This design comes from an exercise in tuning for small area on the open sky130 flow, not from production work.
In this exercise RTL edits were held to simulation tests only and were not proved equivalent to the original.
The series may have gaps, and a smaller design here may also do less where the tests do not look.
Power is estimated from default activity; no workload was simulated.

File: design/flow/run.sh
#!/bin/bash
# synth_recipe.tcl (not shown) runs the flow's synth.tcl, then flattens the netlist and writes it again
# the make line also repeats each setting of config.mk as NAME=value (left out here)
make -C /OpenROAD-flow-scripts/flow DESIGN_CONFIG=/design/flow/config.mk WORK_HOME=/design/flow/orfs CLKGATE_MAP_FILE= SYNTH_SCRIPT=/design/flow/synth_recipe.tcl finish
File: design/flow/config.mk
export PLATFORM = sky130hd
export DESIGN_NAME = TLP_Completer
export DESIGN_NICKNAME = TLP_Completer
export VERILOG_FILES = /design/flow/design.v
export SDC_FILE = /design/flow/constraint.sdc
export NUM_CORES = 8
export LEC_CHECK = 0
export CAP_MARGIN = 20
export CORE_MARGIN = 2
export CORE_UTILIZATION = 40
export SLEW_MARGIN = 20
File: design/flow/constraint.sdc
create_clock -name core_clock -period 10.0 [get_ports {clk}]
set_input_delay 2.0000 -clock core_clock [delete_from_list [all_inputs] [get_ports {clk}]]
set_output_delay 2.0000 -clock core_clock [all_outputs]
set_load 0.01 [all_outputs]
File: design/flow/design.v
`timescale 1ns / 1ps 
`default_nettype none 
module HardwareSubunit #(
	parameter DELAY = 25
) (
	clk,
	reset,
	in_data,
	next_ready,
	out_data,
	completion_status
);
	input	[34:0] 	in_data;
	input 	clk,
		reset,
		next_ready;
	output reg [31:0] out_data; 	
	output reg [3:0] completion_status;
	reg [63:0]	address; 
	reg [31:0]	middle_in_data,
			old_data;
	reg [9:0]		payload_length; 
	reg [7:0]		TLP_TFMT,	
						delay_counter;	
	reg [1:0]		TLP_counter;	
	reg 	middle_next_ready,
		broken,
		middle_reset,
		size;		
	reg [31:0] out_data_v;
	reg [3:0] completion_status_v;
	reg [63:0] address_v;
	reg [31:0] middle_in_data_v;
	reg [31:0] old_data_v;
	reg [9:0] payload_length_v;
	reg [7:0] TLP_TFMT_v;
	reg [7:0] delay_counter_v;
	reg [1:0] TLP_counter_v;
	reg  middle_next_ready_v;
	reg  broken_v;
	reg  middle_reset_v;
	reg  size_v;
always @(posedge clk)
	begin
		out_data_v = out_data;
		completion_status_v = completion_status;
		address_v = address;
		middle_in_data_v = middle_in_data;
		old_data_v = old_data;
		payload_length_v = payload_length;
		TLP_TFMT_v = TLP_TFMT;
		delay_counter_v = delay_counter;
		TLP_counter_v = TLP_counter;
		middle_next_ready_v = middle_next_ready;
		broken_v = broken;
		middle_reset_v = middle_reset;
		size_v = size;
		middle_in_data_v = in_data[31:0];
		middle_next_ready_v = next_ready;
		middle_reset_v = reset;
		if (middle_reset_v == 1'b1)
		begin
			address_v = 64'b0;
			middle_in_data_v = 32'b0;
			old_data_v = 32'b0;
			payload_length_v = 10'b0;
			TLP_TFMT_v = 8'b0;
			delay_counter_v = 0;
			TLP_counter_v = 2'b0;
			middle_next_ready_v = 1'b0;
			size_v = 1'b0;
			out_data_v = 32'b0;
			completion_status_v = 4'b0;
			broken_v = 1'b0;
		end
		else 
		begin
			if (middle_in_data_v != 0 && payload_length_v == 0 && TLP_counter_v == 0 && delay_counter_v == 0) 
			begin
				TLP_TFMT_v = middle_in_data_v[31:24];
				if (TLP_TFMT_v[4:0] == 5'b00000) 
				begin
					if (TLP_TFMT_v[7:5] == 3'b000) 
					begin
						TLP_counter_v = 2'b10;
						size_v = 1'b0;
					end
					else if (TLP_TFMT_v[7:5] == 3'b001) 
					begin
						TLP_counter_v = 2'b11;
						size_v = 1'b1;
					end
					else if (TLP_TFMT_v[7:5] == 3'b010) 
					begin
						TLP_counter_v = 2'b10;
						size_v = 1'b0;
					end
					else if (TLP_TFMT_v[7:5] == 3'b011) 
					begin
						TLP_counter_v = 2'b11;
						size_v = 1'b1;
					end
					payload_length_v = middle_in_data_v[9:0]; 
				end
				else if (TLP_TFMT_v[4:0] == 5'b00010) 
				begin
					size_v = 1'b0;
					TLP_counter_v = 2'b10;
					payload_length_v = 0;
				end
				else if (TLP_TFMT_v[4:0] == 5'b00100 || TLP_TFMT_v[4:0] == 5'b00101) 
				begin
					size_v = 1'b0;
					TLP_counter_v = 2'b10;
					payload_length_v = 0;
				end
				else 
				begin
					broken_v = 1'b1;
				end
			end
			else if (old_data_v != middle_in_data_v && middle_in_data_v != 0 && TLP_counter_v != 0) 
			begin
				TLP_counter_v = TLP_counter_v - 1'b1;
				if (TLP_TFMT_v[4:0] != 5'b00100 && TLP_TFMT_v[4:0] != 5'b00101) 
				begin
					if (size_v == 1'b1 && TLP_counter_v == 2'b01) 
					begin
						address_v[63:32] = middle_in_data_v;
					end
					if (TLP_counter_v == 2'b00)
					begin
							address_v[31:0] = middle_in_data_v;
							delay_counter_v = DELAY; 
					end
				end
				else 
				begin
					delay_counter_v = DELAY; 
				end
			end
			else if (TLP_counter_v == 0 && (payload_length_v != 0 || delay_counter_v !=0)) 
			begin
				if (TLP_TFMT_v[4:0] == 5'b00000 && (TLP_TFMT_v[7:5] == 3'b000 || TLP_TFMT_v[7:5] == 3'b001)) 
				begin
					if (delay_counter_v != 0)
					begin
						delay_counter_v = delay_counter_v - 1; 
					end
					else if (delay_counter_v == 0 && payload_length_v != 0 && middle_next_ready_v == 1 && out_data_v == 0)
					begin
						out_data_v = ~(address_v[47:16]);
						payload_length_v = payload_length_v - 1'b1;
						completion_status_v = 4'b1000;
					end
					if (payload_length_v == 0)
					begin
						address_v = 64'b0;
						TLP_TFMT_v = 8'b0;
						TLP_counter_v = 2'b0;
						size_v = 1'b0;
					end
				end
				else if ((TLP_TFMT_v[4:0] == 5'b00000 && (TLP_TFMT_v[7:5] == 3'b010 || TLP_TFMT_v[7:5] == 3'b011)) || TLP_TFMT_v[4:0] == 5'b00010 || TLP_TFMT_v[4:0] == 5'b00100 || TLP_TFMT_v[4:0] == 5'b00101) 
				begin
					if (old_data_v != middle_in_data_v && middle_in_data_v != 0 && delay_counter_v == DELAY && payload_length_v != 0)
					begin
						payload_length_v = payload_length_v - 1'b1;
					end
					else if (payload_length_v == 0)
					begin
						delay_counter_v = delay_counter_v - 1; 
					end
					if (middle_next_ready_v == 1 && delay_counter_v == 0)
					begin
						out_data_v = 32'b0;
						completion_status_v = 4'b1000;
						address_v = 64'b0;
						TLP_TFMT_v = 8'b0;
						TLP_counter_v = 2'b0;
						size_v = 1'b0;
					end
				end
			end
			if (old_data_v != middle_in_data_v)
			begin
				old_data_v = middle_in_data_v;
			end
			if (middle_next_ready_v == 0)
			begin
				out_data_v = 32'b0;
				completion_status_v = 4'b0;
			end
		end
		out_data <= out_data_v;
		completion_status <= completion_status_v;
		address <= address_v;
		middle_in_data <= middle_in_data_v;
		old_data <= old_data_v;
		payload_length <= payload_length_v;
		TLP_TFMT <= TLP_TFMT_v;
		delay_counter <= delay_counter_v;
		TLP_counter <= TLP_counter_v;
		middle_next_ready <= middle_next_ready_v;
		broken <= broken_v;
		middle_reset <= middle_reset_v;
		size <= size_v;
	end
endmodule
`timescale 1ns / 1ps 
`default_nettype none 
module OLR_Ingress(
	header_out,
	payload_out,
	ready1,
	ready2,
	payload_in,
	header_in,
	completionstatus_in,
	clk,
	reset,
	sorter_ready
);
	input [34:0] 	header_in;	
	input [31:0]	payload_in;	
	input [3:0]	completionstatus_in;	
	input		clk,	
			reset,	
			sorter_ready;	
	output reg [135:0]	header_out;		
	output reg [39:0]	payload_out;	
	output reg 		ready1,		
				ready2;			
	reg [135:0]	header_register;
	reg [39:0]	header_temp_register,
			payload_register;	
	reg [31:0]	payload_temp_register;
	reg [9:0]	payload_counter,
			mem_write_ready_counter;
	reg [3:0]	completionstatus_temp_register;
	reg [2:0]	header_counter;
	reg		reset_register,
			sorter_ready_register,
			header_control,
			payload_control,
			mem_write_ready_control,
			mem_write_compstatus_wait,
			ready_to_depart;
	reg [135:0] header_out_v;
	reg [39:0] payload_out_v;
	reg  ready1_v;
	reg  ready2_v;
	reg [135:0] header_register_v;
	reg [39:0] header_temp_register_v;
	reg [39:0] payload_register_v;
	reg [31:0] payload_temp_register_v;
	reg [9:0] payload_counter_v;
	reg [9:0] mem_write_ready_counter_v;
	reg [3:0] completionstatus_temp_register_v;
	reg [2:0] header_counter_v;
	reg  reset_register_v;
	reg  sorter_ready_register_v;
	reg  header_control_v;
	reg  payload_control_v;
	reg  mem_write_ready_control_v;
	reg  mem_write_compstatus_wait_v;
	reg  ready_to_depart_v;
always @(posedge clk)
begin
		header_out_v = header_out;
		payload_out_v = payload_out;
		ready1_v = ready1;
		ready2_v = ready2;
		header_register_v = header_register;
		header_temp_register_v = header_temp_register;
		payload_register_v = payload_register;
		payload_temp_register_v = payload_temp_register;
		payload_counter_v = payload_counter;
		mem_write_ready_counter_v = mem_write_ready_counter;
		completionstatus_temp_register_v = completionstatus_temp_register;
		header_counter_v = header_counter;
		reset_register_v = reset_register;
		sorter_ready_register_v = sorter_ready_register;
		header_control_v = header_control;
		payload_control_v = payload_control;
		mem_write_ready_control_v = mem_write_ready_control;
		mem_write_compstatus_wait_v = mem_write_compstatus_wait;
		ready_to_depart_v = ready_to_depart;
	reset_register_v = reset;
	sorter_ready_register_v = sorter_ready;
	header_temp_register_v = header_in;
	payload_temp_register_v = payload_in;
	completionstatus_temp_register_v = completionstatus_in;
	if(reset_register_v == 1'b1)
	begin
		header_out_v = 136'b0;
		payload_out_v = 40'b0;
		ready1_v = 1'b1;
		ready2_v = 1'b0;
		header_register_v = 136'b0;
		payload_register_v = 32'b0;
		payload_counter_v = 10'b0;
		completionstatus_temp_register_v = 3'b0;
		header_counter_v = 3'b0;
		reset_register_v = 1'b0;
		sorter_ready_register_v = 1'b0;
		header_control_v = 1'b0;
		payload_control_v = 1'b0;
		ready_to_depart_v = 1'b0;
		mem_write_ready_counter_v = 10'b0;
		mem_write_ready_control_v = 1'b0;
		mem_write_compstatus_wait_v = 1'b0;
	end	
	else
	begin
		if(header_control_v == 1'b0 && payload_control_v == 1'b0 && ready1_v == 1'b1 && header_temp_register_v != 1'b0 && mem_write_ready_control_v == 0)
		begin
			header_register_v [31:0] = header_temp_register_v[31:0];				
			header_register_v [135] = header_temp_register_v[34];				
			header_register_v [129:128] = header_temp_register_v[33:32];			
			header_counter_v = 3'b01;
			header_control_v = 1'b1;
			ready1_v = 1'b0;
			if(header_register_v [28:24] == 5'b00000 && (header_register_v [31:29] == 3'b000 || header_register_v [31:29] == 3'b001))
			begin
				payload_control_v = 1'b1;
				payload_counter_v = header_register_v[9:0];
			end
		end
		else if (header_control_v == 1'b1 && header_counter_v > 3'b0 && ready1_v == 1'b1 && header_temp_register_v != 1'b0)
		begin
			if(header_counter_v == 3'b001)
			begin
				header_register_v [63:32] = header_temp_register_v[31:0];
				header_counter_v = header_counter_v + 1'b1;
				ready1_v = 1;
			end
			else if(header_counter_v == 3'b010)
			begin
				header_register_v [95:64] = header_temp_register_v[31:0];
				if(header_register_v[29] == 1'b0)
				begin
					ready1_v = 1'b0;
					header_counter_v = 2'b0;
				end
				else if(header_register_v[29] == 1'b1)
				begin
					ready1_v = 1'b1;
					header_counter_v = header_counter_v + 1'b1;
				end
			end
			else if (header_counter_v == 2'b11)
			begin
				header_register_v [127:96] = header_temp_register_v[31:0];
				header_counter_v = 1'b0;
				ready1_v = 1'b0;
			end
			if (header_counter_v == 2'b00 && mem_write_ready_control_v == 1'b0)
			begin
				 ready2_v = 1'b1;
			end
		end
		if (mem_write_ready_control_v == 1'b1 && ready1_v == 1'b0 && mem_write_ready_counter_v != 10'b0)
		begin
			ready1_v = 1'b1;
			mem_write_ready_counter_v = mem_write_ready_counter_v - 1'b1;
			if(mem_write_ready_counter_v == 1'b0)
			begin
				mem_write_ready_control_v = 1'b0;
				mem_write_compstatus_wait_v = 1'b1;
				ready1_v = 1'b0;
			end
		end
		else if (mem_write_ready_control_v == 1'b1 && ready1_v == 1'b1 && header_temp_register_v != 40'b0)
		begin
			ready1_v = 1'b0;
		end
		else if(header_register_v [28:24] == 5'b00000 && (header_register_v [31:29] == 3'b010 || header_register_v [31:29] == 3'b011) && header_counter_v == 3'b0 && mem_write_ready_control_v == 1'b0 && mem_write_ready_counter_v == 10'b0 && mem_write_compstatus_wait_v == 1'b0)
		begin
			mem_write_ready_control_v = 1'b1;
			mem_write_ready_counter_v = header_register_v[9:0] + 1'b1;
		end
		if (completionstatus_temp_register_v != 4'b0 && ready2_v == 1'b1 && header_control_v == 1'b1)
		begin
			header_register_v[132:130] = completionstatus_temp_register_v[2:0];
			ready2_v = 1'b0;
			ready_to_depart_v = 1'b1;
			mem_write_compstatus_wait_v = 1'b0;
			if (payload_control_v == 1'b1)
			begin
				payload_register_v[31:0] = payload_temp_register_v;
				payload_register_v[33:32] = header_register_v[129:128];		
				payload_counter_v = payload_counter_v - 1'b1;
			end
		end
		else if (payload_temp_register_v != 32'b0 && payload_control_v == 1'b1 && ready2_v == 1'b1 && header_control_v == 1'b0)
		begin
			payload_register_v[31:0] = payload_temp_register_v;
			payload_register_v[33:32] = header_register_v[129:128];		
			payload_counter_v = payload_counter_v - 1'b1;
			ready_to_depart_v = 1'b1;
			if (payload_counter_v > 1'b0)
			begin
				payload_register_v[39] = 1'b1;
			end
			else if (payload_counter_v == 1'b0)
			begin
				payload_register_v[39] = 1'b0;
			end
		end
		if (ready_to_depart_v == 1'b1 && sorter_ready_register_v == 1'b1 && header_control_v == 1'b1)
		begin
			header_out_v = header_register_v;
			header_control_v = 1'b0;
			if(payload_control_v == 1'b1)
			begin
				ready_to_depart_v = 1'b1;
			end
			else if(payload_control_v == 1'b0)
			begin
				ready_to_depart_v = 1'b0;
				header_register_v = 1'b0;
				ready1_v = 1'b1;
			end
		end
		else if (ready_to_depart_v == 1'b1 && sorter_ready_register_v == 1'b1 && payload_control_v == 1'b1 && header_control_v == 1'b0 && header_out_v == 136'b0)
		begin
			payload_out_v = payload_register_v;
			payload_register_v = 0;
			ready_to_depart_v = 1'b0;
			if (payload_counter_v > 10'b0)
			begin
				ready2_v = 1'b1;
			end
			else if (payload_counter_v == 10'b0)
			begin
				payload_control_v = 1'b0;
				ready1_v = 1'b1;
				header_register_v = 1'b0;
			end
		end
		if (sorter_ready_register_v == 1'b0)
		begin
			header_out_v = 136'b0;
			payload_out_v = 40'b0;
		end
		if (ready1_v == 1'b1 && (header_counter_v > 0 || ready_to_depart_v == 1'b1) && header_temp_register_v != 40'b0)
		begin
			ready1_v = 1'b0;
		end
		else if(ready1_v == 1'b0 && header_counter_v > 0 && header_temp_register_v == 40'b0)
		begin
			ready1_v = 1'b1;
		end
		if (ready2_v == 1'b1 && payload_temp_register_v != 32'b0)
		begin
			ready2_v = 1'b0;
		end
	end
		header_out <= header_out_v;
		payload_out <= payload_out_v;
		ready1 <= ready1_v;
		ready2 <= ready2_v;
		header_register <= header_register_v;
		header_temp_register <= header_temp_register_v;
		payload_register <= payload_register_v;
		payload_temp_register <= payload_temp_register_v;
		payload_counter <= payload_counter_v;
		mem_write_ready_counter <= mem_write_ready_counter_v;
		completionstatus_temp_register <= completionstatus_temp_register_v;
		header_counter <= header_counter_v;
		reset_register <= reset_register_v;
		sorter_ready_register <= sorter_ready_register_v;
		header_control <= header_control_v;
		payload_control <= payload_control_v;
		mem_write_ready_control <= mem_write_ready_control_v;
		mem_write_compstatus_wait <= mem_write_compstatus_wait_v;
		ready_to_depart <= ready_to_depart_v;
	end
endmodule
`timescale 1ns / 1ps 
`default_nettype none 
module OLR_Sorter (
	sorted_header,
	pass_through_payload,
	ready,
	in_data_header,
	in_data_payload,
	next_ready,
	reset,
	clk
); 
	input [135:0]	in_data_header;		
	input [39:0]	in_data_payload;  
	input 		next_ready, 	  		
	      		reset,
	      		clk; 
	output reg [103:0]	sorted_header; 		
	output reg [39:0]	pass_through_payload;  	 
	output reg 		ready; 
	reg [135:0]	temporary_reg;
	reg [127:0]	header_holder;
	reg [103:0]	adjusted_completion_header; 		
	reg [39:0]	payload_holder,
		  	payload_register;
	reg [9:0]	payload_counter; 		
	reg 		reset_register; 
	reg 		use_next_ready,			
	    		payload_control,			
	    		header_control,
	    		ready_to_depart;						 
	reg [103:0] sorted_header_v;
	reg [39:0] pass_through_payload_v;
	reg  ready_v;
	reg [135:0] temporary_reg_v;
	reg [127:0] header_holder_v;
	reg [103:0] adjusted_completion_header_v;
	reg [39:0] payload_holder_v;
	reg [39:0] payload_register_v;
	reg [9:0] payload_counter_v;
	reg  reset_register_v;
	reg  use_next_ready_v;
	reg  payload_control_v;
	reg  header_control_v;
	reg  ready_to_depart_v;
always @(posedge clk)
	begin
		sorted_header_v = sorted_header;
		pass_through_payload_v = pass_through_payload;
		ready_v = ready;
		temporary_reg_v = temporary_reg;
		header_holder_v = header_holder;
		adjusted_completion_header_v = adjusted_completion_header;
		payload_holder_v = payload_holder;
		payload_register_v = payload_register;
		payload_counter_v = payload_counter;
		reset_register_v = reset_register;
		use_next_ready_v = use_next_ready;
		payload_control_v = payload_control;
		header_control_v = header_control;
		ready_to_depart_v = ready_to_depart;
		temporary_reg_v = in_data_header; 
		payload_holder_v = in_data_payload;
		use_next_ready_v = next_ready; 
		reset_register_v = reset; 
		if (reset_register_v)
		begin 
		sorted_header_v = 104'b0; 		
		pass_through_payload_v = 40'b0; 
		ready_v = 1'b1; 
		temporary_reg_v = 136'b0; 
		header_holder_v = 128'b0;
		adjusted_completion_header_v = 104'b0; 		 
		payload_holder_v = 40'b0;
		payload_register_v = 40'b0;
		payload_counter_v = 10'b0; 		
		reset_register_v = 1'b0;
		use_next_ready_v = 1'b0;			 
	   	payload_control_v = 1'b0;			
	    	header_control_v = 1'b0;
	   	ready_to_depart_v = 1'b0;
		end 
		if (temporary_reg_v != 1'b0 && ready_v == 1'b1 && header_control_v == 1'b0 && payload_control_v == 1'b0) 
		begin 
			header_holder_v = temporary_reg_v[127:0];
			header_control_v = 1'b1;  
			adjusted_completion_header_v[103] = temporary_reg_v[135];
			adjusted_completion_header_v[100:98] = temporary_reg_v[132:130]; 
			adjusted_completion_header_v[97:96] = temporary_reg_v[129:128];
			if (header_holder_v [28:24] == 5'b00000 && (header_holder_v [31:29] == 3'b000 || header_holder_v [31:29] == 3'b001))
			begin
				payload_control_v = 1'b1; 
				payload_counter_v[9:0] = header_holder_v[9:0]; 
				adjusted_completion_header_v [28:0] = header_holder_v [28:0];
				adjusted_completion_header_v [11:10] = 2'b00;
				adjusted_completion_header_v [31:29] = 3'b010; 
				casex (header_holder_v [39:32])
					8'b00001xx1: adjusted_completion_header_v [44:32] = 13'd4;
 					8'b000001x1: adjusted_completion_header_v [44:32] = 13'd3;
					8'b00001x10: adjusted_completion_header_v [44:32] = 13'd3;
					8'b00000011: adjusted_completion_header_v [44:32] = 13'd2;
					8'b00000110: adjusted_completion_header_v [44:32] = 13'd2;
					8'b00001100: adjusted_completion_header_v [44:32] = 13'd2;
					8'b00000001: adjusted_completion_header_v [44:32] = 13'd1;
					8'b00000010: adjusted_completion_header_v [44:32] = 13'd1;
					8'b00000100: adjusted_completion_header_v [44:32] = 13'd1;
					8'b00001000: adjusted_completion_header_v [44:32] = 13'd1;
					8'b00000000: adjusted_completion_header_v [44:32] = 13'd1;
					8'b1xxxxxx1: adjusted_completion_header_v [44:32] = (header_holder_v [9:0] * 3'd4);
					8'b01xxxxx1: adjusted_completion_header_v [44:32] = (header_holder_v [9:0] * 3'd4) - 13'd1;
					8'b001xxxx1: adjusted_completion_header_v [44:32] = (header_holder_v [9:0] * 3'd4) - 13'd2;
					8'b0001xxx1: adjusted_completion_header_v [44:32] = (header_holder_v [9:0] * 3'd4) - 13'd3;
					8'b1xxxxx10: adjusted_completion_header_v [44:32] = (header_holder_v [9:0] * 3'd4) - 13'd1;
					8'b01xxxx10: adjusted_completion_header_v [44:32] = (header_holder_v [9:0] * 3'd4) - 13'd2;
					8'b001xxx10: adjusted_completion_header_v [44:32] = (header_holder_v [9:0] * 3'd4) - 13'd3;
					8'b0001xx10: adjusted_completion_header_v [44:32] = (header_holder_v [9:0] * 3'd4) - 13'd4;
					8'b1xxxx100: adjusted_completion_header_v [44:32] = (header_holder_v [9:0] * 3'd4) - 13'd2;
					8'b01xxx100: adjusted_completion_header_v [44:32] = (header_holder_v [9:0] * 3'd4) - 13'd3;
					8'b001xx100: adjusted_completion_header_v [44:32] = (header_holder_v [9:0] * 3'd4) - 13'd4;
					8'b0001x100: adjusted_completion_header_v [44:32] = (header_holder_v [9:0] * 3'd4) - 13'd5;
					8'b1xxx1000: adjusted_completion_header_v [44:32] = (header_holder_v [9:0] * 3'd4) - 13'd3;
					8'b01xx1000: adjusted_completion_header_v [44:32] = (header_holder_v [9:0] * 3'd4) - 13'd4;
					8'b001x1000: adjusted_completion_header_v [44:32] = (header_holder_v [9:0] * 3'd4) - 13'd5;
					8'b00011000: adjusted_completion_header_v [44:32] = (header_holder_v [9:0] * 3'd4) - 13'd6;
					default: adjusted_completion_header_v [44:32] = 0;
				endcase
				adjusted_completion_header_v [47:45] = adjusted_completion_header_v [100:98];
				adjusted_completion_header_v [63:48] = 16'b1111111111111111;
				casex (header_holder_v [35:32])
					4'b0000: adjusted_completion_header_v [65:64] = 2'b00;  
					4'bxxx1: adjusted_completion_header_v [65:64] = 2'b00; 
					4'bxx10: adjusted_completion_header_v [65:64] = 2'b01; 
					4'bx100: adjusted_completion_header_v [65:64] = 2'b10;
					4'b1000: adjusted_completion_header_v [65:64] = 2'b11;
					default: adjusted_completion_header_v [65:64] = 2'b00; 
 				endcase 
				if (header_holder_v [29] == 1'b0) 
					begin
						adjusted_completion_header_v [70:66] = header_holder_v [70:66]; 
					end 	
				else 
					begin
						adjusted_completion_header_v [70:66] = header_holder_v [102:98]; 
					end 
				adjusted_completion_header_v [71] = 1'b0;
 				adjusted_completion_header_v [79:72] = header_holder_v [47:40];
				adjusted_completion_header_v [95:80] = header_holder_v [63:48];
				end
			else if (header_holder_v [28:24] == 5'b00000 && (header_holder_v [31:29] == 3'b010 || header_holder_v [31:29] == 3'b011))
			begin
				adjusted_completion_header_v [9:0] = header_holder_v [9:0];
				adjusted_completion_header_v [11:10] = 2'b00;
				adjusted_completion_header_v [28:12] = header_holder_v [28:12]; 
				adjusted_completion_header_v [31:29] = 3'b000; 
				adjusted_completion_header_v [44:32] = 13'b0000000000011;
				adjusted_completion_header_v [47:45] = adjusted_completion_header_v [100:98];
				adjusted_completion_header_v [63:48] = 16'b1111111111111111;
				adjusted_completion_header_v [70:64] = 7'b0000000;
				adjusted_completion_header_v [71] = 1'b0;
 				adjusted_completion_header_v [79:72] = header_holder_v [47:40];
				adjusted_completion_header_v [95:80] = header_holder_v [63:48];
			end 
			else if (header_holder_v [28:24] == 5'b00010)
			begin 
				adjusted_completion_header_v [9:0] = header_holder_v [9:0];
				adjusted_completion_header_v [11:10] = 2'b00;
				adjusted_completion_header_v [28:12] = header_holder_v [28:12]; 
				adjusted_completion_header_v [31:29] = 3'b000; 
				adjusted_completion_header_v [44:32] = 13'b0000000111111;
				adjusted_completion_header_v [47:45] = adjusted_completion_header_v [100:98];
				adjusted_completion_header_v [63:48] = 16'b1111111111111111;
				adjusted_completion_header_v [70:64] = 7'b0000000; 
				adjusted_completion_header_v [71] = 1'b0; 
 				adjusted_completion_header_v [79:72] = header_holder_v [47:40];
				adjusted_completion_header_v [95:80] = header_holder_v [63:48];
			end 
		        else if (header_holder_v [28:24] == 5'b00100 || header_holder_v [28:24] == 5'b00101) 
			begin 
				adjusted_completion_header_v [9:0] = header_holder_v [9:0];
				adjusted_completion_header_v [11:10] = 2'b00;
				adjusted_completion_header_v [28:12] = header_holder_v [28:12]; 
				adjusted_completion_header_v [31:29] = 3'b000; 
				adjusted_completion_header_v [44:32] = 13'b000000000011;
				adjusted_completion_header_v [47:45] = adjusted_completion_header_v [100:98];
				adjusted_completion_header_v [63:48] = 16'b1111111111111111;
				adjusted_completion_header_v [70:64] = 7'b0000000; 
				adjusted_completion_header_v [71] = 1'b0; 
	 			adjusted_completion_header_v [79:72] = header_holder_v [47:40];
				adjusted_completion_header_v [95:80] = header_holder_v [63:48];
			end
			ready_to_depart_v = 1'b1; 
			adjusted_completion_header_v[102:98] = 5'b0;
		end 
		if (ready_to_depart_v == 1'b1 && use_next_ready_v == 1'b1 && header_control_v == 1'b1)
		begin 
			sorted_header_v = adjusted_completion_header_v;
			adjusted_completion_header_v = 104'b0; 
			header_holder_v = 127'b0;
			header_control_v = 1'b0;
			ready_to_depart_v = 1'b0;
			ready_v = 1'b1; 
		end 
		if(payload_control_v == 1'b1 && payload_holder_v != 1'b0 && ready_v == 1'b1 && header_control_v == 1'b0)
		begin 
			payload_register_v = payload_holder_v; 
			ready_to_depart_v = 1'b1;  
			payload_counter_v = payload_counter_v - 1'b1; 
			ready_v = 1'b0;
		end 
		if (ready_to_depart_v == 1'b1 && use_next_ready_v == 1'b1 && payload_control_v == 1'b1 && header_control_v == 1'b0)
		begin 
			pass_through_payload_v = payload_register_v; 
			payload_register_v = 1'b0;
			ready_to_depart_v = 1'b0;
			ready_v = 1'b1; 
			if (payload_counter_v == 1'b0)
			begin 
				payload_control_v = 1'b0;
			end 
		end 
		if(ready_v == 1'b1 && (temporary_reg_v != 1'b0 || payload_holder_v != 1'b0))
		begin
			ready_v = 1'b0;
		end
		if(ready_v == 1'b0 && temporary_reg_v == 1'b0 && payload_holder_v == 1'b0 && payload_register_v == 1'b0 && adjusted_completion_header_v == 0)
		begin
			ready_v = 1'b1;
		end
		if(use_next_ready_v == 1'b0)
		begin
			sorted_header_v = 104'b0;
			pass_through_payload_v = 40'b0;
		end
		sorted_header <= sorted_header_v;
		pass_through_payload <= pass_through_payload_v;
		ready <= ready_v;
		temporary_reg <= temporary_reg_v;
		header_holder <= header_holder_v;
		adjusted_completion_header <= adjusted_completion_header_v;
		payload_holder <= payload_holder_v;
		payload_register <= payload_register_v;
		payload_counter <= payload_counter_v;
		reset_register <= reset_register_v;
		use_next_ready <= use_next_ready_v;
		payload_control <= payload_control_v;
		header_control <= header_control_v;
		ready_to_depart <= ready_to_depart_v;
	end 
endmodule
`timescale 1ns / 1ps 
`default_nettype none 
module OLR_Egress (
	data_out0,
	data_out1,
	data_out2,
	data_out3,
	ready,
	header_in,
	payload_in,
	clk,
	reset,
	buffer_ready0,
	buffer_ready1,
	buffer_ready2,
	buffer_ready3
);
	input [103:0] 	header_in;		
	input [39:0]	payload_in;		
	input		clk,				
			reset,					
			buffer_ready0,			
			buffer_ready1,			
			buffer_ready2,			
			buffer_ready3;			
	output reg [34:0]	data_out0,	
				data_out1,			
				data_out2,			
				data_out3;			
	output reg 		ready;			
	reg [103:0]	header_register,
			header_temp_register;	
	reg [39:0]	payload_temp_register,
			payload_register;
	reg [9:0]	payload_counter;
	reg [1:0]	header_counter,
			lane_number;
	reg		reset_register,
			header_control,
			payload_control,
			ready_to_depart,
			buffer0_register,
			buffer1_register,
			buffer2_register,
			buffer3_register,
			buffer_ready_stale0,
			buffer_ready_stale1,
			buffer_ready_stale2,
			buffer_ready_stale3;	
	reg [34:0] data_out0_v;
	reg [34:0] data_out1_v;
	reg [34:0] data_out2_v;
	reg [34:0] data_out3_v;
	reg  ready_v;
	reg [103:0] header_register_v;
	reg [103:0] header_temp_register_v;
	reg [39:0] payload_temp_register_v;
	reg [39:0] payload_register_v;
	reg [9:0] payload_counter_v;
	reg [1:0] header_counter_v;
	reg [1:0] lane_number_v;
	reg  reset_register_v;
	reg  header_control_v;
	reg  payload_control_v;
	reg  ready_to_depart_v;
	reg  buffer0_register_v;
	reg  buffer1_register_v;
	reg  buffer2_register_v;
	reg  buffer3_register_v;
	reg  buffer_ready_stale0_v;
	reg  buffer_ready_stale1_v;
	reg  buffer_ready_stale2_v;
	reg  buffer_ready_stale3_v;
always @(posedge clk)
begin
		data_out0_v = data_out0;
		data_out1_v = data_out1;
		data_out2_v = data_out2;
		data_out3_v = data_out3;
		ready_v = ready;
		header_register_v = header_register;
		header_temp_register_v = header_temp_register;
		payload_temp_register_v = payload_temp_register;
		payload_register_v = payload_register;
		payload_counter_v = payload_counter;
		header_counter_v = header_counter;
		lane_number_v = lane_number;
		reset_register_v = reset_register;
		header_control_v = header_control;
		payload_control_v = payload_control;
		ready_to_depart_v = ready_to_depart;
		buffer0_register_v = buffer0_register;
		buffer1_register_v = buffer1_register;
		buffer2_register_v = buffer2_register;
		buffer3_register_v = buffer3_register;
		buffer_ready_stale0_v = buffer_ready_stale0;
		buffer_ready_stale1_v = buffer_ready_stale1;
		buffer_ready_stale2_v = buffer_ready_stale2;
		buffer_ready_stale3_v = buffer_ready_stale3;
	reset_register_v = reset;
	buffer0_register_v = buffer_ready0;
	buffer1_register_v = buffer_ready1;
	buffer2_register_v = buffer_ready2;
	buffer3_register_v = buffer_ready3;
	header_temp_register_v = header_in;
	payload_temp_register_v = payload_in;
	if(reset_register_v == 1'b1)
	begin
		data_out0_v = 35'b0;
		data_out1_v = 35'b0;
		data_out2_v = 35'b0;
		data_out3_v = 35'b0;
		ready_v = 1'b0;
		header_register_v = 104'b0;
		payload_register_v = 40'b0;
		buffer0_register_v = 1'b0;
		buffer1_register_v = 1'b0;
		buffer2_register_v = 1'b0;
		buffer3_register_v = 1'b0;
		buffer_ready_stale0_v = 1'b0;
		buffer_ready_stale1_v = 1'b0;
		buffer_ready_stale2_v = 1'b0;
		buffer_ready_stale3_v = 1'b0;
		header_control_v = 1'b0;
		payload_control_v = 1'b0;
		ready_to_depart_v = 1'b0;
		ready_v = 1'b1;
		lane_number_v = 2'b0;
		header_counter_v = 2'b0;
		payload_counter_v = 10'b0;
	end
	else	
	begin	
		if(header_control_v == 1'b0 && payload_control_v == 1'b0 && ready_v == 1'b1 && header_temp_register_v != 104'b0)
		begin
			header_register_v = header_temp_register_v;
			lane_number_v = header_register_v[97:96];
			header_control_v = 1'b1;
			header_counter_v = 2'b11;
			ready_to_depart_v = 1'b1;
			if(header_register_v [28:24] == 5'b00000 && (header_register_v [31:29] == 3'b010 || header_register_v [31:29] == 3'b011))
			begin
				payload_counter_v = header_register_v[9:0];
				payload_control_v = 1'b1;
			end 
		end
		if (payload_temp_register_v != 32'b0 && payload_control_v == 1'b1 && ready_v == 1'b1)
		begin
			payload_register_v[31:0] = payload_temp_register_v[31:0];
			payload_register_v[33:32] = lane_number_v;		
			ready_to_depart_v = 1'b1;
		end
		if(buffer0_register_v == 1'b1 && ready_to_depart_v == 1'b1 && lane_number_v == 2'b00 && buffer_ready_stale0_v == 0)
		begin
			if (header_counter_v == 2'b11)
			begin
				data_out0_v = {3'b100, header_register_v[31:0]};
				header_counter_v = header_counter_v - 1'b1;
			end
			else if (header_counter_v == 2'b10)
			begin
				data_out0_v = {3'b100, header_register_v[63:32]};
				header_counter_v = header_counter_v - 1'b1;
			end
			else if (header_counter_v == 2'b01 && payload_control_v == 1'b1)
			begin
				data_out0_v = {3'b100, header_register_v[95:64]};
				header_counter_v = header_counter_v - 1'b1;
			end
			else if (header_counter_v == 2'b01 && payload_control_v == 1'b0)
			begin
				data_out0_v = {3'b0, header_register_v[95:64]};
				header_counter_v = header_counter_v - 1'b1;
			end
			else if (payload_control_v == 1'b1 && payload_counter_v > 0)
			begin
				payload_counter_v = payload_counter_v - 1'b1;
				if (payload_counter_v > 0)
				begin
					data_out0_v = {3'b100, payload_register_v[31:0]};
				end
				else if (payload_counter_v == 0)
				begin
					data_out0_v = {3'b0, payload_register_v[31:0]};
				end
				payload_register_v = 40'b0;
			end
			if (header_counter_v == 3'b0 && payload_counter_v != 10'b0)
			begin
				header_control_v = 1'b0;
				header_register_v = 104'b0;
				ready_to_depart_v = 1'b0;
				ready_v = 1;
			end
			else if (header_counter_v == 3'b0 && payload_counter_v == 10'b0)
			begin
				header_control_v = 1'b0;
				payload_control_v = 1'b0;
				lane_number_v = 2'b0;
				payload_register_v = 40'b0;
				ready_to_depart_v = 1'b0;
				ready_v = 1;
			end
		end
		if(buffer1_register_v == 1'b1 && ready_to_depart_v == 1'b1 && lane_number_v == 2'b01 && buffer_ready_stale1_v == 0)
		begin
			if (header_counter_v == 2'b11)
			begin
				data_out1_v = {3'b100, header_register_v[31:0]};
				header_counter_v = header_counter_v - 1'b1;
			end
			else if (header_counter_v == 2'b10)
			begin
				data_out1_v = {3'b100, header_register_v[63:32]};
				header_counter_v = header_counter_v - 1'b1;
			end
			else if (header_counter_v == 2'b01 && payload_control_v == 1'b1)
			begin
				data_out1_v = {3'b100, header_register_v[95:64]};
				header_counter_v = header_counter_v - 1'b1;
			end
			else if (header_counter_v == 2'b01 && payload_control_v == 1'b0)
			begin
				data_out1_v = {3'b0, header_register_v[95:64]};
				header_counter_v = header_counter_v - 1'b1;
			end
			else if (payload_control_v == 1'b1 && payload_counter_v > 0)
			begin
				payload_counter_v = payload_counter_v - 1'b1;
				if (payload_counter_v > 0)
				begin
					data_out1_v = {3'b100, payload_register_v[31:0]};
				end
				else if (payload_counter_v == 0)
				begin
					data_out1_v = {3'b0, payload_register_v[31:0]};
				end
				payload_register_v = 40'b0;
			end
			if (header_counter_v == 3'b0 && payload_counter_v != 10'b0)
			begin
				header_control_v = 1'b0;
				header_register_v = 104'b0;
				ready_to_depart_v = 1'b0;
				ready_v = 1;
			end
			else if (header_counter_v == 3'b0 && payload_counter_v == 10'b0)
			begin
				header_control_v = 1'b0;
				payload_control_v = 1'b0;
				lane_number_v = 2'b0;
				payload_register_v = 40'b0;
				ready_to_depart_v = 1'b0;
				ready_v = 1;
			end	
		end
		if(buffer2_register_v == 1'b1 && ready_to_depart_v == 1'b1 && lane_number_v == 2'b10 && buffer_ready_stale2_v == 0)
		begin
			if (header_counter_v == 2'b11)
			begin
				data_out2_v = {3'b100, header_register_v[31:0]};
				header_counter_v = header_counter_v - 1'b1;
			end
			else if (header_counter_v == 2'b10)
			begin
				data_out2_v = {3'b100, header_register_v[63:32]};
				header_counter_v = header_counter_v - 1'b1;
			end
			else if (header_counter_v == 2'b01 && payload_control_v == 1'b1)
			begin
				data_out2_v = {3'b100, header_register_v[95:64]};
				header_counter_v = header_counter_v - 1'b1;
			end
			else if (header_counter_v == 2'b01 && payload_control_v == 1'b0)
			begin
				data_out2_v = {3'b0, header_register_v[95:64]};
				header_counter_v = header_counter_v - 1'b1;
			end
			else if (payload_control_v == 1'b1 && payload_counter_v > 0)
			begin
				payload_counter_v = payload_counter_v - 1'b1;
				if (payload_counter_v > 0)
				begin
					data_out2_v = {3'b100, payload_register_v[31:0]};
				end
				else if (payload_counter_v == 0)
				begin
					data_out2_v = {3'b0, payload_register_v[31:0]};
				end
				payload_register_v = 40'b0;
			end
			if (header_counter_v == 3'b0 && payload_counter_v != 10'b0)
			begin
				header_control_v = 1'b0;
				header_register_v = 104'b0;
				ready_to_depart_v = 1'b0;
				ready_v = 1;
			end
			else if (header_counter_v == 3'b0 && payload_counter_v == 10'b0)
			begin
				header_control_v = 1'b0;
				payload_control_v = 1'b0;
				lane_number_v = 2'b0;
				payload_register_v = 40'b0;
				ready_to_depart_v = 1'b0;
				ready_v = 1;
			end	
		end
		if(buffer3_register_v == 1'b1 && ready_to_depart_v == 1'b1 && lane_number_v == 2'b11 && buffer_ready_stale3_v == 0)
		begin
			if (header_counter_v == 2'b11)
			begin
				data_out3_v = {3'b100, header_register_v[31:0]};
				header_counter_v = header_counter_v - 1'b1;
			end
			else if (header_counter_v == 2'b10)
			begin
				data_out3_v = {3'b100, header_register_v[63:32]};
				header_counter_v = header_counter_v - 1'b1;
			end
			else if (header_counter_v == 2'b01 && payload_control_v == 1'b1)
			begin
				data_out3_v = {3'b100, header_register_v[95:64]};
				header_counter_v = header_counter_v - 1'b1;
			end
			else if (header_counter_v == 2'b01 && payload_control_v == 1'b0)
			begin
				data_out3_v = {3'b0, header_register_v[95:64]};
				header_counter_v = header_counter_v - 1'b1;
			end
			else if (payload_control_v == 1'b1 && payload_counter_v > 0)
			begin
				payload_counter_v = payload_counter_v - 1'b1;
				if (payload_counter_v > 0)
				begin
					data_out3_v = {3'b100, payload_register_v[31:0]};
				end
				else if (payload_counter_v == 0)
				begin
					data_out3_v = {3'b0, payload_register_v[31:0]};
				end
				payload_register_v = 40'b0;
			end
			if (header_counter_v == 3'b0 && payload_counter_v != 10'b0)
			begin
				header_control_v = 1'b0;
				header_register_v = 104'b0;
				ready_to_depart_v = 1'b0;
				ready_v = 1;
			end
			else if (header_counter_v == 3'b0 && payload_counter_v == 10'b0)
			begin
				header_control_v = 1'b0;
				payload_control_v = 1'b0;
				lane_number_v = 2'b0;
				payload_register_v = 40'b0;
				ready_to_depart_v = 1'b0;
				ready_v = 1;
			end	
		end
		if(buffer0_register_v == 1'b0)
		begin
			data_out0_v = 35'b0;
		end
		if(buffer1_register_v == 1'b0)
		begin
			data_out1_v = 35'b0;
		end
		if(buffer2_register_v == 1'b0)
		begin
			data_out2_v = 35'b0;
		end
		if(buffer3_register_v == 1'b0)
		begin
			data_out3_v = 35'b0;
		end
		if(buffer0_register_v == 1'b1)
		begin
			buffer_ready_stale0_v = 1'b1;
		end
		else
		begin
			buffer_ready_stale0_v = 1'b0;
		end
		if(buffer1_register_v == 1'b1)
		begin
			buffer_ready_stale1_v = 1'b1;
		end
		else
		begin
			buffer_ready_stale1_v = 1'b0;
		end
		if(buffer2_register_v == 1'b1)
		begin
			buffer_ready_stale2_v = 1'b1;
		end
		else
		begin
			buffer_ready_stale2_v = 1'b0;
		end
		if(buffer3_register_v == 1'b1)
		begin
			buffer_ready_stale3_v = 1'b1;
		end
		else
		begin
			buffer_ready_stale3_v = 1'b0;
		end
		if(ready_v == 1'b1 && ready_to_depart_v == 1'b1)
		begin
			ready_v = 1'b0;
		end
		if(ready_to_depart_v == 1'b1 && header_control_v == 1'b1 && (data_out0_v != 0 || data_out1_v != 0 || data_out2_v != 0 || data_out3_v != 0))
		begin
			ready_to_depart_v = 1'b0;
		end
		else if(ready_to_depart_v == 1'b0 && header_control_v == 1'b1)
		begin
			ready_to_depart_v = 1'b1;
		end
	end
		data_out0 <= data_out0_v;
		data_out1 <= data_out1_v;
		data_out2 <= data_out2_v;
		data_out3 <= data_out3_v;
		ready <= ready_v;
		header_register <= header_register_v;
		header_temp_register <= header_temp_register_v;
		payload_temp_register <= payload_temp_register_v;
		payload_register <= payload_register_v;
		payload_counter <= payload_counter_v;
		header_counter <= header_counter_v;
		lane_number <= lane_number_v;
		reset_register <= reset_register_v;
		header_control <= header_control_v;
		payload_control <= payload_control_v;
		ready_to_depart <= ready_to_depart_v;
		buffer0_register <= buffer0_register_v;
		buffer1_register <= buffer1_register_v;
		buffer2_register <= buffer2_register_v;
		buffer3_register <= buffer3_register_v;
		buffer_ready_stale0 <= buffer_ready_stale0_v;
		buffer_ready_stale1 <= buffer_ready_stale1_v;
		buffer_ready_stale2 <= buffer_ready_stale2_v;
		buffer_ready_stale3 <= buffer_ready_stale3_v;
	end
endmodule
`timescale 1ns / 1ps
module OLR (
	clk,
	reset,
	header_in,
	payload_in,
	completion_status,
	buffer_ready0,
	buffer_ready1,
	buffer_ready2,
	buffer_ready3,
	data_out0,
	data_out1,
	data_out2,
	data_out3,
	ready_buffer,
	ready_subunit
);
	input [34:0]	header_in;
	input [31:0]	payload_in;
	input [3:0]	completion_status;
	input		clk,
			reset,
			buffer_ready0,
			buffer_ready1,
			buffer_ready2,
			buffer_ready3;
	output [34:0] 	data_out0,
			data_out1,
			data_out2,
			data_out3;
	output		ready_buffer,
			ready_subunit;
	wire [135:0]	header_data_IS;
	wire [39:0]	payload_data_IS;
	wire		sorter_ready;
	wire [103:0]	header_data_SE;
	wire [39:0]	payload_data_SE;
	wire		egress_ready;
	OLR_Ingress ingress(
		.header_out(header_data_IS),
		.payload_out(payload_data_IS),
		.ready1(ready_buffer),
		.ready2(ready_subunit),
		.payload_in(payload_in),
		.header_in(header_in),
		.completionstatus_in(completion_status),
		.clk(clk),
		.reset(reset),
		.sorter_ready(sorter_ready)
	);
	OLR_Sorter sorter(
		.sorted_header(header_data_SE),
		.pass_through_payload(payload_data_SE),
		.ready(sorter_ready),
		.in_data_header(header_data_IS),
		.in_data_payload(payload_data_IS),
		.next_ready(egress_ready),
		.reset(reset),
		.clk(clk)
	);
   	OLR_Egress egress(
		.data_out0(data_out0),
		.data_out1(data_out1),
		.data_out2(data_out2),
		.data_out3(data_out3),
		.ready(egress_ready),
		.header_in(header_data_SE),
		.payload_in(payload_data_SE),
		.clk(clk),
		.reset(reset),
		.buffer_ready0(buffer_ready0),
		.buffer_ready1(buffer_ready1),
		.buffer_ready2(buffer_ready2),
		.buffer_ready3(buffer_ready3)
	);
endmodule
`timescale 1ns / 1ps
`default_nettype none
module TLP_Completer (
	clk,
	reset,
	in_data,
	in_ready,
	buffer_ready0,
	buffer_ready1,
	buffer_ready2,
	buffer_ready3,
	out_data0,
	out_data1,
	out_data2,
	out_data3
);
	input		clk,
			reset,
			buffer_ready0,
			buffer_ready1,
			buffer_ready2,
			buffer_ready3;
	input [34:0]	in_data;		 
	output		in_ready;		 
	output [34:0]	out_data0,		 
			out_data1,
			out_data2,
			out_data3;
	wire [31:0]	payload;
	wire [3:0]	completion_status;
	wire		ready_subunit;
	HardwareSubunit #(
		25
	) HardwareSubunit1 (
		.clk(clk),
		.reset(reset),
		.in_data(in_data),
		.next_ready(ready_subunit),
		.out_data(payload),
		.completion_status(completion_status)
	);
	OLR OLR1 (
		.clk(clk),
		.reset(reset),
		.header_in(in_data),
		.payload_in(payload),
		.completion_status(completion_status),
		.buffer_ready0(buffer_ready0),
		.buffer_ready1(buffer_ready1),
		.buffer_ready2(buffer_ready2),
		.buffer_ready3(buffer_ready3),
		.data_out0(out_data0),
		.data_out1(out_data1),
		.data_out2(out_data2),
		.data_out3(out_data3),
		.ready_buffer(in_ready),
		.ready_subunit(ready_subunit)
	);
endmodule
Figure 1. Clock wiring as the flow saved it (run 1).
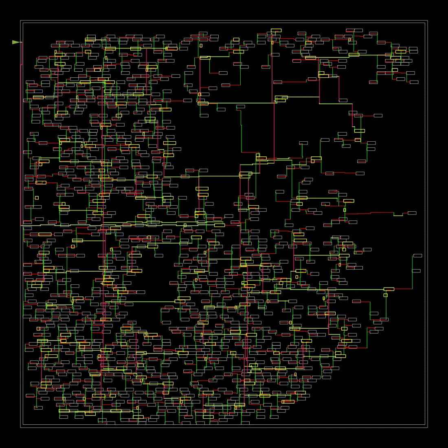
Num CTS Buffers: 117
clock sink total: 1,085

Figure 2. Finished layout with every layer on (run 1).
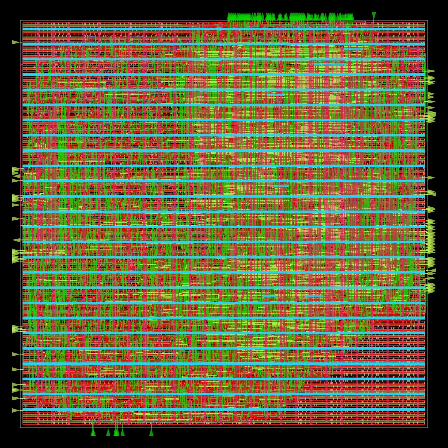
Final Util: 46.97%
die area: 132,500 µm²
routed wire length: 248,600 µm

Figure 3. Placement by cell class (run 1).
Scale bar: 100 µm. Fill, decap, tap and diode cells in gray.
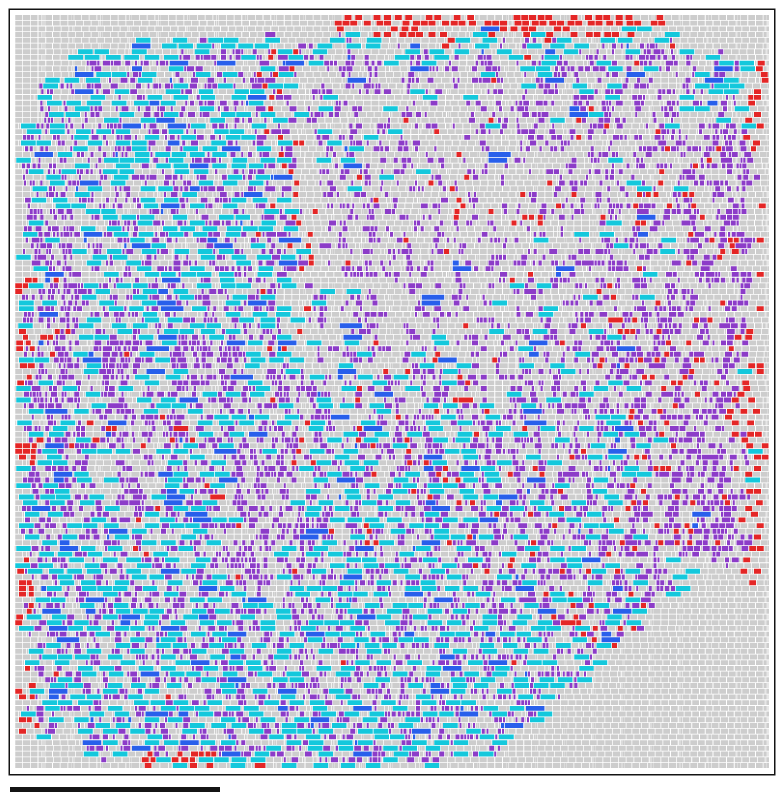
Key: flops = cyan [cells 1,085]; other buffers and delay cells = red [cells 486]; clock drivers and dummy loads = blue [cells 216]; combinational and other logic = purple [cells 4,755]
Rows: 132
core area: 129,000 µm²
sequential cell area share: 35.85%
final instance area: 60,580 µm²

==> results.sh, run 1 <==
export IMPL_synth_adder_area_share_pct=0.7871
export IMPL_drive_above_1_share_pct=10.32
export IMPL_nFillCells=12827
export IMPL_tightestPinTransition_ns=1.320
export IMPL_viasPerCell=6.197
export IMPL_slowest_stage="or3_2"
export IMPL_vias=51399
export IMPL_hpwl_um=184900
export IMPL_ys_ff_latch=1085
export IMPL_grtUsageTotal_pct=36.60
export IMPL_cts_tree="yes"
export IMPL_hold_path_class="reg2reg"
export IMPL_cts_resized=0
export IMPL_setup_viol=0
export IMPL_drcViolationCount=0
export IMPL_antenna_found_initial=19
export IMPL_synth_edf_count=0
export IMPL_crit_required_ns=10.65
export IMPL_syn_to_final_growth_pct=16.91
export IMPL_switching_share_pct=42.51
export IMPL_drt_pass1_iter_count=6
export IMPL_p_comb_share_pct=40.8
export IMPL_start_util_pct=40.18
export IMPL_switching_power_mw=6.624
export IMPL_p_seq_share_pct=29.6
export IMPL_cp_common_cell="a21oi_1"
export IMPL_relSlewSlack_pct=11.21
export IMPL_synthCells=6341
export IMPL_overflow=0
export IMPL_worstPathArrival_ns=10.04
export IMPL_grt_max_degree=266
export IMPL_critPathLaunchType="primary input"
export IMPL_synth_compound_area_share_pct=19.46
export IMPL_fmax_mhz=106.5
export IMPL_synth_area_leaders="dfxtp_1 42%, nor2_1 8.1%, mux2i_1 7.4%"
export IMPL_p_per_area_nw_per_um2=257.2
export IMPL_yosysMostFrequentCell="nor2_1"
export IMPL_pwr_share_clk_pct=29.6
export IMPL_synth_top_area_share_pct=41.91
export IMPL_synth_area_um2=51820
export IMPL_portBuffers=181
export IMPL_drt_iter0_drc=6321
export IMPL_run_status="no timing/DRC/antenna violations"
export IMPL_final_max_slew_viol_count=0
export IMPL_p_leak_nw=22.80
export IMPL_synth_xor_area_share_pct=1.941
export IMPL_avgSynthCellArea_um2=8.173
export IMPL_hold_violations=0
export IMPL_cts_hold_fix_buffers=0
export IMPL_dieWidth_um=363.9
export IMPL_grt_setup_unrepaired="no"
export IMPL_synth_distinct_cells=112
export IMPL_synth_mux_area_share_pct=8.127
export IMPL_p_int_mw=8.958
export IMPL_yosysTopAreaCell="dfxtp_1"
export IMPL_clockRootBuffer="clkbuf_16"
export IMPL_async_flop_share_pct=0
export IMPL_wl_per_cell_um=29.98
run 1: cell type report:
cell class / instances / area (µm²) / share of cell area (%)
inverter: 56 / 211.5 / 0.3490
clock buffer: 169 / 3403 / 5.617
multi-input combinational: 4699 / 28210 / 46.57
antenna: 10 / 25.02 / 0.04130
timing repair buffer: 486 / 4169 / 6.881
tap: 1742 / 2180 / 3.598
clock inverter: 47 / 660.6 / 1.090
sequential: 1085 / 21720 / 35.85
run 1: placed cells by master (no fill, tap or decap), types with 20 or more instances in the layout:
| cell | count |
|---|---|
| a22oi_1 | 63 |
| a221oi_1 | 58 |
| clkbuf_1 | 24 |
| nor2_1 | 1118 |
| a31oi_1 | 40 |
| and2_1 | 104 |
| o22ai_1 | 21 |
| nand2b_1 | 22 |
| mux2i_1 | 359 |
| buf_4 | 300 |
| mux2i_2 | 26 |
| or3_1 | 38 |
| o31ai_1 | 28 |
| nor2b_1 | 62 |
| xor2_1 | 57 |
| a211oi_1 | 296 |
| and3_1 | 50 |
| nor4_1 | 174 |
| clkbuf_8 | 28 |
| a221o_1 | 22 |
| o211ai_1 | 36 |
| nor3_1 | 151 |
| mux2_2 | 23 |
| xnor2_1 | 56 |
| a311oi_1 | 21 |
| clkbuf_16 | 117 |
| a21o_1 | 25 |
| a21oi_1 | 418 |
| or2_2 | 20 |
| ha_1 | 31 |
| dfxtp_1 | 1084 |
| o21ai_0 | 214 |
| nand2_1 | 579 |
| inv_1 | 52 |
| o221ai_1 | 25 |
| nand3_1 | 115 |
| or4_1 | 26 |
| clkdlybuf4s50_1 | 180 |
| nand4_1 | 64 |
run 1: path summary, 6_finish.rpt:
check	slack (ns)	cells after the start	end	start
worst max-delay path	0.61	30	OLR1.egress.header_register[82]$_SDFF_PP0_	buffer_ready0
worst min-delay path	0.43	2	OLR1.ingress.header_register[130]$_SDFF_PP0_	OLR1.ingress.header_register[130]$_SDFF_PP0_
worst max register to register	0.64	31	OLR1.egress.header_register[82]$_SDFF_PP0_	OLR1.egress.payload_control$_SDFF_PP0_
worst min register to register	0.43	2	OLR1.ingress.header_register[130]$_SDFF_PP0_	OLR1.ingress.header_register[130]$_SDFF_PP0_
run 1: power groups by stage:
| stage | clock network (mW) | logic (mW) | registers (mW) |
|---|---|---|---|
| 2_1_floorplan | 0 | 3.79 | 4.65 |
| 3_3_place_gp | 0 | 6.07 | 4.70 |
| 3_5_place_dp | 0 | 6.03 | 4.70 |
| 4_1_cts | 4.65 | 6.05 | 4.61 |
| 5_1_grt | 4.82 | 6.59 | 4.62 |
| 6_report | 4.61 | 6.36 | 4.61 |
run 1: through the flow:
step | setup slack [ns] | hold WS [ns] | power, mW | area [µm²]
2_1_floorplan | 0.7734 | 0.4099 | 8.439 | 51820
3_3_place_gp | 0.3196 | 0.4168 | 10.77 | 56470
3_5_place_dp | 0.1535 | 0.4192 | 10.73 | 56480
4_1_cts | 0.8822 | 0.4288 | 15.31 | 60540
5_1_grt | 0.09914 | 0.4566 | 16.03 | 60560
6_report | 0.6135 | 0.4292 | 15.58 | 60580
run 1: flip-flops by register name, indices dropped and copies added (netlist names), 32 cells and up:
register,flops
OLR1.sorter.adjusted_completion_header,104
OLR1.ingress.payload_register,35
HardwareSubunit1.address,32
OLR1.sorter.payload_register,40
HardwareSubunit1.old_data,32
HardwareSubunit1.out_data,32
OLR1.egress.data_out1,35
OLR1.egress.payload_register,32
OLR1.sorter.pass_through_payload,40
OLR1.ingress.payload_out,35
OLR1.egress.data_out2,35
OLR1.ingress.header_out,134
OLR1.egress.header_register,96
OLR1.egress.data_out3,35
OLR1.egress.data_out0,35
OLR1.ingress.header_register,134
OLR1.sorter.sorted_header,104
run 1: layer usage:
layer	global-route usage [%]	vias up	wire (µm)
met5	0	-	90
met4	26.88	12	21320
met3	7.643	798	22160
met2	55.13	2796	106200
met1	46.26	24695	98870
li1	-	23098	-
run 1: critical path, delay by kind of cell:
family | cells | cell delay (ns)
buffers and inverters | 5 | 1.04
and+or+nand+nor | 9 | 2.56
muxes | 1 | 0.37
xor gates and xnor gates | 1 | 0.29
adders and majority gates | 2 | 0.56
AOI/OAI and AO/OA | 12 | 3.19
Figure 4. The metal 4 layer (run 1).
Scale bar: 100 µm.
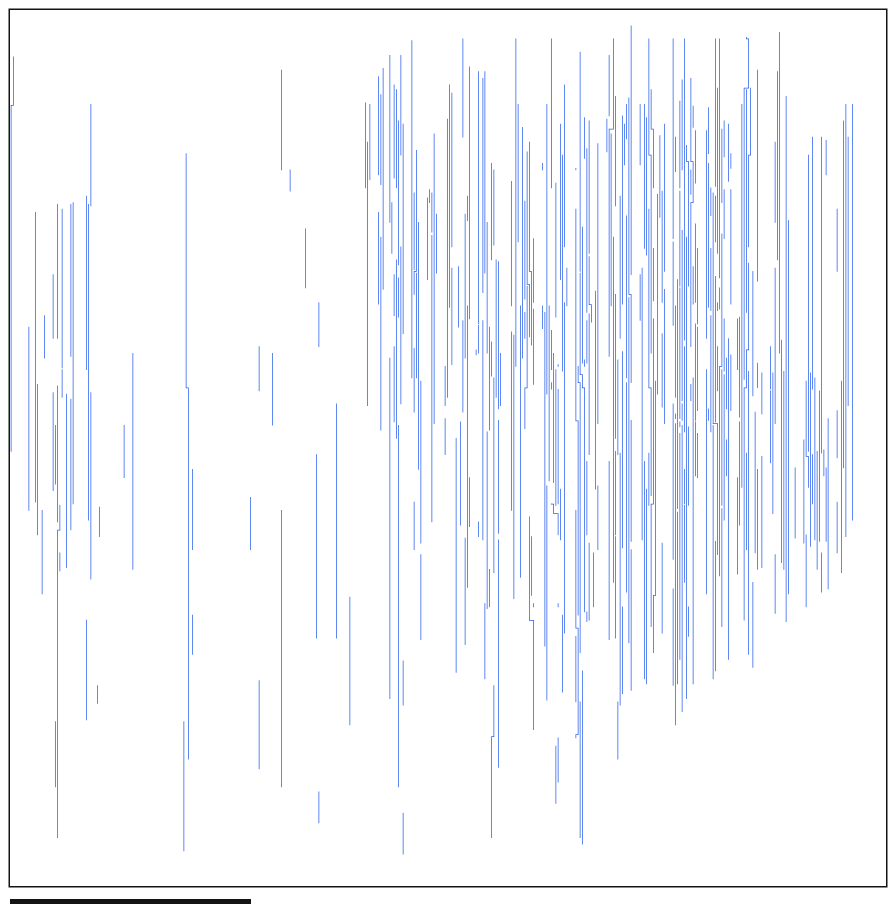

==> run 2: a larger rewrite; changed files in full <==
==> design/flow/design.v <==
`timescale 1ns / 1ps 
`default_nettype none 
module HardwareSubunit #(
	parameter DELAY = 25
) (
	clk,
	reset,
	in_data,
	next_ready,
	out_data,
	completion_status
);
	input	[34:0] 	in_data;
	input 	clk,
		reset,
		next_ready;
	output reg [31:0] out_data; 	
	output reg [3:0] completion_status;
	reg [63:0]	address; 
	reg [31:0]	middle_in_data,
			old_data;
	reg [9:0]		payload_length; 
	reg [7:0]		TLP_TFMT,	
						delay_counter;	
	reg [1:0]		TLP_counter;	
	reg 	middle_next_ready,
		broken,
		middle_reset,
		size;		
	reg [31:0] out_data_v;
	reg [3:0] completion_status_v;
	reg [63:0] address_v;
	reg [31:0] middle_in_data_v;
	reg [31:0] old_data_v;
	reg [9:0] payload_length_v;
	reg [7:0] TLP_TFMT_v;
	reg [7:0] delay_counter_v;
	reg [1:0] TLP_counter_v;
	reg  middle_next_ready_v;
	reg  broken_v;
	reg  middle_reset_v;
	reg  size_v;
always @(posedge clk)
	begin
		out_data_v = out_data;
		completion_status_v = completion_status;
		address_v = address;
		middle_in_data_v = middle_in_data;
		old_data_v = old_data;
		payload_length_v = payload_length;
		TLP_TFMT_v = TLP_TFMT;
		delay_counter_v = delay_counter;
		TLP_counter_v = TLP_counter;
		middle_next_ready_v = middle_next_ready;
		broken_v = broken;
		middle_reset_v = middle_reset;
		size_v = size;
		middle_in_data_v = in_data[31:0];
		middle_next_ready_v = next_ready;
		middle_reset_v = reset;
		if (middle_reset_v == 1'b1)
		begin
			address_v = 64'b0;
			middle_in_data_v = 32'b0;
			old_data_v = 32'b0;
			payload_length_v = 10'b0;
			TLP_TFMT_v = 8'b0;
			delay_counter_v = 0;
			TLP_counter_v = 2'b0;
			middle_next_ready_v = 1'b0;
			size_v = 1'b0;
			out_data_v = 32'b0;
			completion_status_v = 4'b0;
			broken_v = 1'b0;
		end
		else 
		begin
			if (middle_in_data_v != 0 && payload_length_v == 0 && TLP_counter_v == 0 && delay_counter_v == 0) 
			begin
				TLP_TFMT_v = middle_in_data_v[31:24];
				if (TLP_TFMT_v[4:0] == 5'b00000) 
				begin
					if (TLP_TFMT_v[7:5] == 3'b000) 
					begin
						TLP_counter_v = 2'b10;
						size_v = 1'b0;
					end
					else if (TLP_TFMT_v[7:5] == 3'b001) 
					begin
						TLP_counter_v = 2'b11;
						size_v = 1'b1;
					end
					else if (TLP_TFMT_v[7:5] == 3'b010) 
					begin
						TLP_counter_v = 2'b10;
						size_v = 1'b0;
					end
					else if (TLP_TFMT_v[7:5] == 3'b011) 
					begin
						TLP_counter_v = 2'b11;
						size_v = 1'b1;
					end
					payload_length_v = middle_in_data_v[9:0]; 
				end
				else if (TLP_TFMT_v[4:0] == 5'b00010) 
				begin
					size_v = 1'b0;
					TLP_counter_v = 2'b10;
					payload_length_v = 0;
				end
				else if (TLP_TFMT_v[4:0] == 5'b00100 || TLP_TFMT_v[4:0] == 5'b00101) 
				begin
					size_v = 1'b0;
					TLP_counter_v = 2'b10;
					payload_length_v = 0;
				end
				else 
				begin
					broken_v = 1'b1;
				end
			end
			else if (old_data_v != middle_in_data_v && middle_in_data_v != 0 && TLP_counter_v != 0) 
			begin
				TLP_counter_v = TLP_counter_v - 1'b1;
				if (TLP_TFMT_v[4:0] != 5'b00100 && TLP_TFMT_v[4:0] != 5'b00101) 
				begin
					if (size_v == 1'b1 && TLP_counter_v == 2'b01) 
					begin
						address_v[63:32] = middle_in_data_v;
					end
					if (TLP_counter_v == 2'b00)
					begin
							address_v[31:0] = middle_in_data_v;
							delay_counter_v = DELAY; 
					end
				end
				else 
				begin
					delay_counter_v = DELAY; 
				end
			end
			else if (TLP_counter_v == 0 && (payload_length_v != 0 || delay_counter_v !=0)) 
			begin
				if (TLP_TFMT_v[4:0] == 5'b00000 && (TLP_TFMT_v[7:5] == 3'b000 || TLP_TFMT_v[7:5] == 3'b001)) 
				begin
					if (delay_counter_v != 0)
					begin
						delay_counter_v = delay_counter_v - 1; 
					end
					else if (delay_counter_v == 0 && payload_length_v != 0 && middle_next_ready_v == 1 && out_data_v == 0)
					begin
						out_data_v = ~(address_v[47:16]);
						payload_length_v = payload_length_v - 1'b1;
						completion_status_v = 4'b1000;
					end
					if (payload_length_v == 0)
					begin
						address_v = 64'b0;
						TLP_TFMT_v = 8'b0;
						TLP_counter_v = 2'b0;
						size_v = 1'b0;
					end
				end
				else if ((TLP_TFMT_v[4:0] == 5'b00000 && (TLP_TFMT_v[7:5] == 3'b010 || TLP_TFMT_v[7:5] == 3'b011)) || TLP_TFMT_v[4:0] == 5'b00010 || TLP_TFMT_v[4:0] == 5'b00100 || TLP_TFMT_v[4:0] == 5'b00101) 
				begin
					if (old_data_v != middle_in_data_v && middle_in_data_v != 0 && delay_counter_v == DELAY && payload_length_v != 0)
					begin
						payload_length_v = payload_length_v - 1'b1;
					end
					else if (payload_length_v == 0)
					begin
						delay_counter_v = delay_counter_v - 1; 
					end
					if (middle_next_ready_v == 1 && delay_counter_v == 0)
					begin
						out_data_v = 32'b0;
						completion_status_v = 4'b1000;
						address_v = 64'b0;
						TLP_TFMT_v = 8'b0;
						TLP_counter_v = 2'b0;
						size_v = 1'b0;
					end
				end
			end
			if (old_data_v != middle_in_data_v)
			begin
				old_data_v = middle_in_data_v;
			end
			if (middle_next_ready_v == 0)
			begin
				out_data_v = 32'b0;
				completion_status_v = 4'b0;
			end
		end
		out_data <= out_data_v;
		completion_status <= completion_status_v;
		address <= address_v;
		middle_in_data <= middle_in_data_v;
		old_data <= old_data_v;
		payload_length <= payload_length_v;
		TLP_TFMT <= TLP_TFMT_v;
		delay_counter <= delay_counter_v;
		TLP_counter <= TLP_counter_v;
		middle_next_ready <= middle_next_ready_v;
		broken <= broken_v;
		middle_reset <= middle_reset_v;
		size <= size_v;
	end
endmodule
`timescale 1ns / 1ps
`default_nettype none
module OLR_Ingress (
	clk,
	reset,
	header_in,
	payload_in,
	cs_in,
	sorter_ready,
	ready1,
	ready2,
	ho_valid,
	po_nz,
	h_w1,
	h_len,
	h_w2,
	h_la,
	h_b135,
	h_link,
	p_data
);
	input		clk, reset, cs_in, sorter_ready;
	input [34:0]	header_in;
	input [31:0]	payload_in;
	output reg	ready1, ready2, ho_valid, po_nz;
	output reg [19:0] h_w1;		 
	output reg [9:0] h_len;		 
	output reg [31:0] h_w2;
	output reg [4:0] h_la;		 
	output reg	h_b135;
	output reg [1:0] h_link;
	output reg [31:0] p_data;
	reg		hctl, pctl, rtd, mwctl, mww, hr_valid, p_lk, p_39;
	reg [1:0]	hcnt;
	reg [9:0]	pcnt, mwc;
	reg		r1_v, r2_v, ho_v, po_v, hctl_v, pctl_v, rtd_v, mwctl_v, mww_v, hrv_v, plk_v, p39_v;
	reg [19:0]	w1_v;
	reg [9:0]	len_v;
	reg [31:0]	w2_v, pd_v;
	reg [4:0]	la_v;
	reg		b135_v;
	reg [1:0]	link_v, hcnt_v;
	reg [9:0]	pcnt_v, mwc_v;
	wire		tnz = |header_in;
	wire		pnz = |payload_in;
	always @(posedge clk) begin
		r1_v = ready1; r2_v = ready2; ho_v = ho_valid; po_v = po_nz;
		hctl_v = hctl; pctl_v = pctl; rtd_v = rtd; mwctl_v = mwctl; mww_v = mww;
		hrv_v = hr_valid; plk_v = p_lk; p39_v = p_39;
		w1_v = h_w1; len_v = h_len; w2_v = h_w2; la_v = h_la; b135_v = h_b135; link_v = h_link;
		pd_v = p_data; hcnt_v = hcnt; pcnt_v = pcnt; mwc_v = mwc;
		if (reset) begin
			r1_v = 1'b1; r2_v = 1'b0; ho_v = 1'b0; po_v = 1'b0;
			hctl_v = 1'b0; pctl_v = 1'b0; rtd_v = 1'b0; mwctl_v = 1'b0; mww_v = 1'b0;
			hrv_v = 1'b0; p39_v = 1'b0; hcnt_v = 2'd0; pcnt_v = 10'd0; mwc_v = 10'd0;
		end else begin
			if (!hctl_v && !pctl_v && r1_v && tnz && !mwctl_v) begin
				w1_v = header_in[31:12];
				len_v = header_in[9:0];
				b135_v = header_in[34];
				link_v = header_in[33:32];
				hrv_v = 1'b1;
				hcnt_v = 2'd1;
				hctl_v = 1'b1;
				r1_v = 1'b0;
				if (header_in[28:24] == 5'b00000 && header_in[31:30] == 2'b00) begin
					pctl_v = 1'b1;
					pcnt_v = header_in[9:0];
				end
			end else if (hctl_v && hcnt_v != 2'd0 && r1_v && tnz) begin
				if (hcnt_v == 2'd1) begin
					w2_v = header_in[31:0];
					hcnt_v = 2'd2;
					r1_v = 1'b1;
				end else if (hcnt_v == 2'd2) begin
					if (w1_v[29-12] == 1'b0) begin
						la_v = header_in[6:2];
						r1_v = 1'b0;
						hcnt_v = 2'd0;
					end else begin
						la_v = 5'd0;
						r1_v = 1'b1;
						hcnt_v = 2'd3;
					end
				end else begin
					la_v = header_in[6:2];
					hcnt_v = 2'd0;
					r1_v = 1'b0;
				end
				if (hcnt_v == 2'd0 && !mwctl_v)
					r2_v = 1'b1;
			end
			if (mwctl_v && !r1_v && mwc_v != 10'd0) begin
				r1_v = 1'b1;
				mwc_v = mwc_v - 1'b1;
				if (mwc_v == 10'd0) begin
					mwctl_v = 1'b0;
					mww_v = 1'b1;
					r1_v = 1'b0;
				end
			end else if (mwctl_v && r1_v && tnz) begin
				r1_v = 1'b0;
			end else if (hrv_v && w1_v[28-12:24-12] == 5'b00000 && w1_v[31-12:30-12] == 2'b01 &&
				     hcnt_v == 2'd0 && !mwctl_v && mwc_v == 10'd0 && !mww_v) begin
				mwctl_v = 1'b1;
				mwc_v = len_v + 1'b1;
			end
			if (cs_in && r2_v && hctl_v) begin
				r2_v = 1'b0;
				rtd_v = 1'b1;
				mww_v = 1'b0;
				if (pctl_v) begin
					pd_v = payload_in;
					plk_v = |link_v;
					pcnt_v = pcnt_v - 1'b1;
				end
			end else if (pnz && pctl_v && r2_v && !hctl_v) begin
				pd_v = payload_in;
				plk_v = |link_v;
				pcnt_v = pcnt_v - 1'b1;
				rtd_v = 1'b1;
				p39_v = (pcnt_v != 10'd0);
			end
			if (rtd_v && sorter_ready && hctl_v) begin
				ho_v = 1'b1;
				hctl_v = 1'b0;
				if (!pctl_v) begin
					rtd_v = 1'b0;
					hrv_v = 1'b0;
					r1_v = 1'b1;
				end
			end else if (rtd_v && sorter_ready && pctl_v && !hctl_v && !ho_v) begin
				po_v = (|pd_v) | plk_v | p39_v;
				p39_v = 1'b0;
				rtd_v = 1'b0;
				if (pcnt_v != 10'd0)
					r2_v = 1'b1;
				else begin
					pctl_v = 1'b0;
					r1_v = 1'b1;
					hrv_v = 1'b0;
				end
			end
			if (!sorter_ready) begin
				ho_v = 1'b0;
				po_v = 1'b0;
			end
			if (r1_v && (hcnt_v != 2'd0 || rtd_v) && tnz)
				r1_v = 1'b0;
			else if (!r1_v && hcnt_v != 2'd0 && !tnz)
				r1_v = 1'b1;
			if (r2_v && pnz)
				r2_v = 1'b0;
		end
		ready1 <= r1_v; ready2 <= r2_v; ho_valid <= ho_v; po_nz <= po_v;
		hctl <= hctl_v; pctl <= pctl_v; rtd <= rtd_v; mwctl <= mwctl_v; mww <= mww_v;
		hr_valid <= hrv_v; p_lk <= plk_v; p_39 <= p39_v;
		h_w1 <= w1_v; h_len <= len_v; h_w2 <= w2_v; h_la <= la_v; h_b135 <= b135_v; h_link <= link_v;
		p_data <= pd_v; hcnt <= hcnt_v; pcnt <= pcnt_v; mwc <= mwc_v;
	end
endmodule
`timescale 1ns / 1ps
`default_nettype none
module OLR_Sorter (
	clk,
	reset,
	ho_valid,
	po_nz,
	h_w1,
	h_len,
	h_w2,
	h_la,
	h_b135,
	h_link,
	p_data,
	next_ready,
	ready,
	sorted_nz,
	pass_valid,
	c_known,
	c_mr,
	c_t,
	c_len,
	c_mid,
	c_be,
	c_la,
	c_tag,
	c_rid,
	c_link,
	q_data
);
	input		clk, reset, ho_valid, po_nz, next_ready;
	input [19:0]	h_w1;
	input [9:0]	h_len;
	input [31:0]	h_w2;
	input [4:0]	h_la;
	input		h_b135;
	input [1:0]	h_link;
	input [31:0]	p_data;
	output reg	ready;
	output		sorted_nz;
	output reg	pass_valid;
	output reg	c_known, c_mr;
	output reg [2:0] c_t;
	output reg [9:0] c_len;
	output reg [11:0] c_mid;
	output reg [7:0] c_be;
	output reg [4:0] c_la;
	output reg [7:0] c_tag;
	output reg [15:0] c_rid;
	output reg [1:0] c_link;
	output reg [31:0] q_data;
	reg		hc, pc, rtd, adj_held, anz, sorted_valid, q_nz;
	reg [9:0]	pcount;
	reg		ready_v, pass_v, hc_v, pc_v, rtd_v, held_v, anz_v, sv_v, qnz_v;
	reg		known_v, mr_v;
	reg [2:0]	t_v;
	reg [9:0]	len_v, pcount_v;
	reg [11:0]	mid_v;
	reg [7:0]	be_v, tag_v;
	reg [4:0]	la_v;
	reg [15:0]	rid_v;
	reg [1:0]	link_v;
	reg [31:0]	q_v;
	wire [4:0]	typ = h_w1[28-12:24-12];
	wire [2:0]	fmt = h_w1[31-12:29-12];
	wire		is_mr = typ == 5'b00000 && fmt[2:1] == 2'b00;
	wire		is_known = (typ == 5'b00000 && fmt[2] == 1'b0) || typ == 5'b00010 ||
				   typ == 5'b00100 || typ == 5'b00101;
	assign sorted_nz = sorted_valid & anz;
	always @(posedge clk) begin
		ready_v = ready; pass_v = pass_valid; hc_v = hc; pc_v = pc; rtd_v = rtd;
		held_v = adj_held; anz_v = anz; sv_v = sorted_valid; qnz_v = q_nz;
		known_v = c_known; mr_v = c_mr; t_v = c_t; len_v = c_len; pcount_v = pcount;
		mid_v = c_mid; be_v = c_be; tag_v = c_tag; la_v = c_la; rid_v = c_rid; link_v = c_link;
		q_v = q_data;
		if (reset) begin
			ready_v = 1'b1; pass_v = 1'b0; hc_v = 1'b0; pc_v = 1'b0; rtd_v = 1'b0;
			held_v = 1'b0; sv_v = 1'b0; qnz_v = 1'b0; pcount_v = 10'd0;
		end else begin
			if (ho_valid && ready_v && !hc_v && !pc_v) begin
				known_v = is_known;
				mr_v = is_mr;
				t_v = is_known ? typ[2:0] : 3'd0;
				len_v = is_known ? h_len : 10'd0;
				mid_v = is_known ? h_w1[23-12:12-12] : 12'd0;
				be_v = h_w2[7:0];
				la_v = h_la;
				tag_v = is_known ? h_w2[15:8] : 8'd0;
				rid_v = is_known ? h_w2[31:16] : 16'd0;
				link_v = h_link;
				anz_v = is_known | h_b135 | (|h_link);
				held_v = 1'b1;
				hc_v = 1'b1;
				if (is_mr) begin
					pc_v = 1'b1;
					pcount_v = h_len;
				end
				rtd_v = 1'b1;
			end
			if (rtd_v && next_ready && hc_v) begin
				sv_v = 1'b1;
				held_v = 1'b0;
				hc_v = 1'b0;
				rtd_v = 1'b0;
				ready_v = 1'b1;
			end
			if (pc_v && po_nz && ready_v && !hc_v) begin
				q_v = p_data;
				qnz_v = 1'b1;
				rtd_v = 1'b1;
				pcount_v = pcount_v - 1'b1;
				ready_v = 1'b0;
			end
			if (rtd_v && next_ready && pc_v && !hc_v) begin
				pass_v = 1'b1;
				qnz_v = 1'b0;
				rtd_v = 1'b0;
				ready_v = 1'b1;
				if (pcount_v == 10'd0)
					pc_v = 1'b0;
			end
			if (ready_v && (ho_valid || po_nz))
				ready_v = 1'b0;
			if (!ready_v && !ho_valid && !po_nz && !qnz_v && !(held_v && anz_v))
				ready_v = 1'b1;
			if (!next_ready) begin
				sv_v = 1'b0;
				pass_v = 1'b0;
			end
		end
		ready <= ready_v; pass_valid <= pass_v; hc <= hc_v; pc <= pc_v; rtd <= rtd_v;
		adj_held <= held_v; anz <= anz_v; sorted_valid <= sv_v; q_nz <= qnz_v;
		c_known <= known_v; c_mr <= mr_v; c_t <= t_v; c_len <= len_v; pcount <= pcount_v;
		c_mid <= mid_v; c_be <= be_v; c_tag <= tag_v; c_la <= la_v; c_rid <= rid_v; c_link <= link_v;
		q_data <= q_v;
	end
endmodule
`timescale 1ns / 1ps
`default_nettype none
module OLR_Egress (
	clk,
	reset,
	sorted_nz,
	pass_valid,
	c_known,
	c_mr,
	c_t,
	c_len,
	c_mid,
	c_be,
	c_la,
	c_tag,
	c_rid,
	c_link,
	q_data,
	buffer_ready0,
	buffer_ready1,
	buffer_ready2,
	buffer_ready3,
	ready,
	data_out0,
	data_out1,
	data_out2,
	data_out3
);
	input		clk, reset, sorted_nz, pass_valid;
	input		c_known, c_mr;
	input [2:0]	c_t;
	input [9:0]	c_len;
	input [11:0]	c_mid;
	input [7:0]	c_be;
	input [4:0]	c_la;
	input [7:0]	c_tag;
	input [15:0]	c_rid;
	input [1:0]	c_link;
	input [31:0]	q_data;
	input		buffer_ready0, buffer_ready1, buffer_ready2, buffer_ready3;
	output reg	ready;
	output [34:0]	data_out0, data_out1, data_out2, data_out3;
	reg [32:0]	out0, out1, out2, out3;	 
	assign data_out0 = {out0[32], 2'b00, out0[31:0]};
	assign data_out1 = {out1[32], 2'b00, out1[31:0]};
	assign data_out2 = {out2[32], 2'b00, out2[31:0]};
	assign data_out3 = {out3[32], 2'b00, out3[31:0]};
	reg		known, mr;
	reg [2:0]	t;
	reg [9:0]	len;
	reg [11:0]	mid;
	reg [7:0]	be, tag;
	reg [4:0]	la;
	reg [15:0]	rid;
	reg [31:0]	preg;
	reg [9:0]	pcnt;
	reg [1:0]	hcnt, lane;
	reg		hc, pc, rtd;
	reg [3:0]	stale;
	wire [3:0]	br = {buffer_ready3, buffer_ready2, buffer_ready1, buffer_ready0};
	function [12:0] f_bc;
		input [7:0] be;
		input [9:0] len;
		begin
			casex (be)
				8'b00001xx1: f_bc = 13'd4;
				8'b000001x1: f_bc = 13'd3;
				8'b00001x10: f_bc = 13'd3;
				8'b00000011: f_bc = 13'd2;
				8'b00000110: f_bc = 13'd2;
				8'b00001100: f_bc = 13'd2;
				8'b00000001: f_bc = 13'd1;
				8'b00000010: f_bc = 13'd1;
				8'b00000100: f_bc = 13'd1;
				8'b00001000: f_bc = 13'd1;
				8'b00000000: f_bc = 13'd1;
				8'b1xxxxxx1: f_bc = (len * 3'd4);
				8'b01xxxxx1: f_bc = (len * 3'd4) - 13'd1;
				8'b001xxxx1: f_bc = (len * 3'd4) - 13'd2;
				8'b0001xxx1: f_bc = (len * 3'd4) - 13'd3;
				8'b1xxxxx10: f_bc = (len * 3'd4) - 13'd1;
				8'b01xxxx10: f_bc = (len * 3'd4) - 13'd2;
				8'b001xxx10: f_bc = (len * 3'd4) - 13'd3;
				8'b0001xx10: f_bc = (len * 3'd4) - 13'd4;
				8'b1xxxx100: f_bc = (len * 3'd4) - 13'd2;
				8'b01xxx100: f_bc = (len * 3'd4) - 13'd3;
				8'b001xx100: f_bc = (len * 3'd4) - 13'd4;
				8'b0001x100: f_bc = (len * 3'd4) - 13'd5;
				8'b1xxx1000: f_bc = (len * 3'd4) - 13'd3;
				8'b01xx1000: f_bc = (len * 3'd4) - 13'd4;
				8'b001x1000: f_bc = (len * 3'd4) - 13'd5;
				8'b00011000: f_bc = (len * 3'd4) - 13'd6;
				default: f_bc = 13'd0;
			endcase
		end
	endfunction
	function [1:0] f_lo2;
		input [3:0] be;
		begin
			casex (be)
				4'b0000: f_lo2 = 2'b00;
				4'bxxx1: f_lo2 = 2'b00;
				4'bxx10: f_lo2 = 2'b01;
				4'bx100: f_lo2 = 2'b10;
				4'b1000: f_lo2 = 2'b11;
				default: f_lo2 = 2'b00;
			endcase
		end
	endfunction
	reg [32:0]	o0_v, o1_v, o2_v, o3_v, w_v;
	reg [12:0]	bcount;
	reg [31:0]	word1, word2, word3;
	reg		known_v, mr_v;
	reg [2:0]	t_v;
	reg [9:0]	len_v;
	reg [11:0]	mid_v;
	reg [7:0]	be_v, tag_v;
	reg [4:0]	la_v;
	reg [15:0]	rid_v;
	reg		ready_v, hc_v, pc_v, rtd_v, fire, wr;
	reg [1:0]	hcnt_v, lane_v, fl;
	reg [9:0]	pcnt_v;
	reg [31:0]	preg_v;
	always @(posedge clk) begin
		o0_v = out0; o1_v = out1; o2_v = out2; o3_v = out3;
		ready_v = ready; hc_v = hc; pc_v = pc; rtd_v = rtd;
		hcnt_v = hcnt; lane_v = lane; pcnt_v = pcnt; preg_v = preg;
		w_v = 33'd0; wr = 1'b0;
		known_v = known; mr_v = mr; t_v = t; len_v = len; mid_v = mid;
		be_v = be; la_v = la; tag_v = tag; rid_v = rid;
		if (reset) begin
			o0_v = 33'd0; o1_v = 33'd0; o2_v = 33'd0; o3_v = 33'd0;
			ready_v = 1'b1; hc_v = 1'b0; pc_v = 1'b0; rtd_v = 1'b0;
			hcnt_v = 2'd0; lane_v = 2'd0; pcnt_v = 10'd0; preg_v = 32'd0;
			stale <= 4'd0;
		end else begin
			if (!hc_v && !pc_v && ready_v && sorted_nz) begin
				known_v = c_known; mr_v = c_mr; t_v = c_t; len_v = c_len; mid_v = c_mid;
				be_v = c_be; la_v = c_la; tag_v = c_tag; rid_v = c_rid;
				lane_v = c_link;
				hc_v = 1'b1;
				hcnt_v = 2'd3;
				rtd_v = 1'b1;
				if (c_mr) begin
					pcnt_v = c_len;
					pc_v = 1'b1;
				end
			end
			if (pass_valid && pc_v && ready_v) begin
				preg_v = q_data;
				rtd_v = 1'b1;
			end
			bcount = mr_v ? f_bc(be_v, len_v) : (known_v ? ((t_v == 3'b010) ? 13'd63 : 13'd3) : 13'd0);
			word1 = {1'b0, mr_v, 3'b000, t_v, mid_v, 2'b00, len_v};
			word2 = {{16{known_v}}, 3'b000, bcount};
			word3 = {rid_v, tag_v, 1'b0, mr_v ? la_v : 5'd0, mr_v ? f_lo2(be_v[3:0]) : 2'b00};
			fl = lane_v;
			fire = br[lane_v] && rtd_v && !stale[lane_v];
			if (fire) begin
				if (hcnt_v == 2'd3) begin
					w_v = {1'b1, word1}; wr = 1'b1;
					hcnt_v = 2'd2;
				end else if (hcnt_v == 2'd2) begin
					w_v = {1'b1, word2}; wr = 1'b1;
					hcnt_v = 2'd1;
				end else if (hcnt_v == 2'd1) begin
					w_v = {pc_v, word3}; wr = 1'b1;
					hcnt_v = 2'd0;
				end else if (pc_v && pcnt_v != 10'd0) begin
					pcnt_v = pcnt_v - 1'b1;
					w_v = {pcnt_v != 10'd0, preg_v}; wr = 1'b1;
					preg_v = 32'd0;
				end
				if (hcnt_v == 2'd0 && pcnt_v != 10'd0) begin
					hc_v = 1'b0;
					rtd_v = 1'b0;
					ready_v = 1'b1;
				end else if (hcnt_v == 2'd0 && pcnt_v == 10'd0) begin
					hc_v = 1'b0;
					pc_v = 1'b0;
					lane_v = 2'd0;
					preg_v = 32'd0;
					rtd_v = 1'b0;
					ready_v = 1'b1;
				end
			end
			if (wr) begin
				case (fl)
				2'd0: o0_v = w_v;
				2'd1: o1_v = w_v;
				2'd2: o2_v = w_v;
				default: o3_v = w_v;
				endcase
			end
			o0_v = br[0] ? o0_v : 33'd0;
			o1_v = br[1] ? o1_v : 33'd0;
			o2_v = br[2] ? o2_v : 33'd0;
			o3_v = br[3] ? o3_v : 33'd0;
			stale <= br;
			if (ready_v && rtd_v)
				ready_v = 1'b0;
			if (rtd_v && hc_v && ((|o0_v) || (|o1_v) || (|o2_v) || (|o3_v)))
				rtd_v = 1'b0;
			else if (!rtd_v && hc_v)
				rtd_v = 1'b1;
		end
		out0 <= o0_v; out1 <= o1_v; out2 <= o2_v; out3 <= o3_v;
		ready <= ready_v; hc <= hc_v; pc <= pc_v; rtd <= rtd_v;
		hcnt <= hcnt_v; lane <= lane_v; pcnt <= pcnt_v; preg <= preg_v;
		known <= known_v; mr <= mr_v; t <= t_v; len <= len_v; mid <= mid_v;
		be <= be_v; la <= la_v; tag <= tag_v; rid <= rid_v;
	end
endmodule
`timescale 1ns / 1ps
`default_nettype none
module OLR (
	clk,
	reset,
	header_in,
	payload_in,
	completion_status,
	buffer_ready0,
	buffer_ready1,
	buffer_ready2,
	buffer_ready3,
	data_out0,
	data_out1,
	data_out2,
	data_out3,
	ready_buffer,
	ready_subunit
);
	input [34:0]	header_in;
	input [31:0]	payload_in;
	input [3:0]	completion_status;
	input		clk, reset, buffer_ready0, buffer_ready1, buffer_ready2, buffer_ready3;
	output [34:0]	data_out0, data_out1, data_out2, data_out3;
	output		ready_buffer, ready_subunit;
	wire		ho_valid, po_nz, sorter_ready, sorted_nz, pass_valid, egress_ready;
	wire [19:0]	h_w1;
	wire [9:0]	h_len;
	wire [31:0]	h_w2, p_data, q_data;
	wire [4:0]	h_la;
	wire		h_b135;
	wire [1:0]	h_link;
	wire		c_known, c_mr;
	wire [2:0]	c_t;
	wire [9:0]	c_len;
	wire [11:0]	c_mid;
	wire [7:0]	c_be, c_tag;
	wire [4:0]	c_la;
	wire [15:0]	c_rid;
	wire [1:0]	c_link;
	OLR_Ingress ingress (
		.clk(clk), .reset(reset),
		.header_in(header_in), .payload_in(payload_in), .cs_in(|completion_status),
		.sorter_ready(sorter_ready),
		.ready1(ready_buffer), .ready2(ready_subunit),
		.ho_valid(ho_valid), .po_nz(po_nz),
		.h_w1(h_w1), .h_len(h_len), .h_w2(h_w2), .h_la(h_la), .h_b135(h_b135), .h_link(h_link),
		.p_data(p_data)
	);
	OLR_Sorter sorter (
		.clk(clk), .reset(reset),
		.ho_valid(ho_valid), .po_nz(po_nz),
		.h_w1(h_w1), .h_len(h_len), .h_w2(h_w2), .h_la(h_la), .h_b135(h_b135), .h_link(h_link),
		.p_data(p_data),
		.next_ready(egress_ready),
		.ready(sorter_ready), .sorted_nz(sorted_nz), .pass_valid(pass_valid),
		.c_known(c_known), .c_mr(c_mr), .c_t(c_t), .c_len(c_len), .c_mid(c_mid), .c_be(c_be),
		.c_la(c_la), .c_tag(c_tag), .c_rid(c_rid), .c_link(c_link), .q_data(q_data)
	);
	OLR_Egress egress (
		.clk(clk), .reset(reset),
		.sorted_nz(sorted_nz), .pass_valid(pass_valid),
		.c_known(c_known), .c_mr(c_mr), .c_t(c_t), .c_len(c_len), .c_mid(c_mid), .c_be(c_be),
		.c_la(c_la), .c_tag(c_tag), .c_rid(c_rid), .c_link(c_link), .q_data(q_data),
		.buffer_ready0(buffer_ready0), .buffer_ready1(buffer_ready1),
		.buffer_ready2(buffer_ready2), .buffer_ready3(buffer_ready3),
		.ready(egress_ready),
		.data_out0(data_out0), .data_out1(data_out1), .data_out2(data_out2), .data_out3(data_out3)
	);
endmodule
`timescale 1ns / 1ps
`default_nettype none
module TLP_Completer (
	clk,
	reset,
	in_data,
	in_ready,
	buffer_ready0,
	buffer_ready1,
	buffer_ready2,
	buffer_ready3,
	out_data0,
	out_data1,
	out_data2,
	out_data3
);
	input		clk,
			reset,
			buffer_ready0,
			buffer_ready1,
			buffer_ready2,
			buffer_ready3;
	input [34:0]	in_data;		 
	output		in_ready;		 
	output [34:0]	out_data0,		 
			out_data1,
			out_data2,
			out_data3;
	wire [31:0]	payload;
	wire [3:0]	completion_status;
	wire		ready_subunit;
	HardwareSubunit #(
		25
	) HardwareSubunit1 (
		.clk(clk),
		.reset(reset),
		.in_data(in_data),
		.next_ready(ready_subunit),
		.out_data(payload),
		.completion_status(completion_status)
	);
	OLR OLR1 (
		.clk(clk),
		.reset(reset),
		.header_in(in_data),
		.payload_in(payload),
		.completion_status(completion_status),
		.buffer_ready0(buffer_ready0),
		.buffer_ready1(buffer_ready1),
		.buffer_ready2(buffer_ready2),
		.buffer_ready3(buffer_ready3),
		.data_out0(out_data0),
		.data_out1(out_data1),
		.data_out2(out_data2),
		.data_out3(out_data3),
		.ready_buffer(in_ready),
		.ready_subunit(ready_subunit)
	);
endmodule
Figure 5. The metal 4 layer (run 2).
Scale bar: 100 µm.
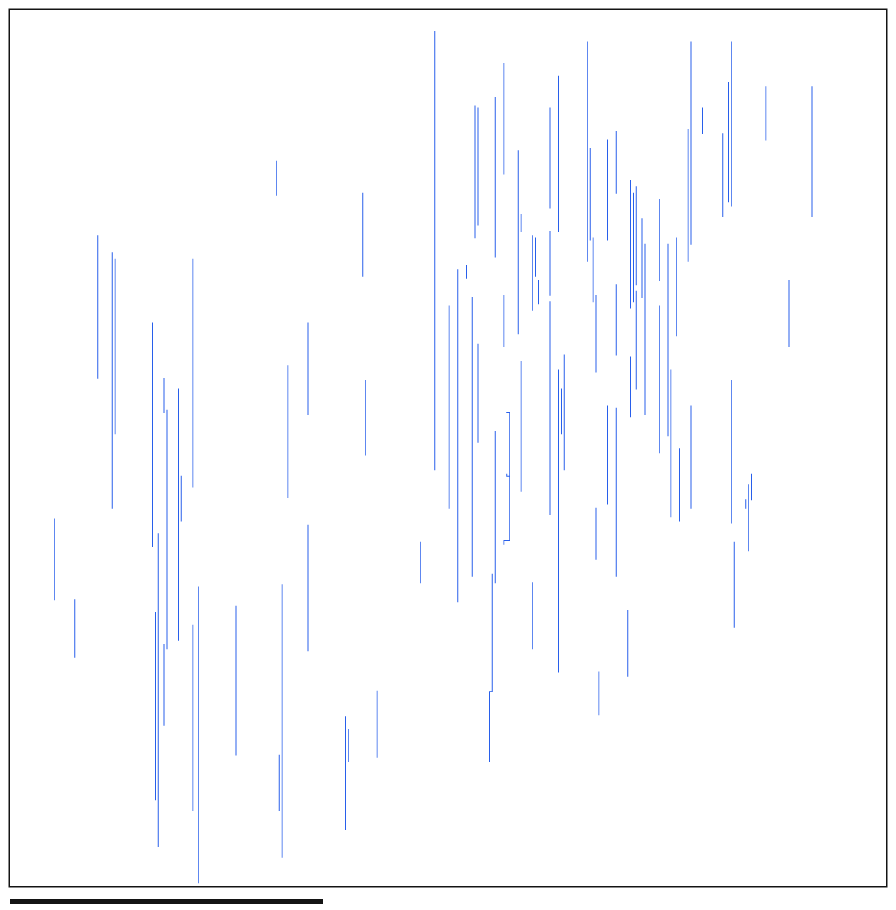
The longest straight run is 140 µm. The layer carries 3,830 µm of wire. The layer holds 3.7% of the routed length. The wires run mostly vertical. 75 nets have wire on it.
vias: 26,328
routed wire length: 103,600 µm

Figure 6. Finished layout with every layer on (run 2).
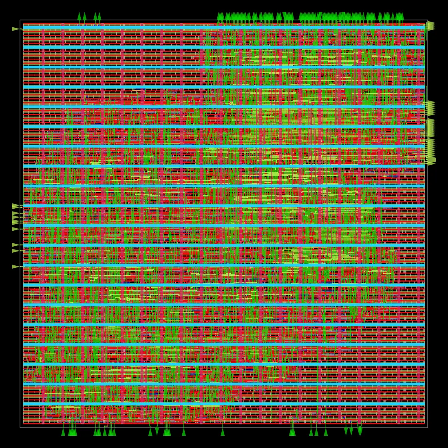
I/O Pins: 182
final instance area: 35,390 µm²
Rows: 101
die area: 78,330 µm²
Final Util: 46.75%

==> run 2 against run 1 <==
Against the previous run: non-clock buffer count decreased by 253; largest cell class is now registers; cell area decreased by 42%; global-route usage decreased by 11 points; die area decreased by 41%; area after synthesis decreased by 41%; clock power decreased by 42%; flip-flop and latch count decreased by 457; fmax increased by 52%; setup slack improved by 3.2 ns.
==> results.sh, run 2 <==
export IMPL_run_status="no timing/DRC/antenna violations"
export IMPL_syn_to_final_growth_pct=16.25
export IMPL_slowest_stage="dfxtp_1"
export IMPL_hold_path_class="reg2reg"
export IMPL_timing_hold_ws_ns=0.4181
export IMPL_globalplace_congestion=0.9906
export IMPL_drt_iter0_drc=2877
export IMPL_drcViolationCount=0
export IMPL_finalCritPeriodShare_pct=61.61
export IMPL_synthFlopType="dfxtp_1"
export IMPL_end_kind="flip-flop"
export IMPL_synth_seq_area_share_pct=50.05
export IMPL_wl_per_cell_um=22.98
export IMPL_synth_area_um2=30440
export IMPL_p_per_area_nw_per_um2=198.8
export IMPL_peakVddDrop_mv=0.2512
export IMPL_path_buf_inv=0
export IMPL_relSlewSlack_pct=22.27
export IMPL_r2r_start="OLR1.egress.ready$_SDFF_PP1_"
export IMPL_synth_area_leaders="edfxtp_1 26%, dfxtp_1 24%, nand2_1 7.8%"
export IMPL_grt_max_degree=85
export IMPL_htreeDepth=3
export IMPL_avgSynthCellArea_um2=8.969
export IMPL_worstRegToRegCells=14
export IMPL_synth_top_cells_by_count="636 x nand2_1, 362 x dfxtp_1, 329 x nor2_1, 286 x a21oi_1, 266 x edfxtp_1"
export IMPL_grt_setup_unrepaired="no"
export IMPL_synth_top_area_share_pct=26.24
export IMPL_slowest_delay_ns=0.58
export IMPL_cts_sinks=628
export IMPL_ys_ff_latch=628
export IMPL_portBuffers=173
export IMPL_crit_type="reg2reg"
export IMPL_final_common_cell="nand2_1"
export IMPL_tightestPinTransition_ns=1.166
export IMPL_hold_violations=0
export IMPL_synthCells=3394
export IMPL_synth_distinct_cells=94
export IMPL_cts_hold_fix_buffers=0
export IMPL_die_h_um=279.9
export IMPL_clockRootBuffer="clkbuf_16"
export IMPL_cp_max_fo=19
export IMPL_cts_resized=0
export IMPL_yosysMostFrequentCell="nand2_1"
export IMPL_tns_ns=0
export IMPL_postCtsSetupBuffers=0
export IMPL_grtUsageTotal_pct=25.98
export IMPL_p_leak_nw=12.83
export IMPL_grt_pass1_vias=24615
export IMPL_worstPathArrival_ns=6.68
export IMPL_fmax_mhz=162.3
export IMPL_path_delay_family="compound AO/OA/AOI/OAI gates"
export IMPL_clkTransAtPathRegs_ns=0.06
export IMPL_yosysTopAreaCell="edfxtp_1"
export IMPL_grt_pass1_wl_um=156000
export IMPL_viasPerCell=5.838
export IMPL_antenna_found_initial=1
export IMPL_final_max_slew_viol_count=0
export IMPL_drv_cap=0
export IMPL_critPathLaunchType="flip-flop"
export IMPL_crit_required_ns=10.52
export IMPL_start_util_pct=40.22
export IMPL_path_cells="nor2b_2 -> nand2_1 -> mux2i_1 -> ha_1 -> nor3b_1 -> a311o_1 -> a21o_1 -> o221ai_1 -> o311ai_1 -> o311ai_0 -> a2111oi_0 -> nand4_1 -> or4_1 -> o31ai_1"
export IMPL_setup_viol=0
export IMPL_clockBufferDepth=3
export IMPL_path_depth=14
export IMPL_fin_worst_skew_ns=0.03716
export IMPL_min_path_cells=0
export IMPL_clk_latency_ns=0.63
export IMPL_layout_nets=3531
export IMPL_ant_nets=0
export IMPL_hp_start="OLR1.ingress.h_w2[7]$_DFFE_PP_"
export IMPL_dieWidth_um=279.9
export IMPL_cts_buffers=70
export IMPL_synth_edf_count=266
export IMPL_async_flop_share_pct=0
export IMPL_cts_tree="yes"
export IMPL_drt_pass1_iter_count=9
export IMPL_hpwl_um=72530
export IMPL_final_min_clock_period_ns=6.161
export IMPL_ys_warnings_count=4
export IMPL_placed_cell_area_um2=32960
export IMPL_startpoint="OLR1.egress.ready$_SDFF_PP1_"
export IMPL_nFillCells=7256
export IMPL_drive_above_1_share_pct=7.335
export IMPL_final_cell_mix="633 x nand2_1, 361 x dfxtp_1, 324 x nor2_1, 286 x a21oi_1, 266 x edfxtp_1"
export IMPL_overflow=0
Figure 7. Supply network (run 2).
Scale bar: 100 µm. Pins as bars on the die edge. Tap cells in gray.
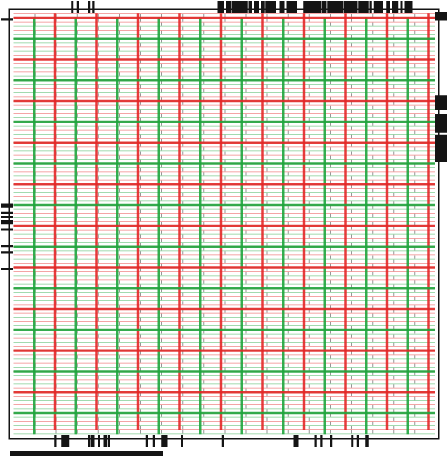
Key: VSS = green; VDD = red
20 straps on met4. The core has 101 rows.

Figure 8. Placement by cell class (run 2).
Scale bar: 100 µm. Fill, decap, tap and diode cells in gray.
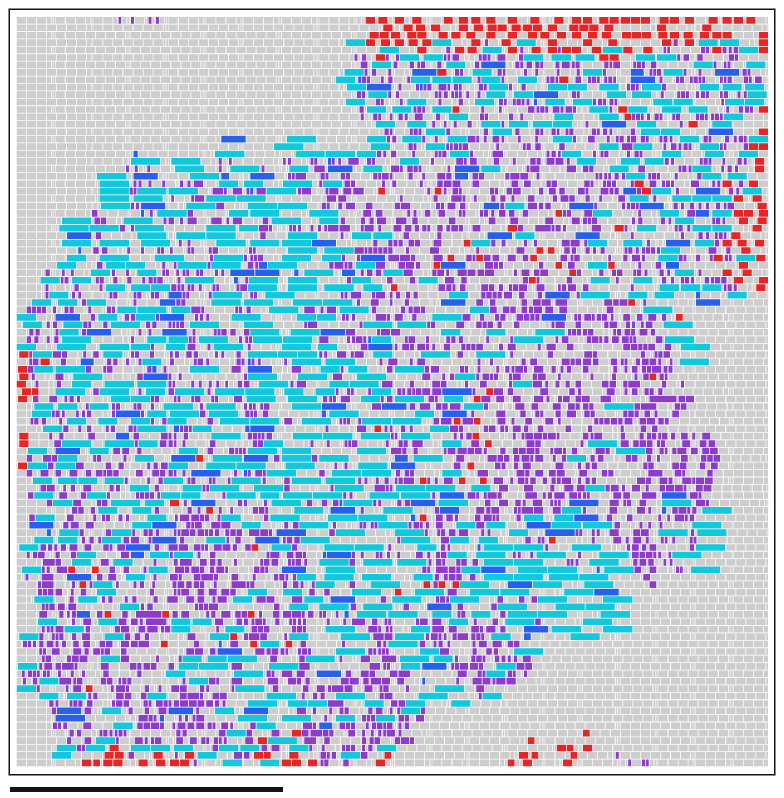
Key: other buffers and delay cells = red [cells 233]; combinational and other logic = purple [cells 2,542]; flops = cyan [cells 628]; clock drivers and dummy loads = blue [cells 128]
core area: 75,700 µm²
sequential cell area share: 43.05%

run 2: cell types whose count changed after synthesis, sizes merged, moves of 142 or more:
| cell | delta |
|---|---|
| a211oi | -262 |
| a21oi | -142 |
| clkbuf | -254 |
| dfxtp | -723 |
| edfxtp | +266 |
| mux2i | -321 |
| nor2 | -799 |
run 2: through the flow:
| stage | std cells | power [mW] | setup slack [ns] |
|---|---|---|---|
| 2_1_floorplan | 3401 | 3.991 | 0.6739 |
| 5_1_grt | 4510 | 7.333 | 3.665 |
| 3_5_place_dp | 4381 | 4.388 | 3.498 |
| 3_3_place_gp | 4381 | 4.381 | 3.562 |
| 6_report | 4510 | 7.036 | 3.839 |
| 4_1_cts | 4509 | 7.061 | 4.112 |
run 2: final cells by class:
cell class | count | area, µm² | share of cell area [%]
well taps | 978 | 1224 | 3.458
diodes | 1 | 2.502 | 0.007071
multi-input cells | 2491 | 14140 | 39.95
inverters | 51 | 196.4 | 0.5551
clock buffers | 99 | 2076 | 5.866
clock inverters | 29 | 339.1 | 0.9581
repair buffers | 233 | 2180 | 6.159
flip-flops and latches | 628 | 15240 | 43.05
run 2: worst paths after layout:
| path | to | slack (ns) |
|---|---|---|
| setup / recovery | OLR1.egress.rtd$_SDFF_PP0_ | 3.84 |
| hold / removal | OLR1.sorter.c_be[7]$_DFFE_PP_ | 0.42 |
| setup reg to reg | OLR1.egress.rtd$_SDFF_PP0_ | 3.84 |
| hold reg to reg | OLR1.sorter.c_be[7]$_DFFE_PP_ | 0.42 |
run 2: logic make-up after synthesis:
| kind of cell | Yosys count | share of synthesized area [%] |
|---|---|---|
| muxes | 99 | 3.411 |
| and+or+nand+nor | 1571 | 24.47 |
| AOI/OAI and AO/OA | 710 | 14.97 |
| other | 1 | 0.01232 |
| DFF | 628 | 50.05 |
| adders and majority gates | 17 | 0.6823 |
| xor gates and xnor gates | 86 | 2.474 |
| buffers and inverters | 282 | 3.929 |
run 2: routing by layer:
layer | up-vias | track usage, % | routed length (µm)
li1 | 12318 | - | -
met1 | 12711 | 35.78 | 44450
met2 | 1081 | 41.18 | 47480
met3 | 218 | 4.262 | 7868
met4 | 0 | 9.379 | 3833
met5 | - | 0 | 0
run 2: power breakdown:
part | internal (mW) | total (mW) | switching (mW)
logic | 0.443 | 1.40 | 0.954
registers | 2.84 | 2.96 | 0.124
clock network | 1.59 | 2.68 | 1.09
total | 4.87 | 7.04 | 2.17
run 2: worst reg2reg max path, delay by kind of cell (launching register included):
kind	cells	cell delay, ns
AND/OR/NAND/NOR	5	1.98
flip-flops	1	0.58
adder cells (fa/ha/maj)	1	0.36
AO/OA/AOI/OAI	7	2.72
multiplexers	1	0.44
Figure 9. Clock wiring as the flow saved it (run 2).
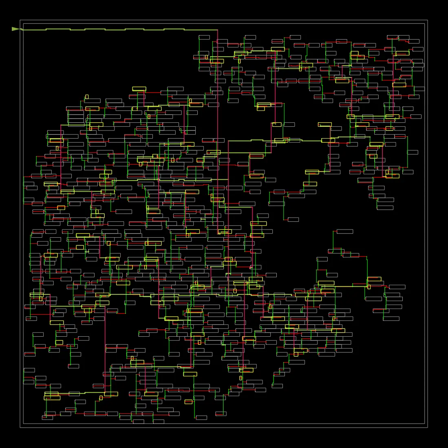

## Run 3: what changed since run 2
--- a/design/flow/design.v
+++ b/design/flow/design.v
@@ -1,4 +1,4 @@
-`timescale 1ns / 1ps 
-`default_nettype none 
+`timescale 1ns / 1ps
+`default_nettype none
 module HardwareSubunit #(
 	parameter DELAY = 25
@@ -11,199 +11,112 @@
 	completion_status
 );
-	input	[34:0] 	in_data;
-	input 	clk,
-		reset,
-		next_ready;
-	output reg [31:0] out_data; 	
-	output reg [3:0] completion_status;
-	reg [63:0]	address; 
-	reg [31:0]	middle_in_data,
-			old_data;
-	reg [9:0]		payload_length; 
-	reg [7:0]		TLP_TFMT,	
-						delay_counter;	
-	reg [1:0]		TLP_counter;	
-	reg 	middle_next_ready,
-		broken,
-		middle_reset,
-		size;		
-	reg [31:0] out_data_v;
-	reg [3:0] completion_status_v;
-	reg [63:0] address_v;
-	reg [31:0] middle_in_data_v;
-	reg [31:0] old_data_v;
-	reg [9:0] payload_length_v;
-	reg [7:0] TLP_TFMT_v;
-	reg [7:0] delay_counter_v;
-	reg [1:0] TLP_counter_v;
-	reg  middle_next_ready_v;
-	reg  broken_v;
-	reg  middle_reset_v;
-	reg  size_v;
-always @(posedge clk)
-	begin
-		out_data_v = out_data;
-		completion_status_v = completion_status;
-		address_v = address;
-		middle_in_data_v = middle_in_data;
-		old_data_v = old_data;
-		payload_length_v = payload_length;
-		TLP_TFMT_v = TLP_TFMT;
-		delay_counter_v = delay_counter;
-		TLP_counter_v = TLP_counter;
-		middle_next_ready_v = middle_next_ready;
-		broken_v = broken;
-		middle_reset_v = middle_reset;
-		size_v = size;
-		middle_in_data_v = in_data[31:0];
-		middle_next_ready_v = next_ready;
-		middle_reset_v = reset;
-		if (middle_reset_v == 1'b1)
-		begin
-			address_v = 64'b0;
-			middle_in_data_v = 32'b0;
-			old_data_v = 32'b0;
-			payload_length_v = 10'b0;
-			TLP_TFMT_v = 8'b0;
-			delay_counter_v = 0;
-			TLP_counter_v = 2'b0;
-			middle_next_ready_v = 1'b0;
-			size_v = 1'b0;
-			out_data_v = 32'b0;
-			completion_status_v = 4'b0;
-			broken_v = 1'b0;
-		end
-		else 
-		begin
-			if (middle_in_data_v != 0 && payload_length_v == 0 && TLP_counter_v == 0 && delay_counter_v == 0) 
-			begin
-				TLP_TFMT_v = middle_in_data_v[31:24];
-				if (TLP_TFMT_v[4:0] == 5'b00000) 
-				begin
-					if (TLP_TFMT_v[7:5] == 3'b000) 
-					begin
-						TLP_counter_v = 2'b10;
-						size_v = 1'b0;
-					end
-					else if (TLP_TFMT_v[7:5] == 3'b001) 
-					begin
-						TLP_counter_v = 2'b11;
-						size_v = 1'b1;
-					end
-					else if (TLP_TFMT_v[7:5] == 3'b010) 
-					begin
-						TLP_counter_v = 2'b10;
-						size_v = 1'b0;
-					end
-					else if (TLP_TFMT_v[7:5] == 3'b011) 
-					begin
-						TLP_counter_v = 2'b11;
-						size_v = 1'b1;
-					end
-					payload_length_v = middle_in_data_v[9:0]; 
-				end
-				else if (TLP_TFMT_v[4:0] == 5'b00010) 
-				begin
+	input	[34:0]	in_data;
+	input		clk, reset, next_ready;
+	output	[31:0]	out_data;
+	output	[3:0]	completion_status;
+	localparam [1:0] C_MR = 2'd0, C_MW = 2'd1, C_CFG = 2'd2, C_OTHER = 2'd3;
+	reg		cs, ov, ohv, hiv, size;
+	reg [15:0]	hi, lo;			 
+	reg [31:0]	old_data;
+	reg [9:0]	pl;
+	reg [1:0]	cls;			 
+	reg [7:0]	dc;
+	reg [1:0]	tc;
+	assign out_data = ov ? ~{ohv ? hi : 16'h0000, lo} : 32'h0;
+	assign completion_status = {cs, 3'b000};
+	wire [31:0]	d = in_data[31:0];
+	wire		dnz = |d;
+	wire		chg = old_data != d;
+	wire		onz = |out_data;
+	wire [4:0]	typ = d[28:24];
+	wire [2:0]	fmt = d[31:29];
+	reg		cs_v, ov_v, ohv_v, hiv_v, size_v;
+	reg [15:0]	hi_v, lo_v;
+	reg [9:0]	pl_v;
+	reg [1:0]	cls_v, tc_v;
+	reg [7:0]	dc_v;
+	always @(posedge clk) begin
+		cs_v = cs; ov_v = ov; ohv_v = ohv; hiv_v = hiv; size_v = size;
+		hi_v = hi; lo_v = lo; pl_v = pl; cls_v = cls; tc_v = tc; dc_v = dc;
+		if (reset) begin
+			cs_v = 1'b0; ov_v = 1'b0; hiv_v = 1'b0; size_v = 1'b0;
+			pl_v = 10'd0; cls_v = C_MR; tc_v = 2'd0; dc_v = 8'd0;
+			old_data <= 32'd0;
+		end else begin
+			if (dnz && pl_v == 10'd0 && tc_v == 2'd0 && dc_v == 8'd0) begin
+				if (typ == 5'b00000) begin
+					cls_v = (fmt[2:1] == 2'b00) ? C_MR : ((fmt[2:1] == 2'b01) ? C_MW : C_OTHER);
+					if (fmt[2] == 1'b0) begin
+						tc_v = fmt[0] ? 2'd3 : 2'd2;
+						size_v = fmt[0];
+					end
+					pl_v = d[9:0];
+				end else if (typ == 5'b00010) begin
+					cls_v = C_MW;
 					size_v = 1'b0;
-					TLP_counter_v = 2'b10;
-					payload_length_v = 0;
-				end
-				else if (TLP_TFMT_v[4:0] == 5'b00100 || TLP_TFMT_v[4:0] == 5'b00101) 
-				begin
+					tc_v = 2'd2;
+					pl_v = 10'd0;
+				end else if (typ == 5'b00100 || typ == 5'b00101) begin
+					cls_v = C_CFG;
 					size_v = 1'b0;
-					TLP_counter_v = 2'b10;
-					payload_length_v = 0;
+					tc_v = 2'd2;
+					pl_v = 10'd0;
+				end else begin
+					cls_v = C_OTHER;
 				end
-				else 
-				begin
-					broken_v = 1'b1;
-				end
-			end
-			else if (old_data_v != middle_in_data_v && middle_in_data_v != 0 && TLP_counter_v != 0) 
-			begin
-				TLP_counter_v = TLP_counter_v - 1'b1;
-				if (TLP_TFMT_v[4:0] != 5'b00100 && TLP_TFMT_v[4:0] != 5'b00101) 
-				begin
-					if (size_v == 1'b1 && TLP_counter_v == 2'b01) 
-					begin
-						address_v[63:32] = middle_in_data_v;
-					end
-					if (TLP_counter_v == 2'b00)
-					begin
-							address_v[31:0] = middle_in_data_v;
-							delay_counter_v = DELAY; 
+			end else if (chg && dnz && tc_v != 2'd0) begin
+				tc_v = tc_v - 1'b1;
+				if (cls_v != C_CFG) begin
+					if (size_v && tc_v == 2'd1) begin
+						hi_v = d[15:0];
+						hiv_v = 1'b1;
+					end
+					if (tc_v == 2'd0) begin
+						lo_v = d[31:16];
+						dc_v = DELAY;
 					end
+				end else begin
+					dc_v = DELAY;
 				end
-				else 
-				begin
-					delay_counter_v = DELAY; 
-				end
-			end
-			else if (TLP_counter_v == 0 && (payload_length_v != 0 || delay_counter_v !=0)) 
-			begin
-				if (TLP_TFMT_v[4:0] == 5'b00000 && (TLP_TFMT_v[7:5] == 3'b000 || TLP_TFMT_v[7:5] == 3'b001)) 
-				begin
-					if (delay_counter_v != 0)
-					begin
-						delay_counter_v = delay_counter_v - 1; 
-					end
-					else if (delay_counter_v == 0 && payload_length_v != 0 && middle_next_ready_v == 1 && out_data_v == 0)
-					begin
-						out_data_v = ~(address_v[47:16]);
-						payload_length_v = payload_length_v - 1'b1;
-						completion_status_v = 4'b1000;
-					end
-					if (payload_length_v == 0)
-					begin
-						address_v = 64'b0;
-						TLP_TFMT_v = 8'b0;
-						TLP_counter_v = 2'b0;
+			end else if (tc_v == 2'd0 && (pl_v != 10'd0 || dc_v != 8'd0)) begin
+				if (cls_v == C_MR) begin
+					if (dc_v != 8'd0) begin
+						dc_v = dc_v - 1'b1;
+					end else if (pl_v != 10'd0 && next_ready && !onz) begin
+						ov_v = ~&{hiv_v ? hi_v : 16'h0000, lo_v};
+						ohv_v = hiv_v;
+						pl_v = pl_v - 1'b1;
+						cs_v = 1'b1;
+					end
+					if (pl_v == 10'd0) begin
+						hiv_v = 1'b0;
+						cls_v = C_MR;
+						tc_v = 2'd0;
 						size_v = 1'b0;
 					end
-				end
-				else if ((TLP_TFMT_v[4:0] == 5'b00000 && (TLP_TFMT_v[7:5] == 3'b010 || TLP_TFMT_v[7:5] == 3'b011)) || TLP_TFMT_v[4:0] == 5'b00010 || TLP_TFMT_v[4:0] == 5'b00100 || TLP_TFMT_v[4:0] == 5'b00101) 
-				begin
-					if (old_data_v != middle_in_data_v && middle_in_data_v != 0 && delay_counter_v == DELAY && payload_length_v != 0)
-					begin
-						payload_length_v = payload_length_v - 1'b1;
-					end
-					else if (payload_length_v == 0)
-					begin
-						delay_counter_v = delay_counter_v - 1; 
-					end
-					if (middle_next_ready_v == 1 && delay_counter_v == 0)
-					begin
-						out_data_v = 32'b0;
-						completion_status_v = 4'b1000;
-						address_v = 64'b0;
-						TLP_TFMT_v = 8'b0;
-						TLP_counter_v = 2'b0;
+				end else if (cls_v != C_OTHER) begin
+					if (chg && dnz && dc_v == DELAY && pl_v != 10'd0) begin
+						pl_v = pl_v - 1'b1;
+					end else if (pl_v == 10'd0) begin
+						dc_v = dc_v - 1'b1;
+					end
+					if (next_ready && dc_v == 8'd0) begin
+						ov_v = 1'b0;
+						cs_v = 1'b1;
+						hiv_v = 1'b0;
+						cls_v = C_MR;
+						tc_v = 2'd0;
 						size_v = 1'b0;
 					end
 				end
 			end
-			if (old_data_v != middle_in_data_v)
-			begin
-				old_data_v = middle_in_data_v;
-			end
-			if (middle_next_ready_v == 0)
-			begin
-				out_data_v = 32'b0;
-				completion_status_v = 4'b0;
+			if (!next_ready) begin
+				ov_v = 1'b0;
+				cs_v = 1'b0;
 			end
+			old_data <= d;
 		end
-		out_data <= out_data_v;
-		completion_status <= completion_status_v;
-		address <= address_v;
-		middle_in_data <= middle_in_data_v;
-		old_data <= old_data_v;
-		payload_length <= payload_length_v;
-		TLP_TFMT <= TLP_TFMT_v;
-		delay_counter <= delay_counter_v;
-		TLP_counter <= TLP_counter_v;
-		middle_next_ready <= middle_next_ready_v;
-		broken <= broken_v;
-		middle_reset <= middle_reset_v;
-		size <= size_v;
+		cs <= cs_v; ov <= ov_v; ohv <= ohv_v; hiv <= hiv_v; size <= size_v;
+		hi <= hi_v; lo <= lo_v; pl <= pl_v; cls <= cls_v; tc <= tc_v; dc <= dc_v;
 	end
 endmodule
@@ -564,5 +477,5 @@
 	reg [1:0]	hcnt, lane;
 	reg		hc, pc, rtd;
-	reg [3:0]	stale;
+	reg [3:0]	stale, onz, onz_v;
 	wire [3:0]	br = {buffer_ready3, buffer_ready2, buffer_ready1, buffer_ready0};
 	function [12:0] f_bc;
@@ -633,11 +546,11 @@
 		ready_v = ready; hc_v = hc; pc_v = pc; rtd_v = rtd;
 		hcnt_v = hcnt; lane_v = lane; pcnt_v = pcnt; preg_v = preg;
-		w_v = 33'd0; wr = 1'b0;
+		w_v = 33'd0; wr = 1'b0; onz_v = onz;
 		known_v = known; mr_v = mr; t_v = t; len_v = len; mid_v = mid;
 		be_v = be; la_v = la; tag_v = tag; rid_v = rid;
 		if (reset) begin
-			o0_v = 33'd0; o1_v = 33'd0; o2_v = 33'd0; o3_v = 33'd0;
+			o0_v = 33'd0; o1_v = 33'd0; o2_v = 33'd0; o3_v = 33'd0; onz_v = 4'd0;
 			ready_v = 1'b1; hc_v = 1'b0; pc_v = 1'b0; rtd_v = 1'b0;
-			hcnt_v = 2'd0; lane_v = 2'd0; pcnt_v = 10'd0; preg_v = 32'd0;
+			hcnt_v = 2'd0; lane_v = 2'd0; pcnt_v = 10'd0;
 			stale <= 4'd0;
 		end else begin
@@ -677,5 +590,4 @@
 					pcnt_v = pcnt_v - 1'b1;
 					w_v = {pcnt_v != 10'd0, preg_v}; wr = 1'b1;
-					preg_v = 32'd0;
 				end
 				if (hcnt_v == 2'd0 && pcnt_v != 10'd0) begin
@@ -687,5 +599,4 @@
 					pc_v = 1'b0;
 					lane_v = 2'd0;
-					preg_v = 32'd0;
 					rtd_v = 1'b0;
 					ready_v = 1'b1;
@@ -694,8 +605,8 @@
 			if (wr) begin
 				case (fl)
-				2'd0: o0_v = w_v;
-				2'd1: o1_v = w_v;
-				2'd2: o2_v = w_v;
-				default: o3_v = w_v;
+				2'd0: begin o0_v = w_v; onz_v[0] = |w_v; end
+				2'd1: begin o1_v = w_v; onz_v[1] = |w_v; end
+				2'd2: begin o2_v = w_v; onz_v[2] = |w_v; end
+				default: begin o3_v = w_v; onz_v[3] = |w_v; end
 				endcase
 			end
@@ -704,8 +615,9 @@
 			o2_v = br[2] ? o2_v : 33'd0;
 			o3_v = br[3] ? o3_v : 33'd0;
+			onz_v = onz_v & br;
 			stale <= br;
 			if (ready_v && rtd_v)
 				ready_v = 1'b0;
-			if (rtd_v && hc_v && ((|o0_v) || (|o1_v) || (|o2_v) || (|o3_v)))
+			if (rtd_v && hc_v && (|onz_v))
 				rtd_v = 1'b0;
 			else if (!rtd_v && hc_v)
@@ -714,5 +626,5 @@
 		out0 <= o0_v; out1 <= o1_v; out2 <= o2_v; out3 <= o3_v;
 		ready <= ready_v; hc <= hc_v; pc <= pc_v; rtd <= rtd_v;
-		hcnt <= hcnt_v; lane <= lane_v; pcnt <= pcnt_v; preg <= preg_v;
+		hcnt <= hcnt_v; lane <= lane_v; pcnt <= pcnt_v; preg <= preg_v; onz <= onz_v;
 		known <= known_v; mr <= mr_v; t <= t_v; len <= len_v; mid <= mid_v;
 		be <= be_v; la <= la_v; tag <= tag_v; rid <= rid_v;
Figure 10. Clock wiring as the flow saved it (run 3).
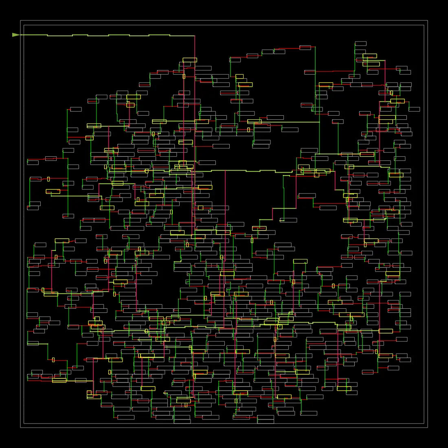
clock buffers: 102
Num CTS Buffers: 68
sequential cells: 598
clk latency of the worst-skew pair: 0.62 ns
Clock Skews: 0.02362 ns

Figure 11. Sizing map (run 3).
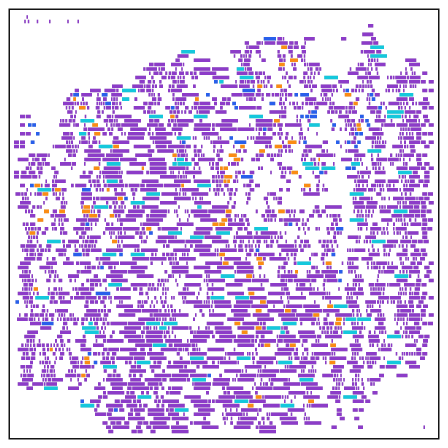
Key: _3 and _4 cells = blue [cells 66]; _2 cells = orange [cells 85]; _6 and larger = cyan [cells 85]; _0 and _1 cells = purple [cells 2,848]
final instance area: 32,880 µm²
Final WS setup: 3.079 ns
Non-clock buffers: 220
P&R area growth vs syn: 16.45%

==> run 3 against run 2 <==
Against the previous run: power shrank 12%; combinational power is 33% lower; sequential power is 3% lower; cell area fell by 7.1%; highest routed layer unchanged; largest cell class unchanged.
==> results.sh, run 3 <==
export IMPL_grt_pass1_vias=21787
export IMPL_final_cell_mix="618 x nand2_1, 331 x edfxtp_1, 267 x dfxtp_1, 224 x a21oi_1, 185 x nor2_1"
export IMPL_ant_nets=0
export IMPL_end_kind="flip-flop"
export IMPL_grt_setup_unrepaired="no"
export IMPL_cp_max_fo=22
export IMPL_clockBufferDepth=3
export IMPL_synth_top_area_share_pct=35.20
export IMPL_dieWidth_um=269.7
export IMPL_dieArea_um2=72730
export IMPL_final_max_slew_viol_count=0
export IMPL_p_per_area_nw_per_um2=188.8
export IMPL_synth_area_um2=28230
export IMPL_grtUsageTotal_pct=23.67
export IMPL_rows=97
export IMPL_avgSynthCellArea_um2=9.699
export IMPL_fmax_mhz=144.5
export IMPL_crit_required_ns=10.46
export IMPL_synthCells=2911
export IMPL_portBuffers=173
export IMPL_ys_warnings_count=4
export IMPL_drt_iter0_drc=2097
export IMPL_worstHoldEndpoint="OLR1.sorter.c_be[3]$_DFFE_PP_"
export IMPL_tightestPinTransition_ns=1.140
export IMPL_crit_type="in2reg"
export IMPL_drv_cap=0
export IMPL_synth_distinct_cells=106
export IMPL_layout_nets=3093
export IMPL_finalCritPeriodShare_pct=69.21
export IMPL_tns_ns=0
export IMPL_cts_sinks=598
export IMPL_globalplace_congestion=0.9472
export IMPL_critPathLaunchType="primary input"
export IMPL_hold_violations=0
export IMPL_peakVddDrop_mv=0.1409
export IMPL_diodes=0
export IMPL_drive_above_1_share_pct=7.652
export IMPL_cts_hold_fix_buffers=0
export IMPL_grt_pass1_wl_um=134800
export IMPL_regToRegSetupSlack_ns=3.73
export IMPL_async_flop_share_pct=0
export IMPL_die_h_um=269.7
export IMPL_synth_seq_area_share_pct=54.13
export IMPL_drt_pass1_iter_count=5
export IMPL_cts_tree="yes"
export IMPL_synth_top_cells_by_count="618 x nand2_1, 331 x edfxtp_1, 267 x dfxtp_1, 224 x a21oi_1, 186 x nor2_1"
export IMPL_postCtsSetupBuffers=0
export IMPL_hpwl_um=62870
export IMPL_grt_max_degree=112
export IMPL_run_status="no timing/DRC/antenna violations"
export IMPL_relSlewSlack_pct=23.02
export IMPL_worstRegToRegCells=16
export IMPL_core_area_um2=69910
export IMPL_final_common_cell="nand2_1"
export IMPL_hold_path_class="reg2reg"
export IMPL_clkTransAtPathRegs_ns=0.06
export IMPL_hp_start="OLR1.ingress.h_w2[3]$_DFFE_PP_"
export IMPL_synthFlopType="edfxtp_1"
export IMPL_start_util_pct=40.39
export IMPL_clockRootBuffer="clkbuf_16"
Figure 12. The metal 4 layer (run 3).
Scale bar: 100 µm.
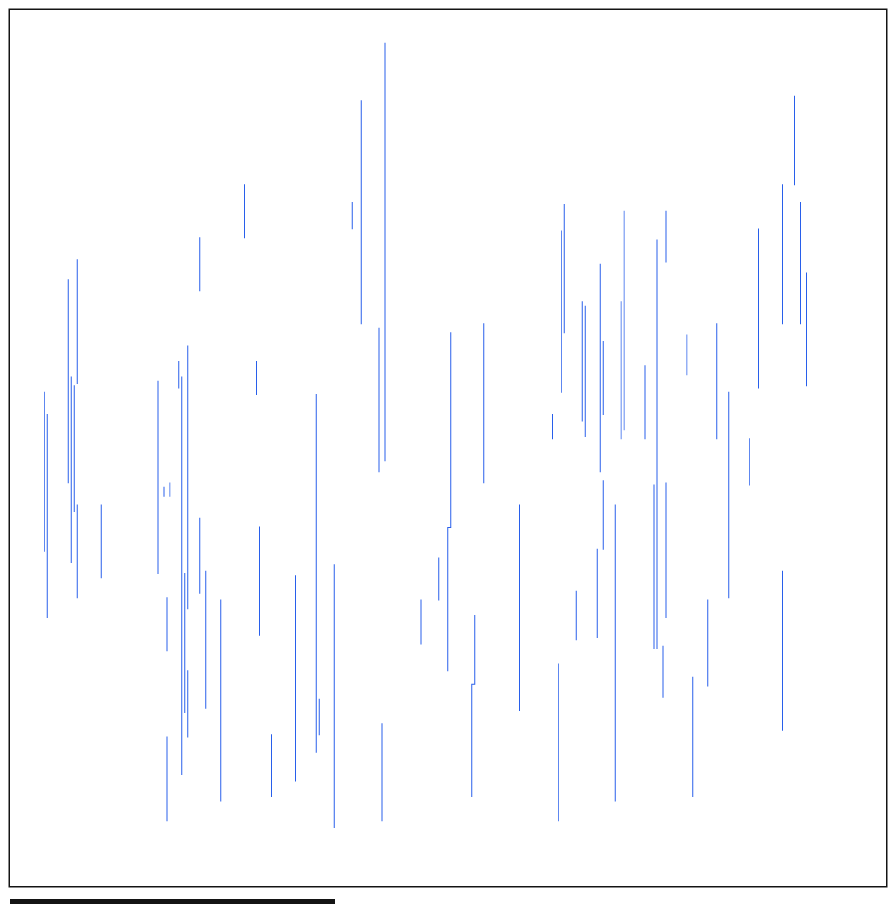
49 nets have wire on it. The layer carries 3,080 µm of wire. The wires run mostly vertical. The longest straight run is 129 µm.
vias: 22,691
routed wire length: 88,050 µm

Figure 13. Placement by cell class (run 3).
Scale bar: 100 µm. Fill, decap, tap and diode cells in gray.
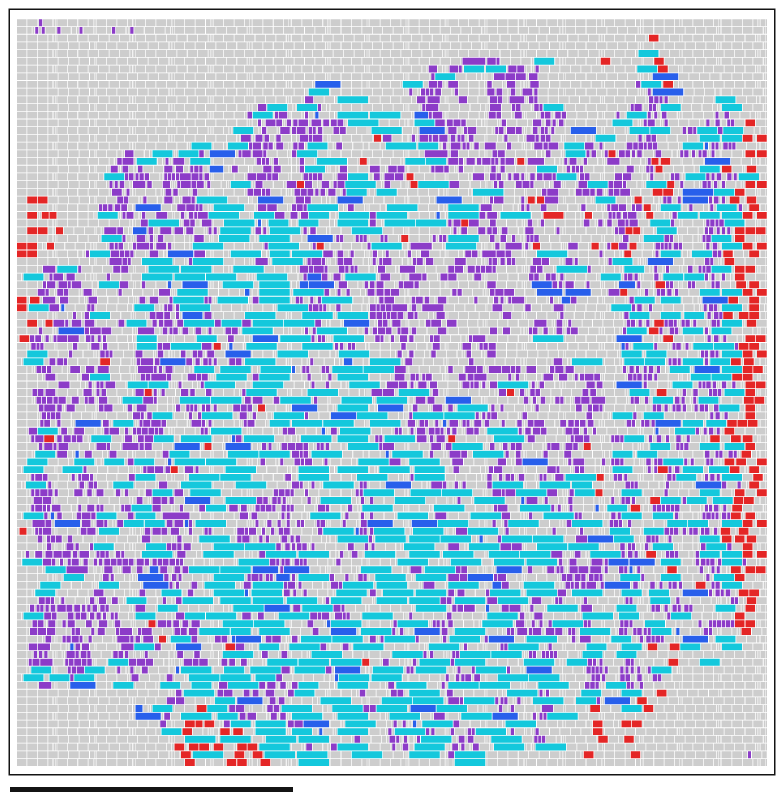
Key: combinational and other logic = purple [cells 2,147]; other buffers and delay cells = red [cells 220]; clock drivers and dummy loads = blue [cells 119]; flops = cyan [cells 598]

run 3: cell count changes after synthesis, sizes merged, moves of 28 or more:
cell and change:
nor4 -29, nor2 -141, clkbuf -46, nor3 -28, dfxtp -95, edfxtp +65, a21oi -61
run 3: worst max-delay path by stage:
stage | startpoint | to | cells after the start | slack (ns)
after detailed placement | in_data[23] | OLR1.ingress.mwc[2]$_SDFFE_PP0P_ | 12 | 2.48
after floorplan | reset | OLR1.sorter.c_be[0]$_DFFE_PP_ | 5 | 0.95
after global placement | in_data[23] | OLR1.ingress.mwc[2]$_SDFFE_PP0P_ | 12 | 2.63
after CTS | in_data[23] | OLR1.ingress.mwc[2]$_SDFFE_PP0P_ | 12 | 3.11
after global routing | in_data[2] | OLR1.ingress.mwc[2]$_SDFFE_PP0P_ | 12 | 2.67
final | in_data[2] | OLR1.ingress.mwc[2]$_SDFFE_PP0P_ | 12 | 3.08
run 3: stage by stage:
| step | instances | utilization (%) | area [µm²] | hold WS [ns] | power (mW) |
|---|---|---|---|---|---|
| after floorplan | 2918 | - | 28260 | 0.4003 | 3.561 |
| after detailed placement | 3905 | 44.05 | 30790 | 0.4081 | 3.850 |
| after global placement | 3905 | 44.05 | 30790 | 0.4049 | 3.826 |
| final | 4024 | 47.03 | 32880 | 0.4118 | 6.209 |
| after CTS | 4024 | 47.03 | 32880 | 0.4127 | 6.248 |
| after global routing | 4024 | 47.03 | 32880 | 0.4297 | 6.466 |
run 3: per-layer routing:
metal / routed length, µm / vias up / track usage (%)
met5: 0 / - / 0
met4: 3080 / 0 / 8.553
met3: 5389 / 166 / 3.740
met2: 41420 / 886 / 38.75
met1: 38160 / 11019 / 31.73
li1: - / 10620 / -
run 3: layout make-up:
type,instances,area [µm²]
timing repair buffer,220,2095
multi-input combinational,2081,11980
tap,940,1176
sequential,598,15280
clock buffer,102,1879
clock inverter,17,207.7
inverter,66,252.7
fill,6545,37030
run 3: worst max-delay path, cell delays in order:
cell and delay (ns):
clkdlybuf4s50_1 0.76, nor3_4 0.48, and4_1 0.36, nand4_1 0.71, nand2_1 0.98, nand2_1 0.12, nand2_1 0.12, or4b_2 0.62
o21ai_2 0.71, o21ai_0 0.21, a22oi_1 0.25, nor2_1 0.06
run 3: cells by family (layout without fill, tap and decap cells):
group,count (synthesis),after routing,synth area share [%]
AND/OR/NAND/NOR,1260,1260,20.96
adder cells (fa/ha/maj),18,18,0.7888
XOR/XNOR,92,92,2.854
buffers and inverters,239,405,3.789
AO/OA/AOI/OAI,599,599,13.48
flip-flops,598,598,54.13
multiplexers,104,104,3.984
other,1,8,0.01328
run 3: report_power, final:
part	switching [mW]	total, mW	internal, mW
Clock	1.03	2.39	1.37
Sequential	0.123	2.87	2.75
Combinational	0.600	0.944	0.344
Figure 14. Finished layout with every layer on (run 3).
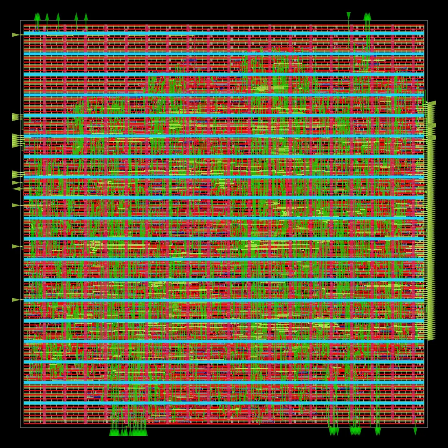

## Run 4: what changed since run 3
--- a/design/flow/config.mk
+++ b/design/flow/config.mk
@@ -6,4 +6,5 @@
 export NUM_CORES = 8
 export LEC_CHECK = 0
+export ABC_AREA = 1
 export CAP_MARGIN = 20
 export CORE_MARGIN = 2
Figure 15. Finished layout with every layer on (run 4).
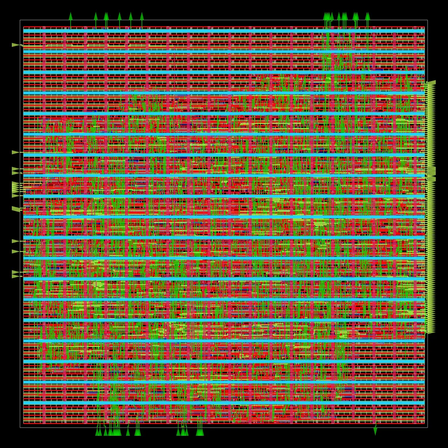
Final Util: 47.33%
die area: 72,010 µm²
Finished Layout Cells: 4,325

Figure 16. Placement by cell class (run 4).
Scale bar: 100 µm. Fill, decap, tap and diode cells in gray.
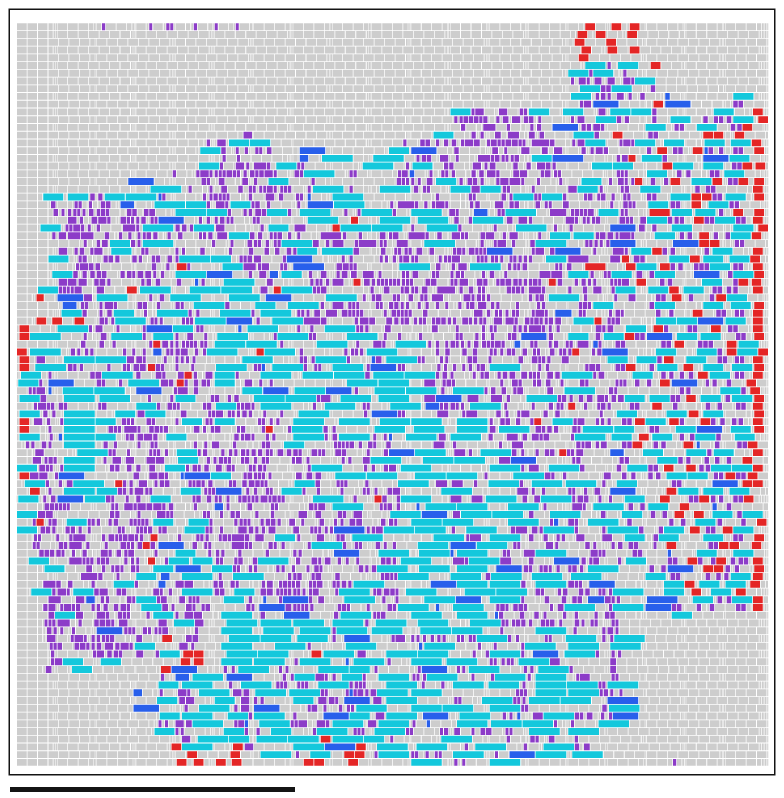
Key: combinational and other logic = purple [cells 2,474]; other buffers and delay cells = red [cells 200]; flops = cyan [cells 598]; clock drivers and dummy loads = blue [cells 122]

Figure 17. Supply network (run 4).
Scale bar: 100 µm. Pins as bars on the die edge. Tap cells in gray.
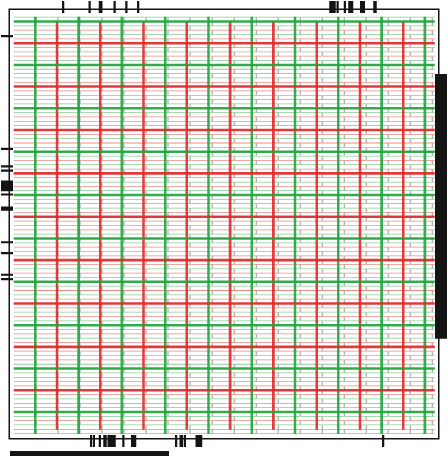
Key: VSS = green; VDD = red
182 signal pins sit on the boundary. 19 straps on met4. 19 straps on met5. The core has 96 rows.

Figure 18. The metal 4 layer (run 4).
Scale bar: 100 µm.
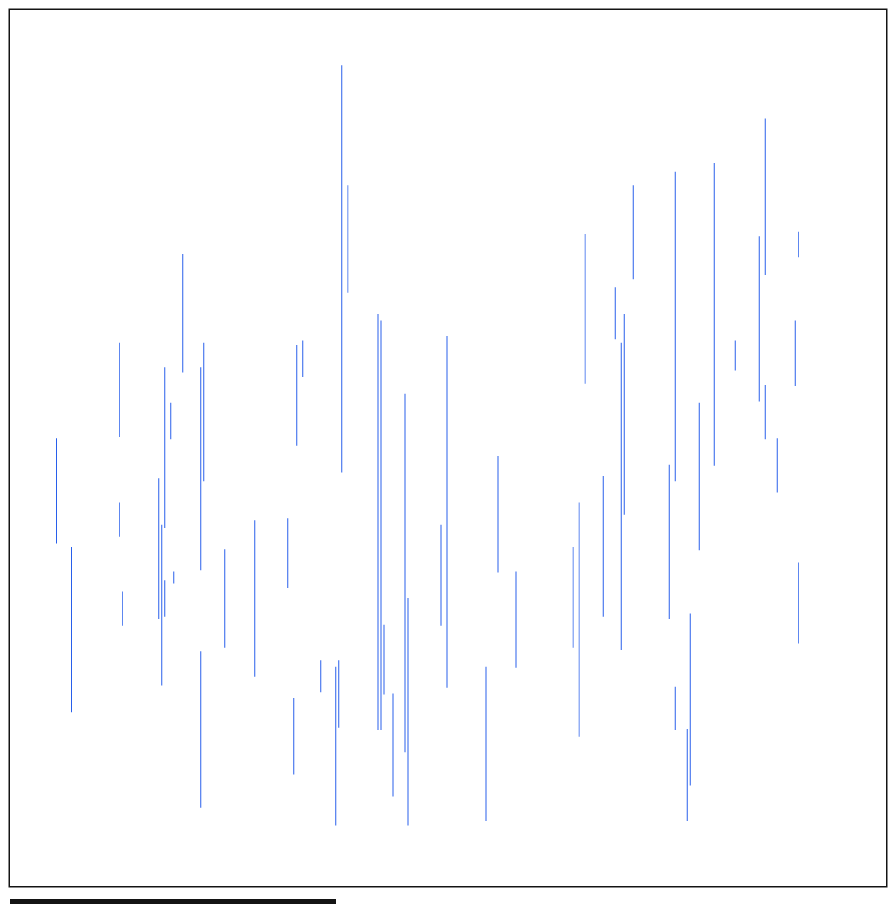
The wires run mostly vertical. The layer carries 2,570 µm of wire.
vias: 22,090
routed wire length: 80,060 µm

==> run 4 against run 3 <==
Against the previous run: sequential power down 2%; critical path type unchanged; still clean; highest routed layer unchanged; power up 7.5%; hold slack better by 0.0048 ns.
==> results.sh, run 4 <==
export IMPL_clockBufferDepth=3
export IMPL_start_util_pct=40.54
export IMPL_p_seq_share_pct=42.1
export IMPL_path_delay_family="simple AND/OR/NAND/NOR gates"
export IMPL_end_kind="flip-flop"
export IMPL_synth_seq_area_share_pct=54.68
export IMPL_pwr_share_clk_pct=37.8
export IMPL_hpwl_um=57690
export IMPL_synth_edf_count=331
export IMPL_ioPinCount=182
export IMPL_yosysMostFrequentCell="nand2_1"
export IMPL_wl_per_cell_um=18.51
export IMPL_placed_cell_area_um2=30370
export IMPL_globalplace_congestion=0.9273
export IMPL_grt_pass1_wl_um=122500
export IMPL_yosysTopAreaCell="edfxtp_1"
export IMPL_syn_to_final_growth_pct=16.75
export IMPL_postCtsSetupBuffers=0
export IMPL_p_int_mw=4.659
export IMPL_worstPathArrival_ns=7.04
export IMPL_ys_ff_latch=598
export IMPL_path_buf_inv=5
export IMPL_drcViolationCount=0
export IMPL_clk_latency_ns=0.61
export IMPL_relSlewSlack_pct=35.66
export IMPL_switching_share_pct=30.18
export IMPL_cp_common_cell="nand2_1"
export IMPL_grt_setup_unrepaired="no"
export IMPL_p_per_area_nw_per_um2=204.4
export IMPL_final_common_cell="nand2_1"
export IMPL_synth_area_um2=27950
export IMPL_tightestPinTransition_ns=0.9620
export IMPL_portBuffers=173
export IMPL_cts_sinks=598
export IMPL_design_area_um2=32630
export IMPL_run_status="no timing/DRC/antenna violations"
export IMPL_crit_type="in2reg"
export IMPL_timing_hold_ws_ns=0.4165
export IMPL_cts_tree="yes"
export IMPL_path_cells="clkdlybuf4s50_1 -> nor2_1 -> nand3_1 -> nor2_1 -> nand2_1 -> nor2_2 -> nand2_1 -> nand3_2 -> buf_4 -> nand2_1 -> inv_1 -> nand2_1 -> nor2_2 -> inv_1 -> nand2_2 -> buf_4 -> nand2_1 -> o21ai_0 -> nand4_1 -> nor3b_1 -> nand3_1 -> nor2_1 -> nor2_1"
export IMPL_tns_ns=0
export IMPL_place_inst=4202
export IMPL_synth_distinct_cells=61
export IMPL_switching_power_mw=2.013
export IMPL_drt_iter0_drc=1893
export IMPL_p_comb_share_pct=20.1
export IMPL_synthFlopType="edfxtp_1"
export IMPL_grtUsageTotal_pct=22.15
export IMPL_hold_violations=0
-- run 4: cell count changes in the layout (fill, tap and decap cells not counted), sizes merged, moves of 51 or more --
cell,change
nand2,+64
xnor2,-51
nor2,+176
and2,-74
mux2i,-52
o21ai,+177
nand3,+77
inv,+314
-- run 4: cell families (layout without fill, tap and decap cells) --
logic type	count (synthesis)	after routing	share of synthesized area, %
AO/OA/AOI/OAI	621	621	12.31
XOR/XNOR	74	74	2.319
adder cells (fa/ha/maj)	17	17	0.7610
buffers and inverters	530	707	7.869
flip-flops	598	598	54.68
multiplexers	27	27	1.052
other	1	8	0.01342
AND/OR/NAND/NOR	1342	1342	20.99
-- run 4: path summary, 6_finish.rpt --
path | start | endpoint | depth (start not counted)
worst max-delay path | in_data[30] | OLR1.ingress.po_nz$_SDFFE_PP0P_ | 23
worst min-delay path | OLR1.ingress.h_w2[1]$_DFFE_PP_ | OLR1.sorter.c_be[1]$_DFFE_PP_ | 0
worst max register to register | OLR1.egress.pc$_SDFF_PP0_ | OLR1.egress.rtd$_SDFF_PP0_ | 24
worst min register to register | OLR1.ingress.h_w2[1]$_DFFE_PP_ | OLR1.sorter.c_be[1]$_DFFE_PP_ | 0
-- run 4: power groups by stage --
| stage | registers [mW] | clock network [mW] | logic (mW) |
|---|---|---|---|
| after detailed placement | 2.86 | 0 | 1.32 |
| after floorplan | 2.84 | 0 | 0.995 |
| after CTS | 2.81 | 2.57 | 1.32 |
| after global routing | 2.82 | 2.66 | 1.51 |
| after global placement | 2.86 | 0 | 1.32 |
| final | 2.81 | 2.52 | 1.34 |
-- run 4: layout make-up --
cell class	count	area (µm²)	share of cell area, %
timing repair buffer	200	1957	5.996
inverter	385	1453	4.451
sequential	598	15280	46.84
multi-input combinational	2089	10540	32.29
tap	931	1165	3.570
clock buffer	94	1902	5.828
clock inverter	28	335.3	1.028
-- run 4: metal layers --
metal | up-vias | share of wire [%] | track usage, %
li1 | 10943 | - | -
met5 | - | 0 | 0
met2 | 756 | 44 | 34.61
met3 | 135 | 6.9 | 4.233
met1 | 10256 | 45 | 30.78
met4 | 0 | 3.2 | 7.628
-- run 4: per-stage QoR --
stage               setup WS (ns)  power [mW]  util [%]
finish                      3.457       6.672     47.33
global route                3.070       6.997     47.33
CTS                         3.598       6.703     47.30
detailed placement          2.960       4.180     44.05
global placement            3.163       4.179     44.05
floorplan                   1.231       3.833         -
Figure 19. Sizing map (run 4).
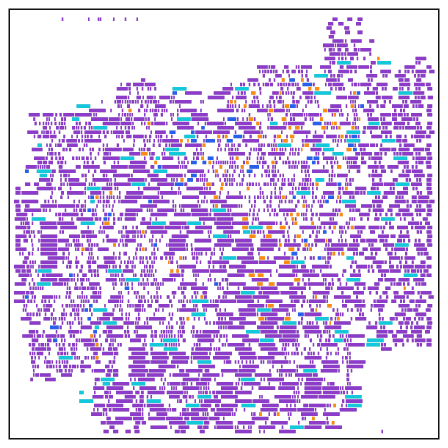

## Run 5: what changed since run 4
--- a/design/flow/design.v
+++ b/design/flow/design.v
@@ -9,5 +9,6 @@
 	next_ready,
 	out_data,
-	completion_status
+	completion_status,
+	out_nz
 );
 	input	[34:0]	in_data;
@@ -15,4 +16,5 @@
 	output	[31:0]	out_data;
 	output	[3:0]	completion_status;
+	output		out_nz;
 	localparam [1:0] C_MR = 2'd0, C_MW = 2'd1, C_CFG = 2'd2, C_OTHER = 2'd3;
 	reg		cs, ov, ohv, hiv, size;
@@ -21,12 +23,12 @@
 	reg [9:0]	pl;
 	reg [1:0]	cls;			 
-	reg [7:0]	dc;
+	reg [4:0]	dc;			 
 	reg [1:0]	tc;
 	assign out_data = ov ? ~{ohv ? hi : 16'h0000, lo} : 32'h0;
 	assign completion_status = {cs, 3'b000};
+	assign out_nz = ov;			 
 	wire [31:0]	d = in_data[31:0];
 	wire		dnz = |d;
 	wire		chg = old_data != d;
-	wire		onz = |out_data;
 	wire [4:0]	typ = d[28:24];
 	wire [2:0]	fmt = d[31:29];
@@ -35,5 +37,5 @@
 	reg [9:0]	pl_v;
 	reg [1:0]	cls_v, tc_v;
-	reg [7:0]	dc_v;
+	reg [4:0]	dc_v;
 	always @(posedge clk) begin
 		cs_v = cs; ov_v = ov; ohv_v = ohv; hiv_v = hiv; size_v = size;
@@ -41,8 +43,7 @@
 		if (reset) begin
 			cs_v = 1'b0; ov_v = 1'b0; hiv_v = 1'b0; size_v = 1'b0;
-			pl_v = 10'd0; cls_v = C_MR; tc_v = 2'd0; dc_v = 8'd0;
-			old_data <= 32'd0;
+			pl_v = 10'd0; cls_v = C_MR; tc_v = 2'd0; dc_v = 5'd0;
 		end else begin
-			if (dnz && pl_v == 10'd0 && tc_v == 2'd0 && dc_v == 8'd0) begin
+			if (dnz && pl_v == 10'd0 && tc_v == 2'd0 && dc_v == 5'd0) begin
 				if (typ == 5'b00000) begin
 					cls_v = (fmt[2:1] == 2'b00) ? C_MR : ((fmt[2:1] == 2'b01) ? C_MW : C_OTHER);
@@ -79,9 +80,9 @@
 					dc_v = DELAY;
 				end
-			end else if (tc_v == 2'd0 && (pl_v != 10'd0 || dc_v != 8'd0)) begin
+			end else if (tc_v == 2'd0 && (pl_v != 10'd0 || dc_v != 5'd0)) begin
 				if (cls_v == C_MR) begin
-					if (dc_v != 8'd0) begin
+					if (dc_v != 5'd0) begin
 						dc_v = dc_v - 1'b1;
-					end else if (pl_v != 10'd0 && next_ready && !onz) begin
+					end else if (pl_v != 10'd0 && next_ready && !ov) begin
 						ov_v = ~&{hiv_v ? hi_v : 16'h0000, lo_v};
 						ohv_v = hiv_v;
@@ -101,5 +102,5 @@
 						dc_v = dc_v - 1'b1;
 					end
-					if (next_ready && dc_v == 8'd0) begin
+					if (next_ready && dc_v == 5'd0) begin
 						ov_v = 1'b0;
 						cs_v = 1'b1;
@@ -115,6 +116,6 @@
 				cs_v = 1'b0;
 			end
-			old_data <= d;
 		end
+		old_data <= d;
 		cs <= cs_v; ov <= ov_v; ohv <= ohv_v; hiv <= hiv_v; size <= size_v;
 		hi <= hi_v; lo <= lo_v; pl <= pl_v; cls <= cls_v; tc <= tc_v; dc <= dc_v;
@@ -128,4 +129,5 @@
 	header_in,
 	payload_in,
+	payload_nz,
 	cs_in,
 	sorter_ready,
@@ -142,5 +144,5 @@
 	p_data
 );
-	input		clk, reset, cs_in, sorter_ready;
+	input		clk, reset, cs_in, sorter_ready, payload_nz;
 	input [34:0]	header_in;
 	input [31:0]	payload_in;
@@ -155,5 +157,5 @@
 	reg		hctl, pctl, rtd, mwctl, mww, hr_valid, p_lk, p_39;
 	reg [1:0]	hcnt;
-	reg [9:0]	pcnt, mwc;
+	reg [9:0]	pcnt, mwc;		 
 	reg		r1_v, r2_v, ho_v, po_v, hctl_v, pctl_v, rtd_v, mwctl_v, mww_v, hrv_v, plk_v, p39_v;
 	reg [19:0]	w1_v;
@@ -165,5 +167,5 @@
 	reg [9:0]	pcnt_v, mwc_v;
 	wire		tnz = |header_in;
-	wire		pnz = |payload_in;
+	wire		pnz = payload_nz;
 	always @(posedge clk) begin
 		r1_v = ready1; r2_v = ready2; ho_v = ho_valid; po_v = po_nz;
@@ -175,5 +177,5 @@
 			r1_v = 1'b1; r2_v = 1'b0; ho_v = 1'b0; po_v = 1'b0;
 			hctl_v = 1'b0; pctl_v = 1'b0; rtd_v = 1'b0; mwctl_v = 1'b0; mww_v = 1'b0;
-			hrv_v = 1'b0; p39_v = 1'b0; hcnt_v = 2'd0; pcnt_v = 10'd0; mwc_v = 10'd0;
+			hrv_v = 1'b0; p39_v = 1'b0; hcnt_v = 2'd0; pcnt_v = 10'd0; mwc_v = 10'h3ff;
 		end else begin
 			if (!hctl_v && !pctl_v && r1_v && tnz && !mwctl_v) begin
@@ -213,8 +215,8 @@
 					r2_v = 1'b1;
 			end
-			if (mwctl_v && !r1_v && mwc_v != 10'd0) begin
+			if (mwctl_v && !r1_v && mwc_v != 10'h3ff) begin
 				r1_v = 1'b1;
 				mwc_v = mwc_v - 1'b1;
-				if (mwc_v == 10'd0) begin
+				if (mwc_v == 10'h3ff) begin
 					mwctl_v = 1'b0;
 					mww_v = 1'b1;
@@ -224,7 +226,7 @@
 				r1_v = 1'b0;
 			end else if (hrv_v && w1_v[28-12:24-12] == 5'b00000 && w1_v[31-12:30-12] == 2'b01 &&
-				     hcnt_v == 2'd0 && !mwctl_v && mwc_v == 10'd0 && !mww_v) begin
+				     hcnt_v == 2'd0 && !mwctl_v && mwc_v == 10'h3ff && !mww_v) begin
 				mwctl_v = 1'b1;
-				mwc_v = len_v + 1'b1;
+				mwc_v = len_v;
 			end
 			if (cs_in && r2_v && hctl_v) begin
@@ -234,10 +236,10 @@
 				if (pctl_v) begin
 					pd_v = payload_in;
-					plk_v = |link_v;
+					plk_v = pnz | (|link_v);
 					pcnt_v = pcnt_v - 1'b1;
 				end
 			end else if (pnz && pctl_v && r2_v && !hctl_v) begin
 				pd_v = payload_in;
-				plk_v = |link_v;
+				plk_v = 1'b1;
 				pcnt_v = pcnt_v - 1'b1;
 				rtd_v = 1'b1;
@@ -253,5 +255,5 @@
 				end
 			end else if (rtd_v && sorter_ready && pctl_v && !hctl_v && !ho_v) begin
-				po_v = (|pd_v) | plk_v | p39_v;
+				po_v = plk_v | p39_v;
 				p39_v = 1'b0;
 				rtd_v = 1'b0;
@@ -364,11 +366,11 @@
 				known_v = is_known;
 				mr_v = is_mr;
-				t_v = is_known ? typ[2:0] : 3'd0;
-				len_v = is_known ? h_len : 10'd0;
-				mid_v = is_known ? h_w1[23-12:12-12] : 12'd0;
+				t_v = typ[2:0];
+				len_v = h_len;
+				mid_v = h_w1[23-12:12-12];
 				be_v = h_w2[7:0];
 				la_v = h_la;
-				tag_v = is_known ? h_w2[15:8] : 8'd0;
-				rid_v = is_known ? h_w2[31:16] : 16'd0;
+				tag_v = h_w2[15:8];
+				rid_v = h_w2[31:16];
 				link_v = h_link;
 				anz_v = is_known | h_b135 | (|h_link);
@@ -477,5 +479,5 @@
 	reg [1:0]	hcnt, lane;
 	reg		hc, pc, rtd;
-	reg [3:0]	stale, onz, onz_v;
+	reg [3:0]	stale, onz;
 	wire [3:0]	br = {buffer_ready3, buffer_ready2, buffer_ready1, buffer_ready0};
 	function [12:0] f_bc;
@@ -528,105 +530,101 @@
 		end
 	endfunction
-	reg [32:0]	o0_v, o1_v, o2_v, o3_v, w_v;
+	reg [32:0]	w_v;
+	reg [3:0]	wr_v, onz_v;
 	reg [12:0]	bcount;
 	reg [31:0]	word1, word2, word3;
-	reg		known_v, mr_v;
+	reg		ld, pld, known_v, mr_v;
 	reg [2:0]	t_v;
 	reg [9:0]	len_v;
 	reg [11:0]	mid_v;
-	reg [7:0]	be_v, tag_v;
-	reg [4:0]	la_v;
-	reg [15:0]	rid_v;
 	reg		ready_v, hc_v, pc_v, rtd_v, fire, wr;
-	reg [1:0]	hcnt_v, lane_v, fl;
+	reg [1:0]	hcnt_v, lane_v;
 	reg [9:0]	pcnt_v;
 	reg [31:0]	preg_v;
-	always @(posedge clk) begin
-		o0_v = out0; o1_v = out1; o2_v = out2; o3_v = out3;
+	always @(*) begin
 		ready_v = ready; hc_v = hc; pc_v = pc; rtd_v = rtd;
 		hcnt_v = hcnt; lane_v = lane; pcnt_v = pcnt; preg_v = preg;
-		w_v = 33'd0; wr = 1'b0; onz_v = onz;
-		known_v = known; mr_v = mr; t_v = t; len_v = len; mid_v = mid;
-		be_v = be; la_v = la; tag_v = tag; rid_v = rid;
-		if (reset) begin
-			o0_v = 33'd0; o1_v = 33'd0; o2_v = 33'd0; o3_v = 33'd0; onz_v = 4'd0;
-			ready_v = 1'b1; hc_v = 1'b0; pc_v = 1'b0; rtd_v = 1'b0;
-			hcnt_v = 2'd0; lane_v = 2'd0; pcnt_v = 10'd0;
-			stale <= 4'd0;
-		end else begin
-			if (!hc_v && !pc_v && ready_v && sorted_nz) begin
-				known_v = c_known; mr_v = c_mr; t_v = c_t; len_v = c_len; mid_v = c_mid;
-				be_v = c_be; la_v = c_la; tag_v = c_tag; rid_v = c_rid;
-				lane_v = c_link;
-				hc_v = 1'b1;
-				hcnt_v = 2'd3;
-				rtd_v = 1'b1;
-				if (c_mr) begin
-					pcnt_v = c_len;
-					pc_v = 1'b1;
-				end
-			end
-			if (pass_valid && pc_v && ready_v) begin
-				preg_v = q_data;
-				rtd_v = 1'b1;
+		w_v = 33'd0; wr = 1'b0; wr_v = 4'd0; onz_v = onz;
+		ld = !hc_v && !pc_v && ready_v && sorted_nz;
+		if (ld) begin
+			lane_v = c_link;
+			hc_v = 1'b1;
+			hcnt_v = 2'd3;
+			rtd_v = 1'b1;
+			if (c_mr) begin
+				pcnt_v = c_len;
+				pc_v = 1'b1;
 			end
-			bcount = mr_v ? f_bc(be_v, len_v) : (known_v ? ((t_v == 3'b010) ? 13'd63 : 13'd3) : 13'd0);
-			word1 = {1'b0, mr_v, 3'b000, t_v, mid_v, 2'b00, len_v};
-			word2 = {{16{known_v}}, 3'b000, bcount};
-			word3 = {rid_v, tag_v, 1'b0, mr_v ? la_v : 5'd0, mr_v ? f_lo2(be_v[3:0]) : 2'b00};
-			fl = lane_v;
-			fire = br[lane_v] && rtd_v && !stale[lane_v];
-			if (fire) begin
-				if (hcnt_v == 2'd3) begin
-					w_v = {1'b1, word1}; wr = 1'b1;
-					hcnt_v = 2'd2;
-				end else if (hcnt_v == 2'd2) begin
-					w_v = {1'b1, word2}; wr = 1'b1;
-					hcnt_v = 2'd1;
-				end else if (hcnt_v == 2'd1) begin
-					w_v = {pc_v, word3}; wr = 1'b1;
-					hcnt_v = 2'd0;
-				end else if (pc_v && pcnt_v != 10'd0) begin
-					pcnt_v = pcnt_v - 1'b1;
-					w_v = {pcnt_v != 10'd0, preg_v}; wr = 1'b1;
-				end
-				if (hcnt_v == 2'd0 && pcnt_v != 10'd0) begin
-					hc_v = 1'b0;
-					rtd_v = 1'b0;
-					ready_v = 1'b1;
-				end else if (hcnt_v == 2'd0 && pcnt_v == 10'd0) begin
-					hc_v = 1'b0;
-					pc_v = 1'b0;
-					lane_v = 2'd0;
-					rtd_v = 1'b0;
-					ready_v = 1'b1;
-				end
+		end
+		known_v = ld ? c_known : known;
+		mr_v = ld ? c_mr : mr;
+		t_v = ld ? c_t : t;
+		len_v = ld ? c_len : len;
+		mid_v = ld ? c_mid : mid;
+		pld = pass_valid && pc_v && ready_v;
+		if (pld) begin
+			preg_v = q_data;
+			rtd_v = 1'b1;
+		end
+		bcount = mr ? f_bc(be, len) : ((t == 3'b010) ? 13'd63 : 13'd3);
+		word1 = {1'b0, mr_v, 3'b000, t_v, mid_v, 2'b00, len_v};
+		word2 = {16'hffff, 3'b000, bcount};
+		word3 = {rid, tag, 1'b0, mr ? la : 5'd0, mr ? f_lo2(be[3:0]) : 2'b00};
+		fire = br[lane_v] && rtd_v && !stale[lane_v];
+		case (hcnt_v)
+		2'd3: w_v = {1'b1, word1 & {32{known_v}}};
+		2'd2: w_v = {1'b1, word2 & {32{known}}};
+		2'd1: w_v = {pc_v, word3 & {32{known}}};
+		default: w_v = {pcnt_v != 10'd1, preg_v};
+		endcase
+		if (fire) begin
+			if (hcnt_v != 2'd0) begin
+				wr = 1'b1;
+				hcnt_v = hcnt_v - 1'b1;
+			end else if (pc_v && pcnt_v != 10'd0) begin
+				pcnt_v = pcnt_v - 1'b1;
+				wr = 1'b1;
 			end
-			if (wr) begin
-				case (fl)
-				2'd0: begin o0_v = w_v; onz_v[0] = |w_v; end
-				2'd1: begin o1_v = w_v; onz_v[1] = |w_v; end
-				2'd2: begin o2_v = w_v; onz_v[2] = |w_v; end
-				default: begin o3_v = w_v; onz_v[3] = |w_v; end
-				endcase
-			end
-			o0_v = br[0] ? o0_v : 33'd0;
-			o1_v = br[1] ? o1_v : 33'd0;
-			o2_v = br[2] ? o2_v : 33'd0;
-			o3_v = br[3] ? o3_v : 33'd0;
-			onz_v = onz_v & br;
-			stale <= br;
-			if (ready_v && rtd_v)
-				ready_v = 1'b0;
-			if (rtd_v && hc_v && (|onz_v))
+			wr_v[lane_v] = wr;
+			if (hcnt_v == 2'd0 && pcnt_v != 10'd0) begin
+				hc_v = 1'b0;
 				rtd_v = 1'b0;
-			else if (!rtd_v && hc_v)
-				rtd_v = 1'b1;
+				ready_v = 1'b1;
+			end else if (hcnt_v == 2'd0 && pcnt_v == 10'd0) begin
+				hc_v = 1'b0;
+				pc_v = 1'b0;
+				lane_v = 2'd0;
+				rtd_v = 1'b0;
+				ready_v = 1'b1;
+			end
+		end
+		onz_v = ((wr_v & {4{|w_v}}) | (~wr_v & onz)) & br;
+		if (ready_v && rtd_v)
+			ready_v = 1'b0;
+		if (rtd_v && hc_v && (|onz_v))
+			rtd_v = 1'b0;
+		else if (!rtd_v && hc_v)
+			rtd_v = 1'b1;
+	end
+	wire [3:0]	keep = br & ~wr_v & {4{~reset}};
+	wire [3:0]	put = br & wr_v & {4{~reset}};
+	always @(posedge clk) begin
+		out0 <= ({33{put[0]}} & w_v) | ({33{keep[0]}} & out0);
+		out1 <= ({33{put[1]}} & w_v) | ({33{keep[1]}} & out1);
+		out2 <= ({33{put[2]}} & w_v) | ({33{keep[2]}} & out2);
+		out3 <= ({33{put[3]}} & w_v) | ({33{keep[3]}} & out3);
+		if (reset) begin
+			ready <= 1'b1; hc <= 1'b0; pc <= 1'b0; rtd <= 1'b0;
+			hcnt <= 2'd0; lane <= 2'd0; pcnt <= 10'd0; onz <= 4'd0; stale <= 4'd0;
+		end else begin
+			ready <= ready_v; hc <= hc_v; pc <= pc_v; rtd <= rtd_v;
+			hcnt <= hcnt_v; lane <= lane_v; pcnt <= pcnt_v; onz <= onz_v; stale <= br;
+		end
+		if (pld)
+			preg <= q_data;
+		if (ld) begin
+			known <= c_known; mr <= c_mr; t <= c_t; len <= c_len; mid <= c_mid;
+			be <= c_be; la <= c_la; tag <= c_tag; rid <= c_rid;
 		end
-		out0 <= o0_v; out1 <= o1_v; out2 <= o2_v; out3 <= o3_v;
-		ready <= ready_v; hc <= hc_v; pc <= pc_v; rtd <= rtd_v;
-		hcnt <= hcnt_v; lane <= lane_v; pcnt <= pcnt_v; preg <= preg_v; onz <= onz_v;
-		known <= known_v; mr <= mr_v; t <= t_v; len <= len_v; mid <= mid_v;
-		be <= be_v; la <= la_v; tag <= tag_v; rid <= rid_v;
 	end
 endmodule
@@ -638,4 +636,5 @@
 	header_in,
 	payload_in,
+	payload_nz,
 	completion_status,
 	buffer_ready0,
@@ -653,4 +652,5 @@
 	input [31:0]	payload_in;
 	input [3:0]	completion_status;
+	input		payload_nz;
 	input		clk, reset, buffer_ready0, buffer_ready1, buffer_ready2, buffer_ready3;
 	output [34:0]	data_out0, data_out1, data_out2, data_out3;
@@ -673,5 +673,5 @@
 	OLR_Ingress ingress (
 		.clk(clk), .reset(reset),
-		.header_in(header_in), .payload_in(payload_in), .cs_in(|completion_status),
+		.header_in(header_in), .payload_in(payload_in), .payload_nz(payload_nz), .cs_in(|completion_status),
 		.sorter_ready(sorter_ready),
 		.ready1(ready_buffer), .ready2(ready_subunit),
@@ -732,4 +732,5 @@
 	wire [3:0]	completion_status;
 	wire		ready_subunit;
+	wire		payload_nz;
 	HardwareSubunit #(
 		25
@@ -740,5 +741,6 @@
 		.next_ready(ready_subunit),
 		.out_data(payload),
-		.completion_status(completion_status)
+		.completion_status(completion_status),
+		.out_nz(payload_nz)
 	);
 	OLR OLR1 (
@@ -747,4 +749,5 @@
 		.header_in(in_data),
 		.payload_in(payload),
+		.payload_nz(payload_nz),
 		.completion_status(completion_status),
 		.buffer_ready0(buffer_ready0),
--- a/design/flow/config.mk
+++ b/design/flow/config.mk
@@ -10,3 +10,4 @@
 export CORE_MARGIN = 2
 export CORE_UTILIZATION = 40
+export CTS_BUF_LIST = sky130_fd_sc_hd__clkbuf_4
 export SLEW_MARGIN = 20
Figure 20. Sizing map (run 5).
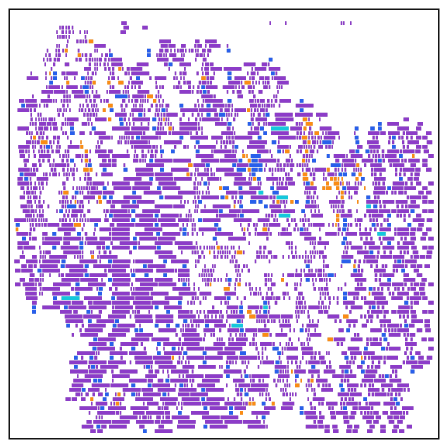
Key: _6 and larger = cyan [cells 9]; _3 and _4 cells = blue [cells 295]; _0 and _1 cells = purple [cells 2,676]; _2 cells = orange [cells 109]

Figure 21. Placement by cell class (run 5).
Scale bar: 100 µm. Fill, decap, tap and diode cells in gray.
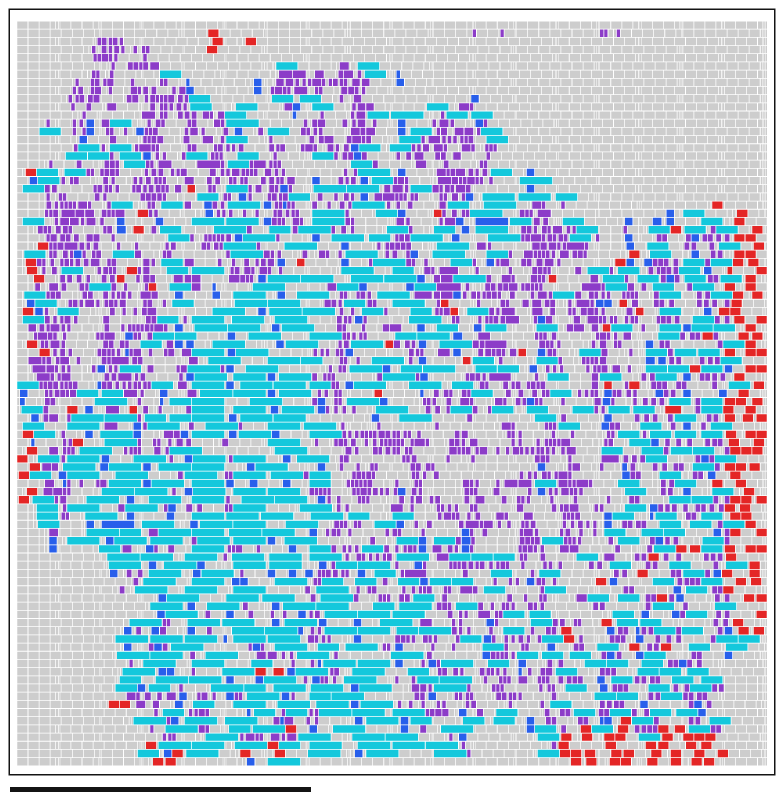
Key: other buffers and delay cells = red [cells 191]; clock drivers and dummy loads = blue [cells 284]; flops = cyan [cells 595]; combinational and other logic = purple [cells 2,019]

==> run 5 against run 4 <==
Against the previous run: critical path depth shrank 5; register-to-register slack gained 0.52 ns; clock power shrank 12%; sequential power shrank 4%; sequential share of layout area grew 2.7 points; global-route usage grew 0.17 points; clock skew grew 0.040 ns; largest cell class unchanged.
==> results.sh, run 5 <==
export IMPL_run_status="no timing/DRC/antenna violations"
export IMPL_drv_cap=0
export IMPL_yosysTopAreaCell="edfxtp_1"
export IMPL_final_common_cell="nand2_1"
export IMPL_synth_top_area_share_pct=32.70
export IMPL_min_path_cells=0
export IMPL_synthFlopType="dfxtp_1"
export IMPL_nFillCells=5940
export IMPL_design_area_um2=29530
export IMPL_cts_buffers=157
export IMPL_timing_hold_ws_ns=0.3804
export IMPL_worstRegToRegCells=15
export IMPL_htreeDepth=4
export IMPL_ys_ff_latch=595
export IMPL_ant_nets=0
export IMPL_synth_distinct_cells=66
export IMPL_overflow=0
export IMPL_relSlewSlack_pct=34.44
export IMPL_grt_setup_unrepaired="no"
export IMPL_met1Wirelength_um=31600
export IMPL_synth_seq_area_share_pct=58.59
export IMPL_hold_path_class="reg2reg"
export IMPL_r2r_start="OLR1.egress.ready$_SDFF_PP1_"
export IMPL_worstHoldEndpoint="OLR1.sorter.q_data[21]$_DFFE_PP_"
export IMPL_die_h_um=253.9
export IMPL_multi_input_area_um2=8765
export IMPL_wl_met2_um=33590
export IMPL_path_buf_inv=4
export IMPL_fin_worst_skew_ns=0.06063
export IMPL_cp_common_cell="nand2_1"
export IMPL_hpwl_um=51260
export IMPL_path_cells="clkdlybuf4s50_1 -> nor2_2 -> nand2_1 -> nor2_1 -> nand2_1 -> nor2_2 -> nand2_2 -> nand2_2 -> buf_4 -> inv_1 -> nand2_1 -> o21ai_0 -> nor4_1 -> nand3_1 -> nand2_2 -> inv_1 -> nand2_1 -> nand3_1"
export IMPL_clockRootBuffer="clkbuf_4"
export IMPL_peakVddDrop_mv=0.1278
export IMPL_highest_layer="met5"
export IMPL_crit_type="in2reg"
export IMPL_clkTransAtPathRegs_ns=0.06
export IMPL_drt_iter0_drc=1463
export IMPL_rows=91
export IMPL_synth_top_cells_by_count="515 x nand2_1, 323 x dfxtp_1, 278 x nand3_1, 272 x edfxtp_1, 268 x inv_1"
export IMPL_avgSynthCellArea_um2=9.224
export IMPL_path_delay_family="simple AND/OR/NAND/NOR gates"
export IMPL_wl_per_cell_um=18.34
export IMPL_synthCells=2708
export IMPL_antenna_found_initial=3
export IMPL_critPathLaunchType="primary input"
export IMPL_worstPathArrival_ns=6.04
export IMPL_hp_start="OLR1.ingress.p_data[21]$_SDFFCE_PN0P_"
export IMPL_regToRegSetupSlack_ns=5.68
export IMPL_fmax_mhz=192.4
export IMPL_crit_required_ns=10.84
export IMPL_cp_max_fo=49
export IMPL_cts_sinks=595
export IMPL_final_min_clock_period_ns=5.197
export IMPL_viasPerCell=5.134
export IMPL_synth_edf_count=272
export IMPL_worstReg2RegEnd="OLR1.egress.out0[12]$_DFF_P_"
export IMPL_cts_resized=0
export IMPL_placed_cell_area_um2=27390
export IMPL_layout_nets=3024
export IMPL_grt_pass1_wl_um=110400
export IMPL_portBuffers=173
export IMPL_slowest_delay_ns=0.60
export IMPL_met3_length_um=5211
export IMPL_slowest_stage="clkdlybuf4s50_1"
export IMPL_drt_pass1_iter_count=7
export IMPL_async_flop_share_pct=0
export IMPL_ioPinCount=182
export IMPL_p_per_area_nw_per_um2=191.3
export IMPL_dieArea_um2=64460
export IMPL_fin_ws_ns=4.803
export IMPL_globalplace_congestion=0.9056
export IMPL_drcViolationCount=0
export IMPL_finalCritPeriodShare_pct=51.97
export IMPL_dp_slack_ns=3.799
export IMPL_hold_violations=0
export IMPL_end_kind="flip-flop"
export IMPL_regArea_um2=14630
export IMPL_ys_warnings_count=4
export IMPL_grt_pass1_vias=19478
export IMPL_postCtsSetupBuffers=0
export IMPL_cts_tree="yes"
export IMPL_final_cell_mix="512 x nand2_1, 323 x dfxtp_1, 278 x nand3_1, 272 x edfxtp_1, 266 x inv_1"
export IMPL_tns_ns=0
export IMPL_clockBufferDepth=3
export IMPL_core_area_um2=61710
export IMPL_final_max_slew_viol_count=0
export IMPL_grtUsageTotal_pct=22.31
export IMPL_drive_above_1_share_pct=13.37
export IMPL_yosysMostFrequentCell="nand2_1"
export IMPL_dieWidth_um=253.9
export IMPL_clk_latency_ns=1.01
export IMPL_setup_viol=0
export IMPL_cts_hold_fix_buffers=0
Figure 22. Finished layout with every layer on (run 5).
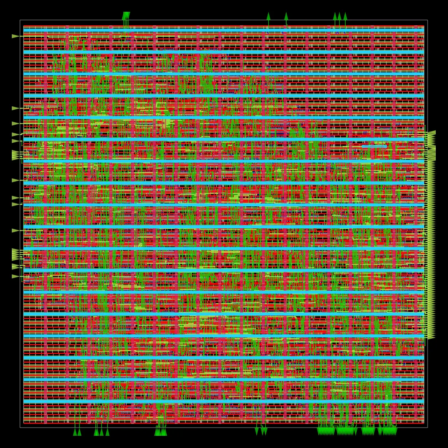
Finished Layout Cells: 3,933
routed wire length: 72,110 µm
Final Util: 47.85%

Figure 23. The metal 4 layer (run 5).
Scale bar: 100 µm.
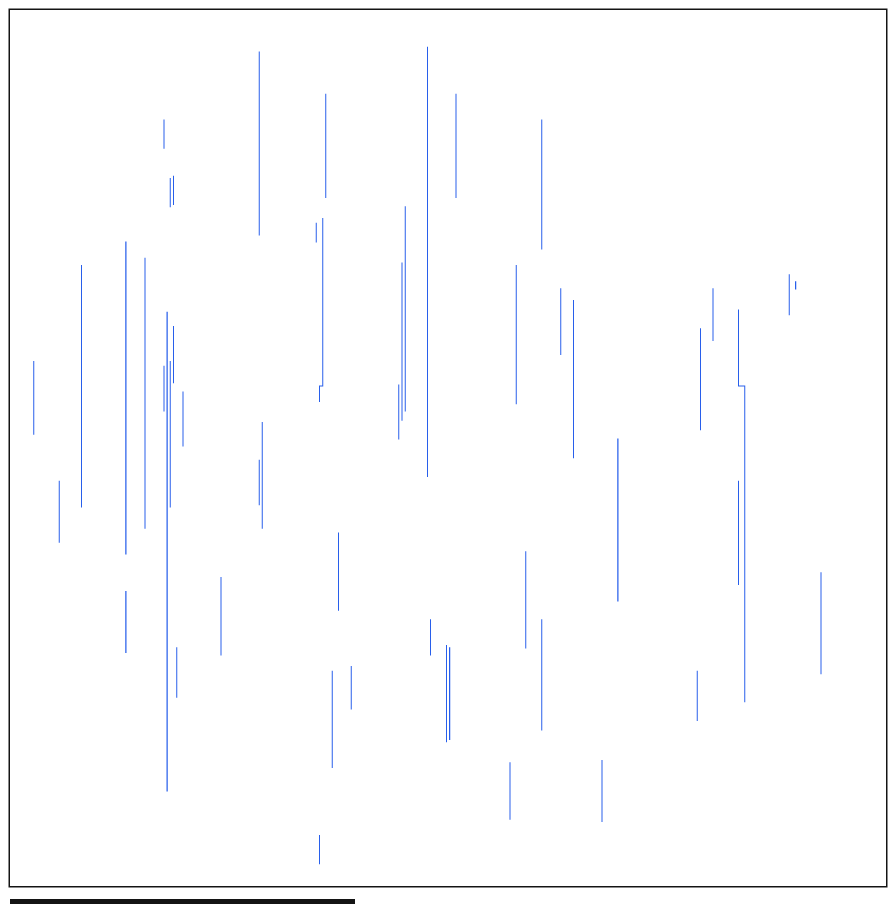
The longest straight run is 139 µm. The layer carries 1,710 µm of wire.
vias: 20,193

run 5: cell types whose count changed after synthesis, moves of 17 or more:
cell | previous run | this run
a21oi_1 | 230 | 77
buf_2 | 46 | 29
clkbuf_1 | 71 | 42
dfxtp_1 | 267 | 323
edfxtp_1 | 331 | 272
inv_1 | 372 | 268
nand2_1 | 652 | 515
nand3_1 | 121 | 278
nand4_1 | 60 | 42
nor2_1 | 339 | 260
o21ai_0 | 244 | 212
run 5: per-layer routing:
layer / global-route usage (%) / up-vias
met5: 0 / -
met4: 9.042 / 2
met3: 4.353 / 120
met2: 36.27 / 782
met1: 29.20 / 9606
li1: - / 9683
run 5: logic make-up after synthesis:
family / after synthesis / synth area share, %
AND/OR/NAND/NOR: 1218 / 21.98
flip-flops: 595 / 58.59
AO/OA/AOI/OAI: 406 / 8.942
buffers and inverters: 390 / 6.637
XOR/XNOR: 70 / 2.455
adder cells (fa/ha/maj): 19 / 0.9518
multiplexers: 9 / 0.4308
other: 1 / 0.01501
run 5: worst max-delay path by stage:
stage / startpoint / to / cells after the start
floorplan: reset / OLR1.sorter.c_be[0]$_DFFE_PP_ / 4
global placement: in_data[26] / OLR1.ingress.mwc[9]$_SDFFE_PP1P_ / 18
detailed placement: in_data[26] / OLR1.ingress.mwc[3]$_SDFFE_PP1P_ / 18
CTS: in_data[26] / OLR1.ingress.mwc[3]$_SDFFE_PP1P_ / 18
global route: in_data[26] / OLR1.ingress.mwc[3]$_SDFFE_PP1P_ / 18
finish: in_data[26] / OLR1.ingress.mwc[3]$_SDFFE_PP1P_ / 18
run 5: layout make-up:
class | count | area share, %
Antenna cell | 7 | 0.05931
Clock buffer | 252 | 6.406
Clock inverter | 32 | 0.7202
Inverter | 289 | 3.707
Multi-Input combinational cell | 1730 | 29.68
Sequential cell | 595 | 49.55
Tap cell | 837 | 3.546
Timing Repair Buffer | 191 | 6.330
run 5: report_power, final:
| group | switching (mW) | leakage, nW | internal [mW] |
|---|---|---|---|
| registers | 0.0598 | 5.19 | 2.63 |
| logic | 0.520 | 5.64 | 0.223 |
| clock network | 1.02 | 1.26 | 1.20 |
| total | 1.60 | 12.1 | 4.05 |
run 5: metrics by stage:
stage	util [%]	std cells
3_3_place_gp	44.38	3641
5_1_grt	47.85	3933
3_5_place_dp	44.38	3641
6_report	47.85	3933
2_1_floorplan	-	2715
4_1_cts	47.79	3925
run 5: worst register-to-register path, stage by stage (launching register included):
cell and delay, ns:
dfxtp_1 0.52, nand2_2 0.12, nor2_4 0.15, nand2_4 0.38
inv_2 0.18, buf_4 0.58, nor2_1 0.15, nand2_1 0.20
nand3_4 0.21, inv_4 0.17, nand2_2 0.07, nor3_2 0.13
nand2_2 0.45, inv_2 0.23, nand2_2 0.38, o21ai_0 0.33
Figure 24. Clock wiring as the flow saved it (run 5).
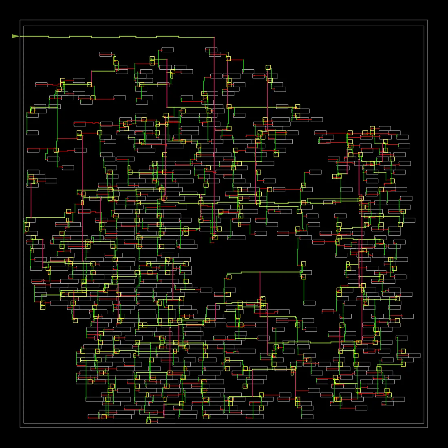

## Run 6: what changed since run 5
--- a/design/flow/config.mk
+++ b/design/flow/config.mk
@@ -6,8 +6,6 @@
 export NUM_CORES = 8
 export LEC_CHECK = 0
-export ABC_AREA = 1
 export CAP_MARGIN = 20
 export CORE_MARGIN = 2
 export CORE_UTILIZATION = 40
-export CTS_BUF_LIST = sky130_fd_sc_hd__clkbuf_4
 export SLEW_MARGIN = 20
Figure 25. Clock wiring as the flow saved it (run 6).
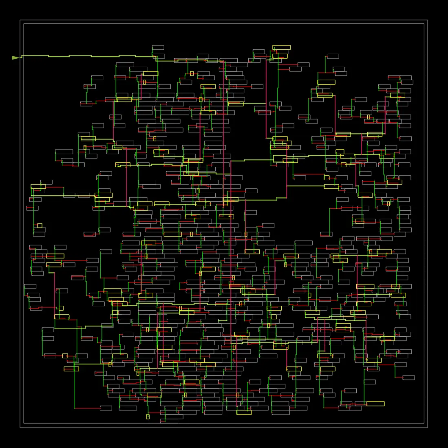
clock buffers: 92
Clock Skews: 0.02115 ns

Figure 26. Placement by cell class (run 6).
Scale bar: 100 µm. Fill, decap, tap and diode cells in gray.
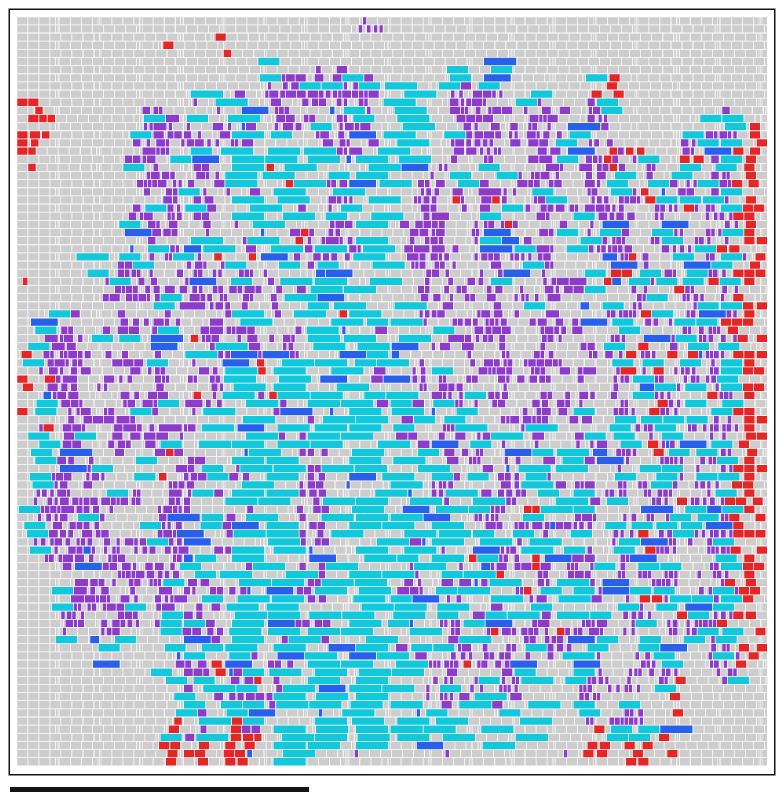
Key: flops = cyan [cells 595]; clock drivers and dummy loads = blue [cells 120]; other buffers and delay cells = red [cells 220]; combinational and other logic = purple [cells 1,715]

==> run 6 against run 5 <==
Against the previous run: combinational power increased by 27%; utilization up 0.091 points; non-clock buffer count is 29 higher; still clean on timing, DRC and antenna; sequential power grew 3%; area after synthesis increased by 1.1%; die area is 1.0% higher; wire length increased by 0.20%; first-iteration DRC count up 8.9%; sequential share of layout area decreased by 0.90 points; clock skew down 0.039 ns; flip-flop and latch count is the same; critical path depth fell by 2.
==> results.sh, run 6 <==
export IMPL_crit_required_ns=10.54
export IMPL_antenna_found_initial=1
export IMPL_end_kind="flip-flop"
export IMPL_grt_pass1_vias=18106
export IMPL_synth_top_area_share_pct=32.36
export IMPL_synth_distinct_cells=97
export IMPL_p_leak_nw=10.77
export IMPL_switching_share_pct=26.84
export IMPL_synth_compound_area_share_pct=12.55
export IMPL_setup_viol=0
export IMPL_run_status="no timing/DRC/antenna violations"
export IMPL_dieArea_um2=65130
export IMPL_synth_area_um2=25240
export IMPL_ant_nets=0
export IMPL_switching_power_mw=1.681
export IMPL_drt_iter0_drc=1593
export IMPL_final_common_cell="nand2_1"
export IMPL_final_cell_mix="351 x nand2_1, 323 x dfxtp_1, 272 x edfxtp_1, 211 x nor2_1, 204 x a21oi_1"
export IMPL_synth_area_leaders="edfxtp_1 32%, dfxtp_1 26%, nand2_1 5.2%"
export IMPL_vias=19008
export IMPL_hold_violations=0
export IMPL_layout_nets=2658
export IMPL_synth_xor_area_share_pct=2.637
export IMPL_wl_um=72260
export IMPL_synth_seq_area_share_pct=57.97
export IMPL_tightestPinTransition_ns=1.120
export IMPL_p_seq_share_pct=44.3
export IMPL_fin_ws_ns=4.181
export IMPL_synthCells=2445
export IMPL_start_util_pct=40.24
export IMPL_clockRootBuffer="clkbuf_16"
export IMPL_yosysTopAreaCell="edfxtp_1"
export IMPL_portBuffers=173
export IMPL_worstPathArrival_ns=6.36
export IMPL_grtUsageTotal_pct=22.02
export IMPL_synth_adder_area_share_pct=0.9418
export IMPL_drv_cap=0
export IMPL_yosysMostFrequentCell="nand2_1"
export IMPL_pwr_share_clk_pct=40.6
export IMPL_finalCritPeriodShare_pct=58.19
export IMPL_avgSynthCellArea_um2=10.32
export IMPL_p_per_area_nw_per_um2=208.2
Figure 27. The metal 4 layer (run 6).
Scale bar: 100 µm.
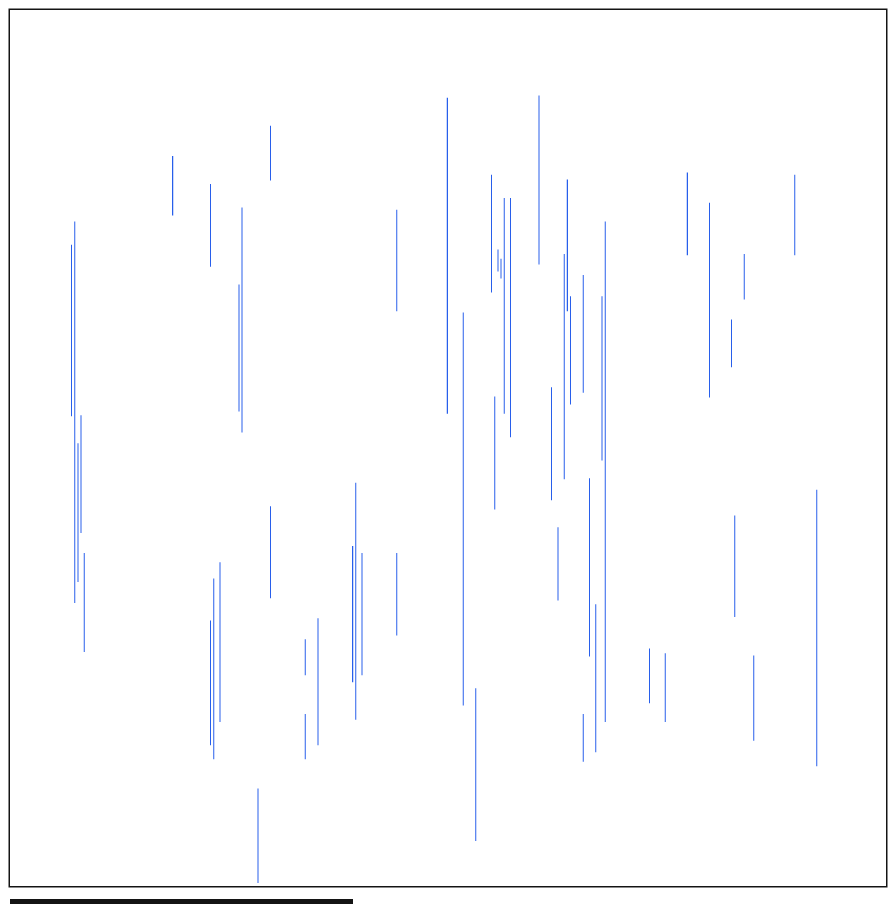
36 nets have wire on it. The layer holds 3.0% of the routed length. The wires run mostly vertical. The layer carries 2,200 µm of wire. The longest straight run is 146 µm.

Figure 28. Supply network (run 6).
Scale bar: 100 µm. Pins as bars on the die edge. Tap cells in gray.
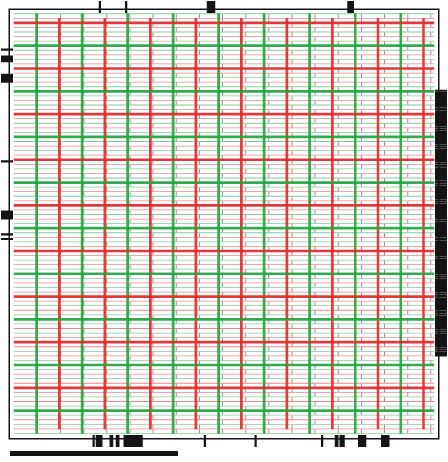
Key: VDD = red; VSS = green
The core has 92 rows. 846 tap cells. 93 met1 rails follow the rows. 18 straps on met5.
core area: 62,740 µm²
die width: 255.2 µm
Peak supply drop: 0.2514 mV
Die H: 255.2 µm

## run 6: cell count changes after synthesis, sizes merged, moves of 21 or more
cell	change
a211oi	+37
nor2	-63
mux2	+21
and3	+30
nor2b	+36
inv	-212
clkbuf	+40
nand3	-241
nor3	+41
o21ai	-207
nor4	+35
mux2i	+76
nand2	-190
a21oi	+128
## run 6: worst paths after layout
path,startpoint,endpoint,slack [ns],cells after the start
min,OLR1.sorter.c_tag[0]$_DFFE_PP_,OLR1.egress.tag[0]$_DFFE_PP_,0.41,0
max reg2reg,OLR1.egress.ready$_SDFF_PP1_,OLR1.egress.onz[2]$_SDFF_PP0_,4.79,13
min reg2reg,OLR1.sorter.c_tag[0]$_DFFE_PP_,OLR1.egress.tag[0]$_DFFE_PP_,0.41,0
max,in_data[9],OLR1.ingress.ready1$_SDFF_PP1_,4.18,16
## run 6: layout make-up
type	count	area, µm²
Timing Repair Buffer	220	2087
Clock buffer	92	1874
Antenna cell	1	2.502
Clock inverter	28	412.9
Sequential cell	595	14630
Inverter	71	266.5
Multi-Input combinational cell	1644	9743
Tap cell	846	1059
Fill cell	5668	32660
## run 6: logic make-up after synthesis
| group | after synthesis |
|---|---|
| fa+ha+maj | 19 |
| other cells | 1 |
| compound gates | 495 |
| flops | 595 |
| mux | 106 |
| xor+xnor | 76 |
| simple gates | 940 |
| buf+inv | 213 |
## run 6: stage by stage
stage	hold slack, ns	cell area (µm²)	power, mW	util, %
after floorplan	0.4003	25270	3.500	-
after global placement	0.4044	27770	3.747	44.27
after detailed placement	0.4045	27770	3.757	44.27
after CTS	0.4179	30060	6.305	47.92
after global routing	0.4244	30080	6.518	47.94
final	0.4131	30080	6.263	47.95
## run 6: layer usage
layer	track usage (%)	vias to the layer above	share of wire, %
li1	-	9064	-
met1	29.79	9170	44
met2	36.02	648	47
met3	3.570	126	6.1
met4	7.302	0	3.0
met5	0	-	0
## run 6: critical path, stage by stage
cell             delay (ns)
clkdlybuf4s50_1        0.39
buf_4                  0.21
nor4_1                 0.68
nand4_1                0.37
o21bai_2               0.21
buf_4                  0.36
mux2i_1                0.35
ha_1                   0.29
nor2b_1                0.20
nand2_1                0.07
mux2i_1                0.23
nand3_1                0.17
mux2i_1                0.18
nand4_1                0.15
nor3_2                 0.30
o32a_1                 0.17
## run 6: power by group through the flow
stage	clock [mW]	combinational, mW	sequential (mW)
after floorplan	0	0.719	2.78
after global placement	0	0.923	2.82
after detailed placement	0	0.931	2.83
after CTS	2.59	0.939	2.77
after global routing	2.68	1.05	2.79
final	2.54	0.945	2.77
Figure 29. Finished layout with every layer on (run 6).
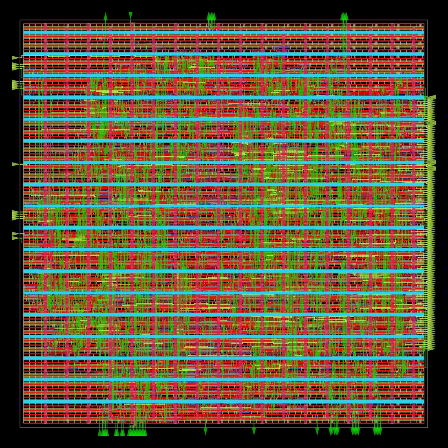

## Run 7: what changed since run 6
--- a/design/flow/config.mk
+++ b/design/flow/config.mk
@@ -6,6 +6,10 @@
 export NUM_CORES = 8
 export LEC_CHECK = 0
+export ABC_AREA = 1
 export CAP_MARGIN = 20
 export CORE_MARGIN = 2
 export CORE_UTILIZATION = 40
+export CTS_BUF_LIST = sky130_fd_sc_hd__clkbuf_16
+export CTS_CLUSTER_DIAMETER = 60
+export CTS_CLUSTER_SIZE = 30
 export SLEW_MARGIN = 20
Figure 30. Finished layout with every layer on (run 7).
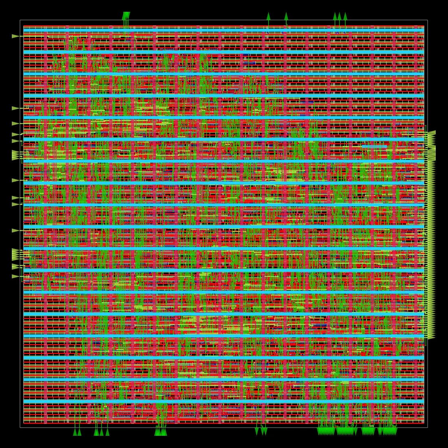
die area: 64,460 µm²
Final Util: 47.20%
Rows: 91
routed wire length: 70,450 µm

Figure 31. Placement by cell class (run 7).
Scale bar: 100 µm. Fill, decap, tap and diode cells in gray.
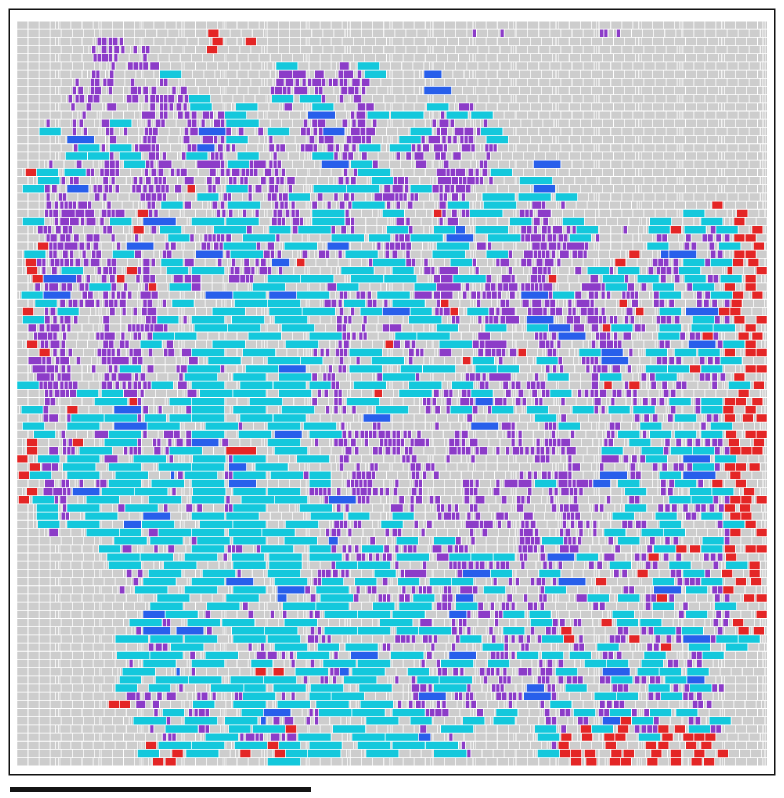
Key: combinational and other logic = purple [cells 2,019]; other buffers and delay cells = red [cells 191]; clock drivers and dummy loads = blue [cells 79]; flops = cyan [cells 595]
core area: 61,710 µm²
final instance area: 29,130 µm²

Figure 32. Sizing map (run 7).
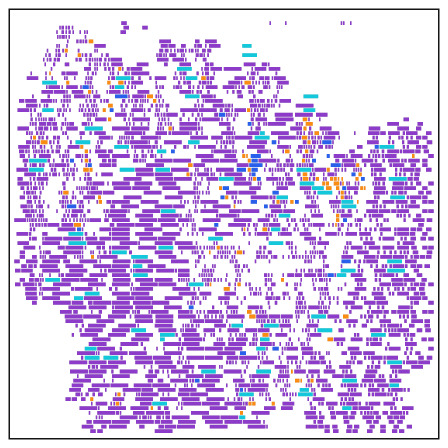
Key: _0 and _1 cells = purple [cells 2,663]; _6 and larger = cyan [cells 77]; _3 and _4 cells = blue [cells 41]; _2 cells = orange [cells 103]
Final WS setup: 4.435 ns
P&R area growth vs syn: 16.62%
Non-clock buffers: 191

Figure 33. The metal 4 layer (run 7).
Scale bar: 100 µm.
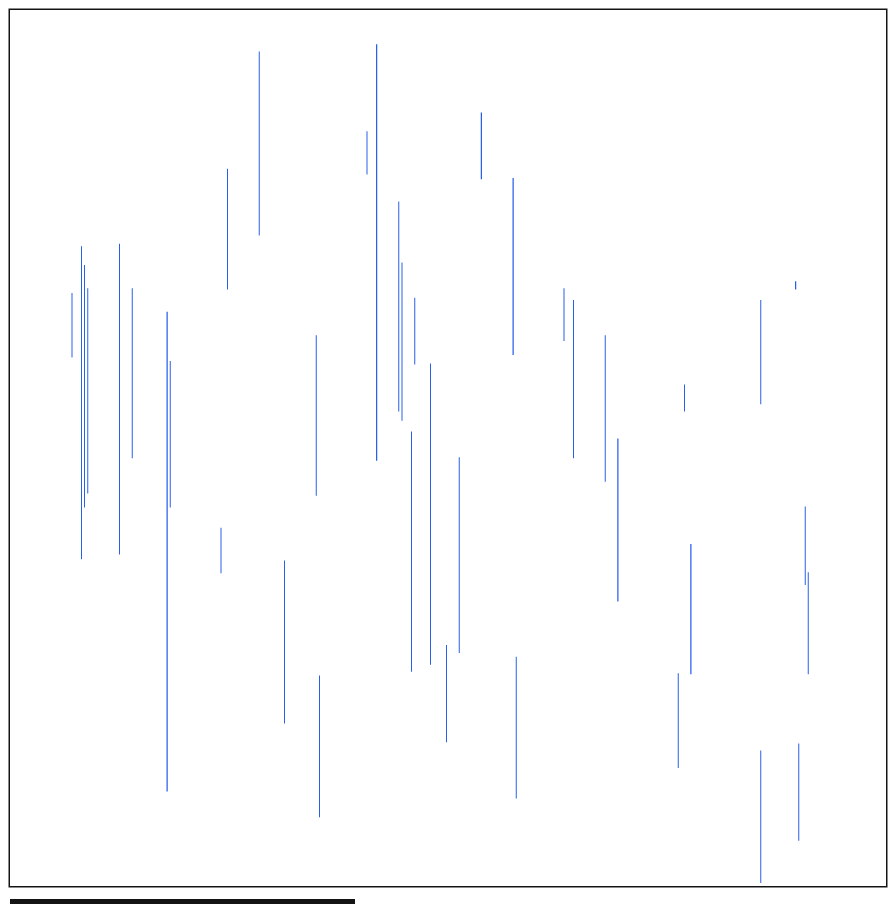
The longest straight run is 139 µm. 25 nets have wire on it. The wires run mostly vertical. The layer carries 1,770 µm of wire. The layer holds 2.5% of the routed length.

==> run 7 against run 6 <==
Against the previous run: still clean on timing, DRC and antenna; via count rose by 2.0%; clock skew rose by 0.010 ns; hold slack got worse by 0.0075 ns; area after synthesis fell by 1.1%; fmax rose by 4.6%; largest cell class unchanged; clock power fell by 19%; first-iteration DRC count rose by 4.3%; die area fell by 1.0%; critical path depth rose by 2; clock-buffer cell count fell by 46; synthesized cell count rose by 11%; non-clock buffer count fell by 29.
==> results.sh, run 7 <==
export IMPL_run_status="no timing/DRC/antenna violations"
export IMPL_p_leak_nw=11.66
export IMPL_finalCritPeriodShare_pct=55.65
export IMPL_final_cell_mix="511 x nand2_1, 323 x dfxtp_1, 278 x nand3_1, 272 x edfxtp_1, 267 x inv_1"
export IMPL_overflow=0
export IMPL_ys_ff_latch=595
export IMPL_setup_viol=0
export IMPL_globalplace_congestion=0.9056
export IMPL_portBuffers=173
export IMPL_hold_path_class="reg2reg"
export IMPL_end_kind="flip-flop"
export IMPL_r2r_start="OLR1.egress.ready$_SDFF_PP1_"
export IMPL_cts_buffers=43
export IMPL_cp_common_cell="nand2_1"
export IMPL_fin_worst_skew_ns=0.03119
export IMPL_diodes=0
export IMPL_start_util_pct=40.47
export IMPL_synth_distinct_cells=66
export IMPL_peakVddDrop_mv=0.2151
export IMPL_critPathLaunchType="primary input"
export IMPL_ys_warnings_count=4
export IMPL_synth_edf_count=272
export IMPL_synth_seq_area_share_pct=58.59
export IMPL_clk_latency_ns=0.61
export IMPL_grt_pass1_wl_um=107900
export IMPL_worstRegToRegCells=15
export IMPL_placed_cell_area_um2=27390
export IMPL_relSlewSlack_pct=31.61
export IMPL_synth_top_area_share_pct=32.70
export IMPL_drcViolationCount=0
export IMPL_final_max_slew_viol_count=0
export IMPL_slowest_delay_ns=0.62
export IMPL_postCtsSetupBuffers=0
export IMPL_ant_nets=0
export IMPL_fmax_mhz=179.7
export IMPL_htreeDepth=2
export IMPL_grt_max_degree=57
export IMPL_clockBufferDepth=3
export IMPL_synth_area_leaders="edfxtp_1 33%, dfxtp_1 26%, nand2_1 7.7%"
export IMPL_die_h_um=253.9
export IMPL_hpwl_um=51260
export IMPL_hp_start="OLR1.ingress.p_data[11]$_SDFFCE_PN0P_"
export IMPL_vias=19381
export IMPL_synth_adder_area_share_pct=0.9518
export IMPL_async_flop_share_pct=0
export IMPL_grt_setup_unrepaired="no"
export IMPL_hold_violations=0
export IMPL_yosysMostFrequentCell="nand2_1"
export IMPL_regArea_um2=14630
export IMPL_multi_input_area_um2=8767
export IMPL_synthFlopType="dfxtp_1"
export IMPL_crit_required_ns=10.47
export IMPL_avgSynthCellArea_um2=9.224
export IMPL_worstHoldEndpoint="OLR1.sorter.q_data[11]$_DFFE_PP_"
export IMPL_synth_xor_area_share_pct=2.455
export IMPL_clkTransAtPathRegs_ns=0.10
export IMPL_drt_iter0_drc=1661
export IMPL_regToRegSetupSlack_ns=5.72
export IMPL_synth_top_family_by_area="simple AND/OR/NAND/NOR gates"
export IMPL_worstPathArrival_ns=6.03
export IMPL_synth_compound_area_share_pct=8.942
export IMPL_drv_cap=0
export IMPL_dp_slack_ns=3.799
export IMPL_yosysTopAreaCell="edfxtp_1"
export IMPL_drive_above_1_share_pct=7.663
export IMPL_drt_pass1_iter_count=8
export IMPL_synth_area_um2=24980
export IMPL_synth_simple_gate_area_share_pct=21.98
export IMPL_clockRootBuffer="clkbuf_16"
export IMPL_tightestPinTransition_ns=1.022
export IMPL_antenna_found_initial=1
export IMPL_synth_mux_area_share_pct=0.4308
export IMPL_wl_per_cell_um=18.93
export IMPL_tns_ns=0
export IMPL_synthCells=2708
export IMPL_cts_tree="yes"
export IMPL_path_cells="clkdlybuf4s50_1 -> nor2_2 -> nand2_1 -> nor2_1 -> nand2_1 -> nor2_2 -> nand2_2 -> nand2_2 -> buf_4 -> inv_1 -> nand2_1 -> o21ai_0 -> nor4_1 -> nand3_1 -> nand2_2 -> inv_1 -> nand2_1 -> nand3_1"
export IMPL_min_path_cells=0
export IMPL_synth_top_cells_by_count="515 x nand2_1, 323 x dfxtp_1, 278 x nand3_1, 272 x edfxtp_1, 268 x inv_1"
export IMPL_slowest_stage="clkdlybuf4s50_1"
export IMPL_layout_nets=2910
export IMPL_ioPinCount=182
export IMPL_grt_pass1_vias=18279
export IMPL_final_min_clock_period_ns=5.565
export IMPL_crit_type="in2reg"
export IMPL_p_per_area_nw_per_um2=188.2
run 7: final cells by class:
type | instances | share of cell area, %
inverters | 289 | 3.759
flip-flops and latches | 595 | 50.24
clock inverters | 33 | 1.894
clock buffers | 46 | 3.952
multi-input cells | 1730 | 30.10
well taps | 837 | 3.595
repair buffers | 191 | 6.460
run 7: stage by stage:
| step | std cells | hold slack [ns] |
|---|---|---|
| after floorplan | 2715 | 0.4003 |
| after global placement | 3641 | 0.4046 |
| after detailed placement | 3641 | 0.4045 |
| after CTS | 3720 | 0.4075 |
| after global routing | 3721 | 0.4103 |
| final | 3721 | 0.4057 |
run 7: kinds of logic after synthesis:
group / count (synthesis)
AND/OR/NAND/NOR: 1218
flip-flops: 595
AO/OA/AOI/OAI: 406
buffers and inverters: 390
adder cells (fa/ha/maj): 19
other: 1
XOR/XNOR: 70
multiplexers: 9
run 7: worst max-delay path, delay by kind of cell:
kind,cells,cell delay (ns)
and+or+nand+nor,13,2.37
AOI/OAI and AO/OA,1,0.12
buffers and inverters,4,1.52
run 7: how the worst max path moves through the flow:
stage,start,end,slack [ns],cells past startpoint
finish,in_data[26],OLR1.ingress.mwc[3]$_SDFFE_PP1P_,4.43,18
global route,in_data[26],OLR1.ingress.mwc[3]$_SDFFE_PP1P_,4.15,18
CTS,in_data[26],OLR1.ingress.mwc[3]$_SDFFE_PP1P_,4.43,18
detailed placement,in_data[26],OLR1.ingress.mwc[3]$_SDFFE_PP1P_,3.80,18
global placement,in_data[26],OLR1.ingress.mwc[9]$_SDFFE_PP1P_,3.98,18
floorplan,reset,OLR1.sorter.c_be[0]$_DFFE_PP_,4.11,4
run 7: power by group:
part / total, mW / switching [mW] / internal, mW
Clock: 2.05 / 1.06 / 0.994
Sequential: 2.69 / 0.0599 / 2.63
Combinational: 0.745 / 0.521 / 0.224
run 7: per-layer routing:
| layer | vias to the layer above | wire (µm) | GRT usage (%) | part of all wire [%] |
|---|---|---|---|---|
| met5 | - | 13 | 0 | 0.018 |
| met1 | 9297 | 31110 | 29.72 | 44 |
| met2 | 668 | 32950 | 35.50 | 47 |
| met3 | 90 | 4601 | 3.104 | 6.5 |
| met4 | 2 | 1772 | 6.000 | 2.5 |
| li1 | 9324 | - | - | - |
Figure 34. Clock wiring as the flow saved it (run 7).
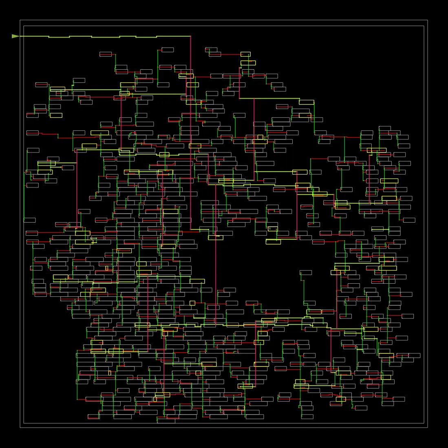

## Run 8: what changed since run 7
--- a/design/flow/config.mk
+++ b/design/flow/config.mk
@@ -10,6 +10,6 @@
 export CORE_MARGIN = 2
 export CORE_UTILIZATION = 40
-export CTS_BUF_LIST = sky130_fd_sc_hd__clkbuf_16
-export CTS_CLUSTER_DIAMETER = 60
-export CTS_CLUSTER_SIZE = 30
+export CTS_BUF_LIST = sky130_fd_sc_hd__clkbuf_8
+export CTS_CLUSTER_DIAMETER = 50
+export CTS_CLUSTER_SIZE = 18
 export SLEW_MARGIN = 20
Figure 35. Clock wiring as the flow saved it (run 8).
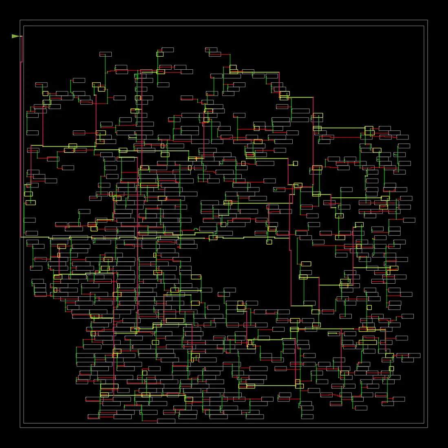
clock sink total: 595
Clock Skews: 0.04081 ns
Clk. pwr: 1.73 mW
clk latency of the worst-skew pair: 0.72 ns

Figure 36. Sizing map (run 8).
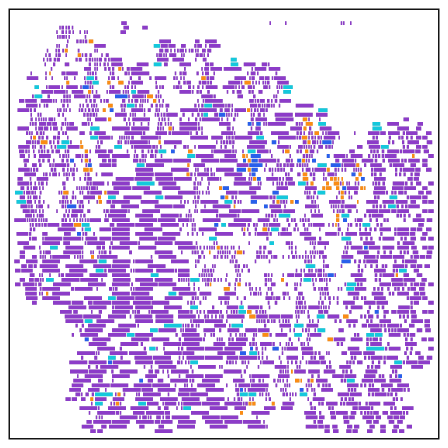
Key: _2 cells = orange [cells 108]; _6 and larger = cyan [cells 92]; _0 and _1 cells = purple [cells 2,664]; _3 and _4 cells = blue [cells 49]

Figure 37. Finished layout with every layer on (run 8).
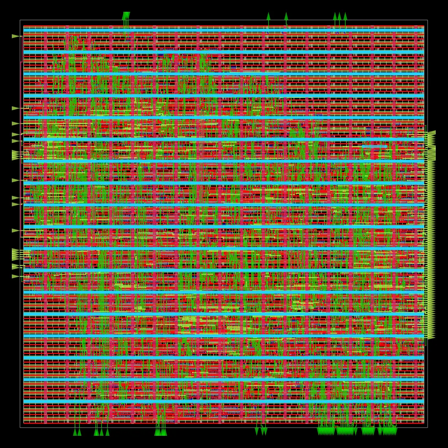
final instance area: 28,800 µm²
routed wire length: 70,510 µm
Finished Layout Cells: 3,752

Figure 38. The metal 4 layer (run 8).
Scale bar: 100 µm.
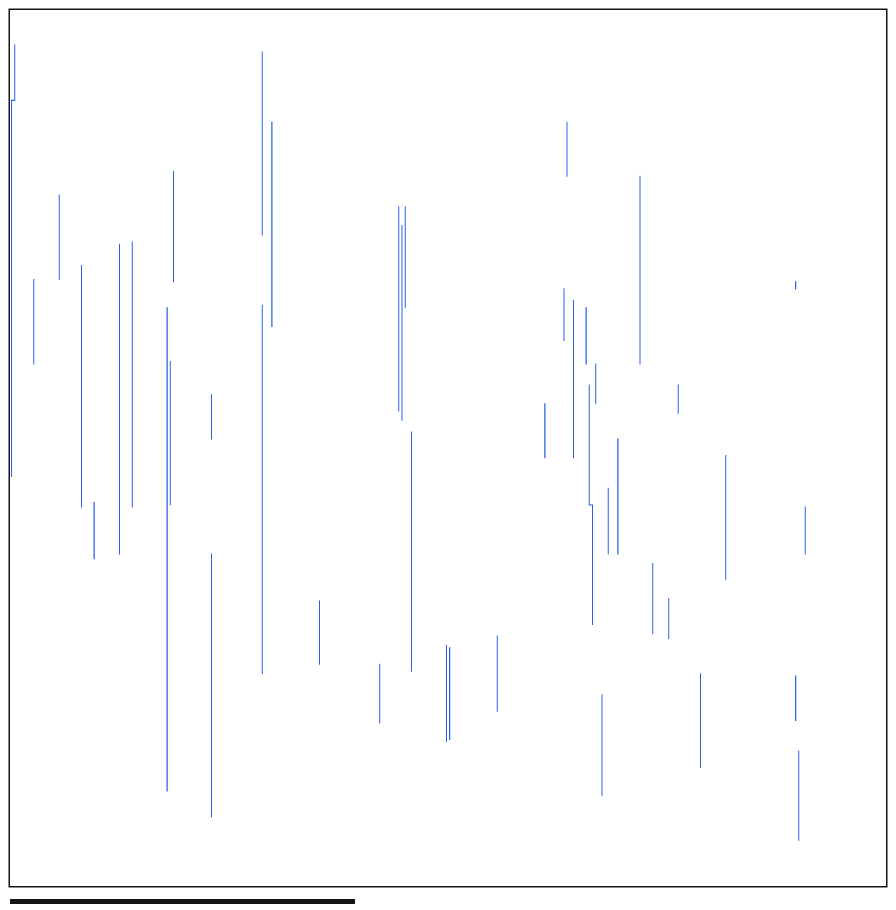
The wires run mostly vertical. The longest straight run is 140 µm. The layer holds 2.5% of the routed length.

==> run 8 against run 7 <==
Against the previous run: still clean; register-to-register slack got worse by 0.02 ns; synthesized cell count unchanged; power decreased by 5.8%; cell count increased by 0.83%; critical path depth unchanged; wire length about the same; largest cell class unchanged; highest routed layer unchanged.
==> results.sh, run 8 <==
export IMPL_final_max_slew_viol_count=0
export IMPL_final_core_util_pct=46.67
export IMPL_dp_slack_ns=3.799
export IMPL_finalCritPeriodShare_pct=54.78
export IMPL_worstPathArrival_ns=6.05
export IMPL_final_cell_mix="511 x nand2_1, 323 x dfxtp_1, 278 x nand3_1, 272 x edfxtp_1, 269 x inv_1"
export IMPL_clockRootBuffer="clkbuf_8"
export IMPL_synthCells=2708
export IMPL_drt_pass1_iter_count=6
export IMPL_cp_common_cell="nand2_1"
export IMPL_run_status="no timing/DRC/antenna violations"
export IMPL_synth_top_area_share_pct=32.70
export IMPL_hold_path_class="reg2reg"
export IMPL_tns_ns=0
export IMPL_worstRegToRegCells=15
export IMPL_overflow=0
export IMPL_htreeDepth=2
export IMPL_rows=91
export IMPL_place_inst=3641
export IMPL_die_h_um=253.9
export IMPL_slowest_stage="clkdlybuf4s50_1"
export IMPL_peakVddDrop_mv=0.1965
export IMPL_synth_adder_area_share_pct=0.9518
export IMPL_critPathLaunchType="primary input"
export IMPL_async_flop_share_pct=0
export IMPL_p_leak_nw=11.52
export IMPL_dieWidth_um=253.9
export IMPL_synth_edf_count=272
export IMPL_ys_ff_latch=595
export IMPL_avgSynthCellArea_um2=9.224
export IMPL_grt_pass1_vias=18368
export IMPL_final_common_cell="nand2_1"
export IMPL_synth_distinct_cells=66
export IMPL_synth_top_family_by_area="simple AND/OR/NAND/NOR gates"
export IMPL_synth_xor_area_share_pct=2.455
export IMPL_portBuffers=173
export IMPL_syn_to_final_growth_pct=15.31
export IMPL_grt_setup_unrepaired="no"
export IMPL_layout_nets=2924
export IMPL_min_path_cells=0
export IMPL_antenna_found_initial=2
export IMPL_start_util_pct=40.47
export IMPL_synth_area_leaders="edfxtp_1 33%, dfxtp_1 26%, nand2_1 7.7%"
export IMPL_postCtsSetupBuffers=0
export IMPL_clkTransAtPathRegs_ns=0.11
export IMPL_fmax_mhz=182.5
export IMPL_viasPerCell=5.178
export IMPL_end_kind="flip-flop"
export IMPL_setup_viol=0
export IMPL_synthFlopType="dfxtp_1"
export IMPL_synth_area_um2=24980
export IMPL_drcViolationCount=0
export IMPL_crit_type="in2reg"
export IMPL_clockBufferDepth=3
export IMPL_cts_resized=0
export IMPL_slowest_delay_ns=0.62
export IMPL_ant_nets=0
export IMPL_synth_mux_area_share_pct=0.4308
export IMPL_grtUsageTotal_pct=21.59
export IMPL_drive_above_1_share_pct=8.548
export IMPL_cp_max_fo=49
export IMPL_vias=19426
export IMPL_tightestPinTransition_ns=1.003
export IMPL_cts_buffers=58
export IMPL_yosysMostFrequentCell="nand2_1"
-- run 8: cell counts after synthesis --
Identical to the previous run, type by type.
-- run 8: cell type report --
cell class	instances	area, µm²
diodes	2	5.005
clock buffers	62	853.3
clock inverters	47	545.5
fillers	5915	32910
inverters	289	1095
multi-input cells	1730	8767
flip-flops and latches	595	14630
well taps	837	1047
repair buffers	190	1854
-- run 8: metrics by stage --
stage / hold WS (ns) / power (mW) / area, µm²
finish: 0.4151 / 5.164 / 28800
detailed placement: 0.4045 / 3.473 / 27390
CTS: 0.4141 / 5.185 / 28790
global placement: 0.4046 / 3.452 / 27390
floorplan: 0.4003 / 3.247 / 25000
global route: 0.4239 / 5.388 / 28800
-- run 8: path summary, 6_finish.rpt --
kind	startpoint	to	slack (ns)
setup / recovery	in_data[26]	OLR1.ingress.mwc[3]$_SDFFE_PP1P_	4.52
setup reg to reg	OLR1.egress.ready$_SDFF_PP1_	OLR1.egress.out0[12]$_DFF_P_	5.70
hold / removal	OLR1.sorter.c_rid[15]$_DFFE_PP_	OLR1.egress.rid[15]$_DFFE_PP_	0.42
hold reg to reg	OLR1.sorter.c_rid[15]$_DFFE_PP_	OLR1.egress.rid[15]$_DFFE_PP_	0.42
-- run 8: cells by family after synthesis --
| kind of cell | Yosys count |
|---|---|
| other cells | 1 |
| fa+ha+maj | 19 |
| flops | 595 |
| mux | 9 |
| buf+inv | 390 |
| compound gates | 406 |
| simple gates | 1218 |
| xor+xnor | 70 |
-- run 8: worst max-delay path, delay by kind of cell --
kind / cells / cell delay [ns]
simple gates: 13 / 2.40
buf+inv: 4 / 1.53
compound gates: 1 / 0.12
-- run 8: power by group --
group          internal (mW)  switching (mW)
Sequential              2.63          0.0592
Clock                  0.747           0.987
Combinational          0.223           0.520
-- run 8: per-layer routing --
metal  global-route usage [%]  part of all wire, %  vias to the layer above  wire length, µm
met5                        0                0.018                        -               13
met4                    6.538                  2.5                        2             1758
met3                    2.868                  6.5                      104             4581
met2                    35.55                   47                      671            32790
met1                    29.61                   44                     9295            31370
li1                         -                    -                     9354                -
Figure 39. Placement by cell class (run 8).
Scale bar: 100 µm. Fill, decap, tap and diode cells in gray.
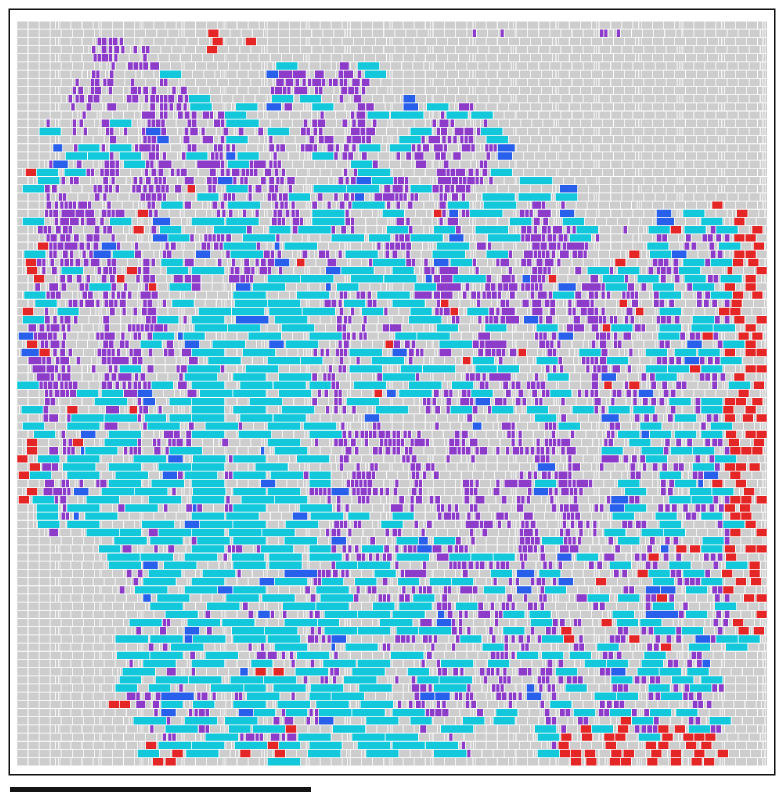

## Run 9: what changed since run 8
==> design/flow/flow/run.sh (new file) <==
#!/bin/bash
# The standard layout, with single-strength port buffers and a clock tree
# without dummy loads. Each tool's output goes to standard.log.
set -euo pipefail
export BUFFER_PORTS_ARGS="-buffer_cell sky130_fd_sc_hd__buf_1"
export CTS_ARGS="-sink_clustering_enable -repair_clock_nets -dont_use_dummy_load"
bash standard.sh finish > standard.log 2>&1
==> design/flow/standard.sh (new file) <==
#!/bin/bash
# synth_recipe.tcl (not shown) runs the flow's synth.tcl, then flattens the netlist and writes it again
# the make line also repeats each setting of config.mk as NAME=value (left out here)
make -C /OpenROAD-flow-scripts/flow DESIGN_CONFIG=/design/flow/config.mk WORK_HOME=/design/flow/orfs CLKGATE_MAP_FILE= SYNTH_SCRIPT=/design/flow/synth_recipe.tcl "${@:-finish}"
--- a/design/flow/config.mk
+++ b/design/flow/config.mk
@@ -10,6 +10,3 @@
 export CORE_MARGIN = 2
 export CORE_UTILIZATION = 40
-export CTS_BUF_LIST = sky130_fd_sc_hd__clkbuf_8
-export CTS_CLUSTER_DIAMETER = 50
-export CTS_CLUSTER_SIZE = 18
 export SLEW_MARGIN = 20
removed: design/flow/run.sh
Figure 40. Placement by cell class (run 9).
Scale bar: 100 µm. Fill, decap, tap and diode cells in gray.
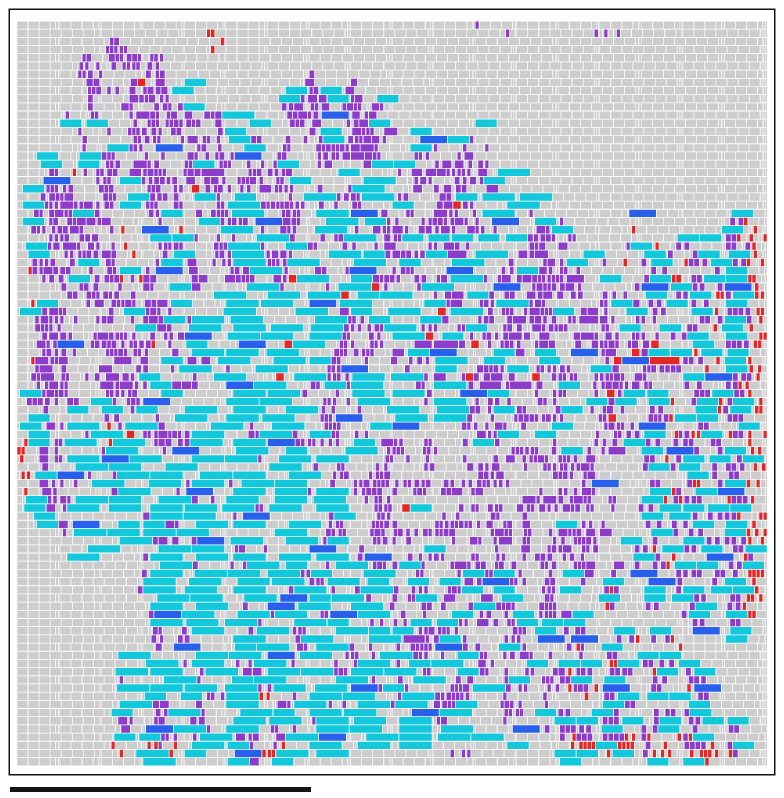
Key: combinational and other logic = purple [cells 2,019]; clock drivers = blue [cells 66]; flops = cyan [cells 595]; other buffers and delay cells = red [cells 194]
sequential cell area share: 52.23%
Final Util: 45.40%
final instance area: 28,020 µm²

Figure 41. Supply network (run 9).
Scale bar: 100 µm. Pins as bars on the die edge. Tap cells in gray.
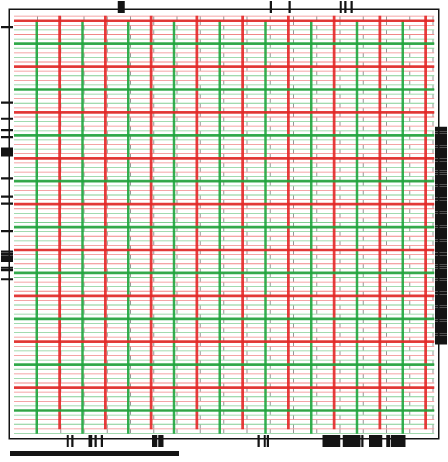
Key: VDD = red; VSS = green
18 straps on met4. 18 straps on met5. 837 tap cells.
Die H: 253.9 µm
die width: 253.9 µm
Peak supply drop: 0.1562 mV

Figure 42. Finished layout with every layer on (run 9).
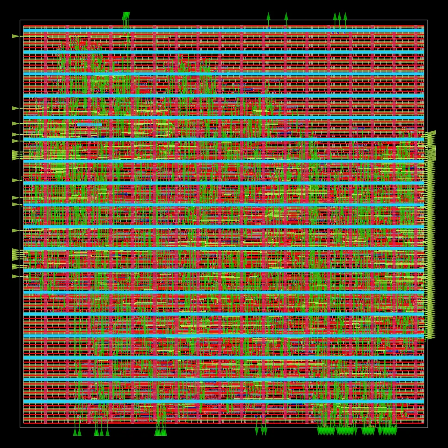
routed wire length: 70,210 µm
Finished Layout Cells: 3,711

Figure 43. Clock wiring as the flow saved it (run 9).
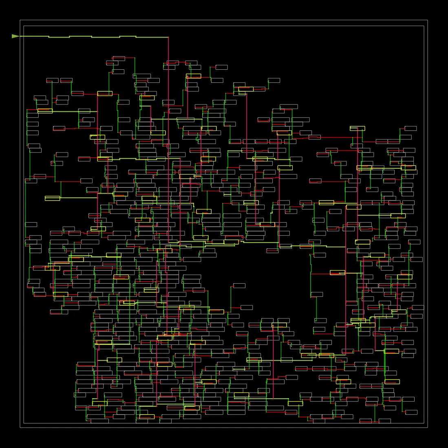
Clk. pwr: 2.03 mW
sequential cells: 595
clock buffers: 66

==> run 9 against run 8 <==
Against the previous run: largest power group unchanged; largest cell class unchanged; sequential share of layout area increased by 1.4 points; synthesized cell count unchanged; highest routed layer unchanged; setup slack better by 0.39 ns; global-route usage increased by 0.16 points; clock skew rose by 0.036 ns; critical path type unchanged; power grew 5.4%; first-iteration DRC count down 2.8%; cell area down 2.7%; area after synthesis unchanged; combinational power decreased by 3.0%; hold slack worse by 0.036 ns.
==> results.sh, run 9 <==
export IMPL_run_status="no timing/DRC/antenna violations"
export IMPL_p_leak_nw=11.27
export IMPL_synthCells=2708
export IMPL_viasPerCell=5.206
export IMPL_p_seq_share_pct=49.5
export IMPL_htreeDepth=3
export IMPL_grt_met1_usage_pct=29.14
export IMPL_use_met2_pct=35.56
export IMPL_layout_nets=2936
export IMPL_path_delay_family="simple AND/OR/NAND/NOR gates"
export IMPL_fin_worst_skew_ns=0.07660
export IMPL_cts_sinks=595
export IMPL_grt_pass1_vias=18492
export IMPL_ys_ff_latch=595
export IMPL_clkTransAtPathRegs_ns=0.06
export IMPL_cts_tree="yes"
export IMPL_end_kind="flip-flop"
export IMPL_synth_top_cells_by_count="515 x nand2_1, 323 x dfxtp_1, 278 x nand3_1, 272 x edfxtp_1, 268 x inv_1"
export IMPL_grtUsageTotal_pct=21.75
export IMPL_synth_area_um2=24980
export IMPL_cp_common_cell="nand2_1"
export IMPL_antenna_found_initial=1
export IMPL_path_cells="buf_1 -> nor2_1 -> nand2_1 -> nor2_1 -> nand2_1 -> nor2_2 -> nand2_2 -> nand2_2 -> buf_4 -> inv_1 -> nand2_1 -> o21ai_0 -> nor4_1 -> nand3_1 -> nand2_2 -> inv_1 -> nand2_1 -> nand3_1"
export IMPL_worstPathArrival_ns=5.54
export IMPL_switching_power_mw=1.443
export IMPL_drv_cap=0
export IMPL_grt_pass1_wl_um=107600
export IMPL_clk_latency_ns=0.62
export IMPL_path_buf_inv=4
export IMPL_regArea_um2=14630
export IMPL_crit_type="in2reg"
export IMPL_hpwl_um=50960
export IMPL_clockRootBuffer="clkbuf_16"
export IMPL_tightestPinTransition_ns=0.9411
export IMPL_rows=91
export IMPL_diodes=0
export IMPL_synth_seq_area_share_pct=58.59
export IMPL_postCtsSetupBuffers=0
export IMPL_ioPinCount=182
export IMPL_crit_required_ns=10.45
export IMPL_slowest_stage="buf_4"
export IMPL_avgSynthCellArea_um2=9.224
export IMPL_synth_distinct_cells=66
export IMPL_tns_ns=0
export IMPL_relSlewSlack_pct=37.06
export IMPL_multi_input_area_um2=8762
export IMPL_cts_hold_fix_buffers=0
export IMPL_ys_warnings_count=4
export IMPL_clockBufferDepth=3
export IMPL_final_max_slew_viol_count=0
export IMPL_nFillCells=5985
export IMPL_cts_buffers=66
export IMPL_final_min_clock_period_ns=5.091
export IMPL_core_area_um2=61710
export IMPL_final_cell_mix="512 x nand2_1, 323 x dfxtp_1, 278 x nand3_1, 272 x edfxtp_1, 267 x inv_1"
export IMPL_synth_top_area_share_pct=32.70
export IMPL_vias=19318
export IMPL_synthFlopType="dfxtp_1"
export IMPL_switching_share_pct=26.51
export IMPL_drive_above_1_share_pct=7.376
export IMPL_yosysMostFrequentCell="nand2_1"
export IMPL_slowest_delay_ns=0.50
export IMPL_cts_resized=0
## run 9: cell counts after synthesis
Identical to the previous run, type by type.
## run 9: cell type report
| type | instances | area share, % |
|---|---|---|
| inverter | 289 | 3.907 |
| multi-input combinational | 1730 | 31.27 |
| tap | 837 | 3.738 |
| sequential | 595 | 52.23 |
| timing repair buffer | 194 | 2.956 |
| clock buffer | 66 | 5.895 |
## run 9: path summary, 6_finish.rpt
path                                                         end  cells after the start  slack [ns]                             from
worst max-delay path            OLR1.ingress.mwc[3]$_SDFFE_PP1P_                     18        4.91                      in_data[19]
worst min-delay path             OLR1.sorter.c_rid[13]$_DFFE_PP_                      0        0.38  OLR1.ingress.h_w2[29]$_DFFE_PP_
worst max register to register      OLR1.egress.out0[25]$_DFF_P_                     15        5.77     OLR1.egress.ready$_SDFF_PP1_
worst min register to register   OLR1.sorter.c_rid[13]$_DFFE_PP_                      0        0.38  OLR1.ingress.h_w2[29]$_DFFE_PP_
## run 9: power groups by stage
stage               Clock (mW)  Combinational, mW  Sequential, mW
floorplan                    0              0.532            2.72
global placement             0              0.703            2.74
detailed placement           0              0.714            2.74
CTS                       2.07              0.716            2.69
global route              2.15              0.814            2.70
finish                    2.03              0.722            2.69
## run 9: worst reg2reg max path, cell delays in order, from the launching register on
cell	delay [ns]
dfxtp_1	0.50
nand2_2	0.11
nor2_4	0.15
nand3_4	0.24
nand2_2	0.12
buf_4	0.35
nand2_4	0.39
nand2_1	0.29
nand3_4	0.21
inv_4	0.17
nand2_2	0.08
nor3_2	0.13
nand2_2	0.45
inv_2	0.23
nand2_2	0.39
o21ai_0	0.33
## run 9: per-stage QoR
step                hold WS (ns)  total power, mW  setup slack [ns]  area [µm²]  std cells
global route              0.3886            5.670             4.566       28020       3711
floorplan                 0.4003            3.247             4.113       25000       2715
CTS                       0.3779            5.478             4.881       28010       3711
global placement          0.4026            3.444             4.367       26330       3644
finish                    0.3794            5.444             4.909       28020       3711
detailed placement        0.4045            3.457             4.249       26360       3645
## run 9: cells by family after synthesis
| kind of cell | Yosys count | share of synthesized area [%] |
|---|---|---|
| AND/OR/NAND/NOR | 1218 | 21.98 |
| buffers and inverters | 390 | 6.637 |
| multiplexers | 9 | 0.4308 |
| adder cells (fa/ha/maj) | 19 | 0.9518 |
| AO/OA/AOI/OAI | 406 | 8.942 |
| XOR/XNOR | 70 | 2.455 |
| flip-flops | 595 | 58.59 |
| other | 1 | 0.01501 |
## run 9: routing by layer
layer,vias to the layer above,wire length [µm],part of all wire [%]
met5,-,13,0.019
met1,9255,31390,45
met4,2,1999,2.8
met2,591,32500,46
li1,9335,-,-
met3,135,4305,6.1
Figure 44. Sizing map (run 9).
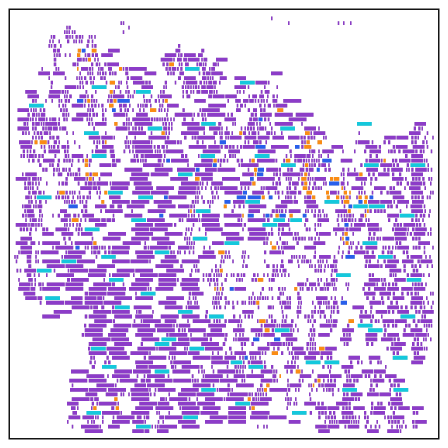

## Run 10: what changed since run 9
==> design/flow/flow/run.sh (replaced) <==
#!/bin/bash
# The standard layout, with single-strength port buffers and a clock tree
# without dummy loads. Each tool's output goes to standard.log.
set -euo pipefail
export BUFFER_PORTS_ARGS="-buffer_cell sky130_fd_sc_hd__buf_1"
export CTS_ARGS="-sink_clustering_enable -repair_clock_nets -dont_use_dummy_load -buf_list sky130_fd_sc_hd__clkbuf_16 -sink_clustering_size 30 -sink_clustering_max_diameter 100"
bash standard.sh finish > standard.log 2>&1
Figure 45. Sizing map (run 10).
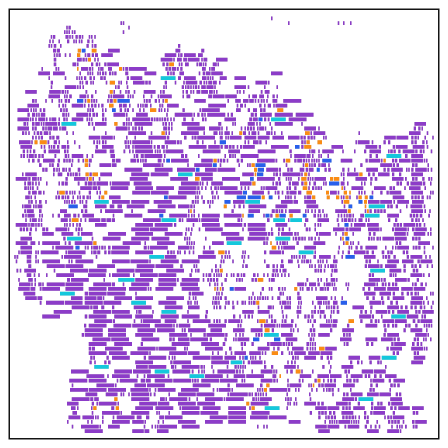
Key: _0 and _1 cells = purple [cells 2,663]; _6 and larger = cyan [cells 31]; _2 cells = orange [cells 100]; _3 and _4 cells = blue [cells 41]

Figure 46. Finished layout with every layer on (run 10).
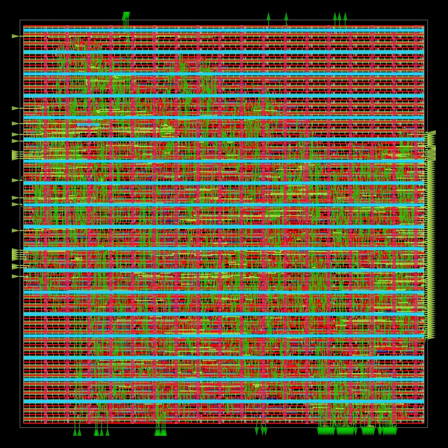
final instance area: 27,040 µm²
routed wire length: 69,250 µm

Figure 47. Placement by cell class (run 10).
Scale bar: 100 µm. Fill, decap, tap and diode cells in gray.
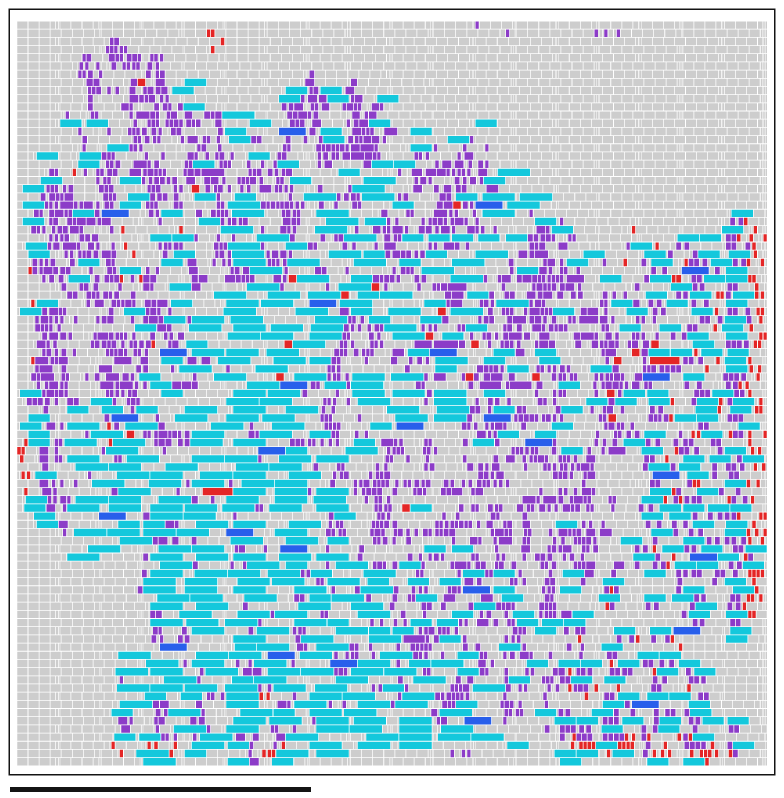
Key: clock drivers = blue [cells 26]; other buffers and delay cells = red [cells 195]; flops = cyan [cells 595]; combinational and other logic = purple [cells 2,019]

Figure 48. Clock wiring as the flow saved it (run 10).
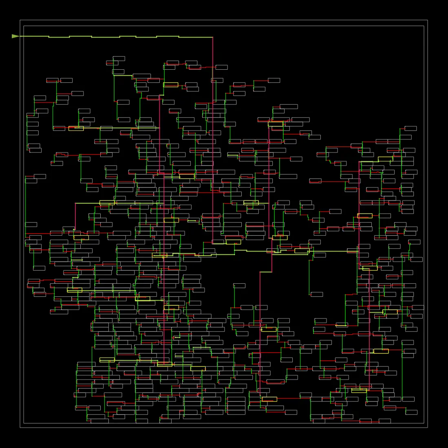
clock buffers: 26
Clock Skews: 0.04833 ns
Num CTS Buffers: 26

==> run 10 against run 9 <==
Against the previous run: fmax shrank 0.29%; utilization shrank 1.6 points; clock skew down 0.028 ns; cell area down 3.5%; sequential share of layout area increased by 1.9 points; via count shrank 1.3%; largest cell class unchanged; highest routed layer unchanged; global-route usage decreased by 0.58 points; cell count fell by 1.1%; flip-flop and latch count is the same; synthesized cell count unchanged; wire length decreased by 1.4%; still clean on timing, DRC and antenna; critical path depth stayed put.
==> results.sh, run 10 <==
export IMPL_run_status="no timing/DRC/antenna violations"
export IMPL_grt_pass1_wl_um=105900
export IMPL_cts_tree="yes"
export IMPL_dieArea_um2=64460
export IMPL_yosysTopAreaCell="edfxtp_1"
export IMPL_synth_top_cells_by_count="515 x nand2_1, 323 x dfxtp_1, 278 x nand3_1, 272 x edfxtp_1, 268 x inv_1"
export IMPL_clockRootBuffer="clkbuf_16"
export IMPL_worstHoldEndpoint="OLR1.sorter.c_be[1]$_DFFE_PP_"
export IMPL_cts_hold_fix_buffers=0
export IMPL_grt_max_degree=53
export IMPL_setup_viol=0
export IMPL_syn_to_final_growth_pct=8.275
export IMPL_hold_path_class="reg2reg"
export IMPL_p_per_area_nw_per_um2=170.0
export IMPL_ioPinCount=182
export IMPL_async_flop_share_pct=0
export IMPL_met3_length_um=4063
export IMPL_finalCritPeriodShare_pct=51.06
export IMPL_drt_pass1_iter_count=6
export IMPL_ys_warnings_count=4
export IMPL_drcViolationCount=0
export IMPL_peakVddDrop_mv=0.1150
export IMPL_timing_hold_ws_ns=0.3885
export IMPL_globalplace_congestion=0.9214
export IMPL_clockBufferDepth=3
export IMPL_synth_simple_gate_area_share_pct=21.98
export IMPL_portBuffers=173
export IMPL_end_kind="flip-flop"
export IMPL_antenna_found_initial=1
export IMPL_overflow=0
export IMPL_grt_pass1_vias=18007
export IMPL_avgSynthCellArea_um2=9.224
export IMPL_wl_met2_um=32330
export IMPL_worstReg2RegEnd="OLR1.egress.out0[2]$_DFF_P_"
export IMPL_yosysMostFrequentCell="nand2_1"
export IMPL_synth_seq_area_share_pct=58.59
export IMPL_tns_ns=0
export IMPL_r2r_start="OLR1.egress.ready$_SDFF_PP1_"
export IMPL_synth_area_um2=24980
export IMPL_viasPerCell=5.190
export IMPL_final_cell_mix="512 x nand2_1, 323 x dfxtp_1, 278 x nand3_1, 272 x edfxtp_1, 267 x inv_1"
export IMPL_synth_distinct_cells=66
export IMPL_grt_setup_unrepaired="no"
export IMPL_highest_layer="met5"
export IMPL_synthFlopType="dfxtp_1"
export IMPL_vias=19058
export IMPL_drt_iter0_drc=1592
export IMPL_die_h_um=253.9
export IMPL_start_util_pct=40.47
export IMPL_met1Wirelength_um=31450
export IMPL_fmax_mhz=195.8
export IMPL_synth_top_area_share_pct=32.70
export IMPL_p_leak_nw=10.79
export IMPL_htreeDepth=1
export IMPL_final_min_clock_period_ns=5.106
export IMPL_rows=91
export IMPL_ant_nets=0
export IMPL_relSlewSlack_pct=38.36
export IMPL_diodes=0
export IMPL_dieWidth_um=253.9
export IMPL_synth_area_leaders="edfxtp_1 33%, dfxtp_1 26%, nand2_1 7.7%"
export IMPL_worstRegToRegCells=15
export IMPL_final_max_slew_viol_count=0
export IMPL_wl_per_cell_um=18.86
export IMPL_crit_required_ns=10.47
export IMPL_synth_mux_area_share_pct=0.4308
export IMPL_fin_ws_ns=4.894
export IMPL_synth_edf_count=272
export IMPL_synth_top_family_by_area="simple AND/OR/NAND/NOR gates"
export IMPL_hp_start="OLR1.ingress.h_w2[1]$_DFFE_PP_"
export IMPL_min_path_cells=0
export IMPL_core_area_um2=61710
export IMPL_final_common_cell="nand2_1"
export IMPL_clk_latency_ns=0.60
export IMPL_regToRegSetupSlack_ns=5.76
export IMPL_crit_type="in2reg"
export IMPL_drive_above_1_share_pct=6.067
export IMPL_layout_nets=2897
export IMPL_cts_sinks=595
export IMPL_synthCells=2708
export IMPL_worstPathArrival_ns=5.57
export IMPL_grtUsageTotal_pct=21.17
export IMPL_tightestPinTransition_ns=0.9216
export IMPL_synth_compound_area_share_pct=8.942
export IMPL_startpoint="in_data[19]"
export IMPL_clkTransAtPathRegs_ns=0.12
export IMPL_synth_xor_area_share_pct=2.455
export IMPL_cts_resized=0
export IMPL_hold_violations=0
export IMPL_hpwl_um=50960
export IMPL_dp_slack_ns=4.249
export IMPL_synth_adder_area_share_pct=0.9518
export IMPL_drv_cap=0
export IMPL_critPathLaunchType="primary input"
export IMPL_ys_ff_latch=595
export IMPL_finalPower_mw=4.598
export IMPL_cp_max_fo=49
export IMPL_postCtsSetupBuffers=0
run 10: cell counts after synthesis:
Identical to the previous run, type by type.
run 10: report_power, final:
| part | leakage, nW | internal, mW | switching, mW | total (mW) |
|---|---|---|---|---|
| registers | 5.19 | 2.63 | 0.0602 | 2.69 |
| clock network | 0.320 | 0.467 | 0.720 | 1.19 |
| logic | 5.28 | 0.212 | 0.510 | 0.723 |
| total | 10.8 | 3.31 | 1.29 | 4.60 |
run 10: area by class of cell:
class | count | area, µm²
Multi-Input combinational cell | 1730 | 8762
Inverter | 289 | 1095
Timing Repair Buffer | 195 | 855.8
Fill cell | 6084 | 34670
Tap cell | 837 | 1047
Sequential cell | 595 | 14630
Clock buffer | 26 | 650.6
run 10: worst max-delay path, cell delays in order:
cell	delay [ns]
buf_1	0.15
nor2_1	0.14
nand2_1	0.10
nor2_1	0.24
nand2_1	0.12
nor2_2	0.23
nand2_2	0.22
nand2_2	0.29
buf_4	0.49
inv_1	0.26
nand2_1	0.10
o21ai_0	0.11
nor4_1	0.34
nand3_1	0.18
nand2_2	0.31
inv_1	0.12
nand2_1	0.08
nand3_1	0.07
run 10: worst max-delay path by stage:
stage                                            end  slack [ns]  cells after the start
floorplan              OLR1.sorter.c_be[0]$_DFFE_PP_        4.11                      4
detailed placement  OLR1.ingress.mwc[9]$_SDFFE_PP1P_        4.25                     18
CTS                 OLR1.ingress.mwc[9]$_SDFFE_PP1P_        4.89                     18
finish              OLR1.ingress.mwc[9]$_SDFFE_PP1P_        4.89                     18
global route        OLR1.ingress.mwc[3]$_SDFFE_PP1P_        4.59                     18
global placement    OLR1.ingress.mwc[9]$_SDFFE_PP1P_        4.37                     18
run 10: per-stage QoR:
stage	cell area, µm²	utilization (%)	std cells
2_1_floorplan	25000	-	2715
3_3_place_gp	26330	42.67	3644
3_5_place_dp	26360	42.71	3645
4_1_cts	27010	43.77	3671
5_1_grt	27040	43.82	3672
6_report	27040	43.82	3672
run 10: logic make-up (layout without fill, tap and decap cells):
| logic type | count (synthesis) | in the layout |
|---|---|---|
| flip-flops | 595 | 595 |
| AND/OR/NAND/NOR | 1218 | 1218 |
| multiplexers | 9 | 9 |
| AO/OA/AOI/OAI | 406 | 406 |
| buffers and inverters | 390 | 510 |
| XOR/XNOR | 70 | 70 |
| adder cells (fa/ha/maj) | 19 | 19 |
| other | 1 | 8 |
run 10: routing by layer:
| metal | track usage (%) | vias up |
|---|---|---|
| li1 | - | 9247 |
| met1 | 29.37 | 9175 |
| met2 | 35.38 | 564 |
| met3 | 2.878 | 70 |
| met4 | 4.303 | 2 |
| met5 | 0 | - |
## Run 11: what changed since run 10
--- a/design/flow/design.v
+++ b/design/flow/design.v
@@ -484,35 +484,19 @@
 		input [7:0] be;
 		input [9:0] len;
+		reg [1:0] fz, lz;
 		begin
-			casex (be)
-				8'b00001xx1: f_bc = 13'd4;
-				8'b000001x1: f_bc = 13'd3;
-				8'b00001x10: f_bc = 13'd3;
-				8'b00000011: f_bc = 13'd2;
-				8'b00000110: f_bc = 13'd2;
-				8'b00001100: f_bc = 13'd2;
-				8'b00000001: f_bc = 13'd1;
-				8'b00000010: f_bc = 13'd1;
-				8'b00000100: f_bc = 13'd1;
-				8'b00001000: f_bc = 13'd1;
-				8'b00000000: f_bc = 13'd1;
-				8'b1xxxxxx1: f_bc = (len * 3'd4);
-				8'b01xxxxx1: f_bc = (len * 3'd4) - 13'd1;
-				8'b001xxxx1: f_bc = (len * 3'd4) - 13'd2;
-				8'b0001xxx1: f_bc = (len * 3'd4) - 13'd3;
-				8'b1xxxxx10: f_bc = (len * 3'd4) - 13'd1;
-				8'b01xxxx10: f_bc = (len * 3'd4) - 13'd2;
-				8'b001xxx10: f_bc = (len * 3'd4) - 13'd3;
-				8'b0001xx10: f_bc = (len * 3'd4) - 13'd4;
-				8'b1xxxx100: f_bc = (len * 3'd4) - 13'd2;
-				8'b01xxx100: f_bc = (len * 3'd4) - 13'd3;
-				8'b001xx100: f_bc = (len * 3'd4) - 13'd4;
-				8'b0001x100: f_bc = (len * 3'd4) - 13'd5;
-				8'b1xxx1000: f_bc = (len * 3'd4) - 13'd3;
-				8'b01xx1000: f_bc = (len * 3'd4) - 13'd4;
-				8'b001x1000: f_bc = (len * 3'd4) - 13'd5;
-				8'b00011000: f_bc = (len * 3'd4) - 13'd6;
-				default: f_bc = 13'd0;
-			endcase
+			fz = be[0] ? 2'd0 : (be[1] ? 2'd1 : (be[2] ? 2'd2 : 2'd3));
+			lz = be[7] ? 2'd0 : (be[6] ? 2'd1 : (be[5] ? 2'd2 : 2'd3));
+			if (be[7:4] == 4'b0000) begin
+				casex (be[3:0])
+					4'b1xx1: f_bc = 13'd4;
+					4'b01x1, 4'b1x10: f_bc = 13'd3;
+					4'b0011, 4'b0110, 4'b1100: f_bc = 13'd2;
+					default: f_bc = 13'd1;
+				endcase
+			end else if (be[3:0] == 4'b0000)
+				f_bc = 13'd0;
+			else
+				f_bc = {1'b0, len, 2'b00} - (fz + lz);
 		end
 	endfunction
@@ -614,10 +598,11 @@
 		out2 <= ({33{put[2]}} & w_v) | ({33{keep[2]}} & out2);
 		out3 <= ({33{put[3]}} & w_v) | ({33{keep[3]}} & out3);
+		stale <= br;
 		if (reset) begin
 			ready <= 1'b1; hc <= 1'b0; pc <= 1'b0; rtd <= 1'b0;
-			hcnt <= 2'd0; lane <= 2'd0; pcnt <= 10'd0; onz <= 4'd0; stale <= 4'd0;
+			hcnt <= 2'd0; lane <= 2'd0; pcnt <= 10'd0; onz <= 4'd0;
 		end else begin
 			ready <= ready_v; hc <= hc_v; pc <= pc_v; rtd <= rtd_v;
-			hcnt <= hcnt_v; lane <= lane_v; pcnt <= pcnt_v; onz <= onz_v; stale <= br;
+			hcnt <= hcnt_v; lane <= lane_v; pcnt <= pcnt_v; onz <= onz_v;
 		end
 		if (pld)
==> design/flow/flow/run.sh (replaced) <==
#!/bin/bash
# The standard layout, with single-strength port buffers and a clock tree
# without dummy loads. Each tool's output goes to standard.log.
set -euo pipefail
export BUFFER_PORTS_ARGS="-buffer_cell sky130_fd_sc_hd__buf_1"
export CTS_ARGS="-sink_clustering_enable -repair_clock_nets -dont_use_dummy_load -buf_list sky130_fd_sc_hd__clkbuf_16 -sink_clustering_size 24 -sink_clustering_max_diameter 100"
bash standard.sh finish > standard.log 2>&1
Figure 49. Sizing map (run 11).
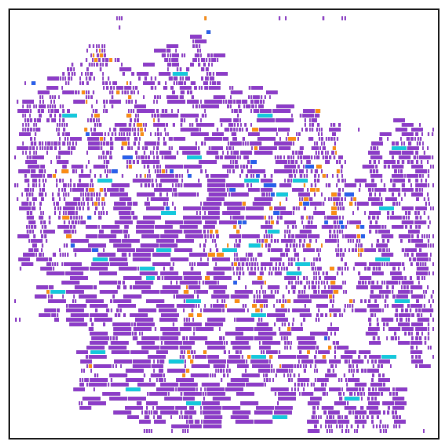
Key: _3 and _4 cells = blue [cells 29]; _0 and _1 cells = purple [cells 2,540]; _2 cells = orange [cells 109]; _6 and larger = cyan [cells 33]

Figure 50. Supply network (run 11).
Scale bar: 100 µm. Pins as bars on the die edge. Tap cells in gray.
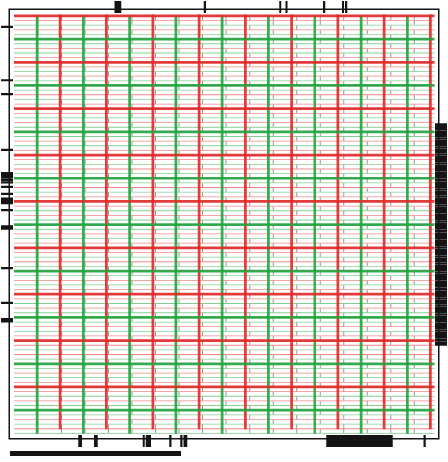
Key: VSS = green; VDD = red
91 met1 rails follow the rows. 182 signal pins sit on the boundary. 782 tap cells. The core has 90 rows. 18 straps on met4.
Die H: 251.0 µm
Peak supply drop: 0.1150 mV
die width: 251.0 µm
core area: 60,360 µm²

Figure 51. The metal 4 layer (run 11).
Scale bar: 100 µm.
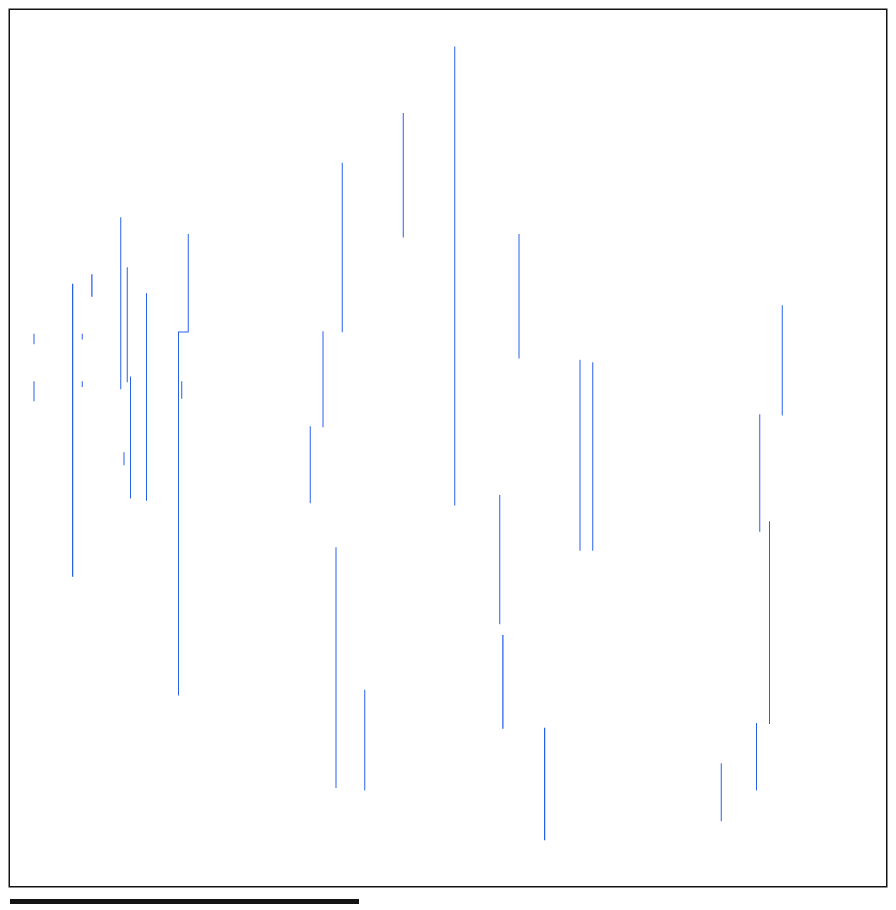
The longest straight run is 131 µm. The layer carries 1,180 µm of wire. The wires run mostly vertical. 18 nets have wire on it. The layer holds 1.8% of the routed length.
vias: 18,030
routed wire length: 63,950 µm

Figure 52. Clock wiring as the flow saved it (run 11).
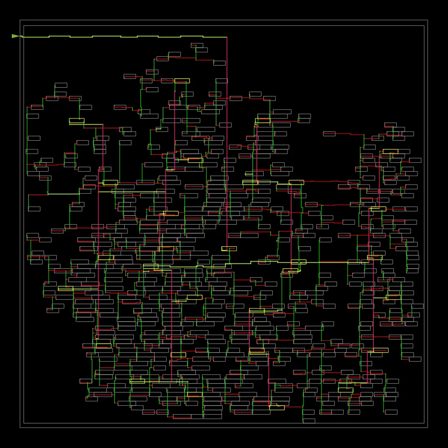
Num CTS Buffers: 29
clock buffers: 29

==> run 11 against run 10 <==
Against the previous run: still clean; setup slack got worse by 0.28 ns; register-to-register slack got worse by 1.1 ns; global-route usage decreased by 1.3 points; first-iteration DRC count decreased by 16%; fmax decreased by 5.2%; critical path depth decreased by 3; cell count decreased by 4.8%; clock power increased by 5%; critical path type is now reg2reg.
==> results.sh, run 11 <==
export IMPL_ys_ff_latch=595
export IMPL_drt_pass1_iter_count=7
export IMPL_grt_pass1_vias=17338
export IMPL_p_comb_share_pct=17.1
export IMPL_synth_seq_area_share_pct=59.97
export IMPL_p_seq_share_pct=56.6
export IMPL_drive_above_1_share_pct=6.308
export IMPL_final_common_cell="nand2_1"
export IMPL_globalplace_congestion=0.9005
export IMPL_overflow=0
export IMPL_synth_xor_area_share_pct=2.405
export IMPL_synth_top_area_share_pct=33.47
export IMPL_start_util_pct=40.43
export IMPL_cts_sinks=595
export IMPL_p_per_area_nw_per_um2=180.1
export IMPL_synth_distinct_cells=67
export IMPL_rows=90
export IMPL_final_min_clock_period_ns=5.384
export IMPL_synth_area_leaders="edfxtp_1 33%, dfxtp_1 26%, nand2_1 8.0%"
export IMPL_cts_hold_fix_buffers=0
export IMPL_wl_per_cell_um=18.30
export IMPL_finalCritPeriodShare_pct=53.84
export IMPL_drt_iter0_drc=1340
export IMPL_fmax_mhz=185.7
export IMPL_run_status="no timing/DRC/antenna violations"
export IMPL_relSlewSlack_pct=28.12
export IMPL_grt_pass1_wl_um=99220
export IMPL_final_cells=3495
export IMPL_path_cells="nor2_2 -> nand4_4 -> buf_4 -> nor2_4 -> nor2_4 -> nor2_8 -> inv_4 -> nand2_1 -> nand3_1 -> nor2_1 -> and3_1 -> nand2_2 -> inv_2 -> nand2_1 -> o21ai_0"
export IMPL_layout_nets=2774
export IMPL_ant_nets=0
export IMPL_final_cell_mix="519 x nand2_1, 323 x dfxtp_1, 287 x inv_1, 272 x edfxtp_1, 212 x nor2_1"
export IMPL_place_inst=3463
export IMPL_synth_mux_area_share_pct=0.4307
export IMPL_hold_violations=0
export IMPL_p_leak_nw=10.34
export IMPL_slowest_delay_ns=0.64
export IMPL_drv_cap=0
export IMPL_dieArea_um2=62990
export IMPL_setup_viol=0
export IMPL_pwr_share_clk_pct=26.3
export IMPL_synth_edf_count=272
export IMPL_slowest_stage="nand2_1"
export IMPL_clockRootBuffer="clkbuf_16"
export IMPL_final_max_slew_viol_count=0
export IMPL_portBuffers=173
export IMPL_avgSynthCellArea_um2=9.458
export IMPL_viasPerCell=5.159
export IMPL_switching_power_mw=1.359
export IMPL_clk_latency_ns=0.61
export IMPL_grtUsageTotal_pct=19.91
export IMPL_end_kind="flip-flop"
export IMPL_grt_setup_unrepaired="no"
export IMPL_synth_adder_area_share_pct=1.056
export IMPL_critPathLaunchType="flip-flop"
export IMPL_cts_resized=0
export IMPL_switching_share_pct=28.54
export IMPL_p_int_mw=3.402
export IMPL_ioPinCount=182
export IMPL_grt_max_degree=59
export IMPL_synthCells=2580
export IMPL_synth_simple_gate_area_share_pct=19.47
export IMPL_tns_ns=0
export IMPL_htreeDepth=1
export IMPL_synth_top_family_by_area="simple AND/OR/NAND/NOR gates"
export IMPL_synthFlopType="dfxtp_1"
export IMPL_antenna_found_initial=7
export IMPL_crit_required_ns=10.50
export IMPL_async_flop_share_pct=0
export IMPL_fin_worst_skew_ns=0.02603
export IMPL_hpwl_um=46110
export IMPL_cts_tree="yes"
export IMPL_worstPathArrival_ns=5.89
export IMPL_yosysMostFrequentCell="nand2_1"
export IMPL_yosysTopAreaCell="edfxtp_1"
export IMPL_synth_area_um2=24400
export IMPL_tightestPinTransition_ns=1.076
export IMPL_clockBufferDepth=3
[run 11: cell count changes after synthesis, sizes merged, moves of 6 or more]
cell,before,now
nand2,543,534
nor3,32,25
inv,283,309
nand3,287,177
o21ai,275,207
clkbuf,42,34
o211ai,15,21
o22ai,4,75
xor2,52,46
or2,13,26
nor2,278,240
[run 11: final timing paths]
path	cells past startpoint	slack [ns]	end	start
min	0	0.41	OLR1.sorter.q_data[0]$_DFFE_PP_	OLR1.ingress.p_data[0]$_SDFFCE_PN0P_
min reg2reg	0	0.41	OLR1.sorter.q_data[0]$_DFFE_PP_	OLR1.ingress.p_data[0]$_SDFFCE_PN0P_
max reg2reg	15	4.62	OLR1.egress.out0[7]$_DFF_P_	OLR1.egress.pc$_SDFF_PP0_
max	15	4.62	OLR1.egress.out0[7]$_DFF_P_	OLR1.egress.pc$_SDFF_PP0_
[run 11: area by class of cell]
class                   instances  area [µm²]
fillers                      5845       33930
multi-input cells            1581        8107
flip-flops and latches        595       14630
diodes                          2       5.005
inverters                     314        1181
clock buffers                  29       725.7
well taps                     782       978.4
repair buffers                192       800.8
[run 11: cell families after synthesis]
family	count (synthesis)
fa+ha+maj	20
mux	10
compound gates	404
simple gates	1072
flops	595
xor+xnor	67
buf+inv	411
other cells	1
[run 11: metrics by stage]
step / area, µm² / utilization [%] / power (mW) / worst slack [ns] / hold slack [ns]
after floorplan: 24430 / - / 3.344 / 4.171 / 0.4003
after global placement: 25680 / 42.55 / 3.531 / 4.219 / 0.4021
after detailed placement: 25690 / 42.56 / 3.551 / 4.144 / 0.4045
after CTS: 26410 / 43.76 / 4.777 / 4.639 / 0.4212
after global routing: 26430 / 43.78 / 4.991 / 4.166 / 0.4325
final: 26430 / 43.79 / 4.760 / 4.616 / 0.4132
[run 11: critical path: cells and delay by family (launching register included)]
kind	cells	cell delay, ns
and+or+nand+nor	11	3.66
buffers and inverters	3	0.79
AOI/OAI and AO/OA	1	0.47
DFF	1	0.34
[run 11: power by group through the flow]
stage	clock (mW)	sequential, mW	combinational [mW]
floorplan	0	2.73	0.618
global placement	0	2.75	0.785
detailed placement	0	2.75	0.801
CTS	1.28	2.69	0.805
global route	1.36	2.71	0.925
finish	1.25	2.69	0.814
[run 11: routing by layer]
metal | track usage [%] | wire, µm
met1 | 27.92 | 29480
met5 | 0 | 40
met3 | 2.568 | 3675
met4 | 4.065 | 1176
met2 | 33.14 | 29580
Figure 53. Placement by cell class (run 11).
Scale bar: 100 µm. Fill, decap, tap and diode cells in gray.
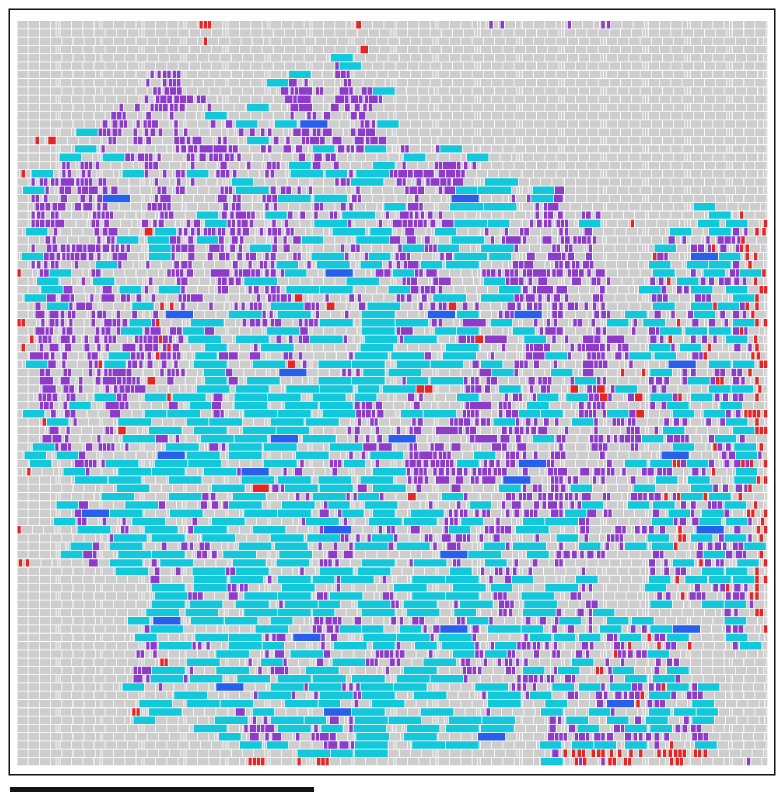

## Run 12: what changed since run 11
==> design/flow/flow/run.sh (replaced) <==
#!/bin/bash
# The standard layout, with single-strength port buffers and a clock tree
# without dummy loads. Each tool's output goes to standard.log.
set -euo pipefail
export BUFFER_PORTS_ARGS="-buffer_cell sky130_fd_sc_hd__buf_1"
export CTS_ARGS="-sink_clustering_enable -repair_clock_nets -dont_use_dummy_load -buf_list sky130_fd_sc_hd__clkbuf_8 -sink_clustering_size 14 -sink_clustering_max_diameter 80"
bash standard.sh finish > standard.log 2>&1
--- a/design/flow/config.mk
+++ b/design/flow/config.mk
@@ -7,4 +7,5 @@
 export LEC_CHECK = 0
 export ABC_AREA = 1
+export ABC_CLOCK_PERIOD_IN_PS = 10000
 export CAP_MARGIN = 20
 export CORE_MARGIN = 2
Figure 54. Placement by cell class (run 12).
Scale bar: 100 µm. Fill, decap, tap and diode cells in gray.
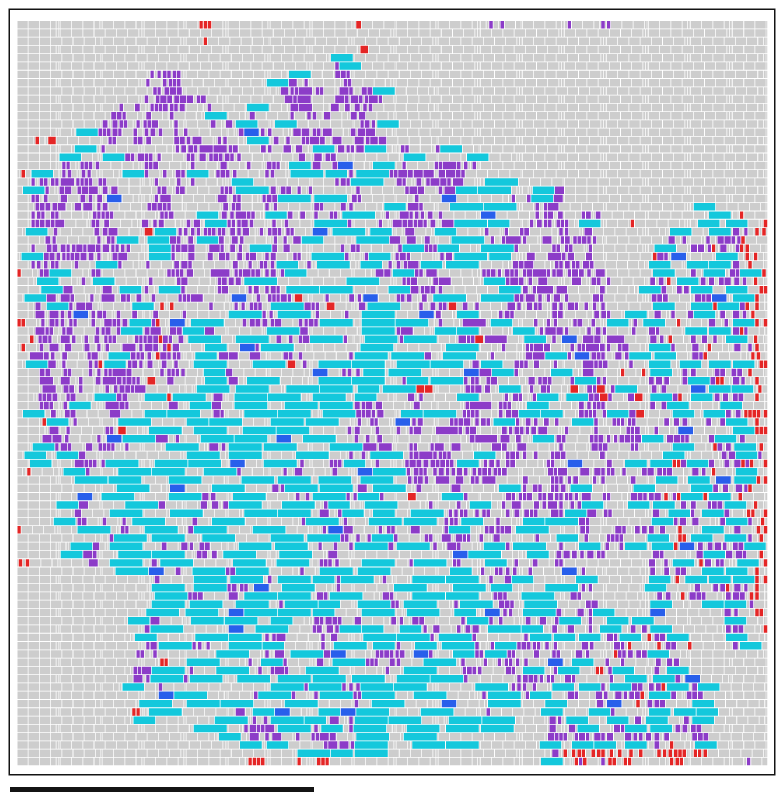
Key: other buffers and delay cells = red [cells 191]; flops = cyan [cells 595]; clock drivers = blue [cells 48]; combinational and other logic = purple [cells 1,895]
final instance area: 26,350 µm²
Rows: 90
Final Util: 43.66%

Figure 55. Finished layout with every layer on (run 12).
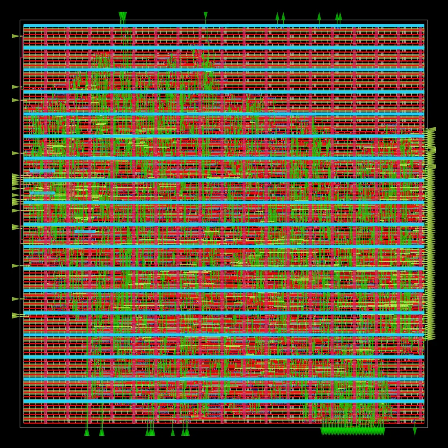
routed wire length: 64,270 µm
Finished Layout Cells: 3,514

Figure 56. Clock wiring as the flow saved it (run 12).
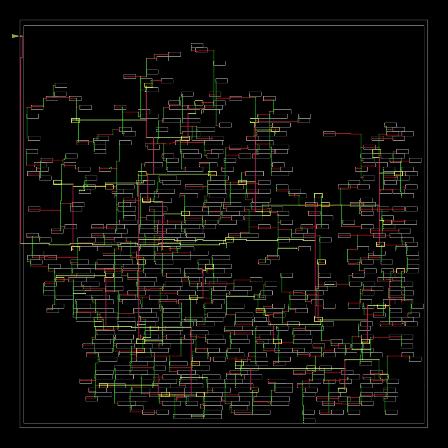
clk latency of the worst-skew pair: 0.66 ns
Clock Skews: 0.07540 ns
Clk. pwr: 1.17 mW

Figure 57. Sizing map (run 12).
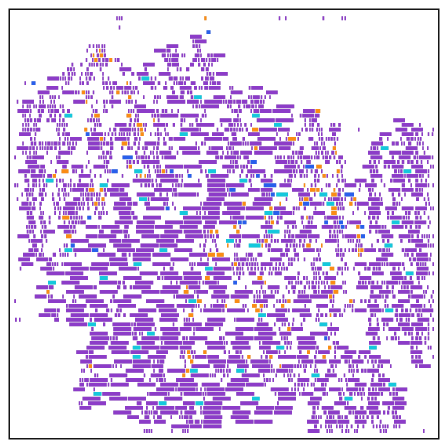
Key: _3 and _4 cells = blue [cells 29]; _2 cells = orange [cells 110]; _0 and _1 cells = purple [cells 2,539]; _6 and larger = cyan [cells 51]
Final WS setup: 4.609 ns
P&R area growth vs syn: 8.004%

==> run 12 against run 11 <==
Against the previous run: die area unchanged; area after synthesis stayed put; critical path depth did not move; clock-buffer cell count is 19 higher; fmax shrank 0.12%; clock skew up 0.049 ns; wire length increased by 0.49%; clock power down 6%; power decreased by 1.7%; utilization shrank 0.13 points; sequential power about the same; critical endpoint is now OLR1.egress.out0[1]$_DFF_P_; largest cell class unchanged.
==> results.sh, run 12 <==
export IMPL_globalplace_congestion=0.9005
export IMPL_drcViolationCount=0
export IMPL_layout_nets=2792
export IMPL_clkTransAtPathRegs_ns=0.09
export IMPL_synth_simple_gate_area_share_pct=19.47
export IMPL_cts_hold_fix_buffers=0
export IMPL_tightestPinTransition_ns=1.056
export IMPL_grt_setup_unrepaired="no"
export IMPL_synth_compound_area_share_pct=9.579
export IMPL_cts_tree="yes"
export IMPL_synth_top_cells_by_count="520 x nand2_1, 323 x dfxtp_1, 288 x inv_1, 272 x edfxtp_1, 218 x nor2_1"
export IMPL_grtUsageTotal_pct=20.12
export IMPL_ioPinCount=182
export IMPL_cp_max_fo=40
export IMPL_path_buf_inv=3
export IMPL_grt_pass1_vias=17525
export IMPL_yosysTopAreaCell="edfxtp_1"
export IMPL_final_max_slew_viol_count=0
export IMPL_end_kind="flip-flop"
export IMPL_synth_edf_count=272
export IMPL_cts_buffers=48
export IMPL_p_per_area_nw_per_um2=177.6
export IMPL_relSlewSlack_pct=29.44
export IMPL_r2r_start="OLR1.egress.pc$_SDFF_PP0_"
export IMPL_clockBufferDepth=3
export IMPL_avgSynthCellArea_um2=9.458
export IMPL_cts_sinks=595
export IMPL_core_area_um2=60360
export IMPL_regToRegSetupSlack_ns=4.61
export IMPL_start_util_pct=40.43
export IMPL_async_flop_share_pct=0
export IMPL_drt_iter0_drc=1364
export IMPL_synth_area_um2=24400
export IMPL_regArea_um2=14630
export IMPL_hpwl_um=46110
export IMPL_worstRegToRegCells=15
export IMPL_synth_distinct_cells=67
export IMPL_synth_top_family_by_area="simple AND/OR/NAND/NOR gates"
export IMPL_p_leak_nw=10.32
export IMPL_die_h_um=251.0
export IMPL_postCtsSetupBuffers=0
export IMPL_htreeDepth=2
export IMPL_synth_xor_area_share_pct=2.405
export IMPL_worstReg2RegEnd="OLR1.egress.out0[1]$_DFF_P_"
export IMPL_drt_pass1_iter_count=5
export IMPL_hp_start="OLR1.ingress.p_data[26]$_SDFFCE_PN0P_"
export IMPL_worstPathArrival_ns=5.88
export IMPL_min_path_cells=0
export IMPL_ys_warnings_count=4
export IMPL_run_status="no timing/DRC/antenna violations"
export IMPL_fmax_mhz=185.5
export IMPL_hold_violations=0
export IMPL_synth_adder_area_share_pct=1.056
export IMPL_drv_cap=0
export IMPL_drive_above_1_share_pct=6.962
export IMPL_antenna_found_initial=8
export IMPL_critPathLaunchType="flip-flop"
export IMPL_synth_mux_area_share_pct=0.4307
export IMPL_nFillCells=5856
export IMPL_finalPower_mw=4.680
export IMPL_slowest_delay_ns=0.63
export IMPL_path_delay_family="simple AND/OR/NAND/NOR gates"
export IMPL_worstHoldEndpoint="OLR1.sorter.q_data[26]$_DFFE_PP_"
export IMPL_synthFlopType="dfxtp_1"
export IMPL_crit_required_ns=10.49
export IMPL_portBuffers=173
export IMPL_clockRootBuffer="clkbuf_8"
export IMPL_synthCells=2580
export IMPL_final_min_clock_period_ns=5.391
export IMPL_hold_path_class="reg2reg"
export IMPL_overflow=0
export IMPL_final_common_cell="nand2_1"
export IMPL_path_cells="nor2_2 -> nand4_4 -> buf_4 -> nor2_4 -> nor2_4 -> nor2_8 -> inv_4 -> nand2_1 -> nand3_1 -> nor2_1 -> and3_1 -> nand2_2 -> inv_2 -> nand2_1 -> o21ai_0"
export IMPL_dieArea_um2=62990
export IMPL_multi_input_area_um2=8107
export IMPL_yosysMostFrequentCell="nand2_1"
export IMPL_crit_type="reg2reg"
export IMPL_tns_ns=0
export IMPL_slowest_stage="nand2_1"
export IMPL_dieWidth_um=251.0
export IMPL_ant_nets=0
export IMPL_viasPerCell=5.149
export IMPL_wl_per_cell_um=18.29
export IMPL_setup_viol=0
export IMPL_final_cell_mix="519 x nand2_1, 323 x dfxtp_1, 287 x inv_1, 272 x edfxtp_1, 212 x nor2_1"
export IMPL_cts_resized=0
export IMPL_synth_seq_area_share_pct=59.97
export IMPL_grt_max_degree=59
export IMPL_vias=18093
export IMPL_peakVddDrop_mv=0.1259
==> run 12: cell counts after synthesis <==
No cell type changed its count.
==> run 12: area by class of cell <==
cell class	instances	area share [%]
Sequential cell	595	55.53
Antenna cell	3	0.02849
Tap cell	782	3.713
Multi-Input combinational cell	1581	30.76
Clock buffer	48	2.507
Timing Repair Buffer	191	2.982
Inverter	314	4.482
==> run 12: how the worst max path moves through the flow <==
stage,from,end,slack (ns),depth (start not counted)
6_report,OLR1.egress.pc$_SDFF_PP0_,OLR1.egress.out0[1]$_DFF_P_,4.61,15
5_1_grt,OLR1.egress.pc$_SDFF_PP0_,OLR1.egress.out0[1]$_DFF_P_,4.17,15
4_1_cts,OLR1.egress.pc$_SDFF_PP0_,OLR1.egress.out0[1]$_DFF_P_,4.62,15
3_5_place_dp,in_data[7],OLR1.ingress.pctl$_SDFF_PP0_,4.14,24
3_3_place_gp,in_data[23],OLR1.ingress.pctl$_SDFF_PP0_,4.22,23
2_1_floorplan,reset,OLR1.sorter.c_be[0]$_DFFE_PP_,4.17,4
==> run 12: where the power goes <==
group          switching (mW)  total [mW]  internal [mW]
Clock                   0.743        1.17          0.430
Sequential             0.0592        2.69           2.63
Combinational           0.564       0.814          0.250
Total                    1.37        4.68           3.31
==> run 12: kinds of logic after synthesis <==
kind of cell	Yosys count
mux	10
flops	595
xor+xnor	67
compound gates	404
buf+inv	411
fa+ha+maj	20
simple gates	1072
other cells	1
==> run 12: worst register-to-register path: stages, from the launching register on <==
cell	delay [ns]
dfxtp_1	0.35
nor2_2	0.18
nand4_4	0.08
buf_4	0.30
nor2_4	0.44
nor2_4	0.11
nor2_8	0.43
inv_4	0.30
nand2_1	0.20
nand3_1	0.57
nor2_1	0.37
and3_1	0.22
nand2_2	0.43
inv_2	0.22
nand2_1	0.63
o21ai_0	0.45
==> run 12: per-layer routing <==
metal	GRT usage [%]	part of all wire, %
met1	27.86	46
met2	33.13	46
met3	3.023	6.1
met4	5.153	2.0
met5	0	0.059
==> run 12: through the flow <==
step	cells	worst slack, ns	cell area (µm²)	hold WS [ns]
2_1_floorplan	2587	4.171	24430	0.4003
3_3_place_gp	3463	4.219	25680	0.4021
3_5_place_dp	3463	4.144	25690	0.4045
4_1_cts	3511	4.624	26350	0.4191
5_1_grt	3513	4.170	26350	0.4318
6_report	3514	4.609	26350	0.4133
## Run 13: what changed since run 12
--- a/design/flow/config.mk
+++ b/design/flow/config.mk
@@ -6,5 +6,5 @@
 export NUM_CORES = 8
 export LEC_CHECK = 0
-export ABC_AREA = 1
+export ABC_AREA = 0
 export ABC_CLOCK_PERIOD_IN_PS = 10000
 export CAP_MARGIN = 20
Figure 58. Placement by cell class (run 13).
Scale bar: 100 µm. Fill, decap, tap and diode cells in gray.
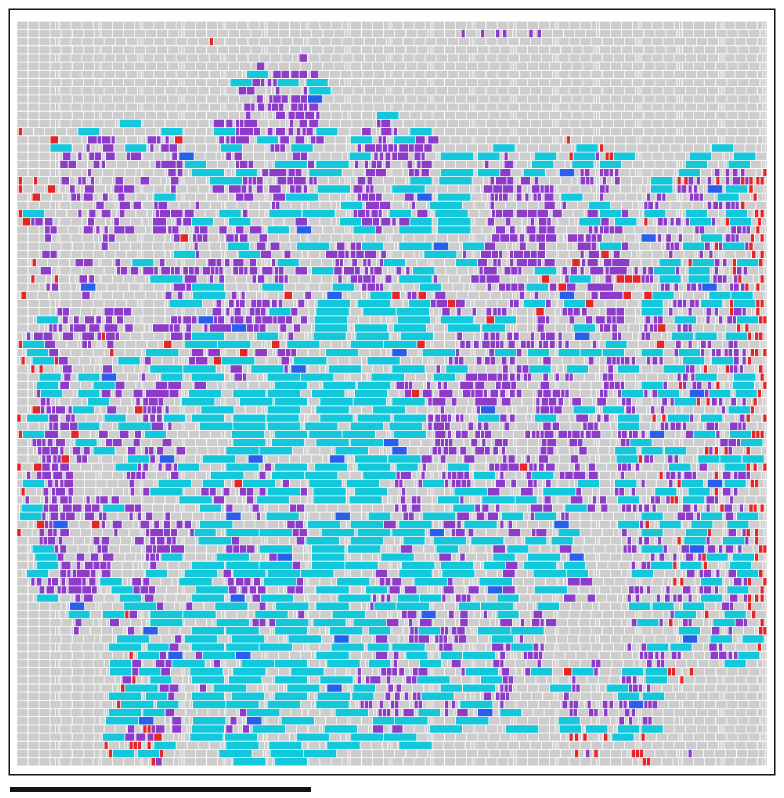
Key: flops = cyan [cells 595]; other buffers and delay cells = red [cells 214]; clock drivers = blue [cells 49]; combinational and other logic = purple [cells 1,677]
Rows: 91
final instance area: 27,140 µm²
Final Util: 43.98%
sequential cell area share: 53.92%
core area: 61,710 µm²

Figure 59. Clock wiring as the flow saved it (run 13).
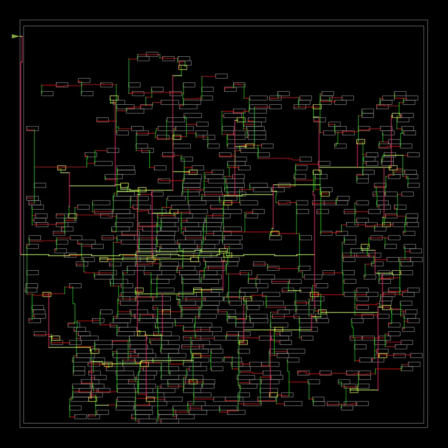
clk latency of the worst-skew pair: 0.67 ns
Clk. pwr: 1.20 mW

==> run 13 against run 12 <==
Against the previous run: highest routed layer is now met4; power up 5.5%; largest power group unchanged; clock-buffer cell count up 1; still clean on timing, DRC and antenna; fmax down 26%; global-route usage up 1.6 points.
==> results.sh, run 13 <==
export IMPL_peakVddDrop_mv=0.2730
export IMPL_drv_cap=0
export IMPL_cts_hold_fix_buffers=0
export IMPL_grt_pass1_wl_um=107400
export IMPL_nFillCells=5950
export IMPL_ys_ff_latch=595
export IMPL_worstPathArrival_ns=7.77
export IMPL_async_flop_share_pct=0
export IMPL_synthFlopType="dfxtp_1"
export IMPL_end_kind="flip-flop"
export IMPL_synth_seq_area_share_pct=58.55
export IMPL_synth_area_leaders="edfxtp_1 33%, dfxtp_1 26%, nand2_1 4.5%"
export IMPL_ioPinCount=182
export IMPL_cts_buffers=49
export IMPL_relSlewSlack_pct=26.92
export IMPL_crit_required_ns=10.54
export IMPL_cts_tree="yes"
export IMPL_start_util_pct=40.50
export IMPL_final_max_slew_viol_count=0
export IMPL_clockBufferDepth=3
export IMPL_avgSynthCellArea_um2=10.37
export IMPL_synth_edf_count=272
export IMPL_ant_nets=0
export IMPL_postCtsSetupBuffers=0
export IMPL_clockRootBuffer="clkbuf_8"
export IMPL_hold_violations=0
export IMPL_fmax_mhz=138.2
export IMPL_cts_sinks=595
export IMPL_synthCells=2410
export IMPL_ys_warnings_count=4
export IMPL_drive_above_1_share_pct=6.824
export IMPL_fin_worst_skew_ns=0.05840
export IMPL_layout_nets=2598
export IMPL_setup_viol=0
export IMPL_hpwl_um=50300
export IMPL_p_leak_nw=9.211
export IMPL_htreeDepth=2
export IMPL_portBuffers=173
export IMPL_hold_path_class="reg2reg"
export IMPL_drt_iter0_drc=1679
export IMPL_crit_type="in2reg"
export IMPL_grt_setup_unrepaired="no"
export IMPL_final_min_clock_period_ns=7.238
export IMPL_synth_distinct_cells=95
export IMPL_grt_max_degree=64
export IMPL_synth_area_um2=24990
export IMPL_cts_resized=0
export IMPL_yosysTopAreaCell="edfxtp_1"
export IMPL_cp_endpoint="OLR1.ingress.pctl$_SDFF_PP0_"
export IMPL_viasPerCell=5.459
export IMPL_worstReg2RegEnd="OLR1.ingress.pctl$_SDFF_PP0_"
export IMPL_tns_ns=0
export IMPL_synth_top_area_share_pct=32.68
export IMPL_final_common_cell="dfxtp_1"
export IMPL_run_status="no timing/DRC/antenna violations"
export IMPL_grtUsageTotal_pct=21.69
export IMPL_drcViolationCount=0
export IMPL_synth_top_cells_by_count="323 x dfxtp_1, 300 x nand2_1, 275 x nor2_1, 272 x edfxtp_1, 158 x a21oi_1"
export IMPL_drt_pass1_iter_count=5
export IMPL_startpoint="in_data[9]"
export IMPL_r2r_start="OLR1.ingress.hctl$_SDFF_PP0_"
export IMPL_p_per_area_nw_per_um2=181.9
export IMPL_wl_per_cell_um=20.94
export IMPL_min_path_cells=0
export IMPL_tightestPinTransition_ns=1.085
export IMPL_finalPower_mw=4.938
export IMPL_overflow=0
export IMPL_grt_pass1_vias=17463
export IMPL_final_cell_mix="322 x dfxtp_1, 300 x nand2_1, 274 x nor2_1, 272 x edfxtp_1, 172 x buf_1"
Figure 60. The metal 4 layer (run 13).
Scale bar: 100 µm.
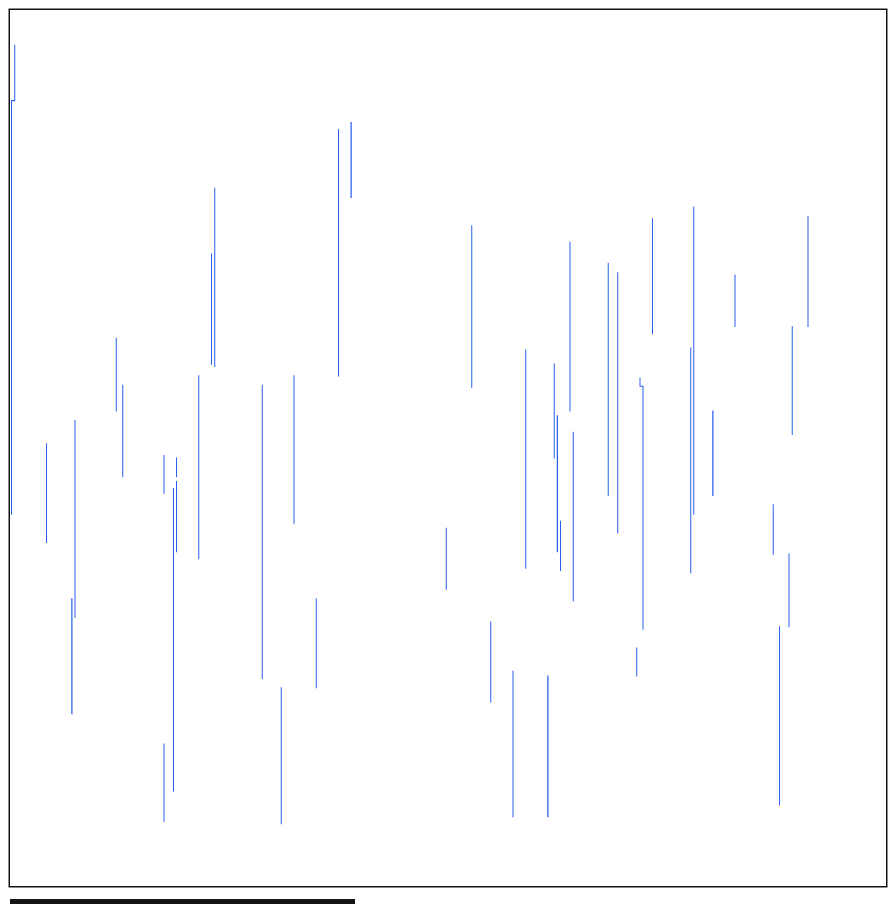
The wires run mostly vertical. 27 nets have wire on it. The layer carries 1,890 µm of wire.
vias: 18,413
routed wire length: 70,630 µm

Figure 61. Finished layout with every layer on (run 13).
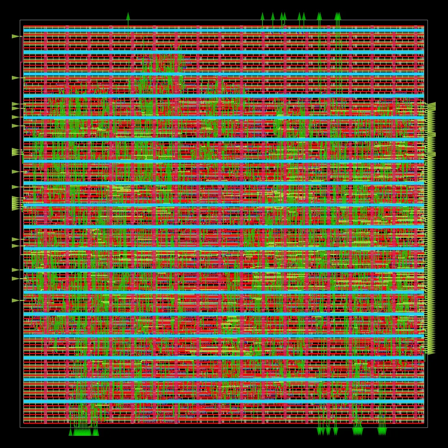
die width: 254.0 µm
Finished Layout Cells: 3,373
die area: 64,500 µm²

==> run 13: changes by cell type in the layout (fill, tap and decap cells not counted), sizes merged, moves of 71 or more <==
cell,previous run,this run
a21oi,76,158
inv,311,41
nand2,534,301
nand3,177,39
nor3,25,111
o21ai,207,73
o22ai,75,4
==> run 13: power breakdown <==
group | switching [mW] | internal [mW] | leakage (nW)
logic | 0.594 | 0.366 | 3.79
registers | 0.112 | 2.67 | 5.07
clock network | 0.761 | 0.438 | 0.352
==> run 13: cells by family after synthesis <==
family | after synthesis | synth area share [%]
other | 1 | 0.01500
XOR/XNOR | 87 | 3.049
AND/OR/NAND/NOR | 972 | 18.64
flip-flops | 595 | 58.55
buffers and inverters | 188 | 3.089
multiplexers | 93 | 3.965
adder cells (fa/ha/maj) | 21 | 1.071
AO/OA/AOI/OAI | 453 | 11.62
==> run 13: stage by stage <==
stage                     setup WS, ns  util (%)  cells  hold slack, ns  area, µm²
after floorplan                  3.273         -   2417          0.4003      25020
after global placement           2.241     42.87   3323          0.4041      26460
after detailed placement         2.123     42.87   3323          0.4045      26460
after CTS                        2.836     43.96   3372          0.4216      27130
after global routing             2.404     43.98   3373          0.4265      27140
final                            2.762     43.98   3373          0.4216      27140
==> run 13: layout make-up <==
class	instances	area [µm²]	share of cell area, %
Tap cell	837	1047	3.858
Clock buffer	49	674.4	2.485
Sequential cell	595	14640	53.92
Antenna cell	1	2.502	0.009220
Multi-Input combinational cell	1634	9662	35.60
Timing Repair Buffer	214	958.4	3.531
Inverter	43	162.7	0.5993
==> run 13: worst max-delay path, stage by stage <==
cell       delay, ns
buf_1           0.37
or4_1           0.62
or3_1           0.44
nand4bb_1       0.42
o2111ai_2       0.29
buf_4           0.35
mux2_2          0.39
inv_1           0.08
ha_1            0.27
nor3b_1         0.32
nand2b_1        0.19
or4_1           0.50
o41a_1          0.34
nand2_1         0.07
o21ai_0         0.07
o22a_1          0.23
a311oi_1        0.37
nand4_1         0.22
nor3b_1         0.20
==> run 13: worst min-delay path by stage <==
stage,start,end
finish,OLR1.ingress.p_data[9]$_SDFFCE_PN0P_,OLR1.sorter.q_data[9]$_DFFE_PP_
global route,OLR1.ingress.h_w1[10]$_DFFE_PP_,OLR1.sorter.c_mid[10]$_DFFE_PP_
CTS,OLR1.ingress.h_w1[10]$_DFFE_PP_,OLR1.sorter.c_mid[10]$_DFFE_PP_
detailed placement,OLR1.ingress.h_w1[2]$_DFFE_PP_,OLR1.sorter.c_mid[2]$_DFFE_PP_
global placement,OLR1.ingress.h_w1[10]$_DFFE_PP_,OLR1.sorter.c_mid[10]$_DFFE_PP_
floorplan,OLR1.sorter.c_be[0]$_DFFE_PP_,OLR1.egress.be[0]$_DFFE_PP_
==> run 13: per-layer routing <==
metal | wire (µm) | up-vias | GRT usage (%) | part of all wire [%]
met2 | 32390 | 612 | 34.86 | 46
met5 | 0 | - | 0 | 0
met3 | 4245 | 106 | 2.632 | 6.0
met1 | 32110 | 8876 | 30.63 | 45
li1 | - | 8819 | - | -
met4 | 1888 | 0 | 6.538 | 2.7

Re-timed with assumed drivers on the ports (clkbuf_16 on the clock, buf_2 on other inputs), run 13 has 2.801 ns of setup slack against 2.762 ns with ideal ports, and 2.106 ns once port delays also move by the mid clock arrival of 0.695 ns.
